Context: an optimization exercise on an open-source flow, tuned for small area, a short achievable clock period and few clock cycles. The choices shown serve that exercise and are no tape-out recipe. Where RTL was checked, it was by simulation tests only, not by an equivalence proof against the original. The series may have gaps, and a smaller design here may also do less where the tests do not look. No functional check of the RTL was part of runs 3, 5 to 7, 10 and 11. With no activity given, the tool overestimates toggling in this design, so its power and IR-drop figures are unreliable.

<file path="flow/run.sh">
#!/bin/bash
# synth_recipe.tcl (not shown) runs the flow's synth.tcl, then flattens the netlist and writes it again
# the make line also repeats each setting of config.mk as NAME=value (left out here)
make -C /OpenROAD-flow-scripts/flow DESIGN_CONFIG=/design/flow/config.mk WORK_HOME=/design/flow/orfs CLKGATE_MAP_FILE= SYNTH_SCRIPT=/design/flow/synth_recipe.tcl finish
</file>
<file path="flow/config.mk">
export PLATFORM = sky130hd
export DESIGN_NAME = supermips_core
export DESIGN_NICKNAME = supermips_core
export VERILOG_FILES = /design/flow/design.v
export SDC_FILE = /design/flow/constraint.sdc
export NUM_CORES = 8
export LEC_CHECK = 0
export CAP_MARGIN = 20
export CORE_MARGIN = 2
export CORE_UTILIZATION = 40
export SLEW_MARGIN = 20
</file>
<file path="flow/constraint.sdc">
create_clock -name core_clock -period 150.0 [get_ports {clock}]
set_input_delay 30.0000 -clock core_clock [delete_from_list [all_inputs] [get_ports {clock}]]
set_output_delay 30.0000 -clock core_clock [all_outputs]
set_load 0.01 [all_outputs]
</file>
<file path="flow/design.v">
package pipTypes;
  typedef enum {
                FWD_NONE,
                FWD_FROM_EXMEM,
                FWD_FROM_MEMWB,
                FWD_FROM_MEMWB_LATE
                } fwd_t;
  typedef enum {
                OP_ADD,
                OP_SUB,
                OP_OR,
                OP_XOR,
                OP_NOR,
                OP_AND,
                OP_LUI,
                OP_MUL_LO,
                OP_PASS_A,
                OP_PASS_B,
                OP_MOVZ,
                OP_MOVN,
                OP_SEB,
                OP_SEH,
                OP_EXT,
                OP_INS
                } alu_op_t;
  typedef enum {
                OP_NONE,
                OP_MUL,
                OP_DIV,
                OP_MADD,
                OP_MFHI,
                OP_MFLO,
                OP_MTHI,
                OP_MTLO
                } muldiv_op_t;
  typedef enum {
                RES_ALU,
                RES_SET,
                RES_SHIFT
                } alu_res_t;
  typedef enum {
                OP_LS_WORD,
                OP_LS_HALFWORD,
                OP_LS_BYTE
                } ls_op_t;
  typedef enum {
                COND_UNCONDITIONAL,
                COND_EQ,
                COND_NE,
                COND_GT,
                COND_LT,
                COND_GE,
                COND_LE
               } cond_t;
endpackage
module shifter #(
  parameter DATA_WIDTH  = 32,
            SHAMT_WIDTH = 5
)(
  input      [ DATA_WIDTH-1:0] in,
  input      [SHAMT_WIDTH-1:0] shamt,
  input                        shleft,
  input                        sharith,
  output reg [ DATA_WIDTH-1:0] out
);
  always_comb begin
    if (shleft)
      if (sharith)
        out  = in <<< shamt;
      else
        out  = in <<  shamt;
    else
      if (sharith)
        out  = in >>> shamt;
      else
        out  = in >>  shamt;
  end
endmodule
module rfile #(
  parameter NREGS      = 32,
            ADDR_WIDTH = 5,
            DATA_WIDTH = 32
)(
  input                   clock,
  input                   reset_n,
  input [ADDR_WIDTH-1:0]  rd_addr1,
  input [ADDR_WIDTH-1:0]  rd_addr2,
  input [ADDR_WIDTH-1:0]  wr_addr1,
  input                   wr_enable1,
  input [DATA_WIDTH-1:0]  wr_data1,
  output [DATA_WIDTH-1:0] rd_data1,
  output [DATA_WIDTH-1:0] rd_data2
);
  reg [DATA_WIDTH-1:0]    regfile[NREGS];
  always_ff @(posedge clock, negedge reset_n)
    if (~reset_n)
      for (int i = 0; i < NREGS; i++)
        regfile[i] <= 'b0;
    else begin
      if (wr_enable1)
        regfile[wr_addr1] <= wr_data1;
    end
  assign rd_data1  = (rd_addr1 == wr_addr1 && wr_enable1) ? wr_data1 : regfile[rd_addr1];
  assign rd_data2  = (rd_addr2 == wr_addr1 && wr_enable1) ? wr_data1 : regfile[rd_addr2];
endmodule
module ifetch #(
  parameter ADDR_WIDTH = 32,
            DATA_WIDTH = 32
)(
  input                   clock,
  input                   reset_n,
  output [ADDR_WIDTH-1:0] cache_addr,
  output                  cache_rd,
  input [DATA_WIDTH-1:0]  cache_data,
  input                   cache_waitrequest,
  output [31:0]           inst_word,
  input                   stall,
  input                   load_pc,
  input [DATA_WIDTH-1:0]  new_pc,
  output [DATA_WIDTH-1:0] pc_out,
  output                  branch_stall
);
  wire                    stall_i;
  reg [DATA_WIDTH-1:0]    pc;
  reg                     cache_waitrequest_d1;
  always_ff @(posedge clock, negedge reset_n)
    if (~reset_n)
      cache_waitrequest_d1 <= 1'b0;
    else
      cache_waitrequest_d1 <= cache_waitrequest;
  always_ff @(posedge clock, negedge reset_n)
    if (~reset_n)
      pc <= 'b0;
    else if (load_pc & ~stall_i)
      pc <= new_pc;
    else if (~stall_i)
      pc <= pc + 4;
  assign branch_stall  = cache_waitrequest;
  assign stall_i    = stall | cache_waitrequest;
  assign cache_rd   = 1'b1;
  assign cache_addr = pc;
  assign inst_word  = (cache_waitrequest) ? 32'b0 : cache_data;
  assign pc_out     = pc;
endmodule
import pipTypes::*;
module idec #(
  parameter ALU_OP_WIDTH = 12,
            LS_OP_WIDTH = 4
)(
  input                         clock,
  input                         reset_n,
  input [31:0]                  pc,
  input [31:0]                  inst_word,
  input [31:0]                  pc_plus_4,
  input                         branch_stall,
  input                         front_stall,
  output [ 4:0]                 rfile_rd_addr1,
  output [ 4:0]                 rfile_rd_addr2,
  input [31:0]                  rfile_rd_data1,
  input [31:0]                  rfile_rd_data2,
  input [ 4:0]                  id_ex_dest_reg,
  input [ 4:0]                  ex_mem_dest_reg,
  input                         id_ex_dest_reg_valid,
  input                         ex_mem_dest_reg_valid,
  input                         id_ex_load_inst,
  input                         ex_mem_load_inst,
  input [31:0]                  result_from_ex_mem,
  output                        stall,
  output [11:0]                 opc,
  output [31:0]                 A,
  output [31:0]                 B,
  output reg [ 4:0]             A_reg,
  output reg                    A_reg_valid,
  output reg [ 4:0]             B_reg,
  output reg                    B_reg_valid,
  output reg                    B_need_late,
  output [31:0]                 imm,
  output                        imm_valid,
  output reg [ 4:0]             shamt,
  output reg                    shamt_valid,
  output reg                    shleft,
  output reg                    sharith,
  output reg                    shopsela,
  output pipTypes::alu_op_t               alu_op,
  output pipTypes::alu_res_t              alu_res_sel,
  output reg                    alu_set_u,
  output pipTypes::muldiv_op_t            muldiv_op,
  output reg                    muldiv_op_u,
  output pipTypes::ls_op_t                ls_op,
  output reg                    ls_sext,
  output pipTypes::cond_t                 branch_cond,
  output reg                    alu_inst,
  output reg                    muldiv_inst,
  output reg                    load_inst,
  output reg                    store_inst,
  output reg                    jmp_inst,
  output reg                    branch_inst,
  output                        nop,
  output reg [ 4:0]             dest_reg,
  output reg                    dest_reg_valid,
  output [31:0]                 new_pc,
  output                        new_pc_valid
);
  wire [5:0]                 inst_opc;
  wire [4:0]                 inst_rs;
  wire [4:0]                 inst_rt;
  wire [4:0]                 inst_rd;
  wire [15:0]                inst_imm;
  wire [25:0]                inst_addr;
  wire [4:0]                 inst_shamt;
  wire [5:0]                 inst_funct;
  reg                        inst_rformat;
  reg                        inst_jformat;
  reg                        inst_iformat;
  reg                        imm_sext;
  reg  [31:0]                A_forwarded;
  reg  [31:0]                B_forwarded;
  wire                       A_fwd_ex_mem;
  wire                       B_fwd_ex_mem;
  reg                        A_fwd_ex_mem_d1;
  reg                        B_fwd_ex_mem_d1;
  wire [31:0]                pc_plus_8;
  wire [31:0]                new_imm_pc;
  wire                       AB_equal;
  wire                       A_gtz;
  wire                       A_gez;
  wire                       A_eqz;
  wire                       B_eqz;
  reg  [31:0]                result_from_ex_mem_retained;
  reg                        stall_d1;
  wire                       stall_i;
  wire                       branch_cond_ok;
  always_ff @(posedge clock, negedge reset_n)
    if (~reset_n) begin
      A_fwd_ex_mem_d1 <= 1'b0;
      B_fwd_ex_mem_d1 <= 1'b0;
    end
    else if (~stall_d1) begin
      A_fwd_ex_mem_d1 <= A_fwd_ex_mem;
      B_fwd_ex_mem_d1 <= B_fwd_ex_mem;
    end
  always_ff @(posedge clock, negedge reset_n)
    if (~reset_n)
      stall_d1 <= 1'b0;
    else
      stall_d1 <= (branch_stall & new_pc_valid & ~front_stall);
  always @(posedge clock, negedge reset_n)
    if (~reset_n)
      result_from_ex_mem_retained <= 32'b0;
    else if (stall & ~stall_d1)
      result_from_ex_mem_retained <= result_from_ex_mem;
  assign A_reg_match_id_ex  = id_ex_dest_reg_valid  && A_reg_valid && (A_reg == id_ex_dest_reg);
  assign B_reg_match_id_ex  = id_ex_dest_reg_valid  && B_reg_valid && (B_reg == id_ex_dest_reg);
  assign A_reg_match_ex_mem = ex_mem_dest_reg_valid && A_reg_valid && (A_reg == ex_mem_dest_reg);
  assign B_reg_match_ex_mem = ex_mem_dest_reg_valid && B_reg_valid && (B_reg == ex_mem_dest_reg);
  assign A_fwd_ex_mem  = A_reg_match_ex_mem;
  assign B_fwd_ex_mem  = B_reg_match_ex_mem;
  always_comb
    begin
      A_forwarded  = A;
      if (stall_d1) begin
        if (A_fwd_ex_mem_d1)
          A_forwarded  = result_from_ex_mem_retained;
      end
      else begin
        if (A_fwd_ex_mem)
          A_forwarded  = result_from_ex_mem;
      end
    end
  always_comb
    begin
      B_forwarded  = B;
      if (stall_d1) begin
        if (B_fwd_ex_mem_d1)
          B_forwarded  = result_from_ex_mem_retained;
      end
      else begin
        if (B_fwd_ex_mem)
          B_forwarded  = result_from_ex_mem;
      end
    end
  assign stall_i  =  (id_ex_load_inst && (A_reg_match_id_ex || (~B_need_late && B_reg_match_id_ex)))
                   | (A_reg_match_id_ex && (branch_inst && branch_cond != COND_UNCONDITIONAL))
                   | (A_reg_match_ex_mem && ex_mem_load_inst && (branch_inst && branch_cond != COND_UNCONDITIONAL))
                   | (B_reg_match_id_ex && (branch_inst && (branch_cond == COND_EQ || branch_cond == COND_NE)))
                   | (B_reg_match_ex_mem && ex_mem_load_inst && (branch_inst && (branch_cond == COND_NE || branch_cond == COND_EQ)))
                   | (A_reg_match_id_ex && (jmp_inst & ~(inst_iformat | inst_jformat)))
                   | (A_reg_match_ex_mem && ex_mem_load_inst && (jmp_inst & ~(inst_iformat | inst_jformat)))
                   | front_stall;
  assign stall    =  stall_i
                   | (branch_stall & new_pc_valid);
  assign rfile_rd_addr1  = inst_rs;
  assign rfile_rd_addr2  = inst_rt;
  assign inst_opc   = inst_word[31:26];
  assign inst_rs    = inst_word[25:21];
  assign inst_rt    = inst_word[20:16];
  assign inst_rd    = inst_word[15:11];
  assign inst_imm   = inst_word[15: 0];
  assign inst_addr  = inst_word[25: 0];
  assign inst_shamt = inst_word[10: 6];
  assign inst_funct = inst_word[ 5: 0];
  assign opc  = { inst_opc, inst_funct };
  assign nop  = (inst_word == 32'b0);
  always_comb begin
    A_reg           = inst_rs;
    A_reg_valid     = 1'b0;
    B_reg           = inst_rt;
    B_reg_valid     = 1'b0;
    B_need_late     = 1'b0;
    dest_reg        = inst_rt;
    shamt           = inst_shamt;
    shamt_valid     = 1'b0;
    shleft          = 1'b0;
    sharith         = 1'b0;
    shopsela        = 1'b0;
    alu_inst        = 1'b0;
    muldiv_inst     = 1'b0;
    load_inst       = 1'b0;
    store_inst      = 1'b0;
    jmp_inst        = 1'b0;
    branch_inst     = 1'b0;
    dest_reg_valid  = 1'b1;
    imm_sext        = 1'b0;
    inst_rformat    = 1'b0;
    inst_iformat    = 1'b1;
    inst_jformat    = 1'b0;
    alu_op          = OP_PASS_A;
    alu_set_u       = 1'b0;
    alu_res_sel     = RES_ALU;
    muldiv_op       = OP_NONE;
    muldiv_op_u     = 1'b0;
    ls_op           = OP_LS_WORD;
    ls_sext         = 1'b0;
    branch_cond     = COND_UNCONDITIONAL;
    case (inst_opc)
      6'h00: begin
        inst_rformat    = 1'b1;
        inst_iformat    = 1'b0;
        dest_reg        = inst_rd;
        case (inst_funct)
          6'd00: begin  
            shamt_valid  = 1'b1;
            shleft       = 1'b1;
            alu_inst     = 1'b1;
            alu_res_sel  = RES_SHIFT;
            B_reg_valid  = 1'b1;
          end
          6'd02: begin  
            shamt_valid  = 1'b1;
            alu_inst     = 1'b1;
            alu_res_sel  = RES_SHIFT;
            B_reg_valid  = 1'b1;
          end
          6'd03: begin  
            shamt_valid  = 1'b1;
            sharith      = 1'b1;
            alu_inst     = 1'b1;
            alu_res_sel  = RES_SHIFT;
            B_reg_valid  = 1'b1;
          end
          6'd04: begin  
            shleft       = 1'b1;
            alu_inst     = 1'b1;
            alu_res_sel  = RES_SHIFT;
            A_reg_valid  = 1'b1;
            B_reg_valid  = 1'b1;
          end
          6'd06: begin  
            alu_inst     = 1'b1;
            alu_res_sel  = RES_SHIFT;
            A_reg_valid  = 1'b1;
            B_reg_valid  = 1'b1;
          end
          6'd07: begin  
            sharith      = 1'b1;
            alu_inst     = 1'b1;
            alu_res_sel  = RES_SHIFT;
            A_reg_valid  = 1'b1;
            B_reg_valid  = 1'b1;
          end
          6'd08: begin  
            jmp_inst        = 1'b1;
            dest_reg_valid  = 1'b0;
            A_reg_valid     = 1'b1;
          end
          6'd09: begin  
            jmp_inst     = 1'b1;
            alu_op       = OP_PASS_B;
            A_reg_valid  = 1'b1;
          end
          6'd10: begin  
            alu_inst        = 1'b1;
            alu_op          = OP_MOVZ;
            A_reg_valid     = 1'b1;
            B_reg_valid     = 1'b1;
          end
          6'd11: begin  
            alu_inst        = 1'b1;
            alu_op          = OP_MOVN;
            A_reg_valid     = 1'b1;
            B_reg_valid     = 1'b1;
          end
          6'd13: begin  
            $display("BREAK!");
            dest_reg_valid  = 1'b0;
          end
          6'd16: begin  
            muldiv_inst  = 1'b1;
            muldiv_op    = OP_MFHI;
          end
          6'd17: begin  
            muldiv_inst     = 1'b1;
            muldiv_op       = OP_MTHI;
            A_reg_valid     = 1'b1;
            dest_reg_valid  = 1'b0;
          end
          6'd18: begin  
            muldiv_inst  = 1'b1;
            muldiv_op    = OP_MFLO;
          end
          6'd19: begin  
            muldiv_inst     = 1'b1;
            muldiv_op       = OP_MTLO;
            A_reg_valid     = 1'b1;
            dest_reg_valid  = 1'b0;
          end
          6'd24: begin  
            muldiv_inst     = 1'b1;
            muldiv_op       = OP_MUL;
            A_reg_valid     = 1'b1;
            B_reg_valid     = 1'b1;
            dest_reg_valid  = 1'b0;
          end
          6'd25: begin  
            muldiv_inst     = 1'b1;
            muldiv_op       = OP_MUL;
            muldiv_op_u     = 1'b1;
            A_reg_valid     = 1'b1;
            B_reg_valid     = 1'b1;
            dest_reg_valid  = 1'b0;
          end
          6'd26: begin  
            muldiv_inst     = 1'b1;
            muldiv_op       = OP_DIV;
            A_reg_valid     = 1'b1;
            B_reg_valid     = 1'b1;
            dest_reg_valid  = 1'b0;
          end
          6'd27: begin  
            muldiv_inst     = 1'b1;
            muldiv_op       = OP_DIV;
            muldiv_op_u     = 1'b1;
            A_reg_valid     = 1'b1;
            B_reg_valid     = 1'b1;
            dest_reg_valid  = 1'b0;
          end
          6'd32: begin  
            alu_inst  = 1'b1;
            alu_op    = OP_ADD;
            A_reg_valid  = 1'b1;
            B_reg_valid  = 1'b1;
          end
          6'd33: begin  
            alu_inst  = 1'b1;
            alu_op    = OP_ADD;
            A_reg_valid  = 1'b1;
            B_reg_valid  = 1'b1;
          end
          6'd34: begin  
            alu_inst  = 1'b1;
            alu_op    = OP_SUB;
            A_reg_valid  = 1'b1;
            B_reg_valid  = 1'b1;
          end
          6'd35: begin  
            alu_inst  = 1'b1;
            alu_op    = OP_SUB;
            A_reg_valid  = 1'b1;
            B_reg_valid  = 1'b1;
          end
          6'd36: begin  
            alu_inst  = 1'b1;
            alu_op    = OP_AND;
            A_reg_valid  = 1'b1;
            B_reg_valid  = 1'b1;
          end
          6'd37: begin  
            alu_inst  = 1'b1;
            alu_op    = OP_OR;
            A_reg_valid  = 1'b1;
            B_reg_valid  = 1'b1;
          end
          6'd38: begin  
            alu_inst  = 1'b1;
            alu_op    = OP_XOR;
            A_reg_valid  = 1'b1;
            B_reg_valid  = 1'b1;
          end
          6'd39: begin  
            alu_inst  = 1'b1;
            alu_op    = OP_NOR;
            A_reg_valid  = 1'b1;
            B_reg_valid  = 1'b1;
          end
          6'd42: begin  
            alu_inst     = 1'b1;
            alu_op       = OP_SUB;
            alu_res_sel  = RES_SET;
            A_reg_valid  = 1'b1;
            B_reg_valid  = 1'b1;
          end
          6'd43: begin  
            alu_inst     = 1'b1;
            alu_op       = OP_SUB;
            alu_res_sel  = RES_SET;
            alu_set_u    = 1'b1;
            A_reg_valid  = 1'b1;
            B_reg_valid  = 1'b1;
          end
          6'd52: begin  
          end
          default: begin
            dest_reg_valid  = 1'b0;
            load_inst       = 1'b0;
            store_inst      = 1'b0;
            $display("Unknown instruction: opc: %x, funct: %d (pc: %x)", inst_opc, inst_funct, pc);
          end
        endcase  
      end  
      6'h01: begin
        case (inst_rt)
          5'h00: begin  
            dest_reg_valid  = 1'b0;
            branch_inst     = 1'b1;
            branch_cond     = COND_LT;
            A_reg_valid     = 1'b1;
          end
          5'h01: begin  
            dest_reg_valid  = 1'b0;
            branch_inst     = 1'b1;
            branch_cond     = COND_GE;
            A_reg_valid     = 1'b1;
          end
          5'h10: begin  
            dest_reg        = 5'd31;
            dest_reg_valid  = 1'b1;
            branch_inst     = 1'b1;
            branch_cond     = COND_LT;
            A_reg_valid     = 1'b1;
            alu_op          = OP_PASS_B;
          end
          5'h11: begin  
            dest_reg        = 5'd31;
            dest_reg_valid  = 1'b1;
            branch_inst     = 1'b1;
            branch_cond     = COND_GE;
            A_reg_valid     = 1'b1;
            alu_op          = OP_PASS_B;
          end
          default: begin
            dest_reg_valid  = 1'b0;
            load_inst       = 1'b0;
            store_inst      = 1'b0;
            $display("Unknown instruction: opc: %x, rt: %d (pc: %x)", inst_opc, inst_rt, pc);
          end
        endcase  
      end  
      6'h02: begin  
        inst_iformat   = 1'b0;
        inst_jformat   = 1'b1;
        dest_reg_valid = 1'b0;
        jmp_inst       = 1'b1;
      end
      6'h03: begin  
        inst_iformat = 1'b0;
        inst_jformat = 1'b1;
        dest_reg     = 5'd31;
	      alu_op       = OP_PASS_B;
        jmp_inst     = 1'b1;
      end
      6'h04: begin  
        dest_reg_valid = 1'b0;
        branch_inst    = 1'b1;
        branch_cond    = COND_EQ;
        A_reg_valid    = 1'b1;
        B_reg_valid    = 1'b1;
      end
      6'h05: begin  
        dest_reg_valid = 1'b0;
        branch_inst    = 1'b1;
        branch_cond    = COND_NE;
        A_reg_valid    = 1'b1;
        B_reg_valid    = 1'b1;
      end
      6'h06: begin  
        dest_reg_valid = 1'b0;
        branch_inst    = 1'b1;
        branch_cond    = COND_LE;
        A_reg_valid    = 1'b1;
      end
      6'h07: begin  
        dest_reg_valid = 1'b0;
        branch_inst    = 1'b1;
        branch_cond    = COND_GT;
        A_reg_valid    = 1'b1;
      end
      6'h08: begin  
        imm_sext     = 1'b1;
        alu_inst     = 1'b1;
        alu_op       = OP_ADD;
        A_reg_valid  = 1'b1;
      end
      6'h09: begin  
        imm_sext     = 1'b1;
        alu_inst     = 1'b1;
        alu_op       = OP_ADD;
        A_reg_valid  = 1'b1;
      end
      6'h0a: begin  
        imm_sext     = 1'b1;
        alu_inst     = 1'b1;
        alu_op       = OP_SUB;
        alu_res_sel  = RES_SET;
        A_reg_valid  = 1'b1;
      end
      6'h0b: begin  
        imm_sext     = 1'b1;
        alu_inst     = 1'b1;
        alu_op       = OP_SUB;
        alu_res_sel  = RES_SET;
        alu_set_u    = 1'b1;
        A_reg_valid  = 1'b1;
      end
      6'h0c: begin  
        alu_inst     = 1'b1;
        alu_op       = OP_AND;
        A_reg_valid  = 1'b1;
      end
      6'h0d: begin  
        alu_inst     = 1'b1;
        alu_op       = OP_OR;
        A_reg_valid  = 1'b1;
      end
      6'h0e: begin  
        alu_inst     = 1'b1;
        alu_op       = OP_XOR;
        A_reg_valid  = 1'b1;
      end
      6'h0f: begin  
        alu_inst  = 1'b1;
        alu_op    = OP_LUI;
      end
      6'h1c: begin
        inst_rformat  = 1'b1;
        inst_iformat  = 1'b0;
        dest_reg      = inst_rd;
        shamt         = inst_shamt;
        case (inst_funct)
          6'd00: begin  
            muldiv_inst     = 1'b1;
            muldiv_op       = OP_MADD;
            A_reg_valid     = 1'b1;
            B_reg_valid     = 1'b1;
            dest_reg_valid  = 1'b0;
          end
          6'd01: begin  
            muldiv_inst     = 1'b1;
            muldiv_op       = OP_MADD;
            muldiv_op_u     = 1'b1;
            A_reg_valid     = 1'b1;
            B_reg_valid     = 1'b1;
            dest_reg_valid  = 1'b0;
          end
          6'd02: begin  
            muldiv_inst     = 1'b1;
            alu_inst        = 1'b1;
            muldiv_op       = OP_MUL;
            muldiv_op_u     = 1'b1;
            A_reg_valid     = 1'b1;
            B_reg_valid     = 1'b1;
            dest_reg_valid  = 1'b1;
            alu_op          = OP_MUL_LO;
          end
          default: begin
            dest_reg_valid  = 1'b0;
            load_inst       = 1'b0;
            store_inst      = 1'b0;
            $display("Unknown instruction: opc: %x, funct: %d (pc: %x)", inst_opc, inst_funct, pc);
          end
        endcase
      end  
      6'h1f: begin
        case (inst_funct)
          6'd00: begin  
            alu_inst     = 1'b1;
            shleft       = 1'b0;
            shopsela     = 1'b1;
            sharith      = 1'b0;
            shamt_valid  = 1'b1;
            alu_op       = OP_EXT;
            A_reg_valid  = 1'b1;
          end
          6'd04: begin  
            alu_inst     = 1'b1;
            shleft       = 1'b1;
            shopsela     = 1'b1;
            sharith      = 1'b0;
            shamt_valid  = 1'b1;
            alu_op       = OP_INS;
            A_reg_valid  = 1'b1;
            B_reg_valid  = 1'b1;
          end
          6'd32: begin
            inst_rformat  = 1'b1;
            inst_iformat  = 1'b0;
            dest_reg      = inst_rd;
            case (inst_shamt)
              5'd16: begin  
                alu_inst     = 1'b1;
                alu_op       = OP_SEB;
                B_reg_valid  = 1'b1;
              end
              5'd24: begin  
                alu_inst  = 1'b1;
                alu_op    = OP_SEH;
                B_reg_valid  = 1'b1;
              end
              default: begin
                dest_reg_valid  = 1'b0;
                load_inst       = 1'b0;
                store_inst      = 1'b0;
                $display("Unknown instruction: opc: %x, funct: %d, shamt: %d (pc: %x)", inst_opc, inst_funct, inst_shamt, pc);
              end
            endcase
          end
          default: begin
            dest_reg_valid  = 1'b0;
            load_inst       = 1'b0;
            store_inst      = 1'b0;
            $display("Unknown instruction: opc: %x, funct: %d (pc: %x)", inst_opc, inst_funct, pc);
          end
        endcase
      end  
      6'h20: begin  
        alu_op       = OP_ADD;
        imm_sext     = 1'b1;
        load_inst    = 1'b1;
        A_reg_valid  = 1'b1;
        ls_op        = OP_LS_BYTE;
        ls_sext      = 1'b1;
      end
      6'h21: begin  
        alu_op       = OP_ADD;
        imm_sext     = 1'b1;
        load_inst    = 1'b1;
        A_reg_valid  = 1'b1;
        ls_op        = OP_LS_HALFWORD;
        ls_sext      = 1'b1;
      end
      6'h23: begin  
        alu_op       = OP_ADD;
        imm_sext     = 1'b1;
        load_inst    = 1'b1;
        A_reg_valid  = 1'b1;
      end
      6'h24: begin  
        alu_op       = OP_ADD;
        imm_sext     = 1'b1;
        load_inst    = 1'b1;
        A_reg_valid  = 1'b1;
        ls_op        = OP_LS_BYTE;
      end
      6'h25: begin  
        alu_op       = OP_ADD;
        imm_sext     = 1'b1;
        load_inst    = 1'b1;
        A_reg_valid  = 1'b1;
        ls_op        = OP_LS_HALFWORD;
      end
      6'h28: begin  
        alu_op          = OP_ADD;
        imm_sext        = 1'b1;
        store_inst      = 1'b1;
        A_reg_valid     = 1'b1;
        B_reg_valid     = 1'b1;
        B_need_late     = 1'b1;  
        dest_reg_valid  = 1'b0;
        ls_op           = OP_LS_BYTE;
      end
      6'h29: begin  
        alu_op          = OP_ADD;
        imm_sext        = 1'b1;
        store_inst      = 1'b1;
        A_reg_valid     = 1'b1;
        B_reg_valid     = 1'b1;
        B_need_late     = 1'b1;  
        dest_reg_valid  = 1'b0;
        ls_op           = OP_LS_HALFWORD;
      end
      6'h2b: begin  
        alu_op          = OP_ADD;
        imm_sext        = 1'b1;
        store_inst      = 1'b1;
        A_reg_valid     = 1'b1;
        B_reg_valid     = 1'b1;
        B_need_late     = 1'b1;  
        dest_reg_valid  = 1'b0;
      end
      default: begin
        dest_reg_valid  = 1'b0;
        load_inst       = 1'b0;
        store_inst      = 1'b0;
        $display("Unknown instruction: opc: %x (pc: %x)", inst_opc, pc);
      end
    endcase  
    if (dest_reg == 5'd0)
      dest_reg_valid  = 1'b0;
    if (stall) begin
      dest_reg_valid  = 1'b0;
      load_inst       = 1'b0;
      store_inst      = 1'b0;
      muldiv_inst     = 1'b0;
      muldiv_op       = OP_NONE;
    end
  end
  assign imm  = (new_pc_valid & dest_reg_valid) ? pc_plus_8
              : (imm_sext)                      ? { {16{inst_imm[15]}}, inst_imm }
              :                                   { 16'd0, inst_imm };
  assign A   = rfile_rd_data1;
  assign B   = rfile_rd_data2;
  assign imm_valid  = inst_iformat | inst_jformat | (new_pc_valid & dest_reg_valid);
  assign pc_plus_8  = pc_plus_4 + 4;
  assign AB_equal  = (A_forwarded == B_forwarded);
  assign A_gtz     = A_gez & ~A_eqz;
  assign A_gez     = (A_forwarded[31] == 1'b0);
  assign A_eqz     = (A_forwarded == 0);
  assign B_eqz     = (B_forwarded == 0);
  assign new_imm_pc  = (jmp_inst)        ? { pc_plus_4[31:28], inst_addr, 2'b00 }
                     :     pc_plus_4 + { {14{inst_imm[15]}}, inst_imm, 2'b00 };
  assign new_pc    = (inst_iformat | inst_jformat) ? new_imm_pc : A_forwarded;
  assign new_pc_valid    = (jmp_inst | (branch_inst & branch_cond_ok)) & ~stall_i;
  assign branch_cond_ok  = (branch_cond == COND_UNCONDITIONAL)
                         | (branch_cond == COND_EQ && AB_equal)
                         | (branch_cond == COND_NE && ~AB_equal)
                         | (branch_cond == COND_GT && A_gtz)
                         | (branch_cond == COND_GE && A_gez)
                         | (branch_cond == COND_LT && ~A_gez)
                         | (branch_cond == COND_LE && ~A_gtz);
endmodule
import pipTypes::*;
module ex #(
  parameter ALU_OP_WIDTH = 12,
            MUL_CYCLES   = 5,
            DIV_CYCLES   = 35,
            DIVCOUNT_WIDTH = $clog2(DIV_CYCLES)+1  
)(
  input                    clock,
  input                    reset_n,
  input [31:0]             pc,
  input [31:0]             A_val,
  input [31:0]             B_val,
  input [31:0]             result_from_ex_mem,
  input [31:0]             result_from_mem_wb,
  input [ 4:0]             A_reg,
  input                    A_reg_valid,
  input [ 4:0]             B_reg,
  input                    B_reg_valid,
  input [ 4:0]             ex_mem_dest_reg,
  input [ 4:0]             mem_wb_dest_reg,
  input                    ex_mem_dest_reg_valid,
  input                    mem_wb_dest_reg_valid,
  input [31:0]             imm,
  input                    imm_valid,
  input [ 4:0]             shamt,
  input                    shamt_valid,
  input                    shleft,
  input                    sharith,
  input                    shopsela,
  input pipTypes::alu_op_t           alu_op,
  input pipTypes::alu_res_t          alu_res_sel,
  input                    alu_set_u,
  input                    alu_inst,
  input                    muldiv_inst,
  input pipTypes::muldiv_op_t        muldiv_op,
  input                    muldiv_op_u,
  input                    load_inst,
  input                    store_inst,
  input [ 4:0]             dest_reg,
  input                    dest_reg_valid,
  output [31:0]            result,
  output [31:0]            result_2,
  output                   inval_dest_reg,
  output                   stall,
  input                    front_stall
);
  wire                     A_fwd_ex_mem;
  wire                     A_fwd_mem_wb;
  wire                     B_fwd_ex_mem;
  wire                     B_fwd_mem_wb;
  wire [6:0]                inst_opc;
  wire [6:0]                inst_funct;
  wire [4:0]                shift_val;
  wire [31:0]               shift_operand;
  wire [31:0]               shift_res;
  reg                       flag_carry;
  wire                      flag_zero;
  wire                      AB_equal;
  wire                      A_gez;
  wire                      A_gtz;
  wire                      B_eqz;
  wire                      A_eqz;
  reg [31:0]                alu_res;
  reg [31:0]                set_res;
  reg  [31:0]               A;
  wire [31:0]               B;
  reg  [31:0]               B_forwarded;
  wire [4:0]                ext_msbd;
  wire [4:0]                ext_lsb;
  reg [31:0]                ext_msbd_mask;
  wire [31:0]               ext_msbd_mask_ins;
  reg [31:0]                hi_r;
  reg [31:0]                lo_r;
  reg [31:0]                next_hi;
  reg [31:0]                next_lo;
  wire                      load_hi;
  wire                      load_lo;
  wire                      load_muldiv_count;
  wire                      muldiv_done;
  reg                       A_fwd_ex_mem_d1;
  reg                       A_fwd_mem_wb_d1;
  reg                       B_fwd_ex_mem_d1;
  reg                       B_fwd_mem_wb_d1;
  reg [31:0]                result_from_mem_wb_retained;
  reg [31:0]                result_from_ex_mem_retained;
  reg                       stall_d1;
  reg [DIVCOUNT_WIDTH-1:0]  muldiv_count;
  always_ff @(posedge clock, negedge reset_n)
    if (~reset_n) begin
      A_fwd_ex_mem_d1 <= 1'b0;
      A_fwd_mem_wb_d1 <= 1'b0;
      B_fwd_ex_mem_d1 <= 1'b0;
      B_fwd_mem_wb_d1 <= 1'b0;
    end
    else if (~stall_d1) begin
      A_fwd_ex_mem_d1 <= A_fwd_ex_mem;
      A_fwd_mem_wb_d1 <= A_fwd_mem_wb;
      B_fwd_ex_mem_d1 <= B_fwd_ex_mem;
      B_fwd_mem_wb_d1 <= B_fwd_mem_wb;
    end
  always_ff @(posedge clock, negedge reset_n)
    if (~reset_n)
      stall_d1 <= 1'b0;
    else
      stall_d1 <= stall;
  always @(posedge clock, negedge reset_n)
    if (~reset_n)
      result_from_mem_wb_retained <= 32'b0;
    else if (stall & ~stall_d1)
      result_from_mem_wb_retained <= result_from_mem_wb;
  always @(posedge clock, negedge reset_n)
    if (~reset_n)
      result_from_ex_mem_retained <= 32'b0;
    else if (stall & ~stall_d1)
      result_from_ex_mem_retained <= result_from_ex_mem;
  assign muldiv_done =  (muldiv_op == OP_MUL )              ? (muldiv_count == MUL_CYCLES) & ~load_muldiv_count
                      : (muldiv_op == OP_MADD)              ? (muldiv_count == MUL_CYCLES) & ~load_muldiv_count
                      : (muldiv_op == OP_DIV )              ? (muldiv_count == DIV_CYCLES) & ~load_muldiv_count
                      :                                       1'b1;
  assign stall = ~muldiv_done | front_stall;
  always_ff @(posedge clock, negedge reset_n)
    if (~reset_n)
      muldiv_count <= 0;
    else if (load_muldiv_count)
      muldiv_count <= 1;
    else if (~muldiv_done)
      muldiv_count <= muldiv_count + 1;
  assign load_muldiv_count =  (~stall_d1 && (
                              (muldiv_op == OP_MUL)
                           || (muldiv_op == OP_DIV)
                           || (muldiv_op == OP_MADD)));
  always @(posedge clock, negedge reset_n)
    if (~reset_n)
      hi_r <= 32'b0;
    else if (load_hi & ~stall)
      hi_r <= next_hi;
  always_ff @(posedge clock, negedge reset_n)
    if (~reset_n)
      lo_r <= 32'b0;
    else if (load_lo & ~stall)
      lo_r <= next_lo;
  assign load_hi =  (muldiv_op == OP_MTHI)
                 || (muldiv_op == OP_MUL)
                 || (muldiv_op == OP_DIV)
                 || (muldiv_op == OP_MADD);
  assign load_lo =  (muldiv_op == OP_MTLO)
                 || (muldiv_op == OP_MUL)
                 || (muldiv_op == OP_DIV)
                 || (muldiv_op == OP_MADD);
  always_comb begin
    next_hi        = A;
    next_lo        = A;
    if (muldiv_op == OP_MUL) begin
      if (muldiv_op_u)
        {next_hi, next_lo}  = A*B;
      else
        {next_hi, next_lo}  = $signed(A)*$signed(B);
    end
    else if (muldiv_op == OP_MADD) begin
      if (muldiv_op_u)
        {next_hi, next_lo}  = {hi_r, lo_r} + A*B;
      else
        {next_hi, next_lo}  = {hi_r, lo_r} + $signed(A)*$signed(B);
    end
    else if (muldiv_op == OP_DIV) begin
      if (muldiv_op_u) begin
        next_hi  = A%B;
        next_lo  = A/B;
      end
      else begin
        next_hi  = $signed(A)%$signed(B);
        next_lo  = $signed(A)/$signed(B);
      end
    end
  end
  assign A_fwd_ex_mem  = ex_mem_dest_reg_valid && A_reg_valid && (A_reg == ex_mem_dest_reg);
  assign A_fwd_mem_wb  = mem_wb_dest_reg_valid && A_reg_valid && (A_reg == mem_wb_dest_reg);
  assign B_fwd_ex_mem  = ex_mem_dest_reg_valid && B_reg_valid && (B_reg == ex_mem_dest_reg);
  assign B_fwd_mem_wb  = mem_wb_dest_reg_valid && B_reg_valid && (B_reg == mem_wb_dest_reg);
  always_comb
    begin
      A  = A_val;
      if (stall_d1) begin
        if (A_fwd_ex_mem_d1)
          A  = result_from_ex_mem_retained;
        else if (A_fwd_mem_wb_d1)
          A  = result_from_mem_wb_retained;
      end
      else begin
        if (A_fwd_ex_mem)
          A  = result_from_ex_mem;
        else if (A_fwd_mem_wb)
          A  = result_from_mem_wb;
      end
    end
  always_comb
    begin
      B_forwarded  = B_val;
      if (stall_d1) begin
        if (B_fwd_ex_mem_d1)
          B_forwarded  = result_from_ex_mem_retained;
        else if (B_fwd_mem_wb_d1)
          B_forwarded  = result_from_mem_wb_retained;
      end
      else begin
        if (B_fwd_ex_mem)
          B_forwarded  = result_from_ex_mem;
        else if (B_fwd_mem_wb)
          B_forwarded  = result_from_mem_wb;
      end
    end
  assign B  = (imm_valid) ? imm : B_forwarded;
  assign ext_msbd  = imm[15:11];
  assign ext_lsb   = imm[10: 6];
  assign AB_equal  = (A == B_forwarded);
  assign A_gtz     = A_gez & ~A_eqz;
  assign A_gez     = (A[31] == 1'b0);
  assign A_eqz     = (A == 0);
  assign B_eqz     = (B == 0);
  assign result_2  = B_forwarded;
  assign inst_opc   = alu_op[11:6];
  assign inst_funct = alu_op[5:0];
  assign shift_val      = shamt_valid ? shamt : A[4:0];
  assign shift_operand  = shopsela    ? A     : B;
  assign flag_zero  = (alu_res == 0);
  assign result =  (muldiv_op == OP_MFHI)     ? hi_r
                 : (muldiv_op == OP_MFLO)     ? lo_r
                 : (alu_res_sel == RES_SHIFT) ? shift_res
                 : (alu_res_sel == RES_ALU)   ? alu_res
                 :                              set_res;
  assign inval_dest_reg =  (alu_op == OP_MOVZ) ? ~B_eqz
                         : (alu_op == OP_MOVN) ?  B_eqz
                         :                        1'b0;
  always_comb begin
    alu_res     = 0;
    flag_carry  = 1'b0;
    case (alu_op)
      OP_ADD:
        { flag_carry, alu_res }  = A + B;
      OP_SUB:
        { flag_carry, alu_res }  = A - B;
      OP_OR:
        alu_res  = A | B;
      OP_XOR:
        alu_res  = A ^ B;
      OP_NOR:
        alu_res  = ~(A | B);
      OP_AND:
        alu_res  = A & B;
      OP_PASS_A:
        alu_res  = A;
      OP_PASS_B:
        alu_res  = B;
      OP_LUI:
        alu_res  = { B[15:0], 16'b0 };
      OP_MUL_LO:
        alu_res  = next_lo;
      OP_MOVZ:
        alu_res  = A;
      OP_MOVN:
        alu_res  = A;
      OP_SEB:
        alu_res  = { {24{B[ 7]}}, B[ 7:0] };
      OP_SEH:
        alu_res  = { {16{B[15]}}, B[15:0] };
      OP_EXT:
        alu_res  = shift_res & ext_msbd_mask;
      OP_INS:
        alu_res  =  (shift_res   & ext_msbd_mask_ins)
                  | (B_forwarded & ~(shift_res & ext_msbd_mask_ins));
    endcase  
  end
  always_comb
    begin
      case (ext_msbd)
        5'd0:    ext_msbd_mask  = 32'h00000001;
        5'd1:    ext_msbd_mask  = 32'h00000003;
        5'd2:    ext_msbd_mask  = 32'h00000007;
        5'd3:    ext_msbd_mask  = 32'h0000000f;
        5'd4:    ext_msbd_mask  = 32'h0000001f;
        5'd5:    ext_msbd_mask  = 32'h0000003f;
        5'd6:    ext_msbd_mask  = 32'h0000007f;
        5'd7:    ext_msbd_mask  = 32'h000000ff;
        5'd8:    ext_msbd_mask  = 32'h000001ff;
        5'd9:    ext_msbd_mask  = 32'h000003ff;
        5'd10:   ext_msbd_mask  = 32'h000007ff;
        5'd11:   ext_msbd_mask  = 32'h00000fff;
        5'd12:   ext_msbd_mask  = 32'h00001fff;
        5'd13:   ext_msbd_mask  = 32'h00003fff;
        5'd14:   ext_msbd_mask  = 32'h00007fff;
        5'd15:   ext_msbd_mask  = 32'h0000ffff;
        5'd16:   ext_msbd_mask  = 32'h0001ffff;
        5'd17:   ext_msbd_mask  = 32'h0003ffff;
        5'd18:   ext_msbd_mask  = 32'h0007ffff;
        5'd19:   ext_msbd_mask  = 32'h000fffff;
        5'd20:   ext_msbd_mask  = 32'h001fffff;
        5'd21:   ext_msbd_mask  = 32'h003fffff;
        5'd22:   ext_msbd_mask  = 32'h007fffff;
        5'd23:   ext_msbd_mask  = 32'h00ffffff;
        5'd24:   ext_msbd_mask  = 32'h01ffffff;
        5'd25:   ext_msbd_mask  = 32'h03ffffff;
        5'd26:   ext_msbd_mask  = 32'h07ffffff;
        5'd27:   ext_msbd_mask  = 32'h0fffffff;
        5'd28:   ext_msbd_mask  = 32'h1fffffff;
        5'd29:   ext_msbd_mask  = 32'h3fffffff;
        5'd30:   ext_msbd_mask  = 32'h7fffffff;
        5'd31:   ext_msbd_mask  = 32'hffffffff;
        default: ext_msbd_mask  = 32'h00000001;
      endcase
    end
  assign ext_msbd_mask_ins  = {1'b0, ext_msbd_mask[31:1]};
  always_comb begin
    if (alu_set_u) begin
      set_res  = { 31'b0, flag_carry };  
    end
    else begin
      set_res  = { 31'b0, (A[31] & ~B[31]) | (alu_res[31] & (~A[31] ^ B[31])) };
    end
  end
  shifter#
    (
     .DATA_WIDTH(32),
     .SHAMT_WIDTH(5)
     ) shifter
    (
     .in       (shift_operand),
     .shamt    (shift_val),
     .shleft   (shleft),
     .sharith  (sharith),
     .out      (shift_res)
     );
endmodule
import pipTypes::*;
module mem #(
  parameter ADDR_WIDTH = 32,
            DATA_WIDTH = 32,
            BE_WIDTH   = DATA_WIDTH/8
)(
  input                     clock,
  input                     reset_n,
  output                    cache_rd,
  output                    cache_wr,
  output [ADDR_WIDTH-1:0]   cache_addr,
  output [DATA_WIDTH-1:0]   cache_wr_data,
  output reg [BE_WIDTH-1:0] cache_wr_be,
  input [DATA_WIDTH-1:0]    cache_data,
  input                     cache_waitrequest,
  input                     load_inst,
  input                     store_inst,
  input pipTypes::ls_op_t             ls_op,
  input                     ls_sext,
  input [ 4:0]              dest_reg,
  input                     dest_reg_valid,
  input [31:0]              alu_result,  
  input [31:0]              result_2,
  input [ 4:0]              result_2_reg,
  input                     result_2_reg_valid,
  input [31:0]              result_from_mem_wb,
  input [ 4:0]              mem_wb_dest_reg,
  input                     mem_wb_dest_reg_valid,
  output [31:0]             result,
  output                    stall
);
  wire                      trickbox_taken;
  wire [31:0]               trickbox_out;
  wire                      fwd;
  wire [31:0]               word_st;
  wire [ 1:0]               word_idx;
  reg [31:0]                word_from_cache;
  reg [31:0]                word_to_cache;
  reg [31:0]                result_from_mem_wb_retained;
  reg                       stall_d1;
  reg                       fwd_d1;
  assign trickbox_taken = 1'b0;
  assign trickbox_out   = 32'b0;
  always @(posedge clock, negedge reset_n)
    if (~reset_n)
      stall_d1 <= 1'b0;
    else
      stall_d1 <= stall;
  always_ff @(posedge clock, negedge reset_n)
    if (~reset_n)
      fwd_d1 <= 1'b0;
    else if (~stall_d1)
      fwd_d1 <= fwd;
  always @(posedge clock, negedge reset_n)
    if (~reset_n)
      result_from_mem_wb_retained <= 32'b0;
    else if (stall & ~stall_d1)
      result_from_mem_wb_retained <= result_from_mem_wb;
  assign fwd = mem_wb_dest_reg_valid && result_2_reg_valid && (result_2_reg == mem_wb_dest_reg);
  assign word_st  = (stall_d1) ? ((fwd_d1) ? result_from_mem_wb_retained : result_2) : (fwd) ? result_from_mem_wb : result_2;
  assign word_idx = alu_result[1:0];
  assign stall  = cache_waitrequest;
  assign result        = (load_inst) ? (trickbox_taken) ? trickbox_out : word_from_cache : alu_result;
  assign cache_addr    = alu_result;
  assign cache_wr      = ~trickbox_taken & store_inst;
  assign cache_rd      = ~trickbox_taken & load_inst;
  assign cache_wr_data = word_to_cache;
  always_comb begin
    word_from_cache  = cache_data;
    if (ls_op == OP_LS_BYTE) begin
      word_from_cache[ 7: 0] = cache_data[31-(word_idx << 3) -: 8];
      word_from_cache[31: 8] = (ls_sext) ? {24{word_from_cache[7]}} : 24'b0;
    end
    else if (ls_op == OP_LS_HALFWORD) begin
      word_from_cache[15: 0] = cache_data[31-(word_idx << 3) -: 16];
      word_from_cache[31:16] = (ls_sext) ? {16{word_from_cache[15]}} : 16'b0;
    end
  end  
  always_comb begin
    word_to_cache  = word_st;
    cache_wr_be    = 4'b1111;
    if (ls_op == OP_LS_BYTE) begin
      word_to_cache[31-(word_idx << 3) -: 8]  = word_st[7:0];
      cache_wr_be                             = 4'b0000;
      cache_wr_be[3-word_idx]                 = 1'b1;
    end
    else if (ls_op == OP_LS_HALFWORD) begin
      word_to_cache[31-(word_idx << 3) -: 16] = word_st[15:0];
      cache_wr_be                             = 4'b0000;
      cache_wr_be[3-word_idx -: 2]            = 2'b11;
    end
  end
endmodule  
module wb #(
)(
  input         clock,
  input         reset_n,
  input [31:0]  result,
  input [ 4:0]  dest_reg,
  input         dest_reg_valid,
  output [ 4:0] rfile_wr_addr1,
  output        rfile_wr_enable1,
  output [31:0] rfile_wr_data1
);
  assign rfile_wr_enable1 = dest_reg_valid;
  assign rfile_wr_addr1   = dest_reg;
  assign rfile_wr_data1   = result;
endmodule
import pipTypes::*;
module pipreg_if_id(
  input [31:0] if_pc,
  input [31:0] if_inst_word,
  output reg [31:0] id_pc,
  output reg [31:0] id_inst_word,
  input stall,
  input clock,
  input reset_n
);
  always_ff @(posedge clock, negedge reset_n) begin
    if (~reset_n) begin
      id_pc<= 'b0;
      id_inst_word<= 'b0;
    end
    else if (~stall) begin
      id_pc <= if_pc;
      id_inst_word <= if_inst_word;
    end
  end
endmodule
import pipTypes::*;
module pipreg_id_ex(
  input [31:0] id_pc,
  input [31:0] id_inst_word,
  input [11:0] id_opc,
  input [31:0] id_A,
  input [31:0] id_B,
  input [4:0] id_A_reg,
  input [0:0] id_A_reg_valid,
  input [4:0] id_B_reg,
  input [0:0] id_B_reg_valid,
  input [0:0] id_B_need_late,
  input [31:0] id_imm,
  input [0:0] id_imm_valid,
  input [4:0] id_shamt,
  input [0:0] id_shamt_valid,
  input [0:0] id_shleft,
  input [0:0] id_sharith,
  input [0:0] id_shopsela,
  input [0:0] id_alu_inst,
  input pipTypes::alu_op_t id_alu_op,
  input pipTypes::alu_res_t id_alu_res_sel,
  input [0:0] id_alu_set_u,
  input [0:0] id_muldiv_inst,
  input pipTypes::muldiv_op_t id_muldiv_op,
  input [0:0] id_muldiv_op_u,
  input pipTypes::ls_op_t id_ls_op,
  input [0:0] id_ls_sext,
  input [0:0] id_load_inst,
  input [0:0] id_store_inst,
  input [0:0] id_jmp_inst,
  input [0:0] id_branch_inst,
  input pipTypes::cond_t id_branch_cond,
  input [4:0] id_dest_reg,
  input [0:0] id_dest_reg_valid,
  output reg [31:0] ex_pc,
  output reg [31:0] ex_inst_word,
  output reg [11:0] ex_opc,
  output reg [31:0] ex_A,
  output reg [31:0] ex_B,
  output reg [4:0] ex_A_reg,
  output reg [0:0] ex_A_reg_valid,
  output reg [4:0] ex_B_reg,
  output reg [0:0] ex_B_reg_valid,
  output reg [0:0] ex_B_need_late,
  output reg [31:0] ex_imm,
  output reg [0:0] ex_imm_valid,
  output reg [4:0] ex_shamt,
  output reg [0:0] ex_shamt_valid,
  output reg [0:0] ex_shleft,
  output reg [0:0] ex_sharith,
  output reg [0:0] ex_shopsela,
  output reg [0:0] ex_alu_inst,
  output pipTypes::alu_op_t ex_alu_op,
  output pipTypes::alu_res_t ex_alu_res_sel,
  output reg [0:0] ex_alu_set_u,
  output reg [0:0] ex_muldiv_inst,
  output pipTypes::muldiv_op_t ex_muldiv_op,
  output reg [0:0] ex_muldiv_op_u,
  output pipTypes::ls_op_t ex_ls_op,
  output reg [0:0] ex_ls_sext,
  output reg [0:0] ex_load_inst,
  output reg [0:0] ex_store_inst,
  output reg [0:0] ex_jmp_inst,
  output reg [0:0] ex_branch_inst,
  output pipTypes::cond_t ex_branch_cond,
  output reg [4:0] ex_dest_reg,
  output reg [0:0] ex_dest_reg_valid,
  input stall,
  input clock,
  input reset_n
);
  always_ff @(posedge clock, negedge reset_n) begin
    if (~reset_n) begin
      ex_pc<= 'b0;
      ex_inst_word<= 'b0;
      ex_opc<= 'b0;
      ex_A<= 'b0;
      ex_B<= 'b0;
      ex_A_reg<= 'b0;
      ex_A_reg_valid<= 'b0;
      ex_B_reg<= 'b0;
      ex_B_reg_valid<= 'b0;
      ex_B_need_late<= 'b0;
      ex_imm<= 'b0;
      ex_imm_valid<= 'b0;
      ex_shamt<= 'b0;
      ex_shamt_valid<= 'b0;
      ex_shleft<= 'b0;
      ex_sharith<= 'b0;
      ex_shopsela<= 'b0;
      ex_alu_inst<= 'b0;
      ex_alu_op<= OP_PASS_A;
      ex_alu_res_sel<= RES_ALU;
      ex_alu_set_u<= 'b0;
      ex_muldiv_inst<= 'b0;
      ex_muldiv_op<= OP_NONE;
      ex_muldiv_op_u<= 'b0;
      ex_ls_op<= OP_LS_WORD;
      ex_ls_sext<= 'b0;
      ex_load_inst<= 'b0;
      ex_store_inst<= 'b0;
      ex_jmp_inst<= 'b0;
      ex_branch_inst<= 'b0;
      ex_branch_cond<= COND_UNCONDITIONAL;
      ex_dest_reg<= 'b0;
      ex_dest_reg_valid<= 'b0;
    end
    else if (~stall) begin
      ex_pc <= id_pc;
      ex_inst_word <= id_inst_word;
      ex_opc <= id_opc;
      ex_A <= id_A;
      ex_B <= id_B;
      ex_A_reg <= id_A_reg;
      ex_A_reg_valid <= id_A_reg_valid;
      ex_B_reg <= id_B_reg;
      ex_B_reg_valid <= id_B_reg_valid;
      ex_B_need_late <= id_B_need_late;
      ex_imm <= id_imm;
      ex_imm_valid <= id_imm_valid;
      ex_shamt <= id_shamt;
      ex_shamt_valid <= id_shamt_valid;
      ex_shleft <= id_shleft;
      ex_sharith <= id_sharith;
      ex_shopsela <= id_shopsela;
      ex_alu_inst <= id_alu_inst;
      ex_alu_op <= id_alu_op;
      ex_alu_res_sel <= id_alu_res_sel;
      ex_alu_set_u <= id_alu_set_u;
      ex_muldiv_inst <= id_muldiv_inst;
      ex_muldiv_op <= id_muldiv_op;
      ex_muldiv_op_u <= id_muldiv_op_u;
      ex_ls_op <= id_ls_op;
      ex_ls_sext <= id_ls_sext;
      ex_load_inst <= id_load_inst;
      ex_store_inst <= id_store_inst;
      ex_jmp_inst <= id_jmp_inst;
      ex_branch_inst <= id_branch_inst;
      ex_branch_cond <= id_branch_cond;
      ex_dest_reg <= id_dest_reg;
      ex_dest_reg_valid <= id_dest_reg_valid;
    end
  end
endmodule
import pipTypes::*;
module pipreg_ex_mem(
  input [31:0] ex_pc,
  input [31:0] ex_inst_word,
  input [11:0] ex_opc,
  input pipTypes::ls_op_t ex_ls_op,
  input [0:0] ex_ls_sext,
  input [0:0] ex_load_inst,
  input [0:0] ex_store_inst,
  input [0:0] ex_jmp_inst,
  input [31:0] ex_result,
  input [31:0] ex_result_2,
  input [4:0] ex_result_2_reg,
  input [0:0] ex_result_2_reg_valid,
  input [4:0] ex_dest_reg,
  input [0:0] ex_dest_reg_valid,
  output reg [31:0] mem_pc,
  output reg [31:0] mem_inst_word,
  output reg [11:0] mem_opc,
  output pipTypes::ls_op_t mem_ls_op,
  output reg [0:0] mem_ls_sext,
  output reg [0:0] mem_load_inst,
  output reg [0:0] mem_store_inst,
  output reg [0:0] mem_jmp_inst,
  output reg [31:0] mem_result,
  output reg [31:0] mem_result_2,
  output reg [4:0] mem_result_2_reg,
  output reg [0:0] mem_result_2_reg_valid,
  output reg [4:0] mem_dest_reg,
  output reg [0:0] mem_dest_reg_valid,
  input stall,
  input clock,
  input reset_n
);
  always_ff @(posedge clock, negedge reset_n) begin
    if (~reset_n) begin
      mem_pc<= 'b0;
      mem_inst_word<= 'b0;
      mem_opc<= 'b0;
      mem_ls_op<= OP_LS_WORD;
      mem_ls_sext<= 'b0;
      mem_load_inst<= 'b0;
      mem_store_inst<= 'b0;
      mem_jmp_inst<= 'b0;
      mem_result<= 'b0;
      mem_result_2<= 'b0;
      mem_result_2_reg<= 'b0;
      mem_result_2_reg_valid<= 'b0;
      mem_dest_reg<= 'b0;
      mem_dest_reg_valid<= 'b0;
    end
    else if (~stall) begin
      mem_pc <= ex_pc;
      mem_inst_word <= ex_inst_word;
      mem_opc <= ex_opc;
      mem_ls_op <= ex_ls_op;
      mem_ls_sext <= ex_ls_sext;
      mem_load_inst <= ex_load_inst;
      mem_store_inst <= ex_store_inst;
      mem_jmp_inst <= ex_jmp_inst;
      mem_result <= ex_result;
      mem_result_2 <= ex_result_2;
      mem_result_2_reg <= ex_result_2_reg;
      mem_result_2_reg_valid <= ex_result_2_reg_valid;
      mem_dest_reg <= ex_dest_reg;
      mem_dest_reg_valid <= ex_dest_reg_valid;
    end
  end
endmodule
import pipTypes::*;
module pipreg_mem_wb(
  input [31:0] mem_pc,
  input [31:0] mem_inst_word,
  input [11:0] mem_opc,
  input [31:0] mem_result,
  input [4:0] mem_dest_reg,
  input [0:0] mem_dest_reg_valid,
  output reg [31:0] wb_pc,
  output reg [31:0] wb_inst_word,
  output reg [11:0] wb_opc,
  output reg [31:0] wb_result,
  output reg [4:0] wb_dest_reg,
  output reg [0:0] wb_dest_reg_valid,
  input stall,
  input clock,
  input reset_n
);
  always_ff @(posedge clock, negedge reset_n) begin
    if (~reset_n) begin
      wb_pc<= 'b0;
      wb_inst_word<= 'b0;
      wb_opc<= 'b0;
      wb_result<= 'b0;
      wb_dest_reg<= 'b0;
      wb_dest_reg_valid<= 'b0;
    end
    else if (~stall) begin
      wb_pc <= mem_pc;
      wb_inst_word <= mem_inst_word;
      wb_opc <= mem_opc;
      wb_result <= mem_result;
      wb_dest_reg <= mem_dest_reg;
      wb_dest_reg_valid <= mem_dest_reg_valid;
    end
  end
endmodule
import pipTypes::*;
module pipeline#(
  parameter ADDR_WIDTH = 32,
            DATA_WIDTH = 32,
            BE_WIDTH = DATA_WIDTH/8
)(
  input                   clock,
  input                   reset_n,
  output [ADDR_WIDTH-1:0] icache_addr,
  output                  icache_rd,
  input [DATA_WIDTH-1:0]  icache_data,
  input                   icache_waitrequest,
  output [ 4:0]           rfile_rd_addr1,
  output [ 4:0]           rfile_rd_addr2,
  input [31:0]            rfile_rd_data1,
  input [31:0]            rfile_rd_data2,
  output [ADDR_WIDTH-1:0] dcache_addr,
  output                  dcache_rd,
  output                  dcache_wr,
  output [DATA_WIDTH-1:0] dcache_wr_data,
  output [  BE_WIDTH-1:0] dcache_wr_be,
  input [DATA_WIDTH-1:0]  dcache_data,
  input                   dcache_waitrequest,
  output [ 4:0]           rfile_wr_addr1,
  output                  rfile_wr_enable1,
  output [31:0]           rfile_wr_data1
);
  wire                    stall_if;
  wire                    stall_id;
  wire                    stall_ex;
  wire                    stall_mem;
  wire                    id_ex_dest_reg_valid_i;
  wire                    id_ex_load_inst_i;
  wire                    id_ex_store_inst_i;
  wire                    id_ex_jmp_inst_i;
  wire                    id_ex_alu_inst_i;
  wire                    id_ex_branch_inst_i;
  pipTypes::muldiv_op_t             id_ex_muldiv_op_i;
  wire                    ex_mem_load_inst_i;
  wire                    ex_mem_store_inst_i;
  wire                    ex_mem_dest_reg_valid_i;
  wire                    mem_wb_dest_reg_valid_i;
  wire [31:0] if_pc;
  wire [31:0] if_inst_word;
  wire        if_branch_stall;
  wire [31:0] id_A;
  wire [31:0] id_B;
  wire [11:0] id_opc;
  wire [ 4:0] id_A_reg;
  wire [ 4:0] id_B_reg;
  wire        id_A_reg_valid;
  wire        id_B_reg_valid;
  wire        id_B_need_late;
  wire [31:0] id_imm;
  wire        id_imm_valid;
  wire [ 4:0] id_shamt;
  wire        id_shamt_valid;
  wire        id_shleft;
  wire        id_sharith;
  wire        id_shopsela;
  wire        id_alu_inst;
  wire        id_muldiv_inst;
  pipTypes::muldiv_op_t id_muldiv_op;
  wire        id_muldiv_op_u;
  wire        id_load_inst;
  wire        id_store_inst;
  wire        id_jmp_inst;
  wire        id_branch_inst;
  pipTypes::cond_t      id_branch_cond;
  wire [ 4:0] id_dest_reg;
  wire        id_dest_reg_valid;
  wire        id_alu_set_u;
  wire        id_ls_sext;
  pipTypes::alu_op_t    id_alu_op;
  pipTypes::alu_res_t   id_alu_res_sel;
  pipTypes::ls_op_t     id_ls_op;
  wire        id_stall;
  wire [31:0] ex_result;
  wire [31:0] ex_result_2;
  wire [31:0] ex_new_pc;
  wire        ex_new_pc_valid;
  wire        ex_inval_dest_reg;
  wire        ex_new_dest_reg_valid;
  wire        ex_stall;
  wire [31:0] mem_result;
  wire        mem_stall;
  wire [31:0] if_pc_r;
  wire [31:0] if_inst_word_r;
  wire [31:0] id_pc_r;
  wire [31:0] id_inst_word_r;
  wire [11:0] id_opc_r;
  wire [31:0] id_A_r;
  wire [31:0] id_B_r;
  wire [ 4:0] id_A_reg_r;
  wire [ 4:0] id_B_reg_r;
  wire        id_A_reg_valid_r;
  wire        id_B_reg_valid_r;
  wire        id_B_need_late_r;
  wire [31:0] id_imm_r;
  wire        id_imm_valid_r;
  wire [ 4:0] id_shamt_r;
  wire        id_shamt_valid_r;
  wire        id_shleft_r;
  wire        id_sharith_r;
  wire        id_shopsela_r;
  wire        id_alu_inst_r;
  wire        id_muldiv_inst_r;
  pipTypes::muldiv_op_t id_muldiv_op_r;
  wire        id_muldiv_op_u_r;
  wire        id_load_inst_r;
  wire        id_store_inst_r;
  wire        id_jmp_inst_r;
  wire        id_branch_inst_r;
  pipTypes::cond_t      id_branch_cond_r;
  wire [ 4:0] id_dest_reg_r;
  wire        id_dest_reg_valid_r;
  wire        id_alu_set_u_r;
  wire        id_ls_sext_r;
  pipTypes::alu_op_t    id_alu_op_r;
  pipTypes::alu_res_t   id_alu_res_sel_r;
  pipTypes::ls_op_t     id_ls_op_r;
  wire [31:0] ex_pc_r;
  wire [31:0] ex_inst_word_r;
  wire [11:0] ex_opc_r;
  wire        ex_load_inst_r;
  wire        ex_store_inst_r;
  wire        ex_jmp_inst_r;
  wire [31:0] ex_result_r;
  wire [31:0] ex_result_2_r;
  wire [ 4:0] ex_result_2_reg_r;
  wire        ex_result_2_reg_valid_r;
  wire [ 4:0] ex_dest_reg_r;
  wire        ex_dest_reg_valid_r;
  wire        ex_ls_sext_r;
  pipTypes::ls_op_t     ex_ls_op_r;
  wire [31:0] mem_pc_r;
  wire [31:0] mem_inst_word_r;
  wire [11:0] mem_opc_r;
  wire [31:0] mem_result_r;
  wire [ 4:0] mem_dest_reg_r;
  wire        mem_dest_reg_valid_r;
  wire [31:0] id_inst_word_i;
  wire [31:0] ex_inst_word_i;
  wire [31:0] mem_inst_word_i;
  assign id_inst_word_i   = (id_stall ) ? 32'b0 : if_inst_word_r;
  assign ex_inst_word_i   = (ex_stall ) ? 32'b0 : id_inst_word_r;
  assign mem_inst_word_i  = (mem_stall) ? 32'b0 : ex_inst_word_r;
  assign stall_mem  = 1'b0;
  assign stall_ex   = mem_stall;  
  assign stall_id   = mem_stall | ex_stall;
  assign stall_if   = mem_stall | ex_stall | id_stall;
  assign id_ex_dest_reg_valid_i  = id_dest_reg_valid    & ~id_stall;
  assign id_ex_load_inst_i       = id_load_inst         & ~id_stall;
  assign id_ex_store_inst_i      = id_store_inst        & ~id_stall;
  assign id_ex_jmp_inst_i        = id_jmp_inst          & ~id_stall;
  assign id_ex_alu_inst_i        = id_alu_inst          & ~id_stall;
  assign id_ex_branch_inst_i     = id_branch_inst       & ~id_stall;
  assign id_ex_muldiv_op_i       = (~id_stall) ? id_muldiv_op : OP_NONE;
  assign ex_mem_load_inst_i      = id_load_inst_r        & ~ex_stall;
  assign ex_mem_store_inst_i     = id_store_inst_r       & ~ex_stall;
  assign ex_mem_dest_reg_valid_i = ex_new_dest_reg_valid & ~ex_stall;
  assign mem_wb_dest_reg_valid_i = ex_dest_reg_valid_r  & ~mem_stall;
  assign ex_new_dest_reg_valid  = id_dest_reg_valid_r & ~ex_inval_dest_reg;
  ifetch IF(
            .cache_addr                 (icache_addr),
            .cache_rd                   (icache_rd),
            .inst_word                  (if_inst_word),
            .pc_out                     (if_pc),
            .branch_stall               (if_branch_stall),
            .clock                      (clock),
            .reset_n                    (reset_n),
            .cache_data                 (icache_data),
            .cache_waitrequest          (icache_waitrequest),
            .stall                      (stall_if),
            .load_pc                    (ex_new_pc_valid),
            .new_pc                     (ex_new_pc));
  idec ID(
          .alu_op                       (id_alu_op),
          .alu_res_sel                  (id_alu_res_sel),
          .muldiv_op                    (id_muldiv_op),
          .ls_op                        (id_ls_op),
          .stall                        (id_stall),
          .rfile_rd_addr1               (rfile_rd_addr1),
          .rfile_rd_addr2               (rfile_rd_addr2),
          .opc                          (id_opc),
          .A                            (id_A),
          .B                            (id_B),
          .A_reg                        (id_A_reg),
          .A_reg_valid                  (id_A_reg_valid),
          .B_reg                        (id_B_reg),
          .B_reg_valid                  (id_B_reg_valid),
          .B_need_late                  (id_B_need_late),
          .imm                          (id_imm),
          .imm_valid                    (id_imm_valid),
          .shamt                        (id_shamt),
          .shamt_valid                  (id_shamt_valid),
          .shleft                       (id_shleft),
          .sharith                      (id_sharith),
          .shopsela                     (id_shopsela),
          .alu_set_u                    (id_alu_set_u),
          .ls_sext                      (id_ls_sext),
          .alu_inst                     (id_alu_inst),
          .muldiv_inst                  (id_muldiv_inst),
          .muldiv_op_u                  (id_muldiv_op_u),
          .load_inst                    (id_load_inst),
          .store_inst                   (id_store_inst),
          .jmp_inst                     (id_jmp_inst),
          .branch_inst                  (id_branch_inst),
          .branch_cond                  (id_branch_cond),
          .dest_reg                     (id_dest_reg),
          .dest_reg_valid               (id_dest_reg_valid),
          .new_pc                       (ex_new_pc),
          .new_pc_valid                 (ex_new_pc_valid),
          .clock                        (clock),
          .reset_n                      (reset_n),
          .pc                           (if_pc_r),
          .pc_plus_4                    (if_pc),
          .inst_word                    (if_inst_word_r),
          .branch_stall                 (if_branch_stall),
          .front_stall                  (stall_id),
          .rfile_rd_data1               (rfile_rd_data1),
          .rfile_rd_data2               (rfile_rd_data2),
          .id_ex_dest_reg               (id_dest_reg_r),
          .ex_mem_dest_reg              (ex_dest_reg_r),
          .id_ex_dest_reg_valid         (id_dest_reg_valid_r),
          .ex_mem_dest_reg_valid        (ex_dest_reg_valid_r),
          .id_ex_load_inst              (id_load_inst_r),
	        .ex_mem_load_inst             (ex_load_inst_r),
	        .result_from_ex_mem           (ex_result_r));
  ex EX(
        .alu_op                         (id_alu_op_r),
        .alu_res_sel                    (id_alu_res_sel_r),
        .muldiv_op                      (id_muldiv_op_r),
        .result                         (ex_result[31:0]),
        .result_2                       (ex_result_2[31:0]),
        .inval_dest_reg                 (ex_inval_dest_reg),
        .stall                          (ex_stall),
        .clock                          (clock),
        .reset_n                        (reset_n),
        .pc                             (id_pc_r),
	.front_stall                    (stall_ex),
        .A_val                          (id_A_r),
        .B_val                          (id_B_r),
        .result_from_ex_mem             (ex_result_r),
        .result_from_mem_wb             (mem_result_r),
        .ex_mem_dest_reg                (ex_dest_reg_r),
        .ex_mem_dest_reg_valid          (ex_dest_reg_valid_r),
        .mem_wb_dest_reg                (mem_dest_reg_r),
        .mem_wb_dest_reg_valid          (mem_dest_reg_valid_r),
        .A_reg                          (id_A_reg_r),
        .A_reg_valid                    (id_A_reg_valid_r),
        .B_reg                          (id_B_reg_r),
        .B_reg_valid                    (id_B_reg_valid_r),
        .imm                            (id_imm_r),
        .imm_valid                      (id_imm_valid_r),
        .shamt                          (id_shamt_r),
        .shamt_valid                    (id_shamt_valid_r),
        .shleft                         (id_shleft_r),
        .sharith                        (id_sharith_r),
        .shopsela                       (id_shopsela_r),
        .alu_set_u                      (id_alu_set_u_r),
        .alu_inst                       (id_alu_inst_r),
        .muldiv_inst                    (id_muldiv_inst_r),
        .muldiv_op_u                    (id_muldiv_op_u_r),
        .load_inst                      (id_load_inst_r),
        .store_inst                     (id_store_inst_r),
        .dest_reg                       (id_dest_reg_r),
        .dest_reg_valid                 (id_dest_reg_valid_r));
  mem MEM(
          .ls_op                        (ex_ls_op_r),
          .cache_rd                     (dcache_rd),
          .cache_wr                     (dcache_wr),
          .cache_addr                   (dcache_addr),
          .cache_wr_data                (dcache_wr_data),
          .cache_wr_be                  (dcache_wr_be),
          .result                       (mem_result),
          .stall                        (mem_stall),
          .clock                        (clock),
          .reset_n                      (reset_n),
          .cache_data                   (dcache_data),
          .cache_waitrequest            (dcache_waitrequest),
          .load_inst                    (ex_load_inst_r),
          .store_inst                   (ex_store_inst_r),
          .ls_sext                      (ex_ls_sext_r),
          .dest_reg                     (ex_dest_reg_r),
          .dest_reg_valid               (ex_dest_reg_valid_r),
          .alu_result                   (ex_result_r),
          .result_2                     (ex_result_2_r),
          .result_2_reg                 (ex_result_2_reg_r),
          .result_2_reg_valid           (ex_result_2_reg_valid_r),
          .mem_wb_dest_reg              (mem_dest_reg_r),
          .mem_wb_dest_reg_valid        (mem_dest_reg_valid_r),
          .result_from_mem_wb           (mem_result_r));
  wb WB(
        .rfile_wr_addr1                 (rfile_wr_addr1),
        .rfile_wr_enable1               (rfile_wr_enable1),
        .rfile_wr_data1                 (rfile_wr_data1),
        .clock                          (clock),
        .reset_n                        (reset_n),
        .result                         (mem_result_r),
        .dest_reg                       (mem_dest_reg_r),
        .dest_reg_valid                 (mem_dest_reg_valid_r));
  pipreg_if_id R_IF_ID(
                       .id_pc           (if_pc_r),
                       .id_inst_word    (if_inst_word_r),
                       .if_pc           (if_pc),
                       .if_inst_word    (if_inst_word),
                       .stall           (stall_if),
                       .clock           (clock),
                       .reset_n         (reset_n));
  pipreg_id_ex R_ID_EX(
                       .id_alu_op       (id_alu_op),
                       .id_alu_res_sel  (id_alu_res_sel),
                       .id_muldiv_op    (id_ex_muldiv_op_i),
                       .id_ls_op        (id_ls_op),
                       .ex_alu_op       (id_alu_op_r),
                       .ex_alu_res_sel  (id_alu_res_sel_r),
                       .ex_muldiv_op    (id_muldiv_op_r),
                       .ex_ls_op        (id_ls_op_r),
                       .ex_pc           (id_pc_r),
                       .ex_inst_word    (id_inst_word_r),
                       .ex_opc          (id_opc_r),
                       .ex_A            (id_A_r),
                       .ex_B            (id_B_r),
                       .ex_A_reg        (id_A_reg_r),
                       .ex_A_reg_valid  (id_A_reg_valid_r),
                       .ex_B_reg        (id_B_reg_r),
                       .ex_B_reg_valid  (id_B_reg_valid_r),
                       .ex_B_need_late  (id_B_need_late_r),
                       .ex_imm          (id_imm_r),
                       .ex_imm_valid    (id_imm_valid_r),
                       .ex_shamt        (id_shamt_r),
                       .ex_shamt_valid  (id_shamt_valid_r),
                       .ex_shleft       (id_shleft_r),
                       .ex_sharith      (id_sharith_r),
                       .ex_shopsela     (id_shopsela_r),
                       .ex_alu_inst     (id_alu_inst_r),
                       .ex_alu_set_u    (id_alu_set_u_r),
                       .ex_muldiv_inst  (id_muldiv_inst_r),
                       .ex_muldiv_op_u  (id_muldiv_op_u_r),
                       .ex_ls_sext      (id_ls_sext_r),
                       .ex_load_inst    (id_load_inst_r),
                       .ex_store_inst   (id_store_inst_r),
                       .ex_jmp_inst     (id_jmp_inst_r),
                       .ex_branch_inst  (id_branch_inst_r),
                       .ex_branch_cond  (id_branch_cond_r),
                       .ex_dest_reg     (id_dest_reg_r),
                       .ex_dest_reg_valid(id_dest_reg_valid_r),
                       .id_pc           (if_pc_r),
                       .id_inst_word    (id_inst_word_i),
                       .id_opc          (id_opc),
                       .id_A            (id_A),
                       .id_B            (id_B),
                       .id_A_reg        (id_A_reg),
                       .id_A_reg_valid  (id_A_reg_valid),
                       .id_B_reg        (id_B_reg),
                       .id_B_reg_valid  (id_B_reg_valid),
                       .id_B_need_late  (id_B_need_late),
                       .id_imm          (id_imm),
                       .id_imm_valid    (id_imm_valid),
                       .id_shamt        (id_shamt),
                       .id_shamt_valid  (id_shamt_valid),
                       .id_shleft       (id_shleft),
                       .id_sharith      (id_sharith),
                       .id_shopsela     (id_shopsela),
                       .id_alu_inst     (id_ex_alu_inst_i),
                       .id_alu_set_u    (id_alu_set_u),
                       .id_muldiv_inst  (id_muldiv_inst),
                       .id_muldiv_op_u  (id_muldiv_op_u),
                       .id_ls_sext      (id_ls_sext),
                       .id_load_inst    (id_ex_load_inst_i),
                       .id_store_inst   (id_ex_store_inst_i),
                       .id_jmp_inst     (id_ex_jmp_inst_i),
                       .id_branch_inst  (id_ex_branch_inst_i),
                       .id_branch_cond  (id_branch_cond),
                       .id_dest_reg     (id_dest_reg),
                       .id_dest_reg_valid(id_ex_dest_reg_valid_i),
                       .stall           (stall_id),
                       .clock           (clock),
                       .reset_n         (reset_n));
  pipreg_ex_mem R_EX_MEM(
                         .ex_ls_op              (id_ls_op_r),
                         .mem_ls_op             (ex_ls_op_r),
                         .mem_pc                (ex_pc_r),
                         .mem_inst_word         (ex_inst_word_r),
                         .mem_opc               (ex_opc_r),
                         .mem_ls_sext           (ex_ls_sext_r),
                         .mem_load_inst         (ex_load_inst_r),
                         .mem_store_inst        (ex_store_inst_r),
                         .mem_jmp_inst          (ex_jmp_inst_r),
                         .mem_result            (ex_result_r),
                         .mem_result_2          (ex_result_2_r),
                         .mem_result_2_reg      (ex_result_2_reg_r),
                         .mem_result_2_reg_valid(ex_result_2_reg_valid_r),
                         .mem_dest_reg          (ex_dest_reg_r),
                         .mem_dest_reg_valid    (ex_dest_reg_valid_r),
                         .ex_pc                 (id_pc_r),
                         .ex_inst_word          (ex_inst_word_i),
                         .ex_opc                (id_opc_r),
                         .ex_ls_sext            (id_ls_sext_r),
                         .ex_load_inst          (ex_mem_load_inst_i),
                         .ex_store_inst         (ex_mem_store_inst_i),
                         .ex_jmp_inst           (id_jmp_inst_r),
                         .ex_result             (ex_result),
                         .ex_result_2           (ex_result_2),
                         .ex_result_2_reg       (id_B_reg_r),
                         .ex_result_2_reg_valid (id_B_reg_valid_r),
                         .ex_dest_reg           (id_dest_reg_r),
                         .ex_dest_reg_valid     (ex_mem_dest_reg_valid_i),
                         .stall                 (stall_ex),
                         .clock                 (clock),
                         .reset_n               (reset_n));
  pipreg_mem_wb R_MEM_WB(
                         .wb_pc                 (mem_pc_r),
                         .wb_inst_word          (mem_inst_word_r),
                         .wb_opc                (mem_opc_r),
                         .wb_result             (mem_result_r),
                         .wb_dest_reg           (mem_dest_reg_r),
                         .wb_dest_reg_valid     (mem_dest_reg_valid_r),
                         .mem_pc                (ex_pc_r),
                         .mem_inst_word         (mem_inst_word_i),
                         .mem_opc               (ex_opc_r),
                         .mem_result            (mem_result),
                         .mem_dest_reg          (ex_dest_reg_r),
                         .mem_dest_reg_valid    (mem_wb_dest_reg_valid_i),
                         .stall                 (stall_mem),
                         .clock                 (clock),
                         .reset_n               (reset_n));
endmodule
module supermips_core (
  input         clock,
  input         reset_n,
  output [31:0] icache_addr,
  output        icache_rd,
  input  [31:0] icache_data,
  input         icache_waitrequest,
  output [31:0] dcache_addr,
  output        dcache_rd,
  output        dcache_wr,
  output [31:0] dcache_wr_data,
  output [ 3:0] dcache_wr_be,
  input  [31:0] dcache_data,
  input         dcache_waitrequest
);
  wire [4:0]  rfile_rd_addr1;
  wire [4:0]  rfile_rd_addr2;
  wire [4:0]  rfile_wr_addr1;
  wire [31:0] rfile_wr_data1;
  wire        rfile_wr_enable1;
  wire [31:0] rfile_rd_data1;
  wire [31:0] rfile_rd_data2;
  pipeline CPU(
               .clock                   (clock),
               .reset_n                 (reset_n),
               .icache_addr             (icache_addr),
               .icache_rd               (icache_rd),
               .icache_data             (icache_data),
               .icache_waitrequest      (icache_waitrequest),
               .rfile_rd_addr1          (rfile_rd_addr1),
               .rfile_rd_addr2          (rfile_rd_addr2),
               .rfile_rd_data1          (rfile_rd_data1),
               .rfile_rd_data2          (rfile_rd_data2),
               .dcache_addr             (dcache_addr),
               .dcache_rd               (dcache_rd),
               .dcache_wr               (dcache_wr),
               .dcache_wr_be            (dcache_wr_be),
               .dcache_wr_data          (dcache_wr_data),
               .dcache_data             (dcache_data),
               .dcache_waitrequest      (dcache_waitrequest),
               .rfile_wr_addr1          (rfile_wr_addr1),
               .rfile_wr_enable1        (rfile_wr_enable1),
               .rfile_wr_data1          (rfile_wr_data1));
  rfile REGFILE(
                .clock                  (clock),
                .reset_n                (reset_n),
                .rd_addr1               (rfile_rd_addr1),
                .rd_addr2               (rfile_rd_addr2),
                .wr_addr1               (rfile_wr_addr1),
                .wr_enable1             (rfile_wr_enable1),
                .wr_data1               (rfile_wr_data1),
                .rd_data1               (rfile_rd_data1),
                .rd_data2               (rfile_rd_data2));
endmodule
</file>
==> results.json, run 1 <==
{
  "worst_pin_slew_ps": 1370,
  "gp_congestion": 1.08,
  "syn_avg_cell_area_sq_um": 8.50,
  "critical_path_class": "register to register",
  "die_y_um": 741,
  "num_vias": 217000,
  "fin_crit_sh_pct": 76.4,
  "synth-simple-area-share_pct": 15.2,
  "cts_tree": "done",
  "die_width_um": 741,
  "synth_xor_area_share_pct": 4.13,
  "ant_nets": 0,
  "wl_per_cell_um": 36.4,
  "via_per_inst": 6.63,
  "final_util_pct": 43.8,
  "final_common_cell": "nand2_1",
  "route.met2.wl_mm": 484,
  "grt_pass1_wl_mm": 1630,
  "cp-start-kind": "register",
  "timing.rr.end": "CPU.EX.hi_r[18]",
  "syn2layout_area_growth_pct": 9.06,
  "fin_cells": 32700,
  "wl_met1_mm": 442,
  "rsz0062_at_grt": "no",
  "antenna_found_initial": 132,
  "pre_cts_ws_ps": 38270,
  "status": "no timing/DRC/antenna violations",
  "cts_root_buffer": "clkbuf_16",
  "place_area_sq_mm": 0.231,
  "end_kind": "register",
  "cts_setup_buffers": 0,
  "synth_compound_area_share_pct": 20.8,
  "rr_startpoint": "CPU.R_MEM_WB.wb_dest_reg[2]",
  "drc_errors": 0,
  "min_to": "CPU.R_EX_MEM.mem_result[31]",
  "layout.nets": 28900,
  "ys_warn_count": 16,
  "hold_depth": 2,
  "numCtsBuffers": 175,
  "hold_start": "CPU.R_EX_MEM.mem_result[31]",
  "cts.path.max_buffers": 4,
  "met2_usage_pct": 60.2,
  "synthArstFlopShare_pct": 100,
  "layout_common_cells": "2472 x nand2_1, 2312 x inv_1, 1981 x nor2_1",
  "firstDrtPassIters": 10,
  "num_rows": 270,
  "worst_hold_slack_ps": 503,
  "drtIter0Drc": 30400
}
Testbench counts for the RTL of run 1, summed over its fixed seeds: cycles 114,003.
-- run 1: critical path: cells and delay by family (launching register included) --
family	cells	cell delay, ps
buffers and inverters	18	5280
AND/OR/NAND/NOR	56	15570
AO/OA/AOI/OAI	329	79980
XOR/XNOR	1	220
multiplexers	8	2700
flip-flops	1	660
adder cells (fa/ha/maj)	31	9740
-- run 1: Yosys cell counts (367+ instances only) --
| master | number |
|---|---|
| nand2_1 | 2491 |
| inv_1 | 2329 |
| nor2_1 | 2073 |
| ha_1 | 1793 |
| fa_1 | 1757 |
| dfrtp_1 | 1554 |
| a21oi_1 | 1511 |
| mux2_2 | 1367 |
| o21ai_0 | 1278 |
| clkbuf_1 | 1177 |
| xnor2_1 | 656 |
| nor3_1 | 597 |
| o21a_1 | 431 |
| nand3_1 | 418 |
| a221oi_1 | 398 |
| a22oi_1 | 387 |
| a22o_1 | 376 |
| xor2_1 | 367 |
-- run 1: area by class of cell --
cell class                      instances  area (sq um)
Fill cell                           53700        304000
Multi-Input combinational cell      20200        166000
Sequential cell                      1555         38900
Tap cell                             7208          9020
Inverter                             2352          8840
Timing Repair Buffer                 1001          8090
Clock buffer                          246          5130
Clock inverter                         57           786
Antenna cell                          109           273
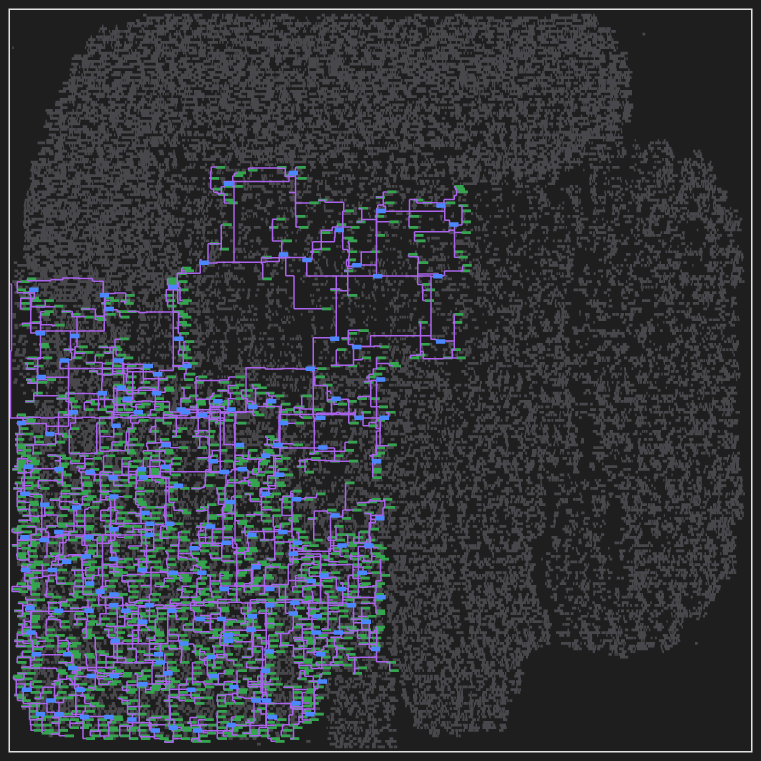
*Clock distribution, run 1*
(1 px per um)
legend:
  clock-net drivers:
    colour: blue
    count: 175
  flip-flops:
    colour: green
    count: 1555
  clock wires:
    colour: purple
    length: 22.9 mm
routed clock nets: 176
latest clock arrival within the worst-skew pair: 910 ps
Final Skew: 109 ps

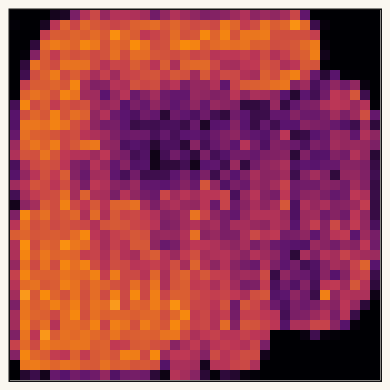
*Placement density heat map, run 1*
(0.5 px per um) 37 x 37 tiles, from black (low) to pale yellow (high), 0 to 100% covered.
tiles over 75% full: 0.70%
fullest tile: 78%
mean over tiles: 42%
emptiest ninth of the die: bottom right
densest ninth of the die: bottom left

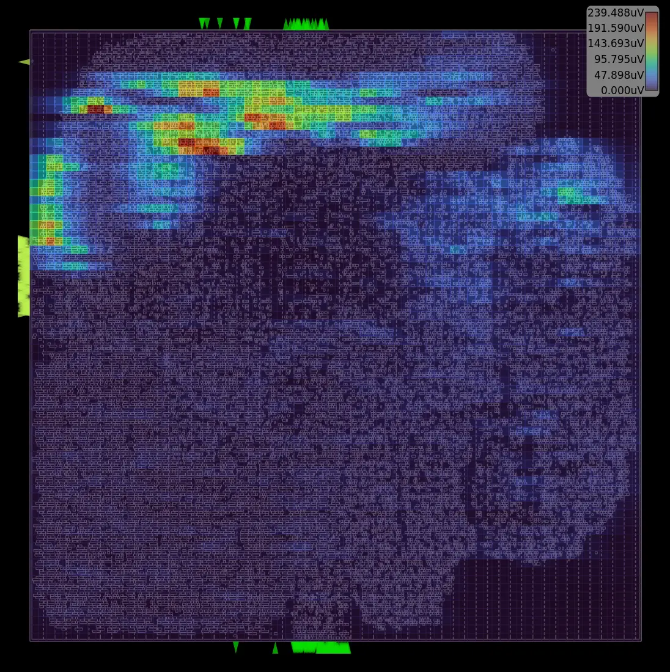
*IR drop map, run 1*

==> run 2: a larger rewrite; changed files in full <==
==> flow/design.v <==
module muldiv #(parameter KM = 8, KD = 8) (
  input         clock,
  input         reset_n,
  input         start,
  input         op_mul,       
  input         op_madd,      
  input         op_div,       
  input         sgn,          
  input  [31:0] a,
  input  [31:0] b,
  input         wr_hi,
  input         wr_lo,
  output        busy,
  output [31:0] hi,
  output [31:0] lo
);
  localparam NCM = 32 / KM;
  localparam NCD = 32 / KD;
  reg  [31:0] hi_r, lo_r;
  reg  [31:0] m;              
  reg  [32:0] s, c;           
  reg         busy_r, is_div, is_madd, is_sgn, neg_q, neg_r;
  reg  [2:0]  cnt;
  assign busy = busy_r;
  assign hi   = hi_r;
  assign lo   = lo_r;
  integer r, j;
  reg  [32:0] ms, mc, x, sum, cy;
  reg  [KM-1:0] pbits;
  always_comb begin
    ms = s; mc = c;
    for (r = 0; r < KM; r = r + 1) begin
      for (j = 0; j < 32; j = j + 1)
        x[j] = (m[j] & lo_r[r]) ^ (is_sgn & ((j == 31) ^ ((cnt == NCM - 1) && (r == KM - 1))));
      x[32] = is_sgn & (((cnt == 0) && (r == 0)) || ((cnt == NCM - 1) && (r == KM - 1)));
      sum = ms ^ mc ^ x;
      cy  = (ms & mc) | (ms & x) | (mc & x);
      pbits[r] = sum[0];
      ms = {1'b0, sum[32:1]};
      mc = cy;
    end
  end
  wire [31:0] hi_mul = ms[31:0] + mc[31:0] + (is_madd ? hi_r : 32'd0);
  integer k;
  reg  [31:0] dr, dq;
  reg  [32:0] r2;
  reg  [33:0] diff;
  always_comb begin
    dr = s[31:0]; dq = lo_r;
    for (k = 0; k < KD; k = k + 1) begin
      r2   = {dr, dq[31]};
      diff = {1'b0, r2} - {2'b0, m};
      dr   = diff[33] ? r2[31:0] : diff[31:0];
      dq   = {dq[30:0], ~diff[33]};
    end
  end
  wire last_m = (cnt == NCM - 1);
  wire last_d = (cnt == NCD - 1);
  wire [31:0] a_mag = (sgn & a[31]) ? -a : a;
  wire [31:0] b_mag = (sgn & b[31]) ? -b : b;
  always_ff @(posedge clock, negedge reset_n)
    if (~reset_n) begin
      hi_r   <= 32'd0;
      lo_r   <= 32'd0;
      busy_r <= 1'b0;
    end else begin
      if (start) begin
        busy_r <= 1'b1;
        lo_r   <= op_div ? a_mag : b;
      end else if (busy_r) begin
        if (~is_div) begin
          lo_r <= {pbits, lo_r[31:KM]};
          if (last_m) begin
            hi_r   <= hi_mul;
            busy_r <= 1'b0;
          end
        end else begin
          lo_r <= (last_d & neg_q) ? -dq : dq;
          if (last_d) begin
            hi_r   <= neg_r ? -dr : dr;
            busy_r <= 1'b0;
          end
        end
      end
      if (wr_hi) hi_r <= a;
      if (wr_lo) lo_r <= a;
    end
  always_ff @(posedge clock)
    if (start) begin
      m       <= op_div ? b_mag : a;
      s       <= {1'b0, op_madd ? lo_r : 32'd0};
      c       <= 33'd0;
      cnt     <= 3'd0;
      is_div  <= op_div;
      is_madd <= op_madd;
      is_sgn  <= sgn & op_mul;
      neg_q   <= sgn & op_div & (a[31] ^ b[31]);
      neg_r   <= sgn & op_div & a[31];
    end else if (busy_r) begin
      cnt <= cnt + 3'd1;
      if (~is_div) begin
        s <= ms;
        c <= mc;
      end else
        s <= {1'b0, dr};
    end
endmodule
module supermips_core (
  input         clock,
  input         reset_n,
  output [31:0] icache_addr,
  output        icache_rd,
  input  [31:0] icache_data,
  input         icache_waitrequest,
  output [31:0] dcache_addr,
  output        dcache_rd,
  output        dcache_wr,
  output [31:0] dcache_wr_data,
  output [ 3:0] dcache_wr_be,
  input  [31:0] dcache_data,
  input         dcache_waitrequest
);
  reg  [31:0] pc_f;           
  reg  [31:0] ir;             
  reg         e_valid;
  reg         md_wp;          
  reg  [ 4:0] md_rd;
  reg         m_we;           
  reg  [ 4:0] m_rd;
  reg  [31:0] m_res;          
  reg         m_ld;           
  reg         m_st;           
  reg  [ 1:0] m_sz;           
  reg         m_sext;
  reg  [31:0] m_sd;           
  reg  [ 3:0] m_be;
  reg  [31:0] rf [1:31];
  reg  [31:1] rf_ok;          
  wire [5:0]  op = ir[31:26];
  wire [4:0]  rs = ir[25:21];
  wire [4:0]  rt = ir[20:16];
  wire [4:0]  rd = ir[15:11];
  wire [4:0]  sa = ir[10:6];
  wire [5:0]  fn = ir[5:0];
  wire [15:0] imm = ir[15:0];
  wire op_special  = (op == 6'h00);
  wire op_regimm   = (op == 6'h01);
  wire op_special2 = (op == 6'h1c);
  wire op_special3 = (op == 6'h1f);
  wire i_sll   = op_special & (fn == 6'd0);
  wire i_srl   = op_special & (fn == 6'd2);
  wire i_sra   = op_special & (fn == 6'd3);
  wire i_sllv  = op_special & (fn == 6'd4);
  wire i_srlv  = op_special & (fn == 6'd6);
  wire i_srav  = op_special & (fn == 6'd7);
  wire i_jr    = op_special & (fn == 6'd8);
  wire i_jalr  = op_special & (fn == 6'd9);
  wire i_movz  = op_special & (fn == 6'd10);
  wire i_movn  = op_special & (fn == 6'd11);
  wire i_mfhi  = op_special & (fn == 6'd16);
  wire i_mthi  = op_special & (fn == 6'd17);
  wire i_mflo  = op_special & (fn == 6'd18);
  wire i_mtlo  = op_special & (fn == 6'd19);
  wire i_mult  = op_special & (fn == 6'd24);
  wire i_multu = op_special & (fn == 6'd25);
  wire i_div   = op_special & (fn == 6'd26);
  wire i_divu  = op_special & (fn == 6'd27);
  wire i_add   = op_special & ((fn == 6'd32) | (fn == 6'd33));
  wire i_sub   = op_special & ((fn == 6'd34) | (fn == 6'd35));
  wire i_and   = op_special & (fn == 6'd36);
  wire i_or    = op_special & (fn == 6'd37);
  wire i_xor   = op_special & (fn == 6'd38);
  wire i_nor   = op_special & (fn == 6'd39);
  wire i_slt   = op_special & (fn == 6'd42);
  wire i_sltu  = op_special & (fn == 6'd43);
  wire i_bltz   = op_regimm & (rt == 5'h00);
  wire i_bgez   = op_regimm & (rt == 5'h01);
  wire i_bltzal = op_regimm & (rt == 5'h10);
  wire i_bgezal = op_regimm & (rt == 5'h11);
  wire i_j     = (op == 6'h02);
  wire i_jal   = (op == 6'h03);
  wire i_beq   = (op == 6'h04);
  wire i_bne   = (op == 6'h05);
  wire i_blez  = (op == 6'h06);
  wire i_bgtz  = (op == 6'h07);
  wire i_addi  = (op == 6'h08) | (op == 6'h09);
  wire i_slti  = (op == 6'h0a);
  wire i_sltiu = (op == 6'h0b);
  wire i_andi  = (op == 6'h0c);
  wire i_ori   = (op == 6'h0d);
  wire i_xori  = (op == 6'h0e);
  wire i_lui   = (op == 6'h0f);
  wire i_madd  = op_special2 & ((fn == 6'd0) | (fn == 6'd1));
  wire i_mul   = op_special2 & (fn == 6'd2);
  wire i_ext   = op_special3 & (fn == 6'd0);
  wire i_ins   = op_special3 & (fn == 6'd4);
  wire i_seb   = op_special3 & (fn == 6'd32) & (sa == 5'd16);
  wire i_seh   = op_special3 & (fn == 6'd32) & (sa == 5'd24);
  wire i_lb    = (op == 6'h20);
  wire i_lh    = (op == 6'h21);
  wire i_lw    = (op == 6'h23);
  wire i_lbu   = (op == 6'h24);
  wire i_lhu   = (op == 6'h25);
  wire i_sb    = (op == 6'h28);
  wire i_sh    = (op == 6'h29);
  wire i_sw    = (op == 6'h2b);
  wire i_load  = i_lb | i_lh | i_lw | i_lbu | i_lhu;
  wire i_store = i_sb | i_sh | i_sw;
  wire i_link_b = i_bltzal | i_bgezal;
  wire i_branch = i_beq | i_bne | i_blez | i_bgtz | i_bltz | i_bgez | i_link_b;
  wire i_ctrl   = i_branch | i_j | i_jal | i_jr | i_jalr;
  wire i_md_start = i_mult | i_multu | i_div | i_divu | i_madd;
  wire i_md_any   = i_md_start | i_mul | i_mfhi | i_mflo | i_mthi | i_mtlo;
  wire uses_rs = ~(i_j | i_jal);
  wire uses_rt = op_special | i_beq | i_bne | i_store | op_special2 |
                 (op_special3 & ~i_ext);
  wire dst_rd  = (op_special & ~(i_jr | i_mthi | i_mtlo | i_md_start)) |
                 i_seb | i_seh;
  wire dst_rt  = i_addi | i_slti | i_sltiu | i_andi | i_ori | i_xori | i_lui |
                 i_load | i_ext | i_ins;
  wire dst_31  = i_jal | i_link_b;
  wire [4:0] e_dst = dst_31 ? 5'd31 : dst_rd ? rd : rt;
  wire [31:0] rf_a = rf_ok[rs] ? rf[rs] : 32'd0;
  wire [31:0] rf_b = rf_ok[rt] ? rf[rt] : 32'd0;
  wire        byp_a = m_we & (m_rd == rs);
  wire        byp_b = m_we & (m_rd == rt);
  wire [31:0] a  = (rs == 5'd0) ? 32'd0 : byp_a ? m_res : rf_a;
  wire [31:0] bt = (rt == 5'd0) ? 32'd0 : byp_b ? m_res : rf_b;
  wire        imm_z  = i_andi | i_ori | i_xori;
  wire [31:0] simm   = {{16{imm[15]}}, imm};
  wire [31:0] b_imm  = imm_z ? {16'd0, imm} : simm;
  wire        use_imm = ~(op_special | op_special2 | op_special3 | op_regimm |
                          i_beq | i_bne);
  wire [31:0] b = use_imm ? b_imm : bt;
  wire        do_sub = i_sub | i_slt | i_sltu | i_slti | i_sltiu;
  wire [32:0] sum    = {1'b0, a} + {1'b0, do_sub ? ~b : b} + {32'd0, do_sub};
  wire        ltu    = ~sum[32];
  wire        lts    = (a[31] & ~b[31]) | (sum[31] & ~(a[31] ^ b[31]));
  wire        sh_var  = i_sllv | i_srlv | i_srav;
  wire        sh_left = i_sll | i_sllv | i_ins;
  wire [4:0]  sh_amt  = sh_var ? a[4:0] : sa;
  wire [31:0] sh_in   = (i_ext | i_ins) ? a : bt;
  wire [31:0] sh_out  = sh_left ? (sh_in << sh_amt) : (sh_in >> sh_amt);
  wire [31:0] mask_f  = 32'hFFFF_FFFF >> (5'd31 - rd);    
  wire [31:0] mask_i  = {1'b0, mask_f[31:1]};            
  wire [31:0] pc_plus4 = pc_f + 32'd4;
  wire a_eq_b = (a == bt);
  wire a_zero = (a == 32'd0);
  wire taken  = i_j | i_jal | i_jr | i_jalr |
                (i_beq & a_eq_b) | (i_bne & ~a_eq_b) |
                (i_blez & (a[31] | a_zero)) | (i_bgtz & ~a[31] & ~a_zero) |
                ((i_bltz | i_bltzal) & a[31]) | ((i_bgez | i_bgezal) & ~a[31]);
  wire [31:0] target = (i_jr | i_jalr) ? a
                     : (i_j | i_jal)   ? {pc_f[31:28], ir[25:0], 2'b00}
                     :                   pc_f + {simm[29:0], 2'b00};
  reg  [31:0] alu;
  wire [31:0] md_hi, md_lo;
  always_comb begin
    alu = sum[31:0];
    if (i_and | i_andi)           alu = a & b;
    else if (i_or | i_ori)        alu = a | b;
    else if (i_xor | i_xori)      alu = a ^ b;
    else if (i_nor)               alu = ~(a | b);
    else if (i_slt | i_slti)      alu = {31'd0, lts};
    else if (i_sltu | i_sltiu)    alu = {31'd0, ltu};
    else if (i_lui)               alu = {imm, 16'd0};
    else if (i_sll | i_srl | i_sra | i_sllv | i_srlv | i_srav)
                                  alu = sh_out;
    else if (i_ext)               alu = sh_out & mask_f;
    else if (i_ins)               alu = bt | (sh_out & mask_i);
    else if (i_seb)               alu = {{24{bt[7]}}, bt[7:0]};
    else if (i_seh)               alu = {{16{bt[15]}}, bt[15:0]};
    else if (i_movz | i_movn)     alu = a;
    else if (i_mfhi)              alu = md_hi;
    else if (i_mflo)              alu = md_lo;
    else if (i_jal | i_jalr)      alu = pc_plus4;
    else if (i_link_b)            alu = taken ? pc_plus4 : {16'd0, imm};
  end
  wire e_we = (dst_rd | dst_rt | dst_31) & (e_dst != 5'd0) &
              ~(i_movz & ~(bt == 32'd0)) & ~(i_movn & (bt == 32'd0));
  wire m_stall  = (m_ld | m_st) & dcache_waitrequest;
  wire f_done   = ~icache_waitrequest;
  wire md_busy;
  wire load_use = m_ld & m_we & ((uses_rs & (m_rd == rs)) | (uses_rt & (m_rd == rt)));
  wire md_wr    = md_wp & ~md_busy & ~m_we;
  wire md_dep   = md_wp & ((uses_rs & (rs == md_rd)) | (uses_rt & (rt == md_rd)) |
                           (e_we & (e_dst == md_rd)));
  wire md_wait  = (i_md_any & (md_busy | md_wp)) | md_dep |
                  (md_wp & ~md_busy & m_we & e_we);
  wire e_block  = e_valid & (load_use | md_wait | (i_ctrl & ~f_done));
  wire e_go     = ~m_stall & ~e_block;
  wire md_start = e_valid & e_go & (i_md_start | i_mul);
  wire [31:0] sd = i_sb ? {4{bt[7:0]}} : i_sh ? {2{bt[15:0]}} : bt;
  wire [1:0]  ea = sum[1:0];
  wire [3:0]  be = i_sb ? (4'b1000 >> ea) : i_sh ? (ea[1] ? 4'b0011 : 4'b1100) : 4'b1111;
  always_ff @(posedge clock, negedge reset_n)
    if (~reset_n) begin
      pc_f       <= 32'd0;
      e_valid    <= 1'b0;
      md_wp      <= 1'b0;
      m_we       <= 1'b0;
      m_ld       <= 1'b0;
      m_st       <= 1'b0;
    end else begin
      if (md_wr)
        md_wp <= 1'b0;
      if (md_start & i_mul & (rd != 5'd0))
        md_wp <= 1'b1;
      if (e_go) begin
        m_we    <= e_valid & e_we;
        m_ld    <= e_valid & i_load;
        m_st    <= e_valid & i_store;
        e_valid <= f_done;
        if (f_done)
          pc_f <= (e_valid & taken) ? target : pc_plus4;
      end else if (~m_stall) begin
        m_we <= 1'b0;
        m_ld <= 1'b0;
        m_st <= 1'b0;
      end
    end
  always_ff @(posedge clock)
    if (md_start & i_mul) md_rd <= rd;
  always_ff @(posedge clock)
    if (e_go) begin
      if (f_done) ir <= icache_data;
      m_rd   <= e_dst;
      m_res  <= alu;
      m_sz   <= (i_lb | i_lbu) ? 2'd0 : (i_lh | i_lhu) ? 2'd1 : 2'd2;
      m_sext <= i_lb | i_lh;
      m_sd   <= sd;
      m_be   <= be;
    end
  assign dcache_addr    = m_res;
  assign dcache_rd      = m_ld;
  assign dcache_wr      = m_st;
  assign dcache_wr_data = m_sd;
  assign dcache_wr_be   = m_be;
  wire [1:0]  mo = m_res[1:0];
  wire [7:0]  ld_b = (mo == 2'd0) ? dcache_data[31:24] : (mo == 2'd1) ? dcache_data[23:16]
                   : (mo == 2'd2) ? dcache_data[15:8] : dcache_data[7:0];
  wire [15:0] ld_h = mo[1] ? dcache_data[15:0] : dcache_data[31:16];
  wire [31:0] ld_v = (m_sz == 2'd0) ? {{24{m_sext & ld_b[7]}}, ld_b}
                   : (m_sz == 2'd1) ? {{16{m_sext & ld_h[15]}}, ld_h}
                   : dcache_data;
  wire [31:0] wd = m_ld ? ld_v : md_wr ? md_lo : m_res;
  wire [ 4:0] wa = md_wr ? md_rd : m_rd;
  wire        rf_we = (m_we & ~m_stall) | md_wr;
  always_ff @(posedge clock)
    if (rf_we) rf[wa] <= wd;
  always_ff @(posedge clock, negedge reset_n)
    if (~reset_n) rf_ok <= 31'd0;
    else if (rf_we) rf_ok[wa] <= 1'b1;
  assign icache_addr = pc_f;
  assign icache_rd   = 1'b1;
  muldiv MD (
    .clock   (clock),
    .reset_n (reset_n),
    .start   (md_start),
    .op_mul  (i_mult | i_multu | i_mul),
    .op_madd (i_madd),
    .op_div  (i_div | i_divu),
    .sgn     (i_mult | i_div),
    .a       (a),
    .b       (bt),
    .wr_hi   (e_valid & e_go & i_mthi),
    .wr_lo   (e_valid & e_go & i_mtlo),
    .busy    (md_busy),
    .hi      (md_hi),
    .lo      (md_lo));
endmodule
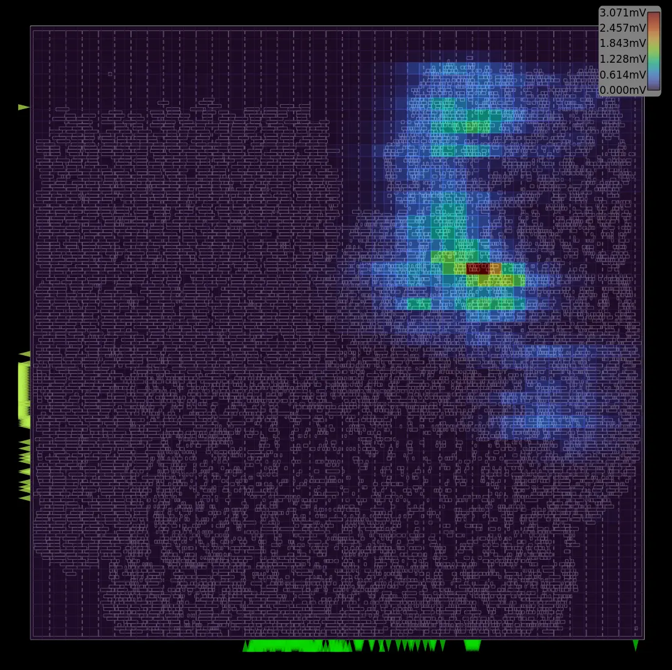
*IR drop map, run 2*

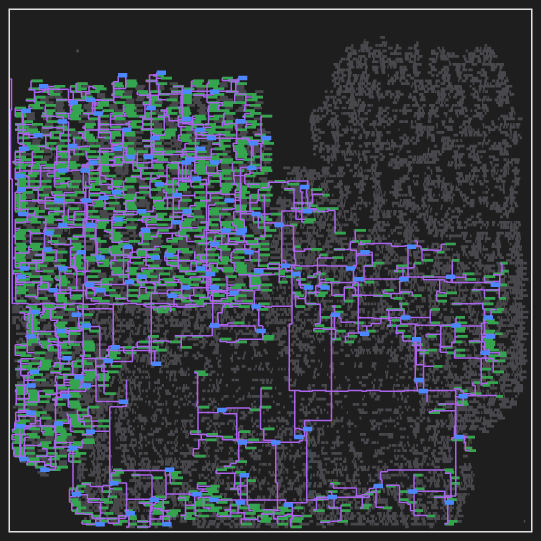
*Clock distribution, run 2*
(1 px per um)
legend:
  clock-net drivers:
    colour: blue
    count: 152
  clock wires:
    colour: purple
    length: 19400 um
  flip-flops:
    colour: green
    count: 1352
routed clock nets: 153

==> run 2 against run 1 <==
  * Register-to-register slack improved by 80000 ps
  * Flip-flop and latch count fell by 203
  * Clock skew rose by 7.8 ps
  * Critical path type unchanged
==> results.json, run 2 <==
{
  "cts_tree": "done",
  "via_per_inst": 6.57,
  "finClkSkew_ps": 117,
  "die_width_um": 521,
  "num_vias": 90300,
  "layout.nets": 10900,
  "route.met2.wl_mm": 204,
  "yosysMostFrequentCell": "edfxtp_1",
  "cp-start-kind": "register",
  "cp_top_family": "compound AO/OA/AOI/OAI gates",
  "met2_usage_pct": 50.6,
  "timing.rr.end": "MD.lo_r[16]",
  "layout_common_cells": "1174 x edfxtp_1, 935 x nand2_1, 807 x nor2_1",
  "status": "no timing/DRC/antenna violations",
  "gp_congestion": 1.06,
  "final_util_pct": 44.8,
  "crit_buf_inv": 12,
  "wl_per_cell_um": 34.4,
  "cts_root_buffer": "clkbuf_16",
  "antenna_found_initial": 27,
  "cts_setup_buffers": 0,
  "ys_warn_count": 2,
  "worst_pin_slew_ps": 1360,
  "rsz0062_at_grt": "no",
  "cts.path.max_buffers": 3,
  "num_rows": 189,
  "syn_avg_cell_area_sq_um": 10.6,
  "ant_nets": 0,
  "critical_path_class": "register to register",
  "hold_depth": 2,
  "place_area_sq_mm": 0.114,
  "numCtsBuffers": 152,
  "end_kind": "register",
  "fin_crit_sh_pct": 23.2
}
Testbench counts for the RTL of run 2, summed over its fixed seeds: cycles 61,882.
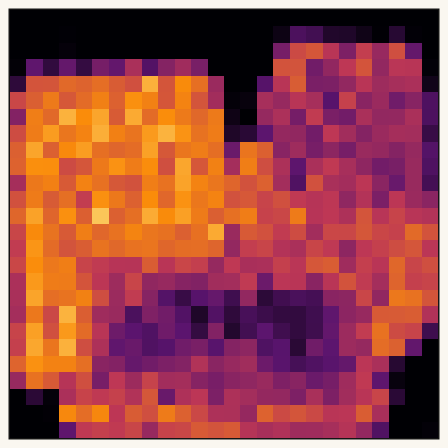
*Placement density heat map, run 2*
26 x 26 tiles, from black (low) to pale yellow (high), 0 to 100% covered.
mean over tiles: 42%
fullest tile: 88%
nearly empty tiles: 14%
tiles over 75% full: 5.6%
densest ninth of the die: left middle

==> run 2: final cells by class <==
class | count | area (sq um) | share of cell area [%]
antenna | 12 | 30.0 | 0.0252
inverter | 493 | 1850 | 1.55
tap | 3533 | 4420 | 3.71
timing repair buffer | 515 | 4380 | 3.68
clock inverter | 90 | 1220 | 1.02
sequential | 1352 | 39500 | 33.2
clock buffer | 184 | 3990 | 3.35
multi-input combinational | 7559 | 63600 | 53.4
==> run 2: worst reg2reg max path: cells and delay by family, from the launching register on <==
kind,cells,cell delay (ps)
buf+inv,12,3610
xor+xnor,1,190
mux,5,1750
compound gates,60,19240
flops,1,360
simple gates,27,6580
fa+ha+maj,9,2850
==> run 2: logic make-up after synthesis <==
family	count (synthesis)	synth area share, %
AND/OR/NAND/NOR	2656	11.1
AO/OA/AOI/OAI	2518	15.2
flip-flops	1352	36.9
buffers and inverters	1148	4.16
multiplexers	1096	17.4
adder cells (fa/ha/maj)	734	10.6
XOR/XNOR	554	4.54
other	1	0.00351
## Run 3: files that changed since run 2, shown whole
removed: flow/run.sh
==> flow/design.v <==
module muldiv #(parameter KM = 8, KD = 4) (
  input         clock,
  input         reset_n,
  input         start,
  input         op_mul,       
  input         op_madd,      
  input         op_div,       
  input         sgn,          
  input  [31:0] a,            
  input  [31:0] a_md,         
  input  [31:0] b,            
  input         wr_hi,
  input         wr_lo,
  output        busy,         
  output        busy_rd,      
  output [31:0] hi,           
  output [31:0] lo,
  output        hi_neg,       
  output        lo_neg
);
  localparam NCM = 32 / KM;
  localparam NCD = 32 / KD;
  reg  [31:0] hi_r, lo_r;
  reg         hi_neg_r, lo_neg_r;
  reg  [31:0] m;              
  reg  [32:0] acc;            
  reg         busy_r, is_div, is_madd, is_sgn, neg_q, neg_r, dcin;
  reg         acin;           
  reg         hneg;           
  reg  [2:0]  cnt;
  wire last_m = (cnt == NCM - 1);
  wire last_d = (cnt == NCD - 1);
  wire fin    = busy_r & (is_div ? last_d : last_m);
  wire [31:0] hi_nx, lo_nx;
  wire        hi_neg_nx, lo_neg_nx;
  assign busy    = busy_r;
  assign busy_rd = busy_r & ~fin;
  assign hi      = fin ? hi_nx : hi_r;
  assign lo      = fin ? lo_nx : lo_r;
  assign hi_neg  = fin ? hi_neg_nx : hi_neg_r;
  assign lo_neg  = fin ? lo_neg_nx : lo_neg_r;
  integer r, j;
  reg  [32:0] ms, x;
  reg  [33:0] sm;
  reg         cy;
  reg  [KM-1:0] pbits;
  always_comb begin
    ms = acc;
    for (r = 0; r < KM; r = r + 1) begin
      for (j = 0; j < 32; j = j + 1)
        x[j] = (m[j] & lo_r[r]) ^ (is_sgn & ((j == 31) ^ (last_m && (r == KM - 1))));
      x[32] = is_sgn & (((cnt == 0) && (r == 0)) || (last_m && (r == KM - 1)));
      cy = (r == 0) && (cnt == 0) && acin;
      for (j = 0; j < 33; j = j + 1) begin
        sm[j] = ms[j] ^ x[j] ^ cy;
        cy    = (ms[j] & x[j]) | (ms[j] & cy) | (x[j] & cy);
      end
      sm[33] = cy;
      pbits[r] = sm[0];
      ms = sm[33:1];
    end
  end
  reg  [31:0] hi_mul, xh;
  reg         ch;
  always_comb begin
    xh = is_madd ? (hi_r ^ {32{hneg}}) : 32'd0;
    ch = is_madd & hneg;
    for (j = 0; j < 32; j = j + 1) begin
      hi_mul[j] = ms[j] ^ xh[j] ^ ch;
      ch        = (ms[j] & xh[j]) | (ms[j] & ch) | (xh[j] & ch);
    end
  end
  integer k;
  reg  [31:0] dr, dq;
  reg  [32:0] r2;
  reg  [33:0] diff;
  always_comb begin
    dr = acc[31:0]; dq = lo_r;
    for (k = 0; k < KD; k = k + 1) begin
      r2   = {dr, dq[31]};
      diff = {1'b0, r2} + {2'b11, m} + {33'd0, dcin};
      dr   = diff[33] ? r2[31:0] : diff[31:0];
      dq   = {dq[30:0], ~diff[33]};
    end
  end
  assign hi_nx     = is_div ? dr : hi_mul;
  assign lo_nx     = is_div ? dq : {pbits, lo_r[31:KM]};
  assign hi_neg_nx = is_div & neg_r;
  assign lo_neg_nx = is_div & neg_q & (dq != 32'd0);
  wire        a_neg = sgn & op_div & a[31];
  wire        b_neg = sgn & b[31];
  always_ff @(posedge clock, negedge reset_n)
    if (~reset_n) begin
      hi_r     <= 32'd0;
      lo_r     <= 32'd0;
      hi_neg_r <= 1'b0;
      lo_neg_r <= 1'b0;
      busy_r   <= 1'b0;
    end else begin
      if (fin) begin
        hi_r     <= hi_nx;
        lo_r     <= lo_nx;
        hi_neg_r <= hi_neg_nx;
        lo_neg_r <= lo_neg_nx;
        busy_r   <= 1'b0;
      end else if (busy_r)
        lo_r <= is_div ? dq : {pbits, lo_r[31:KM]};
      if (start) begin
        busy_r <= 1'b1;
        lo_r   <= a_md;
      end
      if (wr_hi) begin
        hi_r     <= a;
        hi_neg_r <= 1'b0;
      end
      if (wr_lo) begin
        lo_r     <= a;
        lo_neg_r <= 1'b0;
      end
    end
  always_ff @(posedge clock)
    if (~busy_rd) begin
      m       <= b ^ {32{op_div & ~b_neg}};
      dcin    <= ~b_neg;
      acc     <= {1'b0, op_madd ? (lo ^ {32{lo_neg}}) : 32'd0};
      acin    <= op_madd & lo_neg;
      hneg    <= hi_neg;
      cnt     <= 3'd0;
      is_div  <= op_div;
      is_madd <= op_madd;
      is_sgn  <= sgn & op_mul;
      neg_q   <= a_neg ^ (op_div & b_neg);
      neg_r   <= a_neg;
    end else if (busy_r) begin
      cnt <= cnt + 3'd1;
      acc <= is_div ? {1'b0, dr} : ms;
    end
endmodule
module supermips_core (
  input         clock,
  input         reset_n,
  output [31:0] icache_addr,
  output        icache_rd,
  input  [31:0] icache_data,
  input         icache_waitrequest,
  output [31:0] dcache_addr,
  output        dcache_rd,
  output        dcache_wr,
  output [31:0] dcache_wr_data,
  output [ 3:0] dcache_wr_be,
  input  [31:0] dcache_data,
  input         dcache_waitrequest
);
  reg  [31:0] pc_f;           
  reg  [31:0] ir;             
  reg         e_valid;
  reg         md_wp;          
  reg  [ 4:0] md_rd;
  reg         m_we;           
  reg  [ 4:0] m_rd;
  reg  [31:0] m_res;          
  reg         m_ld;           
  reg         m_st;           
  reg  [ 1:0] m_sz;           
  reg         m_sext;
  reg  [31:0] m_sd;           
  reg  [ 3:0] m_be;
  reg  [31:0] rf [1:31];
  reg  [31:1] rf_ok;          
  wire [5:0]  op = ir[31:26];
  wire [4:0]  rs = ir[25:21];
  wire [4:0]  rt = ir[20:16];
  wire [4:0]  rd = ir[15:11];
  wire [4:0]  sa = ir[10:6];
  wire [5:0]  fn = ir[5:0];
  wire [15:0] imm = ir[15:0];
  wire op_special  = (op == 6'h00);
  wire op_regimm   = (op == 6'h01);
  wire op_special2 = (op == 6'h1c);
  wire op_special3 = (op == 6'h1f);
  wire i_sll   = op_special & (fn == 6'd0);
  wire i_srl   = op_special & (fn == 6'd2);
  wire i_sra   = op_special & (fn == 6'd3);
  wire i_sllv  = op_special & (fn == 6'd4);
  wire i_srlv  = op_special & (fn == 6'd6);
  wire i_srav  = op_special & (fn == 6'd7);
  wire i_jr    = op_special & (fn == 6'd8);
  wire i_jalr  = op_special & (fn == 6'd9);
  wire i_movz  = op_special & (fn == 6'd10);
  wire i_movn  = op_special & (fn == 6'd11);
  wire i_mfhi  = op_special & (fn == 6'd16);
  wire i_mthi  = op_special & (fn == 6'd17);
  wire i_mflo  = op_special & (fn == 6'd18);
  wire i_mtlo  = op_special & (fn == 6'd19);
  wire i_mult  = op_special & (fn == 6'd24);
  wire i_multu = op_special & (fn == 6'd25);
  wire i_div   = op_special & (fn == 6'd26);
  wire i_divu  = op_special & (fn == 6'd27);
  wire i_add   = op_special & ((fn == 6'd32) | (fn == 6'd33));
  wire i_sub   = op_special & ((fn == 6'd34) | (fn == 6'd35));
  wire i_and   = op_special & (fn == 6'd36);
  wire i_or    = op_special & (fn == 6'd37);
  wire i_xor   = op_special & (fn == 6'd38);
  wire i_nor   = op_special & (fn == 6'd39);
  wire i_slt   = op_special & (fn == 6'd42);
  wire i_sltu  = op_special & (fn == 6'd43);
  wire i_bltz   = op_regimm & (rt == 5'h00);
  wire i_bgez   = op_regimm & (rt == 5'h01);
  wire i_bltzal = op_regimm & (rt == 5'h10);
  wire i_bgezal = op_regimm & (rt == 5'h11);
  wire i_j     = (op == 6'h02);
  wire i_jal   = (op == 6'h03);
  wire i_beq   = (op == 6'h04);
  wire i_bne   = (op == 6'h05);
  wire i_blez  = (op == 6'h06);
  wire i_bgtz  = (op == 6'h07);
  wire i_addi  = (op == 6'h08) | (op == 6'h09);
  wire i_slti  = (op == 6'h0a);
  wire i_sltiu = (op == 6'h0b);
  wire i_andi  = (op == 6'h0c);
  wire i_ori   = (op == 6'h0d);
  wire i_xori  = (op == 6'h0e);
  wire i_lui   = (op == 6'h0f);
  wire i_madd  = op_special2 & ((fn == 6'd0) | (fn == 6'd1));
  wire i_mul   = op_special2 & (fn == 6'd2);
  wire i_ext   = op_special3 & (fn == 6'd0);
  wire i_ins   = op_special3 & (fn == 6'd4);
  wire i_seb   = op_special3 & (fn == 6'd32) & (sa == 5'd16);
  wire i_seh   = op_special3 & (fn == 6'd32) & (sa == 5'd24);
  wire i_lb    = (op == 6'h20);
  wire i_lh    = (op == 6'h21);
  wire i_lw    = (op == 6'h23);
  wire i_lbu   = (op == 6'h24);
  wire i_lhu   = (op == 6'h25);
  wire i_sb    = (op == 6'h28);
  wire i_sh    = (op == 6'h29);
  wire i_sw    = (op == 6'h2b);
  wire i_load  = i_lb | i_lh | i_lw | i_lbu | i_lhu;
  wire i_store = i_sb | i_sh | i_sw;
  wire i_link_b = i_bltzal | i_bgezal;
  wire i_branch = i_beq | i_bne | i_blez | i_bgtz | i_bltz | i_bgez | i_link_b;
  wire i_ctrl   = i_branch | i_j | i_jal | i_jr | i_jalr;
  wire i_md_start = i_mult | i_multu | i_div | i_divu | i_madd;
  wire i_md_any   = i_md_start | i_mul | i_mfhi | i_mflo | i_mthi | i_mtlo;
  wire uses_rs = ~(i_j | i_jal);
  wire uses_rt = op_special | i_beq | i_bne | i_store | op_special2 |
                 (op_special3 & ~i_ext);
  wire dst_rd  = (op_special & ~(i_jr | i_mthi | i_mtlo | i_md_start)) |
                 i_seb | i_seh;
  wire dst_rt  = i_addi | i_slti | i_sltiu | i_andi | i_ori | i_xori | i_lui |
                 i_load | i_ext | i_ins;
  wire dst_31  = i_jal | i_link_b;
  wire [4:0] e_dst = dst_31 ? 5'd31 : dst_rd ? rd : rt;
  reg  [31:0] rf_a, rf_b;
  integer ri;
  always_comb begin
    rf_a = 32'd0;
    rf_b = 32'd0;
    for (ri = 1; ri < 32; ri = ri + 1) begin
      rf_a = rf_a | (rf[ri] & {32{rf_ok[ri] & (rs == ri)}});
      rf_b = rf_b | (rf[ri] & {32{rf_ok[ri] & (rt == ri)}});
    end
  end
  wire        byp_a = m_we & (m_rd == rs);
  wire        byp_b = m_we & (m_rd == rt);
  wire [31:0] a  = byp_a ? m_res : rf_a;
  wire [31:0] bt = byp_b ? m_res : rf_b;
  wire        imm_z  = i_andi | i_ori | i_xori;
  wire [31:0] simm   = {{16{imm[15]}}, imm};
  wire [31:0] b_imm  = imm_z ? {16'd0, imm} : simm;
  wire        use_imm = ~(op_special | op_special2 | op_special3 | op_regimm |
                          i_beq | i_bne);
  wire [31:0] b = use_imm ? b_imm : bt;
  wire [31:0] md_hi, md_lo;
  wire        md_hi_neg, md_lo_neg;
  wire        md_op   = i_md_start | i_mul;
  wire        dneg_a  = i_div & a[31];
  wire        neg_rd  = (i_mfhi & md_hi_neg) | (i_mflo & md_lo_neg);
  wire        zero_a  = dneg_a | i_mfhi | i_mflo;
  wire        do_sub  = i_sub | i_slt | i_sltu | i_slti | i_sltiu | dneg_a | neg_rd;
  wire [31:0] add_a   = zero_a ? 32'd0 : a;
  wire [31:0] add_b   = i_mfhi ? md_hi : i_mflo ? md_lo : dneg_a ? a : md_op ? 32'd0 : b;
  wire [32:0] sum     = {1'b0, add_a} + {1'b0, do_sub ? ~add_b : add_b} + {32'd0, do_sub};
  wire        ltu    = ~sum[32];
  wire        lts    = (a[31] & ~b[31]) | (sum[31] & ~(a[31] ^ b[31]));
  wire        sh_var  = i_sllv | i_srlv | i_srav;
  wire        sh_left = i_sll | i_sllv | i_ins;
  wire [4:0]  sh_amt  = sh_var ? a[4:0] : sa;
  wire [31:0] sh_in   = (i_ext | i_ins) ? a : bt;
  function automatic [31:0] rev32(input [31:0] v);
    integer q;
    for (q = 0; q < 32; q = q + 1) rev32[q] = v[31 - q];
  endfunction
  wire [31:0] sh_r    = (sh_left ? rev32(sh_in) : sh_in) >> sh_amt;
  wire [31:0] sh_out  = sh_left ? rev32(sh_r) : sh_r;
  wire [31:0] mask_f  = 32'hFFFF_FFFF >> (5'd31 - rd);    
  wire [31:0] mask_i  = {1'b0, mask_f[31:1]};            
  wire [31:0] pc_plus4 = pc_f + 32'd4;
  wire a_eq_b = (a == bt);
  wire a_zero = (a == 32'd0);
  wire taken  = i_j | i_jal | i_jr | i_jalr |
                (i_beq & a_eq_b) | (i_bne & ~a_eq_b) |
                (i_blez & (a[31] | a_zero)) | (i_bgtz & ~a[31] & ~a_zero) |
                ((i_bltz | i_bltzal) & a[31]) | ((i_bgez | i_bgezal) & ~a[31]);
  wire [31:0] target = (i_jr | i_jalr) ? a
                     : (i_j | i_jal)   ? {pc_f[31:28], ir[25:0], 2'b00}
                     :                   pc_f + {simm[29:0], 2'b00};
  reg  [31:0] alu;
  always_comb begin
    alu = sum[31:0];
    if (i_and | i_andi)           alu = a & b;
    else if (i_or | i_ori)        alu = a | b;
    else if (i_xor | i_xori)      alu = a ^ b;
    else if (i_nor)               alu = ~(a | b);
    else if (i_slt | i_slti)      alu = {31'd0, lts};
    else if (i_sltu | i_sltiu)    alu = {31'd0, ltu};
    else if (i_lui)               alu = {imm, 16'd0};
    else if (i_sll | i_srl | i_sra | i_sllv | i_srlv | i_srav)
                                  alu = sh_out;
    else if (i_ext)               alu = sh_out & mask_f;
    else if (i_ins)               alu = bt | (sh_out & mask_i);
    else if (i_seb)               alu = {{24{bt[7]}}, bt[7:0]};
    else if (i_seh)               alu = {{16{bt[15]}}, bt[15:0]};
    else if (i_movz | i_movn)     alu = a;
    else if (i_jal | i_jalr)      alu = pc_plus4;
    else if (i_link_b)            alu = taken ? pc_plus4 : {16'd0, imm};
  end
  wire e_we = (dst_rd | dst_rt | dst_31) & (e_dst != 5'd0) &
              ~(i_movz & ~(bt == 32'd0)) & ~(i_movn & (bt == 32'd0));
  wire m_stall  = (m_ld | m_st) & dcache_waitrequest;
  wire f_done   = ~icache_waitrequest;
  wire md_busy, md_busy_rd;
  wire load_use = m_ld & m_we & ((uses_rs & (m_rd == rs)) | (uses_rt & (m_rd == rt)));
  wire md_wr    = md_wp & ~md_busy_rd & ~m_we;
  wire md_dep   = md_wp & ((uses_rs & (rs == md_rd)) | (uses_rt & (rt == md_rd)) |
                           (e_we & (e_dst == md_rd)));
  wire md_wait  = ((i_md_start | i_mul | i_mthi | i_mtlo) & (md_busy_rd | md_wp)) |
                  ((i_mfhi | i_mflo) & md_busy_rd) | md_dep |
                  (md_wp & ~md_busy_rd & m_we & e_we);
  wire e_block  = e_valid & (load_use | md_wait | (i_ctrl & ~f_done));
  wire e_go     = ~m_stall & ~e_block;
  wire e_md_go  = e_valid & ~m_stall & ~load_use & ~md_wait;
  wire md_start = e_md_go & (i_md_start | i_mul);
  wire [31:0] sd = i_sb ? {4{bt[7:0]}} : i_sh ? {2{bt[15:0]}} : bt;
  wire [1:0]  ea = sum[1:0];
  wire [3:0]  be = i_sb ? (4'b1000 >> ea) : i_sh ? (ea[1] ? 4'b0011 : 4'b1100) : 4'b1111;
  always_ff @(posedge clock, negedge reset_n)
    if (~reset_n) begin
      pc_f       <= 32'd0;
      e_valid    <= 1'b0;
      md_wp      <= 1'b0;
      m_we       <= 1'b0;
      m_ld       <= 1'b0;
      m_st       <= 1'b0;
    end else begin
      if (md_wr)
        md_wp <= 1'b0;
      if (md_start & i_mul & (rd != 5'd0))
        md_wp <= 1'b1;
      if (e_go) begin
        m_we    <= e_valid & e_we;
        m_ld    <= e_valid & i_load;
        m_st    <= e_valid & i_store;
        e_valid <= f_done;
        if (f_done)
          pc_f <= (e_valid & taken) ? target : pc_plus4;
      end else if (~m_stall) begin
        m_we <= 1'b0;
        m_ld <= 1'b0;
        m_st <= 1'b0;
      end
    end
  always_ff @(posedge clock)
    if (md_start & i_mul) md_rd <= rd;
  always_ff @(posedge clock)
    if (e_go)
      ir <= icache_data;
  always_ff @(posedge clock)
    if (~m_stall) begin
      m_rd   <= e_dst;
      m_res  <= alu;
      m_sz   <= (i_lb | i_lbu) ? 2'd0 : (i_lh | i_lhu) ? 2'd1 : 2'd2;
      m_sext <= i_lb | i_lh;
      m_sd   <= sd;
      m_be   <= be;
    end
  assign dcache_addr    = m_res;
  assign dcache_rd      = m_ld;
  assign dcache_wr      = m_st;
  assign dcache_wr_data = m_sd;
  assign dcache_wr_be   = m_be;
  wire [1:0]  mo = m_res[1:0];
  wire [7:0]  ld_b = (mo == 2'd0) ? dcache_data[31:24] : (mo == 2'd1) ? dcache_data[23:16]
                   : (mo == 2'd2) ? dcache_data[15:8] : dcache_data[7:0];
  wire [15:0] ld_h = mo[1] ? dcache_data[15:0] : dcache_data[31:16];
  wire [31:0] ld_v = (m_sz == 2'd0) ? {{24{m_sext & ld_b[7]}}, ld_b}
                   : (m_sz == 2'd1) ? {{16{m_sext & ld_h[15]}}, ld_h}
                   : dcache_data;
  wire [31:0] wd = m_ld ? ld_v : md_wr ? md_lo : m_res;
  wire [ 4:0] wa = md_wr ? md_rd : m_rd;
  wire        rf_we = m_we | md_wr;
  always_ff @(posedge clock)
    if (rf_we) rf[wa] <= wd;
  always_ff @(posedge clock, negedge reset_n)
    if (~reset_n) rf_ok <= 31'd0;
    else if (rf_we) rf_ok[wa] <= 1'b1;
  assign icache_addr = pc_f;
  assign icache_rd   = 1'b1;
  muldiv MD (
    .clock   (clock),
    .reset_n (reset_n),
    .start   (md_start),
    .op_mul  (i_mult | i_multu | i_mul),
    .op_madd (i_madd),
    .op_div  (i_div | i_divu),
    .sgn     (i_mult | i_div),
    .a       (a),
    .a_md    (sum[31:0]),
    .b       (bt),
    .wr_hi   (e_md_go & i_mthi),
    .wr_lo   (e_md_go & i_mtlo),
    .busy    (md_busy),
    .busy_rd (md_busy_rd),
    .hi      (md_hi),
    .lo      (md_lo),
    .hi_neg  (md_hi_neg),
    .lo_neg  (md_lo_neg));
endmodule
==> flow/flow/run.sh <==
#!/bin/bash
# Layout flow: the standard layout, but with an area-oriented ABC mapping
# script in synthesis (registers and everything else as the standard
# synthesis makes them) and stronger port buffers.
set -euo pipefail
W=$(pwd)
F=$W/flow

# synthesis script: the standard flow's own, with ABC's -script argument swapped for ours
{
  echo "proc abc {args} {"
  echo "  set i [lsearch -exact \$args -script]"
  echo "  if {\$i >= 0} { lset args [expr {\$i + 1}] $F/abc_area.script }"
  echo "  yosys abc {*}\$args"
  echo "}"
  cat "$W/synth_recipe.tcl"
} > "$W/synth_area.tcl"
sed "s#SYNTH_SCRIPT=[^ ]*#SYNTH_SCRIPT=$W/synth_area.tcl#" "$W/standard.sh" > "$W/synth_area.sh"

export BUFFER_PORTS_ARGS="-buffer_cell sky130_fd_sc_hd__buf_4"

bash "$W/synth_area.sh" synth > "$W/synth.log" 2>&1
bash "$W/standard.sh" > "$W/layout.log" 2>&1
==> flow/flow/abc_area.script <==
strash
dch
amap
topo
buffer -c
stime -c
dnsize -c
==> flow/standard.sh <==
#!/bin/bash
# synth_recipe.tcl (not shown) runs the flow's synth.tcl, then flattens the netlist and writes it again
# the make line also repeats each setting of config.mk as NAME=value (left out here)
make -C /OpenROAD-flow-scripts/flow DESIGN_CONFIG=/design/flow/config.mk WORK_HOME=/design/flow/orfs CLKGATE_MAP_FILE= SYNTH_SCRIPT=/design/flow/synth_recipe.tcl "${@:-finish}"
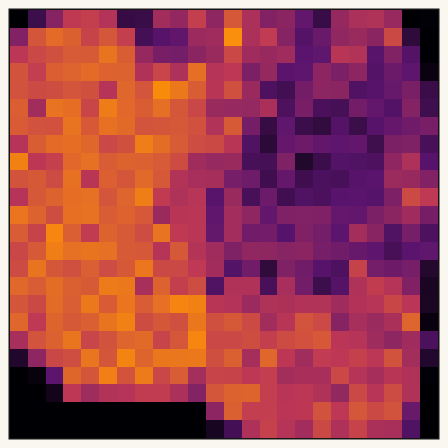
*Placement density heat map, run 3*
24 x 24 tiles, from black (low) to pale yellow (high), 0 to 100% covered.
nearly empty tiles: 5.9%
tiles over 75% full: 0.20%
densest ninth of the die: left middle
mean over tiles: 43%
fullest tile: 76%
Initial Util: 40.2%
core box area: 0.225 sq mm
post-layout util: 45.6%

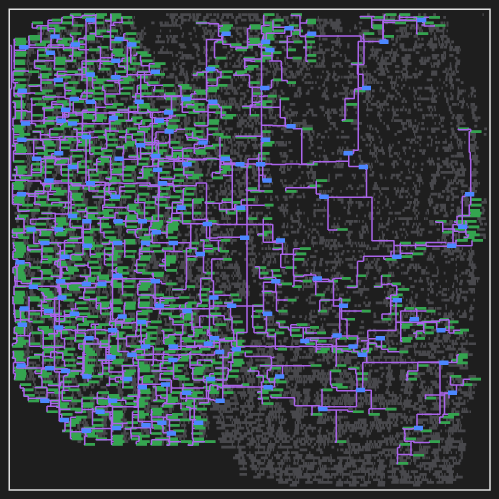
*Clock distribution, run 3*
(1 px per um)
legend:
  clock wires:
    colour: purple
    length: 18700 um
  clock-net drivers:
    colour: blue
    count: 153
  flip-flops:
    colour: green
    count: 1316
routed clock nets: 154

==> run 3 against run 2 <==
  * Largest cell class unchanged
  * Worst setup slack gained 1000 ps
  * Critical path depth grew 30
  * First-iteration DRC count shrank 3.8%
  * Still clean
  * Worst hold slack lost 28 ps
  * Non-clock buffer count grew 78
  * Wire length shrank 2.6%
  * Synthesized cell count grew 2.7%
  * Critical path type unchanged
==> results.json, run 3 <==
{
  "rsz0062_at_grt": "no",
  "cp-start-kind": "register",
  "worst_hold_slack_ps": 468,
  "syn2layout_area_growth_pct": 13.5,
  "nFillCells": 21600,
  "drtIter0Drc": 12200,
  "cts.path.max_buffers": 3,
  "synthArstFlopShare_pct": 10.3,
  "wl_per_cell_um": 33.8,
  "cts_root_buffer": "clkbuf_16",
  "ys_warn_count": 2,
  "routed_wl_mm": 461,
  "place_area_sq_mm": 0.0974,
  "numCtsBuffers": 153,
  "firstDrtPassIters": 9,
  "layout.nets": 11100,
  "yosys-top-cells-count": "1958 x nor2_1, 1510 x inv_1, 1177 x edfxtp_1",
  "num_vias": 86200,
  "cts_tree": "done",
  "clk_latency_ps": 830,
  "synth.distinct_cells": 67,
  "hold_viol": 0,
  "met2_usage_pct": 60.1,
  "rr_startpoint": "MD.m[0]",
  "fin_cells": 13600,
  "grt_pass1_wl_mm": 640,
  "syn_avg_cell_area_sq_um": 8.74,
  "pre_cts_ws_ps": 116980,
  "hold_depth": 1,
  "status": "no timing/DRC/antenna violations",
  "antenna_found_initial": 27,
  "critical_path_class": "register to register",
  "final_common_cell": "nor2_1",
  "finClkSkew_ps": 59.0,
  "via_per_inst": 6.32,
  "yosysMostFrequentCell": "nor2_1",
  "cts_setup_buffers": 0,
  "synth_compound_area_share_pct": 23.7,
  "drc_errors": 0,
  "gp_congestion": 1.08,
  "crit_top_cell": "inv_1",
  "worst_pin_slew_ps": 1250,
  "synth-simple-area-share_pct": 14.0,
  "min_to": "MD.cnt[0]",
  "ant_nets": 0,
  "relSlewSlack_pct": 14.8,
  "synth_mux_area_share_pct": 0,
  "dp.cells": 13300,
  "num_rows": 174,
  "die_width_um": 479,
  "layout_common_cells": "1913 x nor2_1, 1506 x inv_1, 1177 x edfxtp_1",
  "hold_start": "MD.cnt[0]",
  "fin_crit_sh_pct": 22.5,
  "drive_gt1_share_pct": 10.3,
  "largest_register": "rf",
  "synth_top_family_by_area": "compound AO/OA/AOI/OAI gates"
}
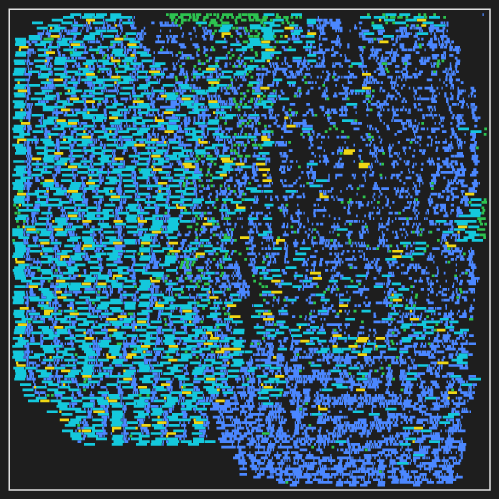
*Cell classes on the final placement, run 3*
(1 px per um)
legend:
  remaining buffers and delay cells:
    colour: green
    cells: 593
    share_of_their_area: 4.6%
  registers:
    colour: cyan
    cells: 1316
    share_of_their_area: 39%
  clock drivers and dummy loads:
    colour: yellow
    cells: 280
    share_of_their_area: 5.1%
  remaining logic cells:
    colour: blue
    cells: 8446
    share_of_their_area: 51%

run 3: changes by cell type after synthesis, moves of 151 or more:
cell      change
nor2_1     +1111
inv_1      +1027
mux4_2      -599
o22ai_1     +543
nand2_1     -472
xnor2_1     -398
mux2i_1     -390
o221ai_1    +294
ha_1        -163
xor2_1      -151
run 3: routing by layer:
layer	vias up	wire length [um]	part of all wire [%]
met3	1342	47900	10
met1	42000	171000	37
met5	-	210	0.046
met4	30	38600	8.4
met2	5690	203000	44
li1	37200	-	-
run 3: cell type report:
type                    instances  area, sq um  area share [%]
well taps                    2992         3740            3.65
inverters                    1550         5820            5.67
multi-input cells            6896        44600            43.5
clock buffers                 186         3990            3.90
flip-flops and latches       1316        38800            37.8
clock inverters                94         1020           0.992
diodes                         13         32.5          0.0317
repair buffers                593         4520            4.41
run 3: worst max-delay path: cells and delay by family, from the launching register on:
kind	cells	cell delay, ps
compound gates	71	19360
fa+ha+maj	5	1900
buf+inv	33	6560
flops	1	350
simple gates	35	5170
==> run 4, diff against run 3 <==
--- a/flow/design.v
+++ b/flow/design.v
@@ -17,4 +17,9 @@
   output [31:0] lo,
+  output [31:0] hi_q,         
+  output [31:0] lo_q,
   output        hi_neg,       
-  output        lo_neg
+  output        lo_neg,
+  output        fin,          
+  output        fhi_neg,      
+  output        flo_neg
 );
@@ -27,8 +32,16 @@
   reg         busy_r, is_div, is_madd, is_sgn, neg_q, neg_r, dcin;
-  reg         acin;           
   reg         hneg;           
   reg  [2:0]  cnt;
-  wire last_m = (cnt == NCM - 1);
-  wire last_d = (cnt == NCD - 1);
-  wire fin    = busy_r & (is_div ? last_d : last_m);
+  wire last_m = busy_r & (cnt == NCM - 1);
+  wire last_d = busy_r & (cnt == NCD - 1);
+  wire        a_neg  = sgn & op_div & a[31];
+  wire        b_neg  = sgn & b[31];
+  wire [31:0] e_m    = b ^ {32{op_div & ~b_neg}};
+  wire [31:0] u_m    = busy_r ? m : e_m;
+  wire [32:0] u_acc  = busy_r ? acc : {1'b0, op_madd ? (lo_r ^ {32{lo_neg_r}}) : 32'd0};
+  wire [31:0] u_lo   = busy_r ? lo_r : a_md;
+  wire        u_sgn  = busy_r ? is_sgn : (sgn & op_mul);
+  wire        u_div  = busy_r ? is_div : op_div;
+  wire        u_dcin = busy_r ? dcin : ~b_neg;
+  assign fin  = busy_r & (is_div ? last_d : last_m);
   wire [31:0] hi_nx, lo_nx;
@@ -39,4 +52,8 @@
   assign lo      = fin ? lo_nx : lo_r;
-  assign hi_neg  = fin ? hi_neg_nx : hi_neg_r;
-  assign lo_neg  = fin ? lo_neg_nx : lo_neg_r;
+  assign hi_q    = hi_r;
+  assign lo_q    = lo_r;
+  assign hi_neg  = hi_neg_r;
+  assign lo_neg  = lo_neg_r;
+  assign fhi_neg = hi_neg_nx;
+  assign flo_neg = lo_neg_nx;
   integer r, j;
@@ -47,8 +64,8 @@
   always_comb begin
-    ms = acc;
+    ms = u_acc;
     for (r = 0; r < KM; r = r + 1) begin
       for (j = 0; j < 32; j = j + 1)
-        x[j] = (m[j] & lo_r[r]) ^ (is_sgn & ((j == 31) ^ (last_m && (r == KM - 1))));
-      x[32] = is_sgn & (((cnt == 0) && (r == 0)) || (last_m && (r == KM - 1)));
-      cy = (r == 0) && (cnt == 0) && acin;
+        x[j] = (u_m[j] & u_lo[r]) ^ (u_sgn & ((j == 31) ^ (last_m && (r == KM - 1))));
+      x[32] = u_sgn & ((~busy_r && (r == 0)) || (last_m && (r == KM - 1)));
+      cy = (r == 0) && ~busy_r && op_madd && lo_neg_r;
       for (j = 0; j < 33; j = j + 1) begin
@@ -77,6 +94,6 @@
   always_comb begin
-    dr = acc[31:0]; dq = lo_r;
+    dr = u_acc[31:0]; dq = u_lo;
     for (k = 0; k < KD; k = k + 1) begin
       r2   = {dr, dq[31]};
-      diff = {1'b0, r2} + {2'b11, m} + {33'd0, dcin};
+      diff = {1'b0, r2} + {2'b11, u_m} + {33'd0, u_dcin};
       dr   = diff[33] ? r2[31:0] : diff[31:0];
@@ -85,8 +102,7 @@
   end
+  wire [31:0] lo_step = u_div ? dq : {pbits, u_lo[31:KM]};
   assign hi_nx     = is_div ? dr : hi_mul;
-  assign lo_nx     = is_div ? dq : {pbits, lo_r[31:KM]};
+  assign lo_nx     = lo_step;
   assign hi_neg_nx = is_div & neg_r;
   assign lo_neg_nx = is_div & neg_q & (dq != 32'd0);
-  wire        a_neg = sgn & op_div & a[31];
-  wire        b_neg = sgn & b[31];
   always_ff @(posedge clock, negedge reset_n)
@@ -105,8 +121,6 @@
         busy_r   <= 1'b0;
-      end else if (busy_r)
-        lo_r <= is_div ? dq : {pbits, lo_r[31:KM]};
-      if (start) begin
+      end else if (busy_r | start)
+        lo_r <= lo_step;
+      if (start)
         busy_r <= 1'b1;
-        lo_r   <= a_md;
-      end
       if (wr_hi) begin
@@ -120,10 +134,7 @@
     end
-  always_ff @(posedge clock)
-    if (~busy_rd) begin
-      m       <= b ^ {32{op_div & ~b_neg}};
+  always_ff @(posedge clock) begin
+    if (~busy_r) begin
+      m       <= e_m;
       dcin    <= ~b_neg;
-      acc     <= {1'b0, op_madd ? (lo ^ {32{lo_neg}}) : 32'd0};
-      acin    <= op_madd & lo_neg;
-      hneg    <= hi_neg;
-      cnt     <= 3'd0;
+      hneg    <= hi_neg_r;
       is_div  <= op_div;
@@ -133,6 +144,6 @@
       neg_r   <= a_neg;
-    end else if (busy_r) begin
-      cnt <= cnt + 3'd1;
-      acc <= is_div ? {1'b0, dr} : ms;
     end
+    cnt <= busy_r ? cnt + 3'd1 : 3'd1;
+    acc <= u_div ? {1'b0, dr} : ms;
+  end
 endmodule
@@ -253,12 +264,4 @@
   wire [4:0] e_dst = dst_31 ? 5'd31 : dst_rd ? rd : rt;
-  reg  [31:0] rf_a, rf_b;
-  integer ri;
-  always_comb begin
-    rf_a = 32'd0;
-    rf_b = 32'd0;
-    for (ri = 1; ri < 32; ri = ri + 1) begin
-      rf_a = rf_a | (rf[ri] & {32{rf_ok[ri] & (rs == ri)}});
-      rf_b = rf_b | (rf[ri] & {32{rf_ok[ri] & (rt == ri)}});
-    end
-  end
+  wire [31:0] rf_a = (rs != 5'd0 && rf_ok[rs]) ? rf[rs] : 32'd0;
+  wire [31:0] rf_b = (rt != 5'd0 && rf_ok[rt]) ? rf[rt] : 32'd0;
   wire        byp_a = m_we & (m_rd == rs);
@@ -273,4 +276,4 @@
   wire [31:0] b = use_imm ? b_imm : bt;
-  wire [31:0] md_hi, md_lo;
-  wire        md_hi_neg, md_lo_neg;
+  wire [31:0] md_hi, md_lo, md_hi_q, md_lo_q;
+  wire        md_hi_neg, md_lo_neg, md_fin, md_fhi_neg, md_flo_neg;
   wire        md_op   = i_md_start | i_mul;
@@ -281,3 +284,3 @@
   wire [31:0] add_a   = zero_a ? 32'd0 : a;
-  wire [31:0] add_b   = i_mfhi ? md_hi : i_mflo ? md_lo : dneg_a ? a : md_op ? 32'd0 : b;
+  wire [31:0] add_b   = i_mfhi ? md_hi_q : i_mflo ? md_lo_q : dneg_a ? a : md_op ? 32'd0 : b;
   wire [32:0] sum     = {1'b0, add_a} + {1'b0, do_sub ? ~add_b : add_b} + {32'd0, do_sub};
@@ -324,2 +327,4 @@
     else if (i_movz | i_movn)     alu = a;
+    else if (i_mfhi & md_fin)     alu = md_hi;
+    else if (i_mflo & md_fin)     alu = md_lo;
     else if (i_jal | i_jalr)      alu = pc_plus4;
@@ -336,4 +341,6 @@
                            (e_we & (e_dst == md_rd)));
-  wire md_wait  = ((i_md_start | i_mul | i_mthi | i_mtlo) & (md_busy_rd | md_wp)) |
-                  ((i_mfhi | i_mflo) & md_busy_rd) | md_dep |
+  wire md_wait  = ((i_md_start | i_mul) & (md_busy | md_wp)) |
+                  ((i_mthi | i_mtlo) & (md_busy_rd | md_wp)) |
+                  (i_mfhi & (md_busy_rd | (md_fin & md_fhi_neg))) |
+                  (i_mflo & (md_busy_rd | (md_fin & md_flo_neg))) | md_dep |
                   (md_wp & ~md_busy_rd & m_we & e_we);
@@ -425,4 +432,9 @@
     .lo      (md_lo),
+    .hi_q    (md_hi_q),
+    .lo_q    (md_lo_q),
     .hi_neg  (md_hi_neg),
-    .lo_neg  (md_lo_neg));
+    .lo_neg  (md_lo_neg),
+    .fin     (md_fin),
+    .fhi_neg (md_fhi_neg),
+    .flo_neg (md_flo_neg));
 endmodule
==> flow/run.sh (new file) <==
#!/bin/bash
# synth_recipe.tcl (not shown) runs the flow's synth.tcl, then flattens the netlist and writes it again
# the make line also repeats each setting of config.mk as NAME=value (left out here)
make -C /OpenROAD-flow-scripts/flow DESIGN_CONFIG=/design/flow/config.mk WORK_HOME=/design/flow/orfs CLKGATE_MAP_FILE= SYNTH_SCRIPT=/design/flow/synth_recipe.tcl finish
removed: flow/flow/run.sh
removed: flow/flow/abc_area.script
removed: flow/standard.sh
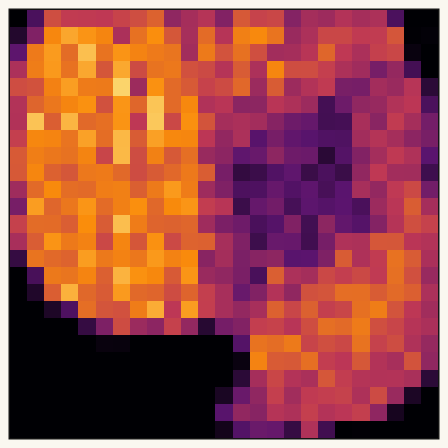
*Placement density heat map, run 4*
25 x 25 tiles, from black (low) to pale yellow (high), 0 to 100% covered.
mean over tiles: 43%
fullest tile: 91%
nearly empty tiles: 16%
emptiest ninth of the die: bottom left
tiles over 75% full: 6.7%
post-layout util: 45.3%
core box area: 0.238 sq mm
Initial Util: 40.3%

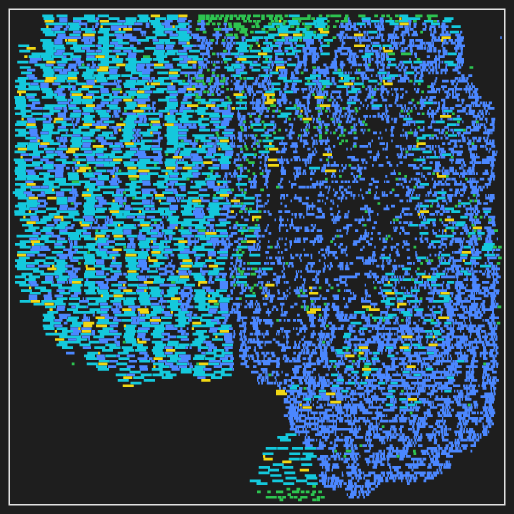
*Cell classes on the final placement, run 4*
(1 px per um)
legend:
  clock drivers and dummy loads:
    colour: yellow
    cells: 276
    share_of_their_area: 4.8%
  registers:
    colour: cyan
    cells: 1325
    share_of_their_area: 37%
  remaining logic cells:
    colour: blue
    cells: 6665
    share_of_their_area: 54%
  remaining buffers and delay cells:
    colour: green
    cells: 512
    share_of_their_area: 4.2%

==> run 4 against run 3 <==
  * Now fails the layout checks on capacitance limit, slew limit
  * Flip-flop and latch count grew 9
  * Sequential share of layout area shrank 2.3 points
  * Register-to-register slack gained 2300 ps
  * Utilization shrank 0.35 points
  * Via count shrank 5.9%
  * Clock skew grew 71 ps
  * Design area grew 5.3%
==> results.json, run 4 <==
{
  "status": "finished with violations",
  "violations": "capacitance limit, slew limit",
  "drive_gt1_share_pct": 16.1,
  "num_rows": 179,
  "drc_errors": 0,
  "timing.rr.end": "m_res[31]",
  "ant_nets": 0,
  "pre_cts_ws_ps": 116330,
  "well_tap_count": 3167,
  "syn2layout_area_growth_pct": 12.3,
  "die_width_um": 494,
  "via_per_inst": 6.78,
  "yosys-top-cells-count": "1109 x edfxtp_1, 802 x nor2_1, 719 x nand2_1",
  "nFillCells": 21900,
  "nonClkBufAreaFrac_pct": 4.02,
  "ys_warn_count": 2,
  "slew_viol_final": 2,
  "seq-cell-share_pct": 35.5,
  "cts_tree": "done",
  "routed_wl_mm": 451,
  "n_all_buffers": 512,
  "hold_depth": 1,
  "ff_latch_area_sq_mm": 0.0383,
  "drv_cap": 1,
  "end_kind": "register",
  "firstDrtPassIters": 7,
  "worst_hold_slack_ps": 399,
  "fin_cells": 12000,
  "cts_root_buffer": "clkbuf_16",
  "drtIter0Drc": 12600,
  "final_common_cell": "edfxtp_1",
  "final-clk-cell-share_pct": 4.65,
  "nMultiInputCombCells": 6347,
  "yosysMostFrequentCell": "edfxtp_1",
  "hold_viol": 0,
  "numCtsBuffers": 150,
  "layout.nets": 9294,
  "layout_common_cells": "1109 x edfxtp_1, 760 x nor2_1, 718 x nand2_1"
}
Testbench counts for the RTL of run 4, summed over its fixed seeds: cycles 61,454.
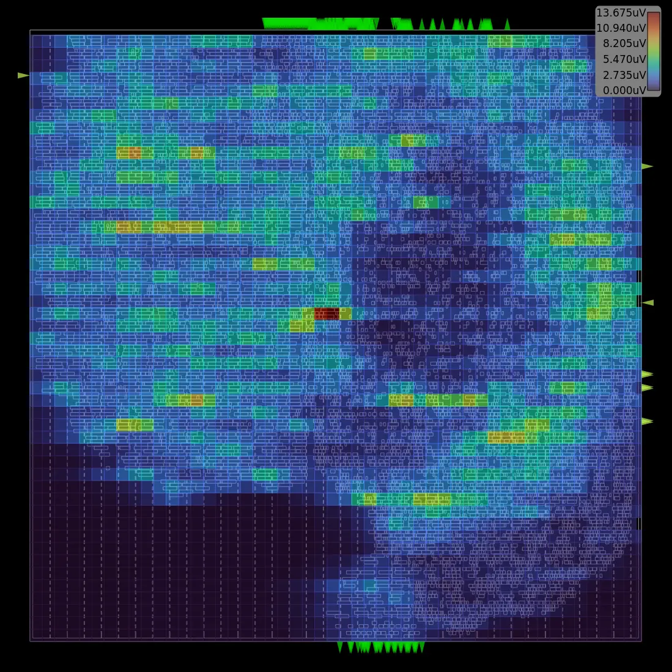
*IR drop map, run 4*

[run 4: cell count changes after synthesis, moves of 192 or more]
cell and delta:
mux2i_1 +460, nor2_1 -1156, inv_1 -1198, xor2_1 +209
o21ai_0 -264, mux4_2 +530, o22ai_1 -558, xnor2_1 +192
nand2_1 +254, o221ai_1 -268
[run 4: cells by family (layout without fill, tap and decap cells)]
kind of cell	after synthesis	in the layout	share of synthesized area, %
other cells	1	19	0.00390
mux	1095	1095	18.5
fa+ha+maj	572	572	9.72
buf+inv	910	1106	3.80
compound gates	2120	2120	14.5
simple gates	2152	2152	9.90
xor+xnor	407	407	3.72
flops	1325	1325	39.9
[run 4: per-layer routing]
metal	share of wire [%]	vias to the layer above	wire length, um	GRT usage (%)
met4	8.5	24	38200	24.7
met5	0.032	-	146	0
met2	44	5833	198000	54.6
met1	36	41000	161000	44.8
met3	12	1516	53300	11.1
li1	-	32800	-	-
[run 4: worst reg2reg max path, delay by kind of cell (launching register included)]
family                     cells  cell delay, ps
adders and majority gates     46           21950
buffers and inverters         10            3580
AOI/OAI and AO/OA              8            1990
muxes                          3            1290
and+or+nand+nor                5             850
DFF                            1             750
xor gates and xnor gates       3             670
==> run 5, diff against run 4 <==
--- a/flow/design.v
+++ b/flow/design.v
@@ -59,5 +59,3 @@
   integer r, j;
-  reg  [32:0] ms, x;
-  reg  [33:0] sm;
-  reg         cy;
+  reg  [32:0] ms, mc, x, sum, cy, xh, s2, c2;
   reg  [KM-1:0] pbits;
@@ -65,2 +63,3 @@
     ms = u_acc;
+    mc = {32'd0, ~busy_r & op_madd & lo_neg_r};
     for (r = 0; r < KM; r = r + 1) begin
@@ -69,22 +68,13 @@
       x[32] = u_sgn & ((~busy_r && (r == 0)) || (last_m && (r == KM - 1)));
-      cy = (r == 0) && ~busy_r && op_madd && lo_neg_r;
-      for (j = 0; j < 33; j = j + 1) begin
-        sm[j] = ms[j] ^ x[j] ^ cy;
-        cy    = (ms[j] & x[j]) | (ms[j] & cy) | (x[j] & cy);
-      end
-      sm[33] = cy;
-      pbits[r] = sm[0];
-      ms = sm[33:1];
-    end
-  end
-  reg  [31:0] hi_mul, xh;
-  reg         ch;
-  always_comb begin
-    xh = is_madd ? (hi_r ^ {32{hneg}}) : 32'd0;
-    ch = is_madd & hneg;
-    for (j = 0; j < 32; j = j + 1) begin
-      hi_mul[j] = ms[j] ^ xh[j] ^ ch;
-      ch        = (ms[j] & xh[j]) | (ms[j] & ch) | (xh[j] & ch);
+      sum = ms ^ mc ^ x;
+      cy  = (ms & mc) | (ms & x) | (mc & x);
+      pbits[r] = sum[0];
+      ms = {1'b0, sum[32:1]};
+      mc = cy;
     end
+    xh = {1'b0, (last_m & is_madd) ? (hi_r ^ {32{hneg}}) : 32'd0};
+    s2 = ms ^ mc ^ xh;
+    c2 = (ms & mc) | (ms & xh) | (mc & xh);
   end
+  wire [32:0] acc_nx = s2 + {c2[31:0], last_m & is_madd & hneg};
   integer k;
@@ -103,3 +93,3 @@
   wire [31:0] lo_step = u_div ? dq : {pbits, u_lo[31:KM]};
-  assign hi_nx     = is_div ? dr : hi_mul;
+  assign hi_nx     = is_div ? dr : acc_nx[31:0];
   assign lo_nx     = lo_step;
@@ -146,3 +136,3 @@
     cnt <= busy_r ? cnt + 3'd1 : 3'd1;
-    acc <= u_div ? {1'b0, dr} : ms;
+    acc <= u_div ? {1'b0, dr} : acc_nx;
   end
==> flow/flow/run.sh (new file) <==
#!/bin/bash
# Layout flow: the standard layout (standard synthesis), with stronger
# port buffers than the default choice.
set -euo pipefail
W=$(pwd)
export BUFFER_PORTS_ARGS="-buffer_cell sky130_fd_sc_hd__buf_4"
bash "$W/standard.sh" > "$W/layout.log" 2>&1
==> flow/standard.sh (new file) <==
#!/bin/bash
# synth_recipe.tcl (not shown) runs the flow's synth.tcl, then flattens the netlist and writes it again
# the make line also repeats each setting of config.mk as NAME=value (left out here)
make -C /OpenROAD-flow-scripts/flow DESIGN_CONFIG=/design/flow/config.mk WORK_HOME=/design/flow/orfs CLKGATE_MAP_FILE= SYNTH_SCRIPT=/design/flow/synth_recipe.tcl "${@:-finish}"
--- a/flow/config.mk
+++ b/flow/config.mk
@@ -7,5 +7,5 @@
 export LEC_CHECK = 0
-export CAP_MARGIN = 20
+export CAP_MARGIN = 40
 export CORE_MARGIN = 2
 export CORE_UTILIZATION = 40
-export SLEW_MARGIN = 20
+export SLEW_MARGIN = 40
removed: flow/run.sh
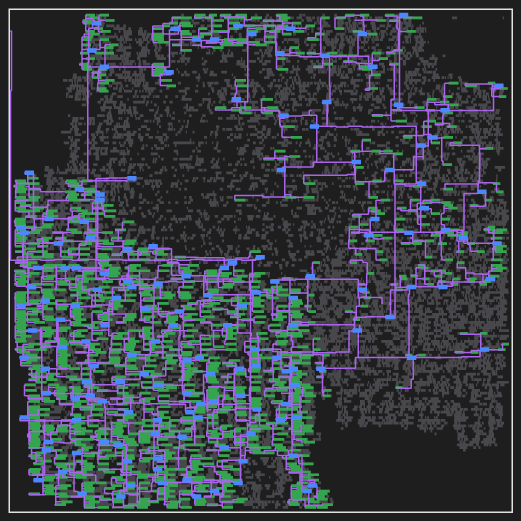
*Clock distribution, run 5*
(1 px per um)
legend:
  clock wires:
    colour: purple
    length: 18900 um
  flip-flops:
    colour: green
    count: 1325
  clock-net drivers:
    colour: blue
    count: 154
flops lie: all over the die
Final Skew: 77.8 ps

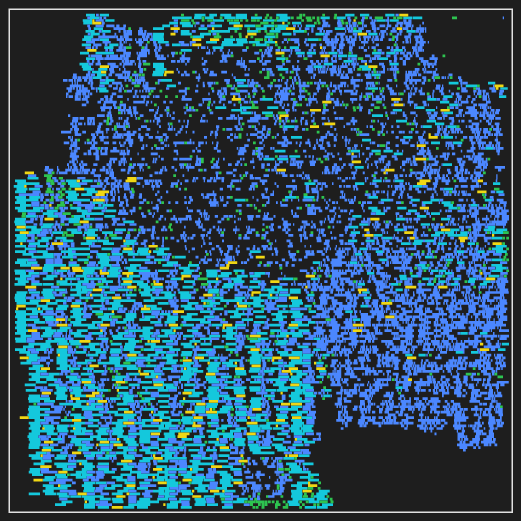
*Cell classes on the final placement, run 5*
(1 px per um)
legend:
  remaining buffers and delay cells:
    colour: green
    cells: 644
    share_of_their_area: 4.8%
  remaining logic cells:
    colour: blue
    cells: 7383
    share_of_their_area: 55%
  registers:
    colour: cyan
    cells: 1325
    share_of_their_area: 36%
  clock drivers and dummy loads:
    colour: yellow
    cells: 283
    share_of_their_area: 4.7%
number of core rows: 182
post-route cell area: 0.112 sq mm
post-layout util: 45.5%
core box area: 0.246 sq mm

==> run 5 against run 4 <==
  * The run now finishes clean
  * Wire length increased by 17%
  * Utilization is 0.26 points higher
  * Maximum frequency increased by 2.3%
  * Critical endpoint is now dcache_addr[1]
  * Largest cell class unchanged
==> results.json, run 5 <==
{
  "largest_register": "rf",
  "drive_gt1_share_pct": 17.6,
  "firstDrtPassIters": 12,
  "cp_top_family": "buffers and inverters",
  "hold_depth": 1,
  "wl_per_cell_um": 41.0,
  "portBuffers": 169,
  "synth.distinct_cells": 119,
  "io_pins": 171,
  "min_to": "MD.cnt[0]",
  "rr_startpoint": "ir[21]",
  "cts_root_buffer": "clkbuf_16",
  "yosysSeqAreaShare_pct": 38.7,
  "path_depth": 2,
  "rsz0062_at_grt": "no",
  "crit_buf_inv": 2,
  "cp-start-kind": "register",
  "hold_viol": 0,
  "die_width_um": 501,
  "synth_fa_ha_area_share_pct": 9.57,
  "relSlewSlack_pct": 28.7,
  "place_area_sq_mm": 0.107,
  "via_per_inst": 6.91,
  "slew_viol_final": 0,
  "drc_errors": 0,
  "cts_setup_buffers": 0,
  "synth_mux_area_share_pct": 15.0,
  "drtIter0Drc": 14100,
  "ys_warn_count": 2,
  "drv_cap": 0,
  "crit_top_cell": "buf_4",
  "status": "no timing/DRC/antenna violations",
  "synthFlopType": "edfxtp_1",
  "worst_pin_slew_ps": 1060,
  "synth-simple-area-share_pct": 11.3,
  "die_y_um": 501,
  "fmax_mhz": 31.2,
  "nFillCells": 22700,
  "syn_avg_cell_area_sq_um": 10.6,
  "ant_nets": 0,
  "final_common_cell": "edfxtp_1",
  "layout.nets": 10200,
  "synth_xor_area_share_pct": 3.90,
  "synthArstFlopShare_pct": 10.2,
  "layout_common_cells": "1109 x edfxtp_1, 935 x nand2_1, 682 x nor2_1",
  "gp_congestion": 1.12,
  "num_vias": 89000,
  "hold_start": "MD.cnt[0]"
}
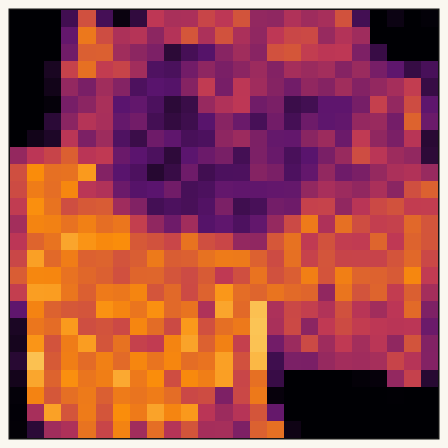
*Placement density heat map, run 5*
25 x 25 tiles, from black (low) to pale yellow (high), 0 to 100% covered.
fullest tile: 87%
mean over tiles: 43%
nearly empty tiles: 10%
tiles over 75% full: 5.1%
Initial Util: 40.2%

## run 5: final cells by class
type	count	area [sq um]	area share, %
clock inverters	82	951	0.849
well taps	3220	4030	3.60
clock buffers	201	4160	3.72
repair buffers	644	5210	4.65
multi-input cells	6999	57800	51.6
inverters	384	1440	1.29
flip-flops and latches	1325	38300	34.2
diodes	27	67.6	0.0603
## run 5: layer usage
metal | up-vias | GRT usage (%) | part of all wire [%]
met3 | 1618 | 14.2 | 12
met1 | 44900 | 50.0 | 36
met4 | 42 | 32.3 | 9.6
met2 | 6721 | 58.9 | 42
met5 | - | 0 | 0.094
li1 | 35800 | - | -
## run 5: worst reg2reg max path, delay by kind of cell, from the launching register on
family	cells	cell delay (ps)
AOI/OAI and AO/OA	46	12760
and+or+nand+nor	14	4270
buffers and inverters	12	3690
adders and majority gates	7	3380
muxes	4	2150
DFF	1	800
xor gates and xnor gates	1	240
## run 5: metrics by stage
stage	util (%)	worst slack (ps)	hold slack, ps	std cells
floorplan	-	117020	371	9345
global placement	42.9	116970	380	12500
detailed placement	43.4	117480	385	12600
CTS	45.4	117910	397	12800
global route	45.5	117920	411	12900
finish	45.5	117910	396	12900
==> run 6, diff against run 5 <==
--- a/flow/design.v
+++ b/flow/design.v
@@ -22,2 +22,3 @@
   output        fin,          
+  output        hi_dead,      
   output        fhi_neg,      
@@ -29,2 +30,3 @@
   reg         hi_neg_r, lo_neg_r;
+  reg         hi_dead_r;
   reg  [31:0] m;              
@@ -50,3 +52,4 @@
   assign busy_rd = busy_r & ~fin;
-  assign hi      = fin ? hi_nx : hi_r;
+  assign hi      = (fin & ~hi_dead_r) ? hi_nx : hi_r;
+  assign hi_dead = hi_dead_r;
   assign lo      = fin ? lo_nx : lo_r;
@@ -67,3 +70,3 @@
         x[j] = (u_m[j] & u_lo[r]) ^ (u_sgn & ((j == 31) ^ (last_m && (r == KM - 1))));
-      x[32] = u_sgn & ((~busy_r && (r == 0)) || (last_m && (r == KM - 1)));
+      x[32] = u_sgn & (((~busy_r || (cnt == 3'd0)) && (r == 0)) || (last_m && (r == KM - 1)));
       sum = ms ^ mc ^ x;
@@ -104,13 +107,20 @@
       busy_r   <= 1'b0;
+      hi_dead_r <= 1'b0;
     end else begin
       if (fin) begin
-        hi_r     <= hi_nx;
-        lo_r     <= lo_nx;
-        hi_neg_r <= hi_neg_nx;
-        lo_neg_r <= lo_neg_nx;
-        busy_r   <= 1'b0;
-      end else if (busy_r | start)
+        if (~hi_dead_r) begin
+          hi_r     <= hi_nx;
+          hi_neg_r <= hi_neg_nx;
+        end
+        lo_r      <= lo_nx;
+        lo_neg_r  <= lo_neg_nx;
+        busy_r    <= 1'b0;
+        hi_dead_r <= 1'b0;
+      end else if (busy_r)
         lo_r <= lo_step;
-      if (start)
-        busy_r <= 1'b1;
+      if (start) begin
+        busy_r    <= 1'b1;
+        lo_r      <= busy_r ? a_md : lo_step;
+        hi_dead_r <= 1'b0;
+      end
       if (wr_hi) begin
@@ -118,2 +128,4 @@
         hi_neg_r <= 1'b0;
+        if (busy_r & ~fin)
+          hi_dead_r <= 1'b1;
       end
@@ -125,3 +137,3 @@
   always_ff @(posedge clock) begin
-    if (~busy_r) begin
+    if (~busy_r | start) begin
       m       <= e_m;
@@ -135,4 +147,4 @@
     end
-    cnt <= busy_r ? cnt + 3'd1 : 3'd1;
-    acc <= u_div ? {1'b0, dr} : acc_nx;
+    cnt <= (busy_r & start) ? 3'd0 : busy_r ? cnt + 3'd1 : 3'd1;
+    acc <= (busy_r & start) ? 33'd0 : u_div ? {1'b0, dr} : acc_nx;
   end
@@ -267,3 +279,3 @@
   wire [31:0] md_hi, md_lo, md_hi_q, md_lo_q;
-  wire        md_hi_neg, md_lo_neg, md_fin, md_fhi_neg, md_flo_neg;
+  wire        md_hi_neg, md_lo_neg, md_fin, md_fhi_neg, md_flo_neg, md_hi_dead;
   wire        md_op   = i_md_start | i_mul;
@@ -331,5 +343,5 @@
                            (e_we & (e_dst == md_rd)));
-  wire md_wait  = ((i_md_start | i_mul) & (md_busy | md_wp)) |
-                  ((i_mthi | i_mtlo) & (md_busy_rd | md_wp)) |
-                  (i_mfhi & (md_busy_rd | (md_fin & md_fhi_neg))) |
+  wire md_wait  = ((i_md_start | i_mul) & (md_wp | (md_busy & i_madd))) |
+                  (i_mtlo & (md_busy_rd | md_wp)) |
+                  (i_mfhi & ~md_hi_dead & (md_busy_rd | (md_fin & md_fhi_neg))) |
                   (i_mflo & (md_busy_rd | (md_fin & md_flo_neg))) | md_dep |
@@ -427,2 +439,3 @@
     .fin     (md_fin),
+    .hi_dead (md_hi_dead),
     .fhi_neg (md_fhi_neg),
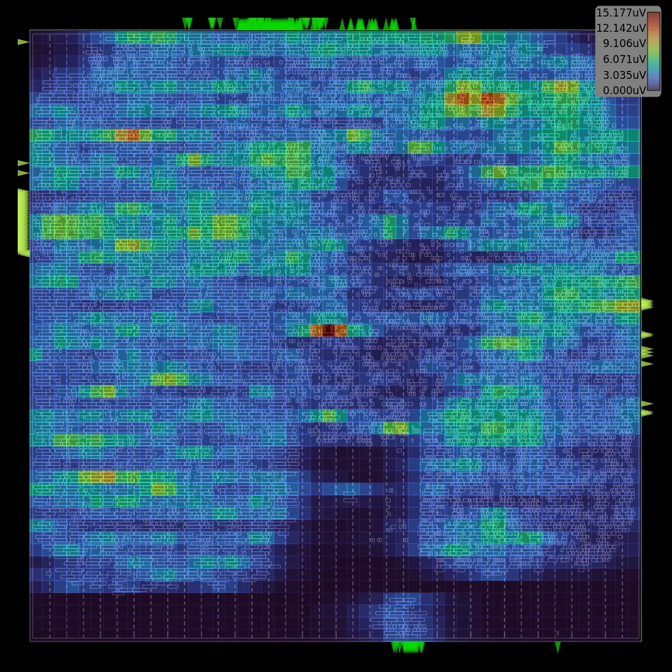
*IR drop map, run 6*

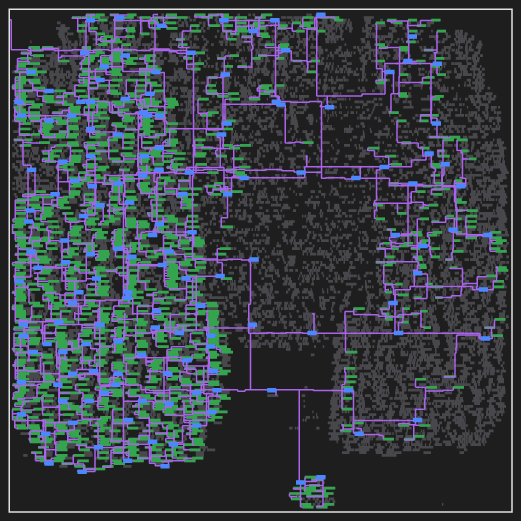
*Clock distribution, run 6*
(1 px per um)
legend:
  clock wires:
    colour: purple
    length: 18800 um
  clock-net drivers:
    colour: blue
    count: 150
  flip-flops:
    colour: green
    count: 1326
routed clock nets: 151
Final Skew: 83.6 ps

==> run 6 against run 5 <==
  * Worst setup slack worse by 1300 ps
  * Clock skew is 5.8 ps higher
  * Largest cell class unchanged
==> results.json, run 6 <==
{
  "core_area_sq_mm": 0.246,
  "end_kind": "register",
  "fin_crit_sh_pct": 22.3,
  "timing.rr.end": "m_res[4]",
  "grt_pass1_wl_mm": 713,
  "nFillCells": 22800,
  "synth_top_family_by_area": "compound AO/OA/AOI/OAI gates",
  "ant_nets": 0,
  "status": "no timing/DRC/antenna violations",
  "yosys-top-cells-count": "1144 x edfxtp_1, 1046 x nand2_1, 685 x nor2_1",
  "cp-start-kind": "primary input",
  "synthArstFlopShare_pct": 10.3,
  "fmax_mhz": 29.9,
  "yosysMostFrequentCell": "edfxtp_1",
  "yosysSeqAreaShare_pct": 39.1,
  "clk_latency_ps": 890,
  "antenna_found_initial": 51,
  "cts_root_buffer": "clkbuf_16",
  "die_y_um": 501,
  "synth-simple-area-share_pct": 12.0,
  "num_vias": 91500,
  "worst_pin_slew_ps": 1100,
  "routed_wl_mm": 527
}
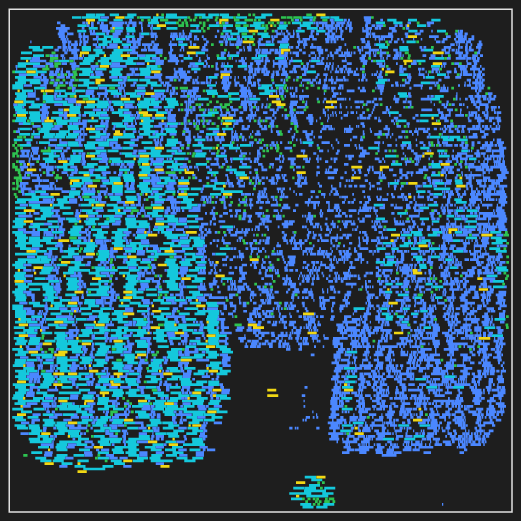
*Cell classes on the final placement, run 6*
(1 px per um)
legend:
  remaining buffers and delay cells:
    colour: green
    cells: 612
    share_of_their_area: 4.6%
  remaining logic cells:
    colour: blue
    cells: 7557
    share_of_their_area: 55%
  registers:
    colour: cyan
    cells: 1326
    share_of_their_area: 36%
  clock drivers and dummy loads:
    colour: yellow
    cells: 269
    share_of_their_area: 4.5%
post-layout util: 45.3%
post-route cell area: 0.111 sq mm
register share of the cell area: 34.7%

[run 6: routing by layer]
metal  track usage [%]  up-vias  wire length (um)
li1                  -    36400                 -
met1              47.5    45500            180000
met2              59.8     7338            222000
met3              14.7     2241             68300
met4              34.6       42             55500
met5             0.945        -               687
[run 6: worst max-delay path: stages]
cell and delay, ps:
buf_4 120, o21a_1 190, inv_4 470, o2111ai_1 620, a31o_2 450, o31ai_4 70
buf_4 720, nand2_1 350, nand2_2 140, buf_4 600
[run 6: layout make-up]
cell class | count | area, sq um | share of cell area [%]
multi-input cells | 7208 | 57600 | 51.7
flip-flops and latches | 1326 | 38700 | 34.7
repair buffers | 612 | 4910 | 4.40
well taps | 3220 | 4030 | 3.61
clock buffers | 198 | 3980 | 3.57
inverters | 349 | 1310 | 1.18
clock inverters | 71 | 812 | 0.729
diodes | 37 | 92.6 | 0.0831
==> run 7, diff against run 6 <==
--- a/flow/design.v
+++ b/flow/design.v
@@ -180,2 +180,9 @@
   reg  [ 3:0] m_be;
+  reg         w_we;           
+  reg  [ 4:0] w_rd;
+  reg  [31:0] w_val;          
+  reg         w_ld;
+  reg  [ 1:0] w_sz;
+  reg         w_sext;
+  reg  [ 1:0] w_off;          
   reg  [31:0] rf [1:31];
@@ -266,8 +273,15 @@
   wire [4:0] e_dst = dst_31 ? 5'd31 : dst_rd ? rd : rt;
+  wire [31:0] md_hi, md_lo, md_hi_q, md_lo_q;
+  wire        md_hi_neg, md_lo_neg, md_fin, md_fhi_neg, md_flo_neg, md_hi_dead;
   wire [31:0] rf_a = (rs != 5'd0 && rf_ok[rs]) ? rf[rs] : 32'd0;
   wire [31:0] rf_b = (rt != 5'd0 && rf_ok[rt]) ? rf[rt] : 32'd0;
-  wire        byp_a = m_we & (m_rd == rs);
-  wire        byp_b = m_we & (m_rd == rt);
-  wire [31:0] a  = byp_a ? m_res : rf_a;
-  wire [31:0] bt = byp_b ? m_res : rf_b;
+  wire [31:0] w_res;
+  wire        byp_a  = m_we & (m_rd == rs);
+  wire        byp_b  = m_we & (m_rd == rt);
+  wire        bypw_a = w_we & (w_rd == rs);
+  wire        bypw_b = w_we & (w_rd == rt);
+  wire        bypd_a = md_wp & (md_rd == rs);
+  wire        bypd_b = md_wp & (md_rd == rt);
+  wire [31:0] a  = bypd_a ? md_lo_q : byp_a ? m_res : bypw_a ? w_res : rf_a;
+  wire [31:0] bt = bypd_b ? md_lo_q : byp_b ? m_res : bypw_b ? w_res : rf_b;
   wire        imm_z  = i_andi | i_ori | i_xori;
@@ -278,4 +292,2 @@
   wire [31:0] b = use_imm ? b_imm : bt;
-  wire [31:0] md_hi, md_lo, md_hi_q, md_lo_q;
-  wire        md_hi_neg, md_lo_neg, md_fin, md_fhi_neg, md_flo_neg, md_hi_dead;
   wire        md_op   = i_md_start | i_mul;
@@ -340,5 +352,5 @@
   wire load_use = m_ld & m_we & ((uses_rs & (m_rd == rs)) | (uses_rt & (m_rd == rt)));
-  wire md_wr    = md_wp & ~md_busy_rd & ~m_we;
-  wire md_dep   = md_wp & ((uses_rs & (rs == md_rd)) | (uses_rt & (rt == md_rd)) |
-                           (e_we & (e_dst == md_rd)));
+  wire md_wr    = md_wp & ~md_busy_rd & ~w_we;
+  wire md_dep   = md_wp & md_busy & ((uses_rs & (rs == md_rd)) | (uses_rt & (rt == md_rd)));
+  wire md_kill  = md_wp & e_we & (e_dst == md_rd);
   wire md_wait  = ((i_md_start | i_mul) & (md_wp | (md_busy & i_madd))) |
@@ -346,4 +358,3 @@
                   (i_mfhi & ~md_hi_dead & (md_busy_rd | (md_fin & md_fhi_neg))) |
-                  (i_mflo & (md_busy_rd | (md_fin & md_flo_neg))) | md_dep |
-                  (md_wp & ~md_busy_rd & m_we & e_we);
+                  (i_mflo & (md_busy_rd | (md_fin & md_flo_neg))) | md_dep;
   wire e_block  = e_valid & (load_use | md_wait | (i_ctrl & ~f_done));
@@ -363,4 +374,6 @@
       m_st       <= 1'b0;
+      w_we       <= 1'b0;
     end else begin
-      if (md_wr)
+      w_we <= m_we & ~m_stall;
+      if (md_wr | (e_valid & e_go & md_kill))
         md_wp <= 1'b0;
@@ -400,12 +413,20 @@
   assign dcache_wr_be   = m_be;
-  wire [1:0]  mo = m_res[1:0];
-  wire [7:0]  ld_b = (mo == 2'd0) ? dcache_data[31:24] : (mo == 2'd1) ? dcache_data[23:16]
-                   : (mo == 2'd2) ? dcache_data[15:8] : dcache_data[7:0];
-  wire [15:0] ld_h = mo[1] ? dcache_data[15:0] : dcache_data[31:16];
-  wire [31:0] ld_v = (m_sz == 2'd0) ? {{24{m_sext & ld_b[7]}}, ld_b}
-                   : (m_sz == 2'd1) ? {{16{m_sext & ld_h[15]}}, ld_h}
-                   : dcache_data;
-  wire [31:0] wd = m_ld ? ld_v : md_wr ? md_lo : m_res;
-  wire [ 4:0] wa = md_wr ? md_rd : m_rd;
-  wire        rf_we = m_we | md_wr;
+  always_ff @(posedge clock) begin
+    w_rd   <= m_rd;
+    w_val  <= m_ld ? dcache_data : m_res;
+    w_ld   <= m_ld;
+    w_sz   <= m_sz;
+    w_sext <= m_sext;
+    w_off  <= m_res[1:0];
+  end
+  wire [7:0]  ld_b = (w_off == 2'd0) ? w_val[31:24] : (w_off == 2'd1) ? w_val[23:16]
+                   : (w_off == 2'd2) ? w_val[15:8] : w_val[7:0];
+  wire [15:0] ld_h = w_off[1] ? w_val[15:0] : w_val[31:16];
+  assign w_res = ~w_ld ? w_val
+               : (w_sz == 2'd0) ? {{24{w_sext & ld_b[7]}}, ld_b}
+               : (w_sz == 2'd1) ? {{16{w_sext & ld_h[15]}}, ld_h}
+               : w_val;
+  wire [31:0] wd = md_wr ? md_lo : w_res;
+  wire [ 4:0] wa = md_wr ? md_rd : w_rd;
+  wire        rf_we = w_we | md_wr;
   always_ff @(posedge clock)
--- a/flow/config.mk
+++ b/flow/config.mk
@@ -10,2 +10,3 @@
 export CORE_UTILIZATION = 40
+export CTS_BUF_LIST = sky130_fd_sc_hd__clkbuf_8 sky130_fd_sc_hd__clkbuf_4
 export SLEW_MARGIN = 40
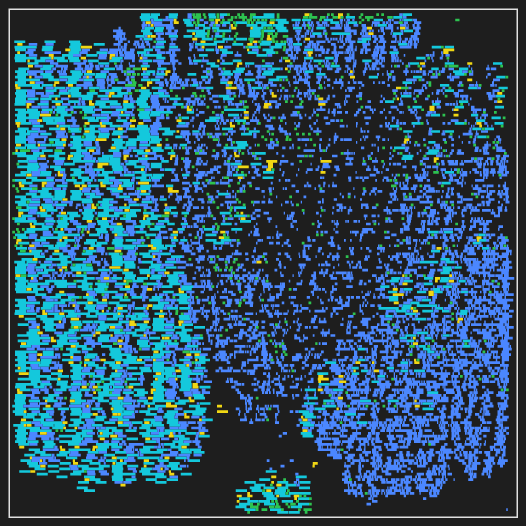
*Cell classes on the final placement, run 7*
(1 px per um)
legend:
  clock drivers and dummy loads:
    colour: yellow
    cells: 427
    share_of_their_area: 4.5%
  remaining buffers and delay cells:
    colour: green
    cells: 633
    share_of_their_area: 4.6%
  registers:
    colour: cyan
    cells: 1370
    share_of_their_area: 36%
  remaining logic cells:
    colour: blue
    cells: 7218
    share_of_their_area: 55%
number of core rows: 184
register share of the cell area: 34.9%

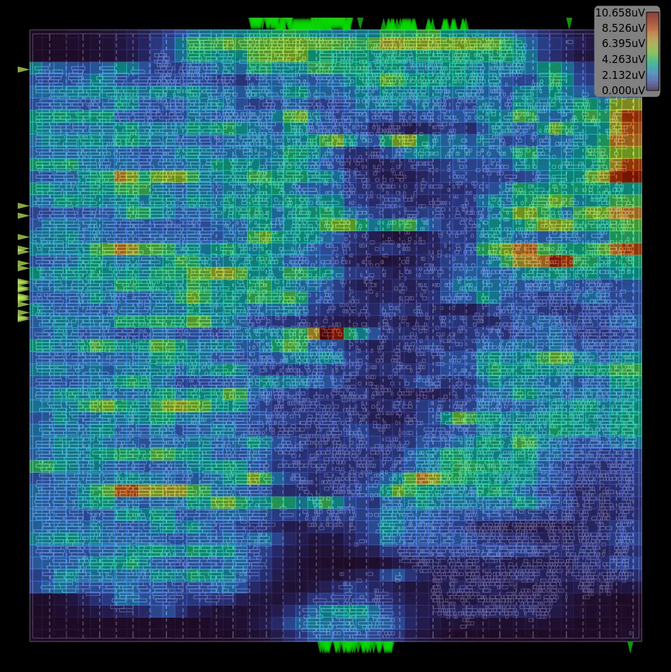
*IR drop map, run 7*

==> run 7 against run 6 <==
  * Final cell count unchanged
  * Critical path depth down 1
  * Non-clock buffer count up 21
  * Maximum frequency up 3.6%
  * Register-to-register slack better by 1300 ps
  * Flip-flop and latch count up 44
  * Worst hold slack worse by 65 ps
  * Critical path type unchanged
  * Highest routed layer unchanged
==> results.json, run 7 <==
{
  "status": "no timing/DRC/antenna violations",
  "num_vias": 88000,
  "layout_common_cells": "1144 x edfxtp_1, 924 x nand2_1, 668 x nor2_1",
  "synth-simple-area-share_pct": 10.8,
  "wl_per_cell_um": 40.0,
  "syn_avg_cell_area_sq_um": 10.9,
  "fmax_mhz": 31.0,
  "yosys-top-cells-count": "1144 x edfxtp_1, 928 x nand2_1, 717 x nor2_1",
  "via_per_inst": 6.76,
  "drtIter0Drc": 12800,
  "cts_tree": "done",
  "end_kind": "register",
  "die_y_um": 506,
  "place_area_sq_mm": 0.108,
  "routed_wl_mm": 521,
  "synthFlopType": "edfxtp_1",
  "pre_cts_ws_ps": 116800,
  "synth.distinct_cells": 114,
  "layout.nets": 10100,
  "ys_warn_count": 2,
  "grtUsageMet1_pct": 47.0,
  "worst_slack_ps": 117750,
  "path_depth": 9,
  "dp.cells": 12600,
  "die_width_um": 506,
  "met2_usage_pct": 60.5,
  "synthArstFlopShare_pct": 10.0,
  "busiest_layer": "met2",
  "slowest_delay_ps": 530,
  "cts_root_buffer": "clkbuf_8",
  "synth_compound_area_share_pct": 15.5,
  "grt_pass1_wl_mm": 704,
  "final_common_cell": "edfxtp_1",
  "worst_pin_slew_ps": 1030,
  "crit_path_top_delay_cell": "buf_4",
  "ant_nets": 0,
  "relSlewSlack_pct": 31.2,
  "cp_top_family": "buffers and inverters",
  "yosysMostFrequentCell": "edfxtp_1",
  "finClkSkew_ps": 107,
  "slew_viol_final": 0,
  "portBuffers": 169,
  "syn2layout_area_growth_pct": 12.5,
  "top_layer_used": "met5",
  "io_pins": 171,
  "synth_top_family_by_area": "multiplexers",
  "crit_buf_inv": 4,
  "drc_errors": 0,
  "route.met2.wl_mm": 231,
  "antenna_found_initial": 65,
  "path_cells": "buf_4, o21a_1, inv_4, nand2_1, nor2_2, nand2b_1, buf_4, nand2_2, buf_4",
  "critical_path_class": "primary input to register",
  "wl_met1_mm": 186
}
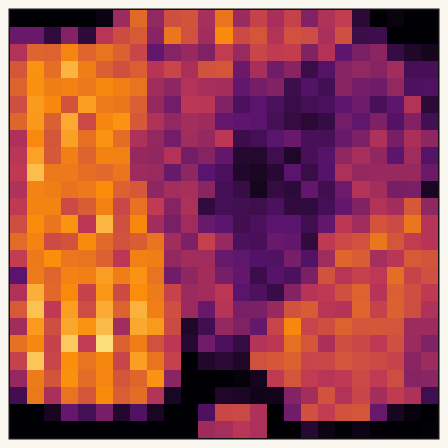
*Placement density heat map, run 7*
25 x 25 tiles, from black (low) to pale yellow (high), 0 to 100% covered.
nearly empty tiles: 6.9%
mean over tiles: 43%
tiles over 75% full: 6.1%
emptiest ninth of the die: top right
fullest tile: 93%
densest ninth of the die: left middle
post-layout util: 45.2%
core box area: 0.251 sq mm
Initial Util: 40.2%

-- run 7: metrics by stage --
step                      hold slack [ps]
after floorplan                       323
after global placement                366
after detailed placement              361
after CTS                             400
after global routing                  399
final                                 416
-- run 7: kinds of logic (layout without fill, tap and decap cells) --
group / count (synthesis) / in the layout
adders and majority gates: 601 / 601
DFF: 1370 / 1370
and+or+nand+nor: 2425 / 2425
xor gates and xnor gates: 453 / 453
buffers and inverters: 1004 / 1413
other: 1 / 26
AOI/OAI and AO/OA: 2293 / 2293
muxes: 1092 / 1092
-- run 7: layout make-up --
class / count / area [sq um] / area share [%]
multi-input combinational: 6865 / 58400 / 51.5
sequential: 1370 / 39600 / 34.9
antenna: 25 / 62.6 / 0.0551
inverter: 353 / 1330 / 1.17
timing repair buffer: 633 / 4990 / 4.40
tap: 3348 / 4190 / 3.69
clock buffer: 320 / 3920 / 3.45
clock inverter: 107 / 991 / 0.873
==> run 8, diff against run 7 <==
--- a/flow/design.v
+++ b/flow/design.v
@@ -169,2 +169,3 @@
   reg         e_valid;
+  reg         e_md_go_done;   
   reg         md_wp;          
@@ -175,2 +176,3 @@
   reg         m_ld;           
+  reg         m_isld;         
   reg         m_st;           
@@ -351,7 +353,8 @@
   wire md_busy, md_busy_rd;
-  wire load_use = m_ld & m_we & ((uses_rs & (m_rd == rs)) | (uses_rt & (m_rd == rt)));
-  wire md_wr    = md_wp & ~md_busy_rd & ~w_we;
-  wire md_dep   = md_wp & md_busy & ((uses_rs & (rs == md_rd)) | (uses_rt & (rt == md_rd)));
+  wire load_use = m_isld & m_we & ((uses_rs & (m_rd == rs)) | (uses_rt & (m_rd == rt)));
+  wire md_wr    = md_wp & ~md_busy_rd & ~w_we & ~(m_we & (m_rd == md_rd));
+  wire md_dep   = md_wp & md_busy & ~e_md_go_done &
+                  ((uses_rs & (rs == md_rd)) | (uses_rt & (rt == md_rd)));
   wire md_kill  = md_wp & e_we & (e_dst == md_rd);
-  wire md_wait  = ((i_md_start | i_mul) & (md_wp | (md_busy & i_madd))) |
+  wire md_wait  = ((i_md_start | i_mul) & ~e_md_go_done & (md_wp | (md_busy & i_madd))) |
                   (i_mtlo & (md_busy_rd | md_wp)) |
@@ -361,4 +364,4 @@
   wire e_go     = ~m_stall & ~e_block;
-  wire e_md_go  = e_valid & ~m_stall & ~load_use & ~md_wait;
-  wire md_start = e_md_go & (i_md_start | i_mul);
+  wire e_md_go  = e_valid & ~load_use & ~md_wait;
+  wire md_start = e_md_go & (i_md_start | i_mul) & ~e_md_go_done;
   wire [31:0] sd = i_sb ? {4{bt[7:0]}} : i_sh ? {2{bt[15:0]}} : bt;
@@ -371,2 +374,3 @@
       md_wp      <= 1'b0;
+      e_md_go_done <= 1'b0;
       m_we       <= 1'b0;
@@ -381,3 +385,6 @@
         md_wp <= 1'b1;
+      if (md_start)
+        e_md_go_done <= 1'b1;
       if (e_go) begin
+        e_md_go_done <= 1'b0;
         m_we    <= e_valid & e_we;
@@ -402,2 +409,3 @@
       m_rd   <= e_dst;
+      m_isld <= i_load;
       m_res  <= alu;
@@ -415,4 +423,4 @@
     w_rd   <= m_rd;
-    w_val  <= m_ld ? dcache_data : m_res;
-    w_ld   <= m_ld;
+    w_val  <= m_isld ? dcache_data : m_res;
+    w_ld   <= m_isld;
     w_sz   <= m_sz;
--- a/flow/config.mk
+++ b/flow/config.mk
@@ -10,3 +10,2 @@
 export CORE_UTILIZATION = 40
-export CTS_BUF_LIST = sky130_fd_sc_hd__clkbuf_8 sky130_fd_sc_hd__clkbuf_4
 export SLEW_MARGIN = 40
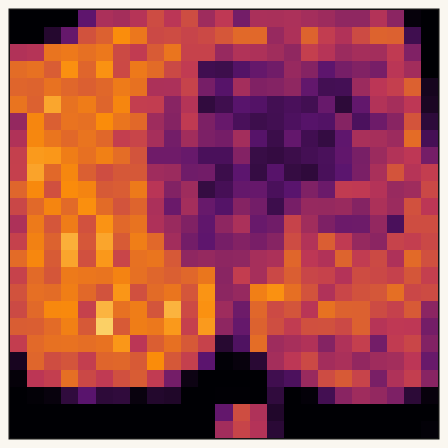
*Placement density heat map, run 8*
25 x 25 tiles, from black (low) to pale yellow (high), 0 to 100% covered.
nearly empty tiles: 11%
densest ninth of the die: left middle
fullest tile: 90%
mean over tiles: 43%
tiles over 75% full: 3.7%

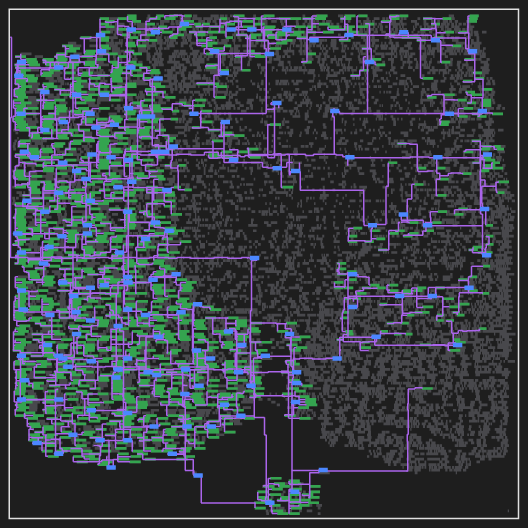
*Clock distribution, run 8*
(1 px per um)
legend:
  clock-net drivers:
    colour: blue
    count: 157
  flip-flops:
    colour: green
    count: 1372
  clock wires:
    colour: purple
    length: 19800 um
routed clock nets: 158
flops lie: all over the die
latest clock arrival within the worst-skew pair: 890 ps

==> run 8 against run 7 <==
  * Maximum frequency increased by 1.6%
  * Worst setup slack improved by 490 ps
  * Clock skew decreased by 14 ps
  * Critical path type is now register to primary output
  * Sequential share of layout area decreased by 0.17 points
  * Flip-flop and latch count increased by 2
  * Still clean
  * Design area increased by 0.63%
  * Area after synthesis increased by 0.52%
==> results.json, run 8 <==
{
  "slowest_delay_ps": 680,
  "syn2layout_area_growth_pct": 12.6,
  "firstDrtPassIters": 9,
  "final_util_pct": 45.4,
  "critical_path_class": "register to primary output",
  "cts_root_buffer": "clkbuf_16",
  "cts_tree": "done",
  "grtUsageMet1_pct": 47.5,
  "layout.nets": 10400,
  "drv_cap": 0,
  "end_kind": "primary output",
  "worst_slack_ps": 118250,
  "status": "no timing/DRC/antenna violations",
  "gp_congestion": 1.12,
  "ant_nets": 0,
  "use_met3_pct": 13.0,
  "dp.cells": 12900,
  "yosysSeqAreaShare_pct": 39.0,
  "fmax_mhz": 31.5,
  "final_common_cell": "edfxtp_1",
  "drc_errors": 0,
  "relSlewSlack_pct": 26.8,
  "ys_warn_count": 2,
  "num_rows": 184,
  "busiest_layer": "met2",
  "route.met2.wl_mm": 224,
  "portBuffers": 169,
  "worst_pin_slew_ps": 1090,
  "cts.path.max_buffers": 3,
  "nFillCells": 23600,
  "slew_viol_final": 0,
  "syn_avg_cell_area_sq_um": 10.6,
  "yosys-top-cells-count": "1145 x edfxtp_1, 939 x nand2_1, 706 x nor2_1",
  "postLayoutCellArea_sq_mm": 0.114,
  "core_area_sq_mm": 0.252,
  "hold_start": "m_sz[0]",
  "multiInputGateArea_sq_mm": 0.0586,
  "ff_latch_area_sq_mm": 0.0397,
  "cp_top_family": "flip-flops",
  "via_per_inst": 6.87
}
Testbench counts for the RTL of run 8, summed over its fixed seeds: cycles 58,678.
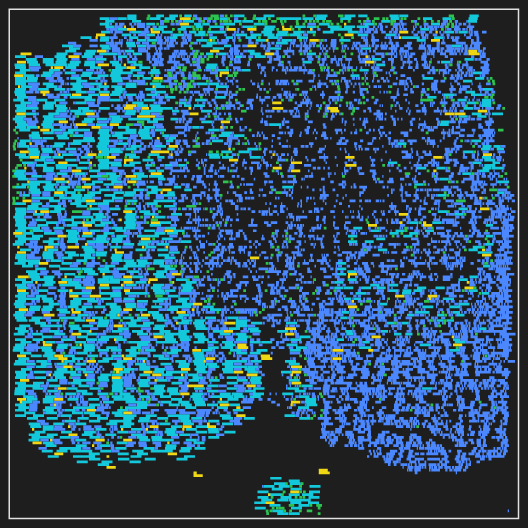
*Cell classes on the final placement, run 8*
(1 px per um)
legend:
  remaining buffers and delay cells:
    colour: green
    cells: 633
    share_of_their_area: 4.6%
  remaining logic cells:
    colour: blue
    cells: 7561
    share_of_their_area: 54%
  clock drivers and dummy loads:
    colour: yellow
    cells: 288
    share_of_their_area: 4.8%
  registers:
    colour: cyan
    cells: 1372
    share_of_their_area: 36%

-- run 8: kinds of logic after synthesis --
group | share of synthesized area, %
compound gates | 16.8
xor+xnor | 3.94
fa+ha+maj | 9.36
buf+inv | 4.34
flops | 39.0
mux | 14.7
other cells | 0.00370
simple gates | 11.9
-- run 8: worst max path at each step --
| stage | from | endpoint | slack (ps) | cells after the start |
|---|---|---|---|---|
| after floorplan | dcache_waitrequest | ir[0] | 116780 | 4 |
| after global placement | dcache_waitrequest | m_ld | 117090 | 8 |
| after detailed placement | dcache_waitrequest | m_ld | 117420 | 8 |
| after CTS | m_res[23] | dcache_addr[23] | 118210 | 1 |
| after global routing | m_res[23] | dcache_addr[23] | 118240 | 1 |
| final | m_res[23] | dcache_addr[23] | 118250 | 1 |
-- run 8: cell type report --
class	count	area share, %
clock inverters	94	1.01
multi-input cells	7208	51.3
flip-flops and latches	1372	34.7
diodes	35	0.0767
repair buffers	633	4.45
clock buffers	194	3.62
inverters	353	1.16
well taps	3348	3.67
==> run 9, diff against run 8 <==
==> flow/run.sh (new file) <==
#!/bin/bash
# synth_recipe.tcl (not shown) runs the flow's synth.tcl, then flattens the netlist and writes it again
# the make line also repeats each setting of config.mk as NAME=value (left out here)
make -C /OpenROAD-flow-scripts/flow DESIGN_CONFIG=/design/flow/config.mk WORK_HOME=/design/flow/orfs CLKGATE_MAP_FILE= SYNTH_SCRIPT=/design/flow/synth_recipe.tcl finish
removed: flow/flow/run.sh
removed: flow/standard.sh
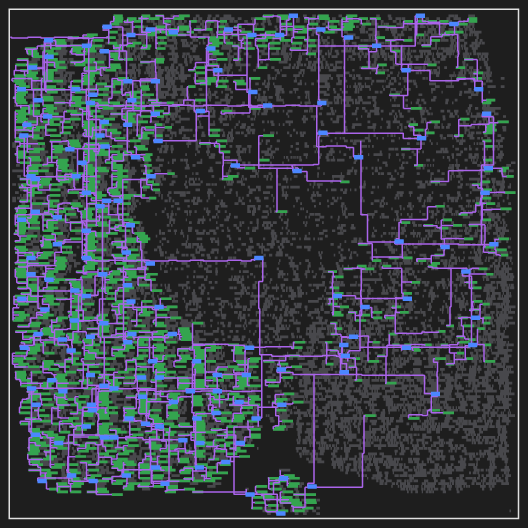
*Clock distribution, run 9*
(1 px per um)
legend:
  clock-net drivers:
    colour: blue
    count: 157
  flip-flops:
    colour: green
    count: 1372
  clock wires:
    colour: purple
    length: 19800 um
routed clock nets: 158

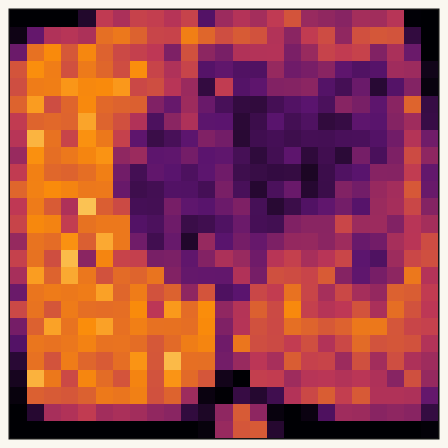
*Placement density heat map, run 9*
25 x 25 tiles, from black (low) to pale yellow (high), 0 to 100% covered.
fullest tile: 87%
mean over tiles: 43%
nearly empty tiles: 5.3%
tiles over 75% full: 4.2%

==> run 9 against run 8 <==
  * Still clean
  * Utilization rose by 0.35 points
  * Worst hold slack got worse by 11 ps
  * Flip-flop and latch count did not move
  * Via count rose by 0.41%
  * Critical endpoint is now dcache_addr[3]
  * Largest cell class unchanged
  * Highest routed layer unchanged
==> results.json, run 9 <==
{
  "synthFlopType": "edfxtp_1",
  "numCtsBuffers": 157,
  "timing.rr.end": "m_res[15]",
  "final_common_cell": "edfxtp_1",
  "drv_cap": 0,
  "crit_path_end": "dcache_addr[3]",
  "clk_latency_ps": 890,
  "routed_wl_mm": 550,
  "status": "no timing/DRC/antenna violations",
  "hold_start": "m_sz[0]",
  "die_width_um": 508,
  "path_depth": 1,
  "gp_congestion": 1.10,
  "core_area_sq_mm": 0.252,
  "fmax_mhz": 31.0,
  "cts_setup_buffers": 0,
  "nFillCells": 23300,
  "syn2layout_area_growth_pct": 13.5,
  "portBuffers": 169,
  "slowest_delay_ps": 770,
  "yosysSeqAreaShare_pct": 39.0,
  "grt_pass1_wl_mm": 741,
  "slew_viol_final": 0,
  "num_vias": 91300,
  "crit_buf_inv": 1,
  "drc_errors": 0,
  "multiInputGateArea_sq_mm": 0.0587,
  "ant_nets": 0,
  "cts.path.max_buffers": 3,
  "ff_latch_area_sq_mm": 0.0397,
  "die_y_um": 508,
  "place_area_sq_mm": 0.109,
  "num_rows": 184,
  "end_kind": "primary output",
  "worst_hold_slack_ps": 364
}
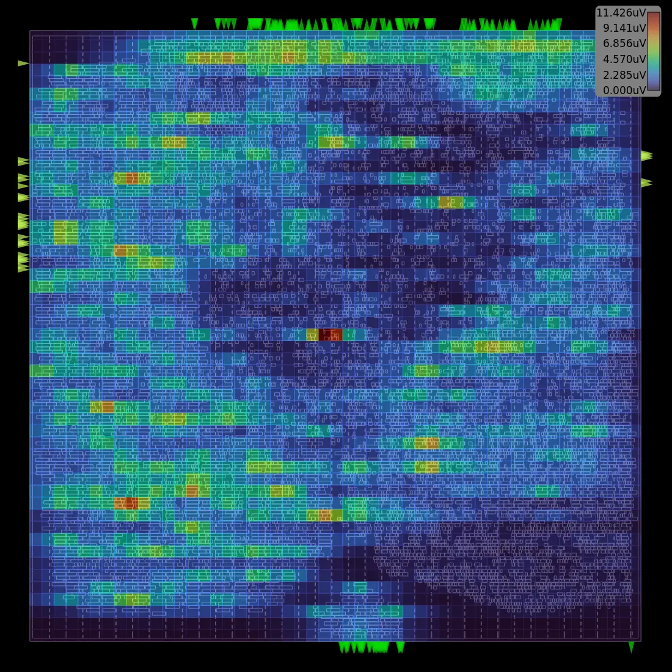
*IR drop map, run 9*

==> run 9: routing by layer <==
| metal | vias to the layer above | GRT usage [%] | wire [um] |
|---|---|---|---|
| met3 | 1903 | 13.4 | 64600 |
| met5 | - | 0 | 185 |
| met1 | 46000 | 50.2 | 198000 |
| li1 | 36800 | - | - |
| met4 | 28 | 32.3 | 51900 |
| met2 | 6642 | 61.7 | 235000 |
==> run 9: cells by family after synthesis <==
kind of cell               synth area share (%)
AOI/OAI and AO/OA                          16.8
xor gates and xnor gates                   3.94
adders and majority gates                  9.36
buffers and inverters                      4.34
DFF                                        39.0
muxes                                      14.7
other                                   0.00370
and+or+nand+nor                            11.9
==> run 9: cell type report <==
cell class,count,share of cell area (%)
multi-input combinational,7208,51.0
inverter,353,1.15
clock inverter,97,1.16
tap,3348,3.64
clock buffer,191,3.60
sequential,1372,34.4
antenna,29,0.0630
timing repair buffer,668,4.98
==> run 10, diff against run 9 <==
--- a/flow/design.v
+++ b/flow/design.v
@@ -35,2 +35,3 @@
   reg         hneg;           
+  reg         acin;           
   reg  [2:0]  cnt;
@@ -66,3 +67,3 @@
     ms = u_acc;
-    mc = {32'd0, ~busy_r & op_madd & lo_neg_r};
+    mc = {32'd0, busy_r ? ((cnt == 3'd0) & is_madd & acin) : (op_madd & lo_neg_r)};
     for (r = 0; r < KM; r = r + 1) begin
@@ -100,2 +101,4 @@
   assign lo_neg_nx = is_div & neg_q & (dq != 32'd0);
+  wire        hi_neg_f = (fin & ~hi_dead_r) ? hi_neg_nx : hi_neg_r;
+  wire        lo_neg_f = fin ? lo_neg_nx : lo_neg_r;
   always_ff @(posedge clock, negedge reset_n)
@@ -140,3 +143,4 @@
       dcin    <= ~b_neg;
-      hneg    <= hi_neg_r;
+      hneg    <= hi_neg_f;
+      acin    <= op_madd & lo_neg_f;
       is_div  <= op_div;
@@ -148,3 +152,4 @@
     cnt <= (busy_r & start) ? 3'd0 : busy_r ? cnt + 3'd1 : 3'd1;
-    acc <= (busy_r & start) ? 33'd0 : u_div ? {1'b0, dr} : acc_nx;
+    acc <= (busy_r & start) ? {1'b0, op_madd ? (lo ^ {32{lo_neg_f}}) : 32'd0}
+         : u_div ? {1'b0, dr} : acc_nx;
   end
@@ -358,4 +363,4 @@
   wire md_kill  = md_wp & e_we & (e_dst == md_rd);
-  wire md_wait  = ((i_md_start | i_mul) & ~e_md_go_done & (md_wp | (md_busy & i_madd))) |
-                  (i_mtlo & (md_busy_rd | md_wp)) |
+  wire md_wait  = ((i_md_start | i_mul) & ~e_md_go_done & ((md_wp & ~md_wr) | (md_busy_rd & i_madd))) |
+                  (i_mtlo & (md_busy_rd | (md_wp & ~md_wr))) |
                   (i_mfhi & ~md_hi_dead & (md_busy_rd | (md_fin & md_fhi_neg))) |
--- a/flow/config.mk
+++ b/flow/config.mk
@@ -7,5 +7,5 @@
 export LEC_CHECK = 0
-export CAP_MARGIN = 40
+export CAP_MARGIN = 30
 export CORE_MARGIN = 2
-export CORE_UTILIZATION = 40
-export SLEW_MARGIN = 40
+export CORE_UTILIZATION = 55
+export SLEW_MARGIN = 30
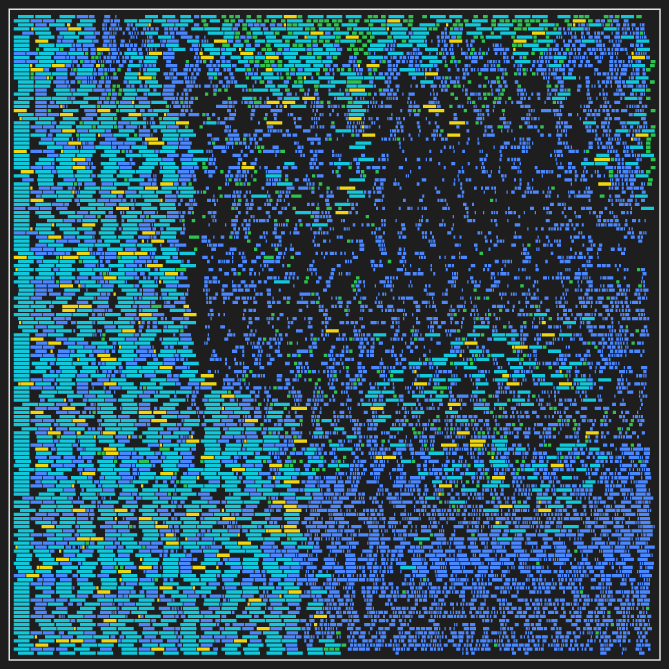
*Cell classes on the final placement, run 10*
(1.5 px per um)
legend:
  remaining buffers and delay cells:
    colour: green
    cells: 622
    share_of_their_area: 4.8%
  remaining logic cells:
    colour: blue
    cells: 7293
    share_of_their_area: 55%
  clock drivers and dummy loads:
    colour: yellow
    cells: 263
    share_of_their_area: 4.3%
  registers:
    colour: cyan
    cells: 1373
    share_of_their_area: 36%

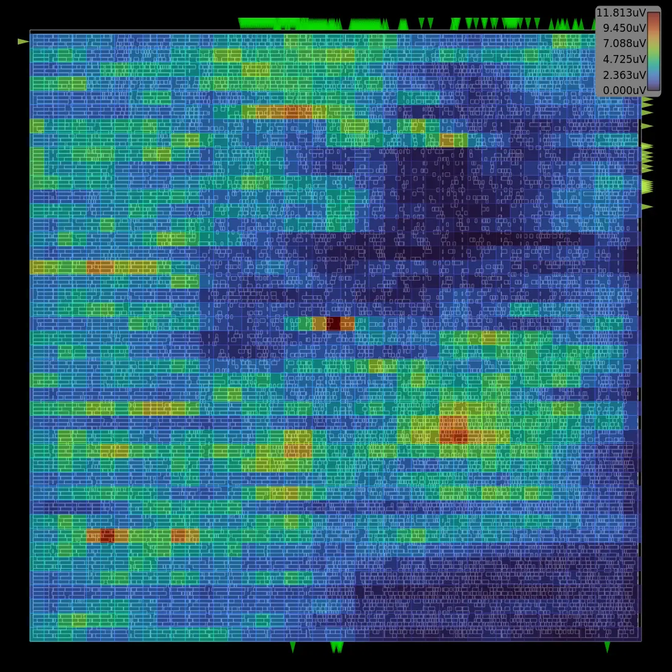
*IR drop map, run 10*

==> run 10 against run 9 <==
  * Utilization rose by 16 points
  * Highest routed layer unchanged
  * Critical path depth did not move
  * Critical path type unchanged
  * Global-route usage rose by 12 points
  * Via count rose by 1.1%
==> results.json, run 10 <==
{
  "status": "no timing/DRC/antenna violations",
  "antenna_found_initial": 78,
  "cts_tree": "done",
  "cts.path.max_buffers": 3,
  "n_all_inverters": 333,
  "dp.cells": 11700,
  "via_per_inst": 7.65,
  "grt_pass1_wl_mm": 690,
  "clkbuf_count": 184,
  "worst_pin_slew_ps": 1280,
  "critical_path_class": "register to primary output",
  "path_depth": 1,
  "die_width_um": 433,
  "num_rows": 157,
  "drc_errors": 0,
  "routed_wl_mm": 503,
  "syn2layout_area_growth_pct": 11.5,
  "multi_input_area_share_pct": 52.0,
  "core_area_sq_mm": 0.183,
  "worst_slack_ps": 117760,
  "pre_cts_ws_ps": 117230,
  "cp-start-kind": "register",
  "ant_nets": 0,
  "fmax_mhz": 31.0,
  "dominant_cells": "multi-input gates",
  "largest_register": "rf",
  "crit_buf_inv": 1,
  "firstDrtPassIters": 13,
  "syn_avg_cell_area_sq_um": 10.9,
  "drv_cap": 0,
  "hold_viol": 0,
  "numCtsBuffers": 144,
  "slowest_delay_ps": 790,
  "cts_root_buffer": "clkbuf_16",
  "layout.nets": 10100,
  "multiInputGateArea_sq_mm": 0.0586,
  "yosys-top-cells-count": "1146 x edfxtp_1, 901 x nand2_1, 708 x nor2_1"
}
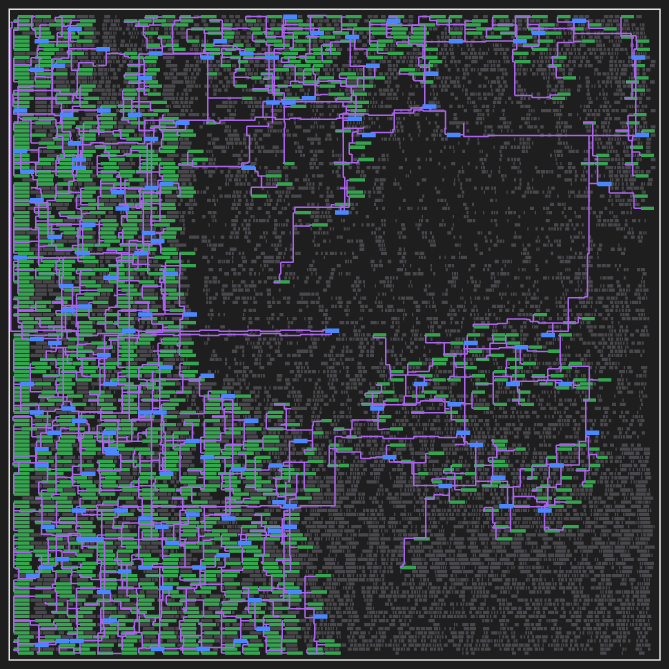
*Clock distribution, run 10*
(1.5 px per um)
legend:
  clock-net drivers:
    colour: blue
    count: 144
  clock wires:
    colour: purple
    length: 17800 um
  flip-flops:
    colour: green
    count: 1373
flops lie: all over the die
routed clock nets: 145
Final Skew: 64.1 ps
latest clock arrival within the worst-skew pair: 870 ps

-- run 10: metal layers --
metal  vias to the layer above  track usage, %  part of all wire (%)  wire (um)
li1                      35800               -                     -          -
met2                      8652            74.1                    41     206000
met5                         -            1.25                  0.11        543
met4                        46            47.2                    12      58300
met1                     45000            61.1                    33     164000
met3                      2762            24.6                    15      73700
-- run 10: cells by family after synthesis --
logic type	Yosys count	synth area share [%]
adder cells (fa/ha/maj)	601	9.39
flip-flops	1373	39.2
other	1	0.00371
XOR/XNOR	489	4.23
AO/OA/AOI/OAI	2395	15.6
multiplexers	1035	16.7
AND/OR/NAND/NOR	2439	10.9
buffers and inverters	989	3.94
-- run 10: through the flow --
step	cell area, sq um	hold slack, ps
after floorplan	101000	323
after global placement	107000	337
after detailed placement	108000	334
after CTS	112000	355
after global routing	113000	362
final	113000	353
-- run 10: path summary, 6_finish.rpt --
check	startpoint	endpoint	slack, ps
setup / recovery	m_res[27]	dcache_addr[27]	117760
hold / removal	m_sext	w_sext	350
setup reg to reg	register	m_res[21]	122150
hold reg to reg	m_sext	w_sext	350
max in group asynchronous	reset_n	MD.busy_r	118950
min in group asynchronous	reset_n	pc_f[11]	29070
==> run 11, diff against run 10 <==
--- a/flow/design.v
+++ b/flow/design.v
@@ -291,4 +291,12 @@
   wire        bypd_b = md_wp & (md_rd == rt);
-  wire [31:0] a  = bypd_a ? md_lo_q : byp_a ? m_res : bypw_a ? w_res : rf_a;
-  wire [31:0] bt = bypd_b ? md_lo_q : byp_b ? m_res : bypw_b ? w_res : rf_b;
+  wire        sm_a = ~bypd_a & byp_a;
+  wire        sw_a = ~bypd_a & ~byp_a & bypw_a;
+  wire        sr_a = ~bypd_a & ~byp_a & ~bypw_a;
+  wire        sm_b = ~bypd_b & byp_b;
+  wire        sw_b = ~bypd_b & ~byp_b & bypw_b;
+  wire        sr_b = ~bypd_b & ~byp_b & ~bypw_b;
+  wire [31:0] a  = ({32{bypd_a}} & md_lo_q) | ({32{sm_a}} & m_res) |
+                   ({32{sw_a}} & w_res) | ({32{sr_a}} & rf_a);
+  wire [31:0] bt = ({32{bypd_b}} & md_lo_q) | ({32{sm_b}} & m_res) |
+                   ({32{sw_b}} & w_res) | ({32{sr_b}} & rf_b);
   wire        imm_z  = i_andi | i_ori | i_xori;
@@ -305,3 +313,4 @@
   wire [31:0] add_a   = zero_a ? 32'd0 : a;
-  wire [31:0] add_b   = i_mfhi ? md_hi_q : i_mflo ? md_lo_q : dneg_a ? a : md_op ? 32'd0 : b;
+  wire [31:0] add_b   = ({32{i_mfhi}} & md_hi_q) | ({32{i_mflo}} & md_lo_q) |
+                        ({32{dneg_a}} & a) | ({32{~(i_mfhi | i_mflo | md_op)}} & b);
   wire [32:0] sum     = {1'b0, add_a} + {1'b0, do_sub ? ~add_b : add_b} + {32'd0, do_sub};
@@ -331,24 +340,33 @@
                      :                   pc_f + {simm[29:0], 2'b00};
-  reg  [31:0] alu;
-  always_comb begin
-    alu = sum[31:0];
-    if (i_and | i_andi)           alu = a & b;
-    else if (i_or | i_ori)        alu = a | b;
-    else if (i_xor | i_xori)      alu = a ^ b;
-    else if (i_nor)               alu = ~(a | b);
-    else if (i_slt | i_slti)      alu = {31'd0, lts};
-    else if (i_sltu | i_sltiu)    alu = {31'd0, ltu};
-    else if (i_lui)               alu = {imm, 16'd0};
-    else if (i_sll | i_srl | i_sra | i_sllv | i_srlv | i_srav)
-                                  alu = sh_out;
-    else if (i_ext)               alu = sh_out & mask_f;
-    else if (i_ins)               alu = bt | (sh_out & mask_i);
-    else if (i_seb)               alu = {{24{bt[7]}}, bt[7:0]};
-    else if (i_seh)               alu = {{16{bt[15]}}, bt[15:0]};
-    else if (i_movz | i_movn)     alu = a;
-    else if (i_mfhi & md_fin)     alu = md_hi;
-    else if (i_mflo & md_fin)     alu = md_lo;
-    else if (i_jal | i_jalr)      alu = pc_plus4;
-    else if (i_link_b)            alu = taken ? pc_plus4 : {16'd0, imm};
-  end
+  wire [1:0]  lsel   = op_special ? fn[1:0] : op[1:0];
+  wire [31:0] lu     = (lsel == 2'd0) ? (a & b) : (lsel == 2'd1) ? (a | b)
+                     : (lsel == 2'd2) ? (a ^ b) : ~(a | b);
+  wire        s_lu   = i_and | i_andi | i_or | i_ori | i_xor | i_xori | i_nor;
+  wire        s_slt  = i_slt | i_slti | i_sltu | i_sltiu;
+  wire        s_sh   = i_sll | i_srl | i_sra | i_sllv | i_srlv | i_srav | i_ext | i_ins;
+  wire        s_seb  = i_seb;
+  wire        s_seh  = i_seh;
+  wire        s_a    = i_movz | i_movn;
+  wire        s_hi   = i_mfhi & md_fin;
+  wire        s_lo   = i_mflo & md_fin;
+  wire        s_pc4  = i_jal | i_jalr | (i_link_b & taken);
+  wire        s_imm  = i_link_b & ~taken;
+  wire        s_lui  = i_lui;
+  wire        s_sum  = ~(s_lu | s_slt | s_sh | s_seb | s_seh | s_a | s_hi | s_lo |
+                         s_pc4 | s_imm | s_lui);
+  wire        slt_b  = (i_sltu | i_sltiu) ? ltu : lts;
+  wire [31:0] sh_msk = i_ext ? mask_f : i_ins ? mask_i : 32'hFFFF_FFFF;
+  wire [31:0] alu =
+      ({32{s_sum}} & sum[31:0])
+    | ({32{s_lu}}  & lu)
+    | ({32{s_slt}} & {31'd0, slt_b})
+    | ({32{s_sh}}  & ((sh_out & sh_msk) | (bt & {32{i_ins}})))
+    | ({32{s_seb}} & {{24{bt[7]}}, bt[7:0]})
+    | ({32{s_seh}} & {{16{bt[15]}}, bt[15:0]})
+    | ({32{s_a}}   & a)
+    | ({32{s_hi}}  & md_hi)
+    | ({32{s_lo}}  & md_lo)
+    | ({32{s_pc4}} & pc_plus4)
+    | ({32{s_imm}} & {16'd0, imm})
+    | ({32{s_lui}} & {imm, 16'd0});
   wire e_we = (dst_rd | dst_rt | dst_31) & (e_dst != 5'd0) &
==> flow/flow/run.sh (new file) <==
#!/bin/bash
# Layout flow: the standard layout, except that
#  - the port buffers are buf_4 cells.
# Each tool's output goes to a log file of its own in the work folder.
set -euo pipefail
W=$(pwd)
F=$W/flow

{
  echo "proc abc {args} {"
  echo "  set i [lsearch -exact \$args -script]"
  echo "  set area \$args"
  echo "  lset area [expr {\$i + 1}] $F/abc_area.script"
  echo "  yosys abc {*}\$args muldiv"
  echo "  yosys abc {*}\$area supermips_core"
  echo "}"
  cat "$W/synth_recipe.tcl"
} > "$W/synth_area.tcl"
sed "s#SYNTH_SCRIPT=[^ ]*#SYNTH_SCRIPT=$W/synth_area.tcl#" "$W/standard.sh" > "$W/synth_area.sh"

export BUFFER_PORTS_ARGS="-buffer_cell sky130_fd_sc_hd__buf_4"

bash "$W/synth_area.sh" synth > "$W/synth.log" 2>&1
bash "$W/standard.sh" > "$W/layout.log" 2>&1
==> flow/flow/abc_area.script (new file) <==
strash
dch
amap
topo
buffer -c
stime -c
dnsize -c
==> flow/standard.sh (new file) <==
#!/bin/bash
# synth_recipe.tcl (not shown) runs the flow's synth.tcl, then flattens the netlist and writes it again
# the make line also repeats each setting of config.mk as NAME=value (left out here)
make -C /OpenROAD-flow-scripts/flow DESIGN_CONFIG=/design/flow/config.mk WORK_HOME=/design/flow/orfs CLKGATE_MAP_FILE= SYNTH_SCRIPT=/design/flow/synth_recipe.tcl "${@:-finish}"
--- a/flow/config.mk
+++ b/flow/config.mk
@@ -7,5 +7,7 @@
 export LEC_CHECK = 0
-export CAP_MARGIN = 30
+export CAP_MARGIN = 40
 export CORE_MARGIN = 2
-export CORE_UTILIZATION = 55
-export SLEW_MARGIN = 30
+export CORE_UTILIZATION = 40
+export SLEW_MARGIN = 40
+export SYNTH_HIERARCHICAL = 1
+export SYNTH_MINIMUM_KEEP_SIZE = 0
removed: flow/run.sh
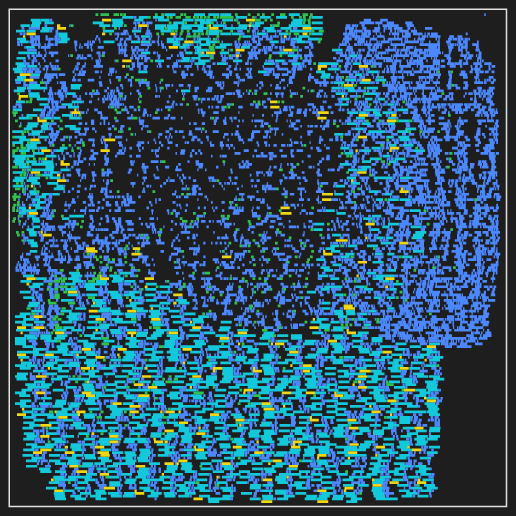
*Cell classes on the final placement, run 11*
(1 px per um)
legend:
  registers:
    colour: cyan
    cells: 1373
    share_of_their_area: 38%
  remaining buffers and delay cells:
    colour: green
    cells: 612
    share_of_their_area: 4.7%
  remaining logic cells:
    colour: blue
    cells: 8092
    share_of_their_area: 53%
  clock drivers and dummy loads:
    colour: yellow
    cells: 275
    share_of_their_area: 4.7%

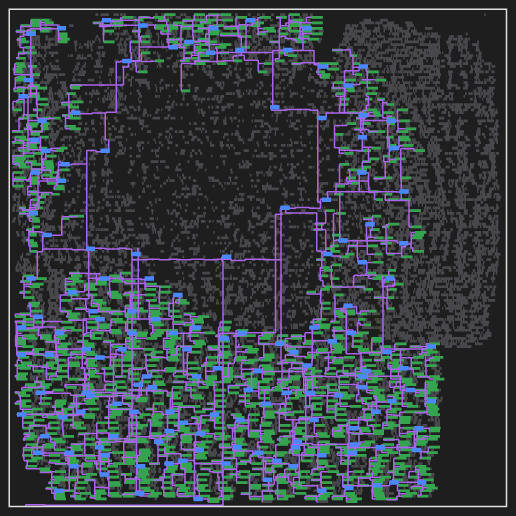
*Clock distribution, run 11*
(1 px per um)
legend:
  clock-net drivers:
    colour: blue
    count: 149
  clock wires:
    colour: purple
    length: 18300 um
  flip-flops:
    colour: green
    count: 1373
routed clock nets: 150
flops lie: all over the die

==> run 11 against run 10 <==
  * Count of clock-buffer cells in the layout increased by 5
  * Critical path type unchanged
  * Via count grew 4.1%
  * Final cell count grew 12%
  * Sequential share of layout area increased by 1.3 points
  * Critical path depth did not move
  * Global-route usage fell by 13 points
==> results.json, run 11 <==
{
  "status": "no timing/DRC/antenna violations",
  "worst_hold_slack_ps": 432,
  "nFillCells": 23000,
  "final_common_cell": "edfxtp_1",
  "core_area_sq_mm": 0.241,
  "dominant_cells": "multi-input gates",
  "hold_start": "m_res[0]",
  "synth.distinct_cells": 100,
  "largest_register": "rf",
  "cts_root_buffer": "clkbuf_16",
  "cts_setup_buffers": 0,
  "multi_input_area_share_pct": 48.1,
  "worstSetupStartpoint": "pc_f[2]",
  "clk_latency_ps": 860,
  "fin_crit_sh_pct": 21.1,
  "cp-start-kind": "register",
  "critical_path_class": "register to primary output",
  "rsz0062_at_grt": "no",
  "fmax_mhz": 31.7,
  "worst_pin_slew_ps": 1070,
  "hold_viol": 0,
  "wl_per_cell_um": 38.0,
  "crit_path_top_delay_cell": "dfrtp_1",
  "ant_nets": 0,
  "postLayoutCellArea_sq_mm": 0.109,
  "final-clk-cell-share_pct": 4.57,
  "well_tap_count": 3185,
  "via_per_inst": 7.08,
  "gp_congestion": 1.11,
  "clkbuf_count": 189,
  "final_util_pct": 45.3,
  "end_kind": "primary output",
  "slew_viol_final": 0,
  "firstDrtPassIters": 16,
  "worst_slack_ps": 118420,
  "n_all_inverters": 743,
  "num_vias": 96000,
  "place_area_sq_mm": 0.104,
  "initial_core_util_pct": 40.2,
  "layout.nets": 10900,
  "drv_cap": 0
}
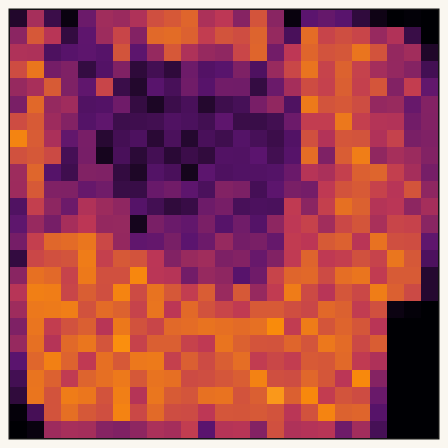
*Placement density heat map, run 11*
25 x 25 tiles, from black (low) to pale yellow (high), 0 to 100% covered.
fullest tile: 78%
tiles over 75% full: 0.30%
mean over tiles: 43%

## run 11: cells by family after synthesis
family	after synthesis	synth area share, %
AO/OA/AOI/OAI	4061	28.5
adder cells (fa/ha/maj)	598	9.78
multiplexers	186	2.09
flip-flops	1373	41.0
AND/OR/NAND/NOR	2212	9.95
XOR/XNOR	291	2.64
other	1	0.00388
buffers and inverters	1553	6.07
## run 11: final timing paths
path / to / slack, ps / cells past startpoint
worst max-delay path: icache_addr[2] / 118420 / 1
worst min-delay path: w_off[0] / 430 / 0
worst max register to register: MD.lo_r[30] / 123070 / 87
worst min register to register: w_off[0] / 430 / 0
max in group asynchronous: rf_ok[5] / 119670 / 2
min in group asynchronous: pc_f[3] / 29180 / 1
## run 11: per-module statistics from Yosys (local to each module, per instance)
module	flip-flops and latches	cells inside	times used
muldiv	144	3366	1
supermips_core	1229	6909	1
## run 11: per-layer routing
layer	vias to the layer above	track usage, %	share of wire [%]	wire (um)
li1	39600	-	-	-
met1	47800	54.0	39	201000
met2	7172	58.4	42	215000
met3	1439	12.2	12	63700
met4	22	23.7	6.8	35100
met5	-	0	0.025	131
==> run 12, diff against run 11 <==
--- a/flow/design.v
+++ b/flow/design.v
@@ -44,3 +44,5 @@
   wire [32:0] u_acc  = busy_r ? acc : {1'b0, op_madd ? (lo_r ^ {32{lo_neg_r}}) : 32'd0};
-  wire [31:0] u_lo   = busy_r ? lo_r : a_md;
+  wire [KD-1:0] a_top = a_neg ? (~a[31:32-KD] + {{(KD-1){1'b0}}, (a[31-KD:0] == 0)})
+                              : a[31:32-KD];
+  wire [31:0] u_lo   = busy_r ? lo_r : {op_div ? a_top : a_md[31:32-KD], a_md[31-KD:0]};
   wire        u_sgn  = busy_r ? is_sgn : (sgn & op_mul);
@@ -61,3 +63,3 @@
   assign fhi_neg = hi_neg_nx;
-  assign flo_neg = lo_neg_nx;
+  assign flo_neg = is_div & neg_q;    
   integer r, j;
@@ -194,3 +196,3 @@
   reg  [ 1:0] w_off;          
-  reg  [31:0] rf [1:31];
+  wire [31:0] rf [0:31];       
   reg  [31:1] rf_ok;          
@@ -337,5 +339,7 @@
                 ((i_bltz | i_bltzal) & a[31]) | ((i_bgez | i_bgezal) & ~a[31]);
-  wire [31:0] target = (i_jr | i_jalr) ? a
-                     : (i_j | i_jal)   ? {pc_f[31:28], ir[25:0], 2'b00}
-                     :                   pc_f + {simm[29:0], 2'b00};
+  wire        t_reg  = i_jr | i_jalr;
+  wire        t_abs  = i_j | i_jal;
+  wire [31:0] target = ({32{t_reg}} & a)
+                     | ({32{t_abs}} & {pc_f[31:28], ir[25:0], 2'b00})
+                     | ({32{~(t_reg | t_abs)}} & (pc_f + {simm[29:0], 2'b00}));
   wire [1:0]  lsel   = op_special ? fn[1:0] : op[1:0];
@@ -462,4 +466,12 @@
   wire        rf_we = w_we | md_wr;
-  always_ff @(posedge clock)
-    if (rf_we) rf[wa] <= wd;
+  assign rf[0] = 32'd0;
+  genvar gr;
+  generate
+    for (gr = 1; gr < 32; gr = gr + 1) begin : R
+      reg [31:0] q;
+      always_ff @(posedge clock)
+        if (rf_we && wa == gr) q <= wd;
+      assign rf[gr] = q;
+    end
+  endgenerate
   always_ff @(posedge clock, negedge reset_n)
==> flow/flow/run.sh (replaced) <==
#!/bin/bash
# Layout flow: the standard layout, except that
#  - synthesis maps the logic with a lighter ABC script (one delay-oriented
#    mapping pass with area recovery, no repeated delay-oriented
#    restructuring); everything else, registers included, is as the standard
#    synthesis;
#  - the port buffers are buf_4 cells.
# Each tool's output goes to a log file of its own in the work folder.
set -euo pipefail
W=$(pwd)
F=$W/flow

{
  echo "proc abc {args} {"
  echo "  set i [lsearch -exact \$args -script]"
  echo "  if {\$i >= 0} { lset args [expr {\$i + 1}] $F/abc_map.script }"
  echo "  yosys abc {*}\$args"
  echo "}"
  cat "$W/synth_recipe.tcl"
} > "$W/synth_map.tcl"
sed "s#SYNTH_SCRIPT=[^ ]*#SYNTH_SCRIPT=$W/synth_map.tcl#" "$W/standard.sh" > "$W/synth_map.sh"

export BUFFER_PORTS_ARGS="-buffer_cell sky130_fd_sc_hd__buf_4"

bash "$W/synth_map.sh" synth > "$W/synth.log" 2>&1
bash "$W/standard.sh" > "$W/layout.log" 2>&1
==> flow/flow/abc_map.script (new file) <==
&get -n
&st
&dch
&nf
&put
buffer -c
topo
stime -c
dnsize -c
--- a/flow/config.mk
+++ b/flow/config.mk
@@ -7,7 +7,8 @@
 export LEC_CHECK = 0
-export CAP_MARGIN = 40
+export CAP_MARGIN = 30
 export CORE_MARGIN = 2
-export CORE_UTILIZATION = 40
-export SLEW_MARGIN = 40
-export SYNTH_HIERARCHICAL = 1
-export SYNTH_MINIMUM_KEEP_SIZE = 0
+export CORE_UTILIZATION = 50
+export CTS_CLUSTER_DIAMETER = 60
+export CTS_CLUSTER_SIZE = 25
+export GPL_TIMING_DRIVEN = 0
+export SLEW_MARGIN = 30
removed: flow/flow/abc_area.script
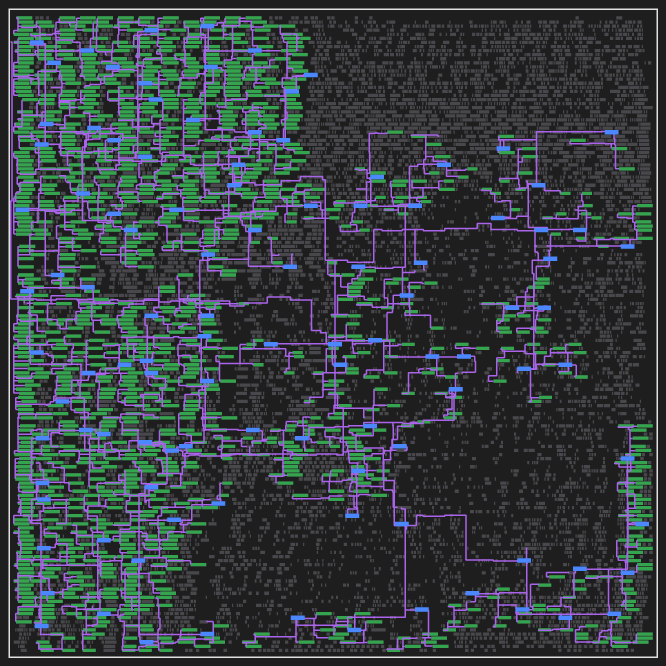
*Clock distribution, run 12*
(1.5 px per um)
legend:
  clock-net drivers:
    colour: blue
    count: 108
  flip-flops:
    colour: green
    count: 1363
  clock wires:
    colour: purple
    length: 16800 um
flops lie: all over the die

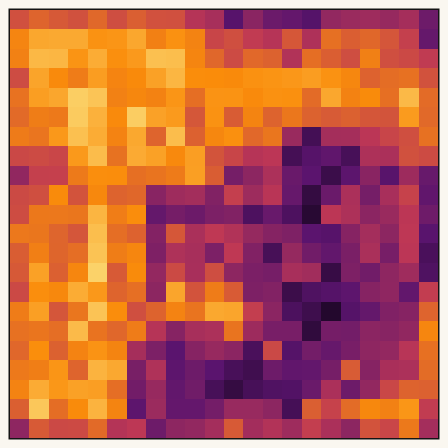
*Placement density heat map, run 12*
22 x 22 tiles, from black (low) to pale yellow (high), 0 to 100% covered.
fullest tile: 90%
densest ninth of the die: top left
mean over tiles: 54%
emptiest ninth of the die: right middle
post-layout util: 57.5%
core box area: 0.181 sq mm
Initial Util: 50.4%

==> run 12 against run 11 <==
  * Sequential share of layout area rose by 1.5 points
  * Utilization rose by 12 points
  * Area after synthesis shrank 5.7%
  * Wire length is 2.7% higher
  * Maximum frequency decreased by 9.6%
  * Flip-flop and latch count decreased by 10
  * Global-route usage is 15 points higher
  * Largest cell class unchanged
==> results.json, run 12 <==
{
  "fin_cells": 12000,
  "multiInputGateArea_sq_mm": 0.0496,
  "use_met3_pct": 25.9,
  "die_width_um": 431,
  "reg2reg_setup_slack_ps": 115060,
  "cp-start-kind": "register",
  "end_kind": "register",
  "portBuffers": 169,
  "grtUsageMet1_pct": 64.1,
  "worst_pin_slew_ps": 1280,
  "syn2layout_area_growth_pct": 14.1,
  "n_all_buffers": 983,
  "rr_startpoint": "ir[24]",
  "top_layer_used": "met5",
  "gp_congestion": 1.15,
  "final-clk-cell-share_pct": 3.88,
  "fmax_mhz": 28.6,
  "status": "no timing/DRC/antenna violations",
  "hold_start": "m_sext",
  "clk_latency_ps": 890,
  "drive_gt1_share_pct": 9.79,
  "nFillCells": 15500,
  "largest_register": "R.q",
  "yosysSeqAreaShare_pct": 43.3,
  "via_per_inst": 7.73,
  "min_to": "w_sext",
  "cp_top_family": "compound AO/OA/AOI/OAI gates",
  "postLayoutCellArea_sq_mm": 0.104,
  "r2r.worst_path.cells": 89,
  "multi_input_area_share_pct": 47.7,
  "relSlewSlack_pct": 13.7,
  "dp.cells": 11700,
  "ff_latch_area_sq_mm": 0.0394,
  "yosys-top-cells-count": "1146 x edfxtp_1, 1111 x nand2_1, 704 x a21oi_1",
  "num_rows": 156,
  "finClkSkew_ps": 110,
  "busiest_layer": "met2",
  "seq_cell_count": 1363,
  "synth.distinct_cells": 83,
  "cts.path.max_buffers": 3,
  "rsz0062_at_grt": "no",
  "hold_viol": 0,
  "drtIter0Drc": 19900,
  "synthArstFlopShare_pct": 10.1,
  "met2_usage_pct": 75.3,
  "crit_top_cell": "a21oi_1",
  "drv_cap": 0,
  "n_all_inverters": 277,
  "layout.nets": 10200,
  "wl_per_cell_um": 44.0,
  "clkbuf_count": 116
}
Testbench counts for the RTL of run 12, summed over its fixed seeds: cycles 58,226.
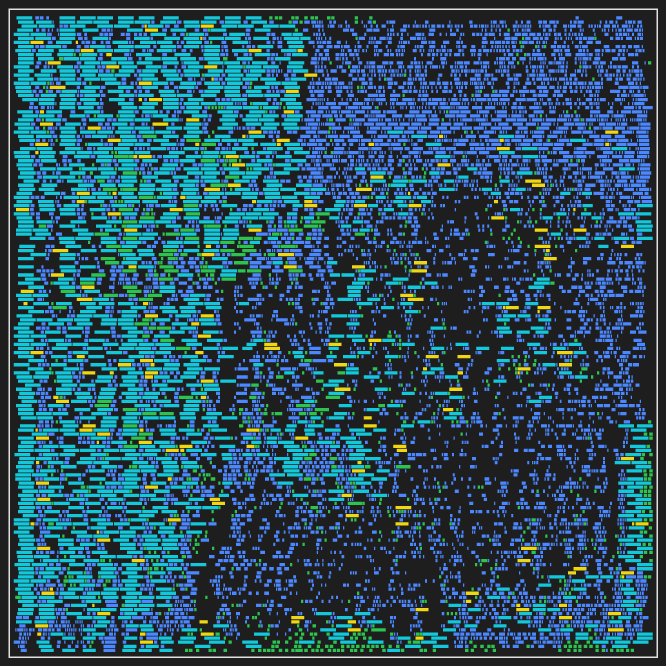
*Cell classes on the final placement, run 12*
(1.5 px per um)
legend:
  remaining logic cells:
    colour: blue
    cells: 7032
    share_of_their_area: 50%
  remaining buffers and delay cells:
    colour: green
    cells: 983
    share_of_their_area: 6.6%
  clock drivers and dummy loads:
    colour: yellow
    cells: 201
    share_of_their_area: 4.0%
  registers:
    colour: cyan
    cells: 1363
    share_of_their_area: 39%

run 12: changes by cell type after synthesis, sizes merged, moves of 122 or more:
cell    delta
inv      -461
nor3     -122
nand3    +168
o22a     -143
a222oi   +274
nand2    +298
o22ai   -1101
a221o    -180
nor2     -206
a22oi    +307
xor2     +131
a221oi   -269
run 12: worst max path at each step:
stage	start	end	slack, ps	cells after the start
floorplan	icache_waitrequest	md_wp	117030	9
global placement	dcache_waitrequest	md_wp	114400	10
detailed placement	dcache_waitrequest	pc_f[29]	117670	10
CTS	ir[24]	m_res[5]	117630	89
global route	ir[24]	m_res[5]	115700	89
finish	ir[24]	m_res[5]	115060	89
run 12: logic make-up (layout without fill, tap and decap cells):
kind of cell	after synthesis	after routing	share of synthesized area [%]
AO/OA/AOI/OAI	2837	2837	21.3
XOR/XNOR	486	486	4.67
adder cells (fa/ha/maj)	610	610	10.5
buffers and inverters	957	1461	3.95
flip-flops	1363	1363	43.3
multiplexers	288	288	3.58
other	1	86	0.00411
AND/OR/NAND/NOR	2533	2533	12.7
==> run 13, diff against run 12 <==
--- a/flow/config.mk
+++ b/flow/config.mk
@@ -12,3 +12,2 @@
 export CTS_CLUSTER_SIZE = 25
-export GPL_TIMING_DRIVEN = 0
 export SLEW_MARGIN = 30
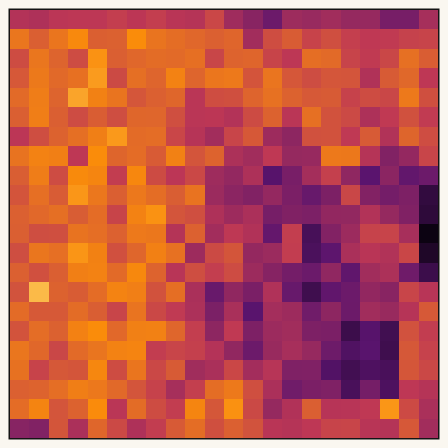
*Placement density heat map, run 13*
22 x 22 tiles, from black (low) to pale yellow (high), 0 to 100% covered.
tiles over 75% full: 2.7%
fullest tile: 85%
mean over tiles: 53%
post-layout util: 55.9%

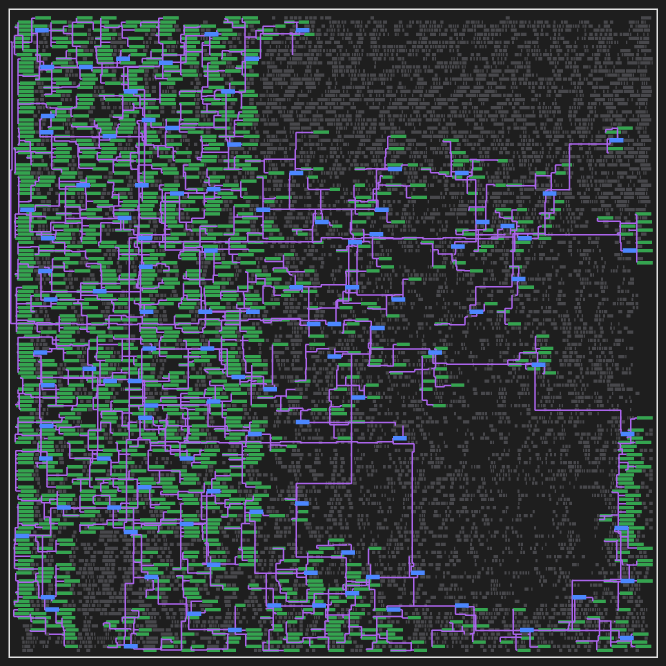
*Clock distribution, run 13*
(1.5 px per um)
legend:
  clock wires:
    colour: purple
    length: 16400 um
  flip-flops:
    colour: green
    count: 1363
  clock-net drivers:
    colour: blue
    count: 109
flops lie: all over the die
routed clock nets: 110

==> run 13 against run 12 <==
  * Design area down 2.7%
  * Worst hold slack worse by 3.1 ps
  * Global-route usage down 8.1 points
  * Final cell count down 3.8%
  * Critical path depth down 88
==> results.json, run 13 <==
{
  "syn2layout_area_growth_pct": 11.0,
  "synth_mux_area_share_pct": 3.58,
  "core_area_sq_mm": 0.181,
  "hold_viol": 0,
  "path_cells": "buf_4",
  "timing.rr.end": "m_res[15]",
  "layout_common_cells": "1146 x edfxtp_1, 1107 x nand2_1, 686 x a21oi_1",
  "wl_per_cell_um": 39.1,
  "die_width_um": 431,
  "dp.cells": 11300,
  "busiest_layer": "met2",
  "worst_pin_slew_ps": 1240,
  "critical_path_class": "register to primary output",
  "cp_top_family": "flip-flops",
  "syn_avg_cell_area_sq_um": 10.0,
  "drc_errors": 0,
  "via_per_inst": 7.37,
  "clk_latency_ps": 850,
  "synth-simple-area-share_pct": 12.7,
  "grtUsageMet1_pct": 57.2,
  "fin_crit_sh_pct": 21.2,
  "ff_latch_area_sq_mm": 0.0395,
  "synthFlopType": "edfxtp_1",
  "reg2reg_setup_slack_ps": 122910,
  "route.met2.wl_mm": 188,
  "finClkSkew_ps": 94.4,
  "slew_viol_final": 0,
  "synth_xor_area_share_pct": 4.67,
  "top_layer_used": "met5",
  "synth.distinct_cells": 83,
  "drtIter0Drc": 15900,
  "initial_core_util_pct": 50.4,
  "status": "no timing/DRC/antenna violations",
  "hold_depth": 0,
  "synth_fa_ha_area_share_pct": 10.5,
  "layout.nets": 9755,
  "io_pins": 171,
  "drive_gt1_share_pct": 12.1,
  "nFillCells": 15800,
  "cp-start-kind": "register",
  "fmax_mhz": 31.5,
  "crit_path_end": "dcache_addr[7]"
}
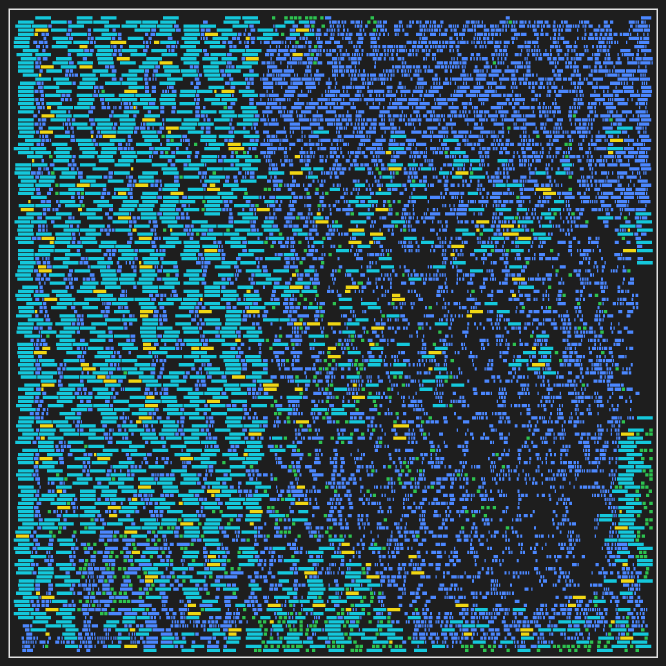
*Cell classes on the final placement, run 13*
(1.5 px per um)
legend:
  clock drivers and dummy loads:
    colour: yellow
    cells: 205
    share_of_their_area: 4.0%
  registers:
    colour: cyan
    cells: 1363
    share_of_their_area: 40%
  remaining buffers and delay cells:
    colour: green
    cells: 571
    share_of_their_area: 4.4%
  remaining logic cells:
    colour: blue
    cells: 7032
    share_of_their_area: 51%

-- run 13: cell counts after synthesis --
No cell type changed its count.
-- run 13: final cells by class --
type,count,share of cell area [%]
repair buffers,571,4.25
diodes,31,0.0767
flip-flops and latches,1363,39.0
clock inverters,92,1.12
well taps,2370,2.93
clock buffers,113,2.71
inverters,277,1.03
multi-input cells,6755,48.9
-- run 13: logic make-up after synthesis --
family | count (synthesis)
muxes | 288
AOI/OAI and AO/OA | 2837
DFF | 1363
other | 1
adders and majority gates | 610
xor gates and xnor gates | 486
buffers and inverters | 957
and+or+nand+nor | 2533
-- run 13: through the flow --
step	setup slack (ps)	instance area [sq um]
2_1_floorplan	117030	91200
3_3_place_gp	117940	97000
3_5_place_dp	117940	97100
4_1_cts	118380	101000
5_1_grt	118330	101000
6_report	118250	101000
==> run 14, diff against run 13 <==
--- a/flow/config.mk
+++ b/flow/config.mk
@@ -9,3 +9,3 @@
 export CORE_MARGIN = 2
-export CORE_UTILIZATION = 50
+export CORE_UTILIZATION = 45
 export CTS_CLUSTER_DIAMETER = 60
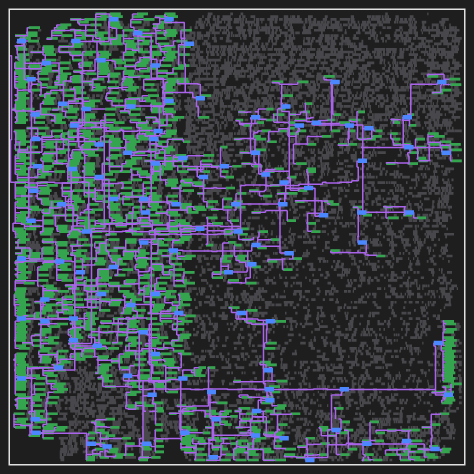
*Clock distribution, run 14*
(1 px per um)
legend:
  clock-net drivers:
    colour: blue
    count: 113
  flip-flops:
    colour: green
    count: 1363
  clock wires:
    colour: purple
    length: 17000 um
routed clock nets: 114
latest clock arrival within the worst-skew pair: 900 ps

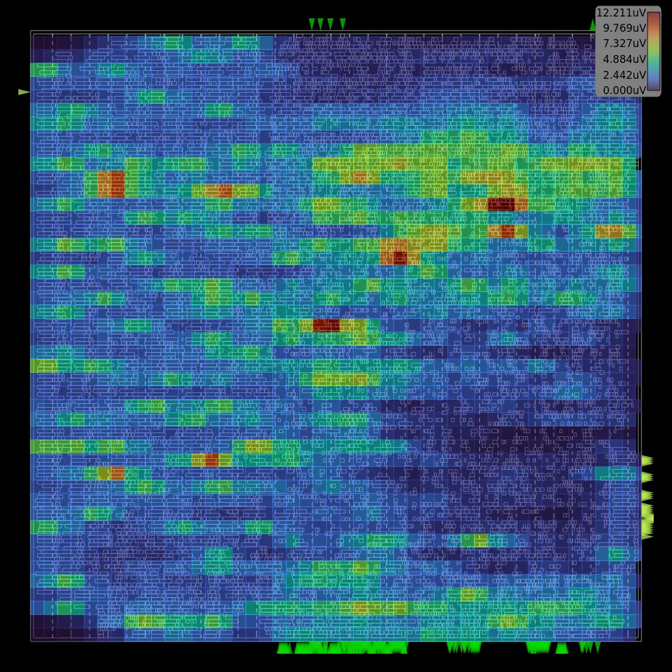
*IR drop map, run 14*

==> run 14 against run 13 <==
  * Still clean
  * Area after synthesis is the same
  * Critical path depth is the same
  * Die area grew 11%
  * Global-route usage shrank 2.7 points
  * Wire length grew 4.0%
  * Flip-flop and latch count is the same
  * Critical endpoint is now dcache_addr[12]
==> results.json, run 14 <==
{
  "die_y_um": 454,
  "rsz0062_at_grt": "no",
  "synth_xor_area_share_pct": 4.67,
  "synth_fa_ha_area_share_pct": 10.5,
  "finClkSkew_ps": 130,
  "synth-simple-area-share_pct": 12.7,
  "path_depth": 1,
  "status": "no timing/DRC/antenna violations",
  "largest_register": "R.q",
  "wl_per_cell_um": 39.5,
  "cts_setup_buffers": 0,
  "cts.path.max_buffers": 3,
  "antenna_found_initial": 56,
  "firstDrtPassIters": 14,
  "synth.distinct_cells": 83,
  "fin_cells": 11900,
  "syn2layout_area_growth_pct": 12.0,
  "postLayoutCellArea_sq_mm": 0.102,
  "io_pins": 171,
  "syn_avg_cell_area_sq_um": 10.0,
  "worst_slack_ps": 118250,
  "worstSetupStartpoint": "m_res[12]",
  "fin_crit_sh_pct": 21.2,
  "yosys-top-cells-count": "1146 x edfxtp_1, 1111 x nand2_1, 704 x a21oi_1",
  "synth_compound_area_share_pct": 21.3,
  "hold_depth": 0,
  "synthFlopType": "edfxtp_1",
  "drc_errors": 0,
  "cts_tree": "done",
  "crit_path_end": "dcache_addr[12]",
  "r2r.worst_path.cells": 83,
  "grt_pass1_wl_mm": 645,
  "rr_startpoint": "ir[22]",
  "worst_hold_slack_ps": 347,
  "cp_top_family": "flip-flops",
  "routed_wl_mm": 470,
  "multiInputGateArea_sq_mm": 0.0495,
  "min_to": "w_sz[0]",
  "ff_latch_area_sq_mm": 0.0395,
  "cts_root_buffer": "clkbuf_16",
  "via_per_inst": 7.13,
  "initial_core_util_pct": 45.2,
  "slew_viol_final": 0,
  "slowest_delay_ps": 660,
  "synth_mux_area_share_pct": 3.58,
  "nFillCells": 18400,
  "core_area_sq_mm": 0.202,
  "ys_warn_count": 2,
  "reg2reg_setup_slack_ps": 122860,
  "pre_cts_ws_ps": 117790,
  "final_util_pct": 50.6
}
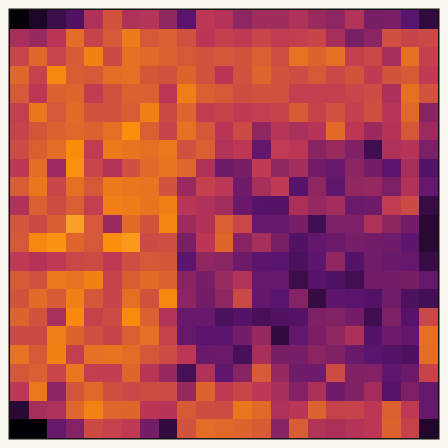
*Placement density heat map, run 14*
23 x 23 tiles, from black (low) to pale yellow (high), 0 to 100% covered.
emptiest ninth of the die: right middle
tiles over 75% full: 1.1%
fullest tile: 79%

## run 14: cell count changes in the layout (fill, tap and decap cells not counted), sizes merged
cell,delta
clkinvlp,-2
diode,+3
buf,+14
clkinv,-1
inv,+3
bufinv,+3
clkbuf,+3
## run 14: layout make-up
cell class                 count  area share [%]
sequential                  1363            38.7
multi-input combinational   6755            48.5
clock inverter                95            1.34
antenna                       34          0.0834
inverter                     277            1.02
tap                         2672            3.28
timing repair buffer         583            4.35
clock buffer                 118            2.79
## run 14: logic make-up (layout without fill, tap and decap cells)
group           Yosys count  after routing
compound gates         2837           2837
xor+xnor                486            486
mux                     288            288
fa+ha+maj               610            610
flops                  1363           1363
buf+inv                 957           1073
other cells               1             35
simple gates           2533           2533
## run 14: layer usage
layer | up-vias | GRT usage (%) | routed length (um)
met5 | - | 0.583 | 393
met4 | 34 | 33.0 | 41800
met3 | 1759 | 14.1 | 55800
met2 | 6345 | 66.5 | 203000
met1 | 42100 | 54.3 | 169000
li1 | 34700 | - | -
==> run 15, diff against run 14 <==
--- a/flow/config.mk
+++ b/flow/config.mk
@@ -7,7 +7,7 @@
 export LEC_CHECK = 0
-export CAP_MARGIN = 30
+export CAP_MARGIN = 20
 export CORE_MARGIN = 2
-export CORE_UTILIZATION = 45
+export CORE_UTILIZATION = 50
 export CTS_CLUSTER_DIAMETER = 60
 export CTS_CLUSTER_SIZE = 25
-export SLEW_MARGIN = 30
+export SLEW_MARGIN = 20
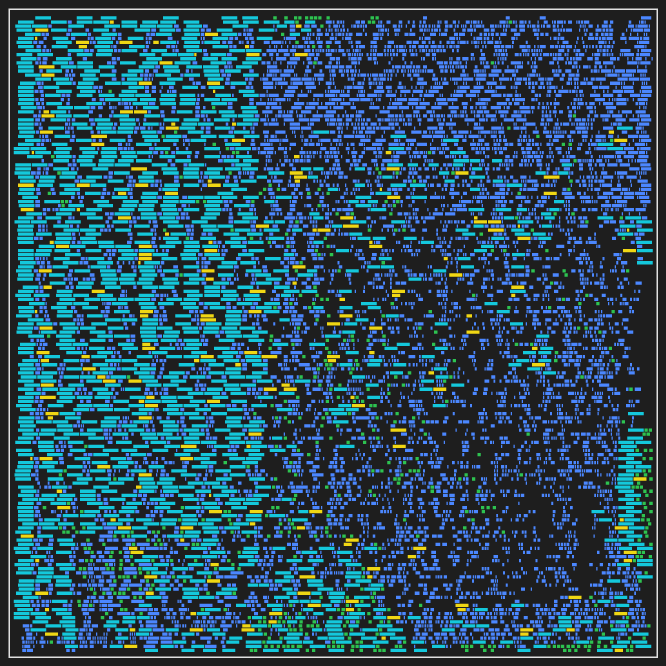
*Cell classes on the final placement, run 15*
(1.5 px per um)
legend:
  remaining logic cells:
    colour: blue
    cells: 7032
    share_of_their_area: 51%
  clock drivers and dummy loads:
    colour: yellow
    cells: 209
    share_of_their_area: 4.2%
  registers:
    colour: cyan
    cells: 1363
    share_of_their_area: 40%
  remaining buffers and delay cells:
    colour: green
    cells: 567
    share_of_their_area: 4.3%

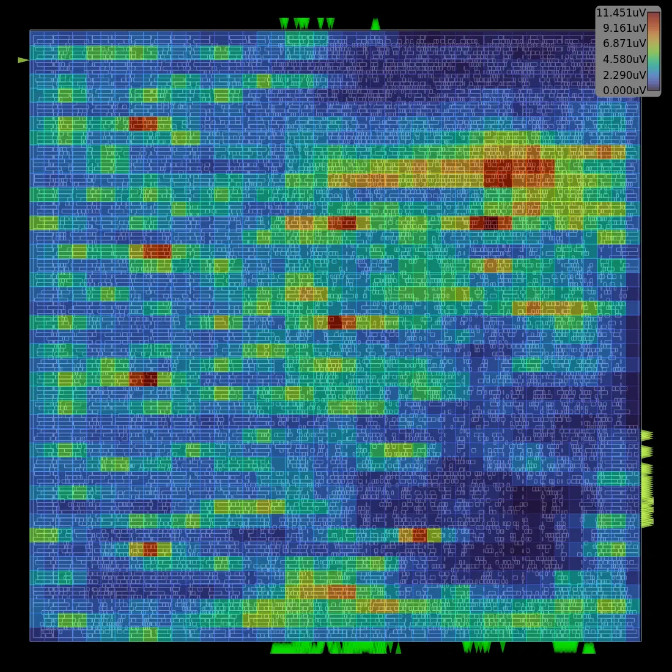
*IR drop map, run 15*

==> run 15 against run 14 <==
  * First-iteration DRC count increased by 9.5%
  * Utilization increased by 5.4 points
  * Non-clock buffer count decreased by 16
  * Worst setup slack improved by 25 ps
  * Clock skew decreased by 40 ps
  * Synthesized cell count unchanged
  * Flip-flop and latch count unchanged
  * Register-to-register slack about the same
  * Sequential share of layout area increased by 0.27 points
  * Wire length decreased by 3.9%
  * Highest routed layer unchanged
==> results.json, run 15 <==
{
  "critical_path_class": "register to primary output",
  "die_y_um": 431,
  "ys_warn_count": 2,
  "yosysMostFrequentCell": "edfxtp_1",
  "ant_nets": 0,
  "crit_buf_inv": 1,
  "slowest_delay_ps": 580,
  "num_rows": 156,
  "fmax_mhz": 31.5,
  "yosys-top-cells-count": "1146 x edfxtp_1, 1111 x nand2_1, 704 x a21oi_1",
  "fin_crit_sh_pct": 21.1,
  "num_vias": 84900,
  "clk_latency_ps": 860,
  "firstDrtPassIters": 13,
  "finClkSkew_ps": 89.7,
  "postLayoutCellArea_sq_mm": 0.101,
  "drtIter0Drc": 15900,
  "hold_start": "m_sext",
  "initial_core_util_pct": 50.4,
  "cts_root_buffer": "clkbuf_16",
  "timing.rr.end": "m_res[15]",
  "routed_wl_mm": 452,
  "nFillCells": 15800,
  "status": "no timing/DRC/antenna violations",
  "core_area_sq_mm": 0.181,
  "hold_viol": 0,
  "drv_cap": 0,
  "crit_path_end": "dcache_addr[17]",
  "antenna_found_initial": 53,
  "wl_per_cell_um": 39.1,
  "syn2layout_area_growth_pct": 11.2,
  "worstSetupStartpoint": "m_res[17]",
  "grt_pass1_wl_mm": 619,
  "cts.path.max_buffers": 3,
  "gp_congestion": 1.10,
  "end_kind": "primary output",
  "rr_startpoint": "ir[22]",
  "drive_gt1_share_pct": 12.0,
  "path_depth": 1,
  "final_common_cell": "edfxtp_1",
  "r2r.worst_path.cells": 80,
  "hold_depth": 0,
  "crit_path_top_delay_cell": "edfxtp_1"
}
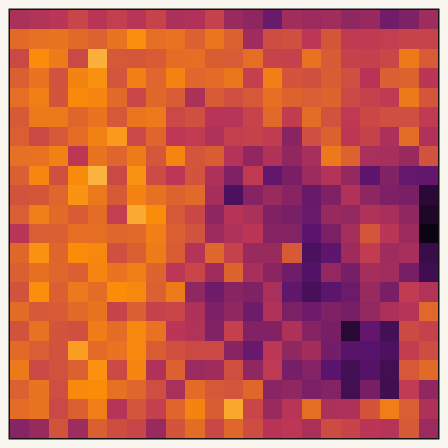
*Placement density heat map, run 15*
22 x 22 tiles, from black (low) to pale yellow (high), 0 to 100% covered.
fullest tile: 84%
mean over tiles: 53%
tiles over 75% full: 3.1%
post-layout util: 56.0%

[run 15: metal layers]
layer	GRT usage, %	routed length [um]
met1	57.1	155000
met2	67.8	186000
met3	17.2	63000
met4	39.1	47400
met5	0.598	370
[run 15: kinds of logic (layout without fill, tap and decap cells)]
family / count (synthesis) / count (layout) / share of synthesized area, %
other: 1 / 27 / 0.00411
AOI/OAI and AO/OA: 2837 / 2837 / 21.3
adders and majority gates: 610 / 610 / 10.5
DFF: 1363 / 1363 / 43.3
muxes: 288 / 288 / 3.58
xor gates and xnor gates: 486 / 486 / 4.67
and+or+nand+nor: 2533 / 2533 / 12.7
buffers and inverters: 957 / 1053 / 3.95
[run 15: final cells by class]
cell class,instances,area share (%)
clock buffers,113,2.77
flip-flops and latches,1363,38.9
inverters,277,1.03
diodes,26,0.0642
multi-input cells,6755,48.7
well taps,2370,2.93
repair buffers,567,4.20
clock inverters,96,1.34
[run 15: through the flow]
step	worst slack, ps	hold WS, ps	std cells
after floorplan	117030	323	9075
after global placement	117940	334	11300
after detailed placement	117940	331	11300
after CTS	118370	352	11500
after global routing	118300	359	11500
final	118280	353	11600
==> run 16, diff against run 15 <==
--- a/flow/design.v
+++ b/flow/design.v
@@ -314,5 +314,6 @@
   wire        do_sub  = i_sub | i_slt | i_sltu | i_slti | i_sltiu | dneg_a | neg_rd;
-  wire [31:0] add_a   = zero_a ? 32'd0 : a;
+  wire [31:0] add_a   = ({32{i_branch}} & pc_f) | ({32{~(zero_a | i_branch)}} & a);
   wire [31:0] add_b   = ({32{i_mfhi}} & md_hi_q) | ({32{i_mflo}} & md_lo_q) |
-                        ({32{dneg_a}} & a) | ({32{~(i_mfhi | i_mflo | md_op)}} & b);
+                        ({32{dneg_a}} & a) | ({32{i_branch}} & {simm[29:0], 2'b00}) |
+                        ({32{~(i_mfhi | i_mflo | md_op | i_branch)}} & b);
   wire [32:0] sum     = {1'b0, add_a} + {1'b0, do_sub ? ~add_b : add_b} + {32'd0, do_sub};
@@ -333,3 +334,3 @@
   wire [31:0] pc_plus4 = pc_f + 32'd4;
-  wire a_eq_b = (a == bt);
+  wire a_eq_b = ((a ^ b) == 32'd0);          
   wire a_zero = (a == 32'd0);
@@ -343,3 +344,3 @@
                      | ({32{t_abs}} & {pc_f[31:28], ir[25:0], 2'b00})
-                     | ({32{~(t_reg | t_abs)}} & (pc_f + {simm[29:0], 2'b00}));
+                     | ({32{~(t_reg | t_abs)}} & sum[31:0]);
   wire [1:0]  lsel   = op_special ? fn[1:0] : op[1:0];
--- a/flow/config.mk
+++ b/flow/config.mk
@@ -7,3 +7,3 @@
 export LEC_CHECK = 0
-export CAP_MARGIN = 20
+export CAP_MARGIN = 30
 export CORE_MARGIN = 2
@@ -12,2 +12,2 @@
 export CTS_CLUSTER_SIZE = 25
-export SLEW_MARGIN = 20
+export SLEW_MARGIN = 30
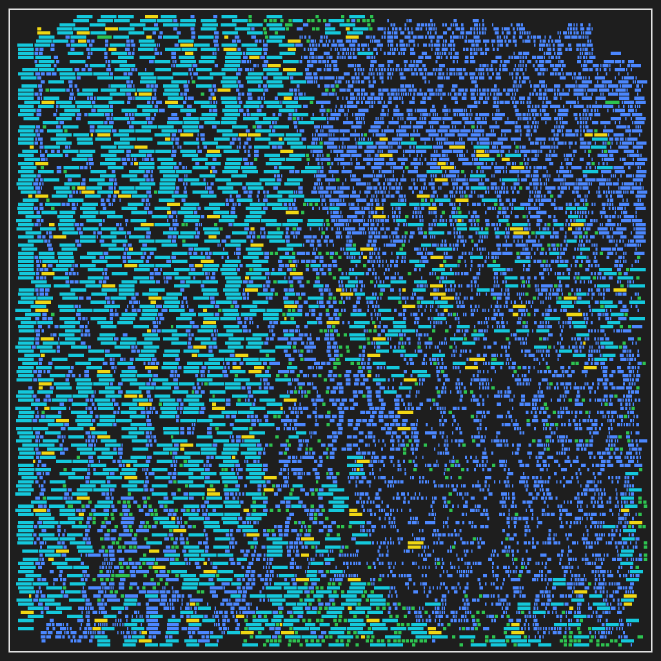
*Cell classes on the final placement, run 16*
(1.5 px per um)
legend:
  registers:
    colour: cyan
    cells: 1363
    share_of_their_area: 41%
  remaining buffers and delay cells:
    colour: green
    cells: 652
    share_of_their_area: 5.1%
  remaining logic cells:
    colour: blue
    cells: 6798
    share_of_their_area: 50%
  clock drivers and dummy loads:
    colour: yellow
    cells: 210
    share_of_their_area: 4.1%

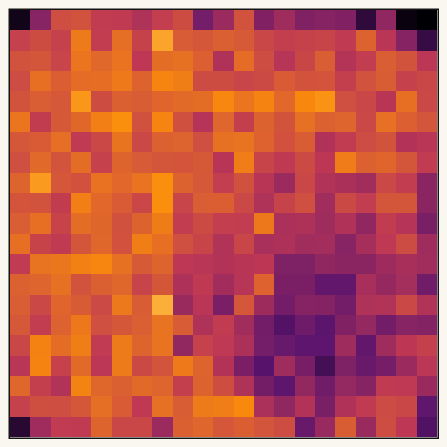
*Placement density heat map, run 16*
(1 px per um) 21 x 21 tiles, from black (low) to pale yellow (high), 0 to 100% covered.
nearly empty tiles: 0.20%
emptiest ninth of the die: bottom right
mean over tiles: 53%
tiles over 75% full: 1.8%
fullest tile: 83%
post-layout util: 56.4%
Initial Util: 50.3%
core box area: 0.178 sq mm

==> run 16 against run 15 <==
  * Area after synthesis down 1.7%
  * Maximum frequency down 0.57%
  * Register-to-register slack better by 800 ps
  * Still clean
  * Critical path type unchanged
  * Critical endpoint is now dcache_addr[29]
  * Synthesized cell count down 2.6%
  * Highest routed layer unchanged
==> results.json, run 16 <==
{
  "status": "no timing/DRC/antenna violations",
  "fmax_mhz": 31.3,
  "synth.distinct_cells": 82,
  "grtUsageMet1_pct": 55.6,
  "rr_startpoint": "ir[21]",
  "cp-start-kind": "register",
  "layout.nets": 9574,
  "relSlewSlack_pct": 21.7,
  "ys_warn_count": 2,
  "multiInputGateArea_sq_mm": 0.0479,
  "worstSetupStartpoint": "m_res[29]",
  "pre_cts_ws_ps": 118070,
  "cts_tree": "done",
  "drtIter0Drc": 16900,
  "clk_latency_ps": 890,
  "antenna_found_initial": 62,
  "postLayoutCellArea_sq_mm": 0.101,
  "path_depth": 1,
  "end_kind": "primary output",
  "min_to": "w_sz[0]",
  "r2r.worst_path.cells": 76,
  "drive_gt1_share_pct": 13.3,
  "crit_path_end": "dcache_addr[29]",
  "num_rows": 155,
  "yosys-top-cells-count": "1157 x nand2_1, 1146 x edfxtp_1, 656 x a21oi_1",
  "cts.path.max_buffers": 3
}
Testbench counts for the RTL of run 16, summed over its fixed seeds: cycles 58,226.
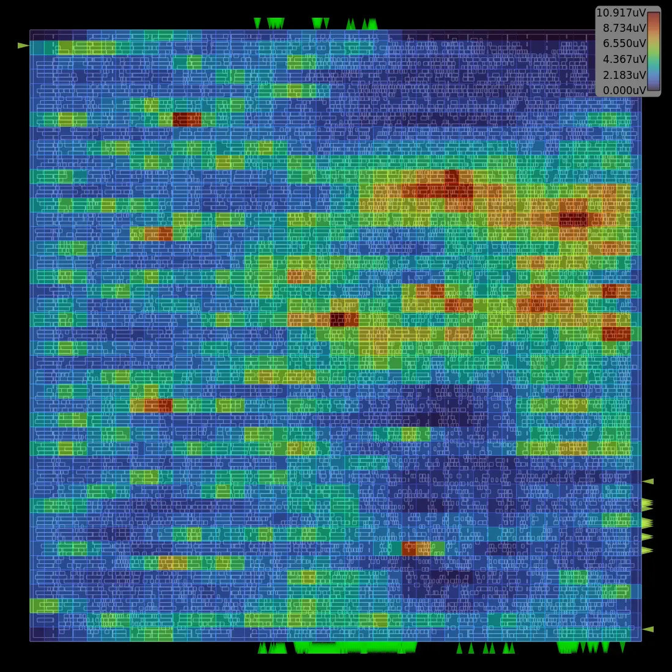
*IR drop map, run 16*

run 16: area by class of cell:
type	instances	share of cell area, %
Multi-Input combinational cell	6501	47.6
Sequential cell	1363	39.2
Timing Repair Buffer	652	4.92
Tap cell	2355	2.93
Clock buffer	116	2.78
Clock inverter	94	1.24
Inverter	297	1.11
Antenna cell	69	0.172
run 16: cells by family (layout without fill, tap and decap cells):
| group | Yosys count | count (layout) | synth area share (%) |
|---|---|---|---|
| AOI/OAI and AO/OA | 2749 | 2749 | 21.2 |
| xor gates and xnor gates | 429 | 429 | 4.19 |
| adders and majority gates | 580 | 580 | 10.3 |
| buffers and inverters | 973 | 1159 | 4.09 |
| DFF | 1363 | 1363 | 44.0 |
| muxes | 310 | 310 | 3.91 |
| other | 1 | 70 | 0.00418 |
| and+or+nand+nor | 2432 | 2432 | 12.3 |
==> run 17, diff against run 16 <==
--- a/flow/config.mk
+++ b/flow/config.mk
@@ -9,3 +9,3 @@
 export CORE_MARGIN = 2
-export CORE_UTILIZATION = 50
+export CORE_UTILIZATION = 55
 export CTS_CLUSTER_DIAMETER = 60
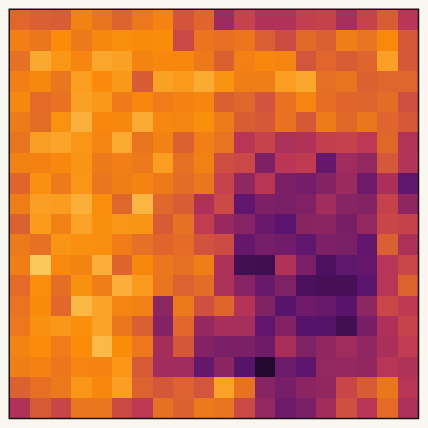
*Placement density heat map, run 17*
(1 px per um) 20 x 20 tiles, from black (low) to pale yellow (high), 0 to 100% covered.
mean over tiles: 58%
fullest tile: 88%
tiles over 75% full: 14%
post-layout util: 61.6%
core box area: 0.162 sq mm
Initial Util: 55.3%

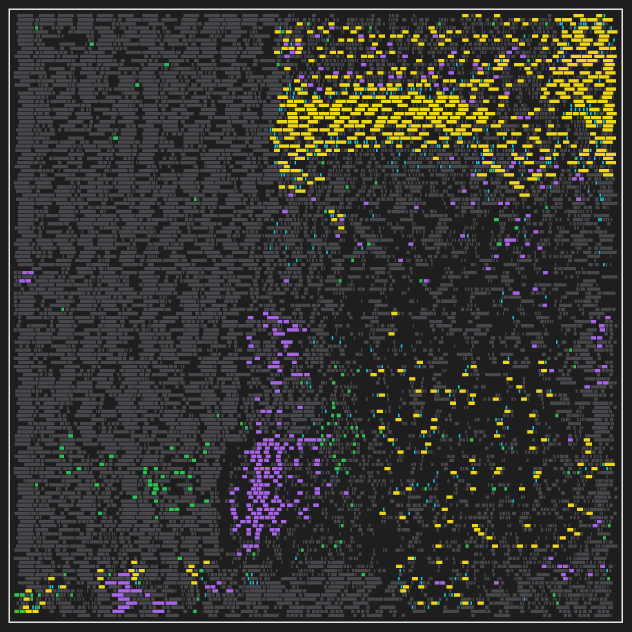
*Logic cells by family, run 17*
(1.5 px per um)
legend:
  mux cells:
    colour: purple
    cells: 310
    most_used: mux2i_1
  inv cells:
    colour: cyan
    cells: 297
    most_used: inv_1
  and/or cells:
    colour: green
    cells: 144
    most_used: and4b_1
    where: all over the die
  fa/ha/maj cells:
    colour: yellow
    cells: 580
    most_used: ha_1
multi-input combinational area share: 47.9%
final std cells w/o fill: 11200
most common cell after layout, fill and taps aside: nand2_1

==> run 17 against run 16 <==
  * Design area fell by 0.61%
  * Synthesized cell count did not move
  * Global-route usage rose by 2.7 points
  * Die area fell by 9.0%
  * Via count barely moved
  * First-iteration DRC count rose by 5.5%
  * Area after synthesis did not move
  * Critical path type unchanged
  * Highest routed layer unchanged
==> results.json, run 17 <==
{
  "num_vias": 85300,
  "grtUsageMet1_pct": 61.2,
  "largest_register": "R.q",
  "hold_depth": 0,
  "rr_startpoint": "ir[16]",
  "ys_warn_count": 2,
  "portBuffers": 169,
  "yosysSeqAreaShare_pct": 44.0,
  "layout_common_cells": "1153 x nand2_1, 1146 x edfxtp_1, 615 x a21oi_1, 615 x buf_4, 520 x o21ai_0",
  "cts_setup_buffers": 0,
  "reg2reg_setup_slack_ps": 123730,
  "status": "no timing/DRC/antenna violations",
  "slew_viol_final": 0,
  "met3_length_mm": 71.4,
  "cts_root_buffer": "clkbuf_16",
  "antenna_found_initial": 46,
  "pre_cts_ws_ps": 117460,
  "busiest_layer": "met2",
  "crit_buf_inv": 1,
  "crit_path_top_delay_cell": "edfxtp_1",
  "numCtsBuffers": 103,
  "io_pins": 171,
  "met2_usage_pct": 73.2,
  "worstSetupStartpoint": "m_res[10]",
  "cp-start-kind": "register",
  "drc_errors": 0,
  "slowest_delay_ps": 780,
  "cts_tree": "done"
}
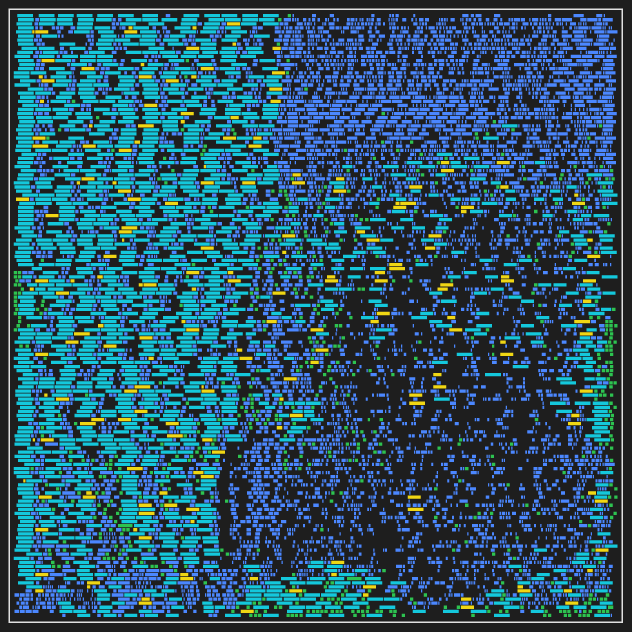
*Cell classes on the final placement, run 17*
(1.5 px per um)
legend:
  clock drivers and dummy loads:
    colour: yellow
    cells: 193
    share_of_their_area: 4.1%
  remaining logic cells:
    colour: blue
    cells: 6798
    share_of_their_area: 50%
  registers:
    colour: cyan
    cells: 1363
    share_of_their_area: 41%
  remaining buffers and delay cells:
    colour: green
    cells: 623
    share_of_their_area: 4.8%
register share of the cell area: 39.5%
number of core rows: 148
post-route cell area: 0.0999 sq mm

run 17: cell types whose count changed in the layout (fill, tap and decap cells not counted), moves of 5 or more:
cell | previous run | this run
clkinv_8 | 22 | 15
clkbuf_16 | 111 | 103
a21oi_4 | 4 | 13
buf_2 | 9 | 3
a21oi_2 | 35 | 28
o21ai_1 | 51 | 44
buf_4 | 628 | 615
inv_6 | 19 | 11
o21ai_0 | 515 | 520
mux2i_1 | 169 | 174
diode_2 | 69 | 38
run 17: logic make-up after synthesis:
kind of cell | Yosys count
other | 1
flip-flops | 1363
buffers and inverters | 973
XOR/XNOR | 429
multiplexers | 310
AO/OA/AOI/OAI | 2749
adder cells (fa/ha/maj) | 580
AND/OR/NAND/NOR | 2432
run 17: layout make-up:
type / instances / area [sq um] / area share (%)
Inverter: 297 / 1110 / 1.12
Multi-Input combinational cell: 6501 / 47900 / 47.9
Tap cell: 2175 / 2720 / 2.72
Antenna cell: 38 / 95.1 / 0.0952
Clock buffer: 104 / 2580 / 2.58
Clock inverter: 89 / 1350 / 1.35
Timing Repair Buffer: 623 / 4710 / 4.71
Sequential cell: 1363 / 39500 / 39.5

## Gallery

IR drop map.
shot_01.png
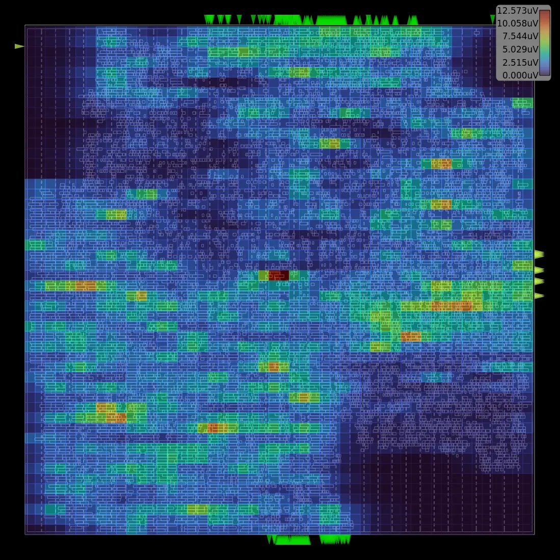
shot_02.png
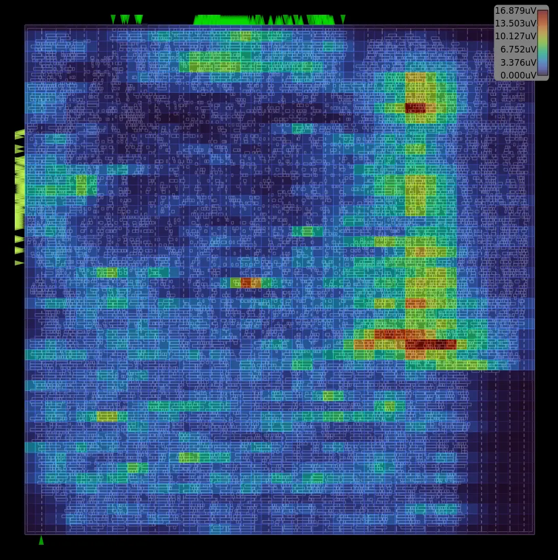
shot_03.png
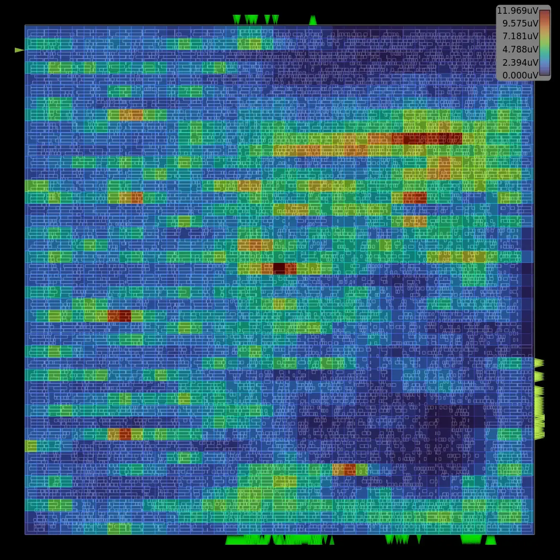
shot_04.png
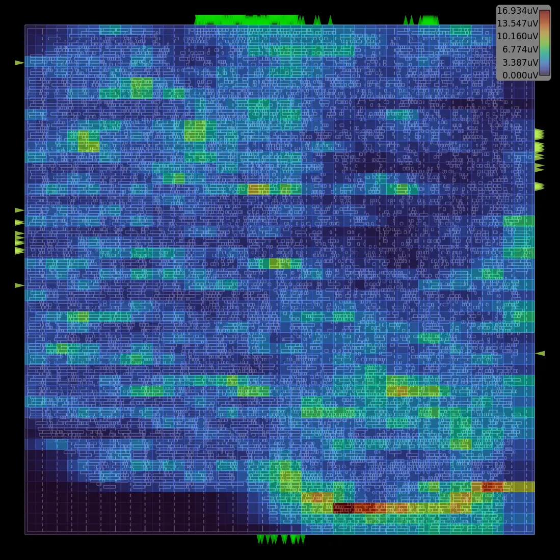
run 3 -> shot_04.png
run 13 -> shot_03.png
run 5 -> shot_01.png
run 11 -> shot_02.png


==> notes/layouts.md <==
Pictures saved along the way, in no particular order.

Clock distribution.
image #1
(1 px per um)
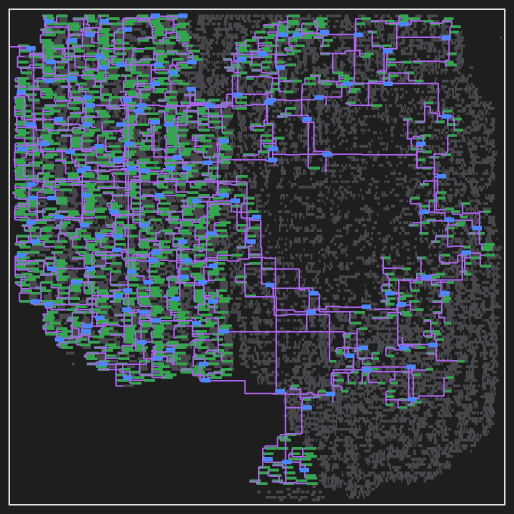
image #2
(1.5 px per um)
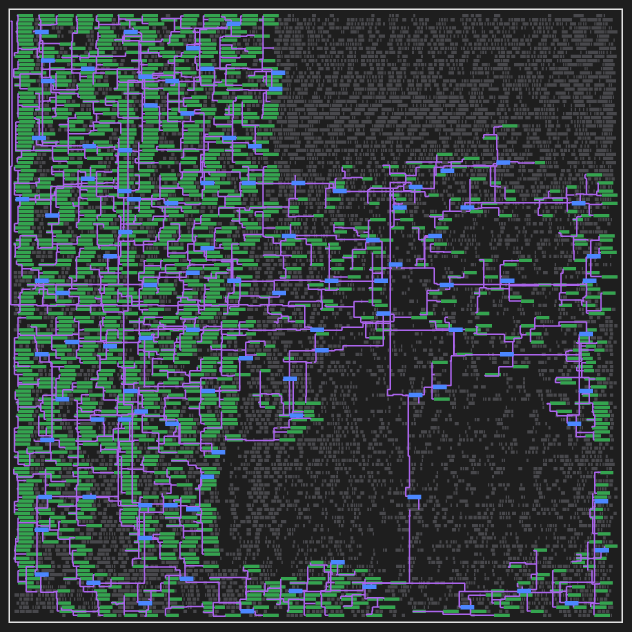
image #3
(1.5 px per um)
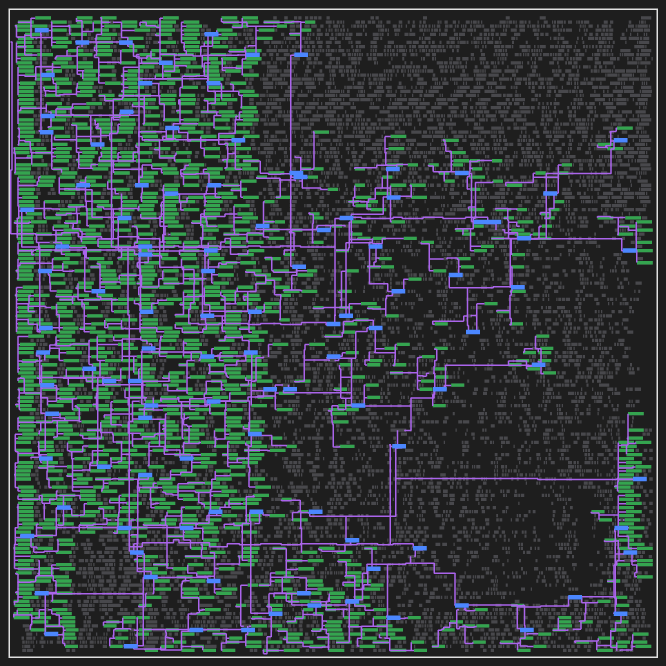
image #4
(1 px per um)
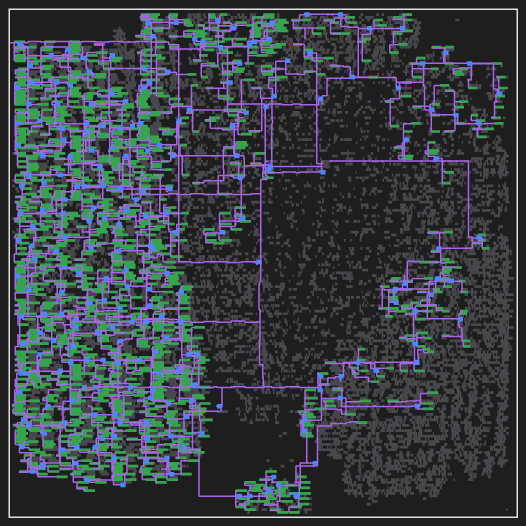
| picture | from |
|---|---|
| image #4 | run 7 |
| image #3 | run 15 |
| image #2 | run 17 |
| image #1 | run 4 |

Key to image #3:
legend:
  clock-net drivers:
    colour: blue
    count: 110
  flip-flops:
    colour: green
    count: 1363
  clock wires:
    colour: purple
    length: 16600 um
flops lie: all over the die
routed clock nets: 111

what the ideal ports hide:
The results above use ideal ports. As a check the final layouts listed here were re-extracted and re-timed, cells and wires unchanged. Step 1 (the two cells are an assumption about what drives the block):
set clk [get_ports {clock}]
set_driving_cell -lib_cell sky130_fd_sc_hd__clkbuf_16 $clk
set_driving_cell -lib_cell sky130_fd_sc_hd__buf_2 [delete_from_list [all_inputs] $clk]
Step 2 times the ports against the registers' clock, not the clock port: input delays grow and output delays shrink by t, the midpoint of the rising clock arrivals with the driver on. Slacks: ideal / step 1 / step 2; pairs: ideal / step 1.
run | t, ns | setup slack, ns | slew at the worst register clock pin (ns) | worst slew at a driven data input, ns
run 1 | 0.942 | 35.461 / 35.461 / 35.461 | 0.07 / 0.07 | 0.11
run 2 | 0.936 | 115.265 / 115.265 / 115.265 | 0.07 / 0.07 | 0.11
run 3 | 0.898 | 116.303 / 116.303 / 116.303 | 0.07 / 0.07 | 0.14
run 4 | 0.920 | 117.162 / 117.232 / 116.312 | 0.08 / 0.08 | 0.13
run 5 | 0.953 | 117.912 / 117.818 / 117.361 | 0.07 / 0.07 | 0.06
run 6 | 0.957 | 116.581 / 116.650 / 115.693 | 0.07 / 0.07 | 0.05
run 7 | 1.150 | 117.754 / 117.821 / 116.674 | 0.07 / 0.07 | 0.05
run 8 | 0.940 | 118.247 / 118.152 / 117.392 | 0.08 / 0.08 | 0.19
run 9 | 0.951 | 117.693 / 117.585 / 116.968 | 0.07 / 0.07 | 0.16
run 10 | 0.943 | 117.759 / 117.659 / 117.114 | 0.07 / 0.07 | 0.11
run 11 | 0.924 | 118.423 / 118.334 / 117.791 | 0.08 / 0.08 | 0.05
run 12 | 0.941 | 115.063 / 115.063 / 115.063 | 0.10 / 0.10 | 0.09
run 13 | 0.894 | 118.246 / 118.158 / 117.904 | 0.10 / 0.10 | 0.05
run 14 | 0.925 | 118.253 / 118.165 / 117.695 | 0.10 / 0.10 | 0.06
run 15 | 0.906 | 118.278 / 118.187 / 117.917 | 0.10 / 0.10 | 0.05
run 16 | 0.914 | 118.095 / 118.007 / 117.939 | 0.10 / 0.10 | 0.07
run 17 | 0.873 | 118.132 / 118.043 / 117.563 | 0.10 / 0.10 | 0.04
For run 7, which loses most, drivers alone change the setup slack by +0.067 ns; drivers and shift together by -1.080 ns.
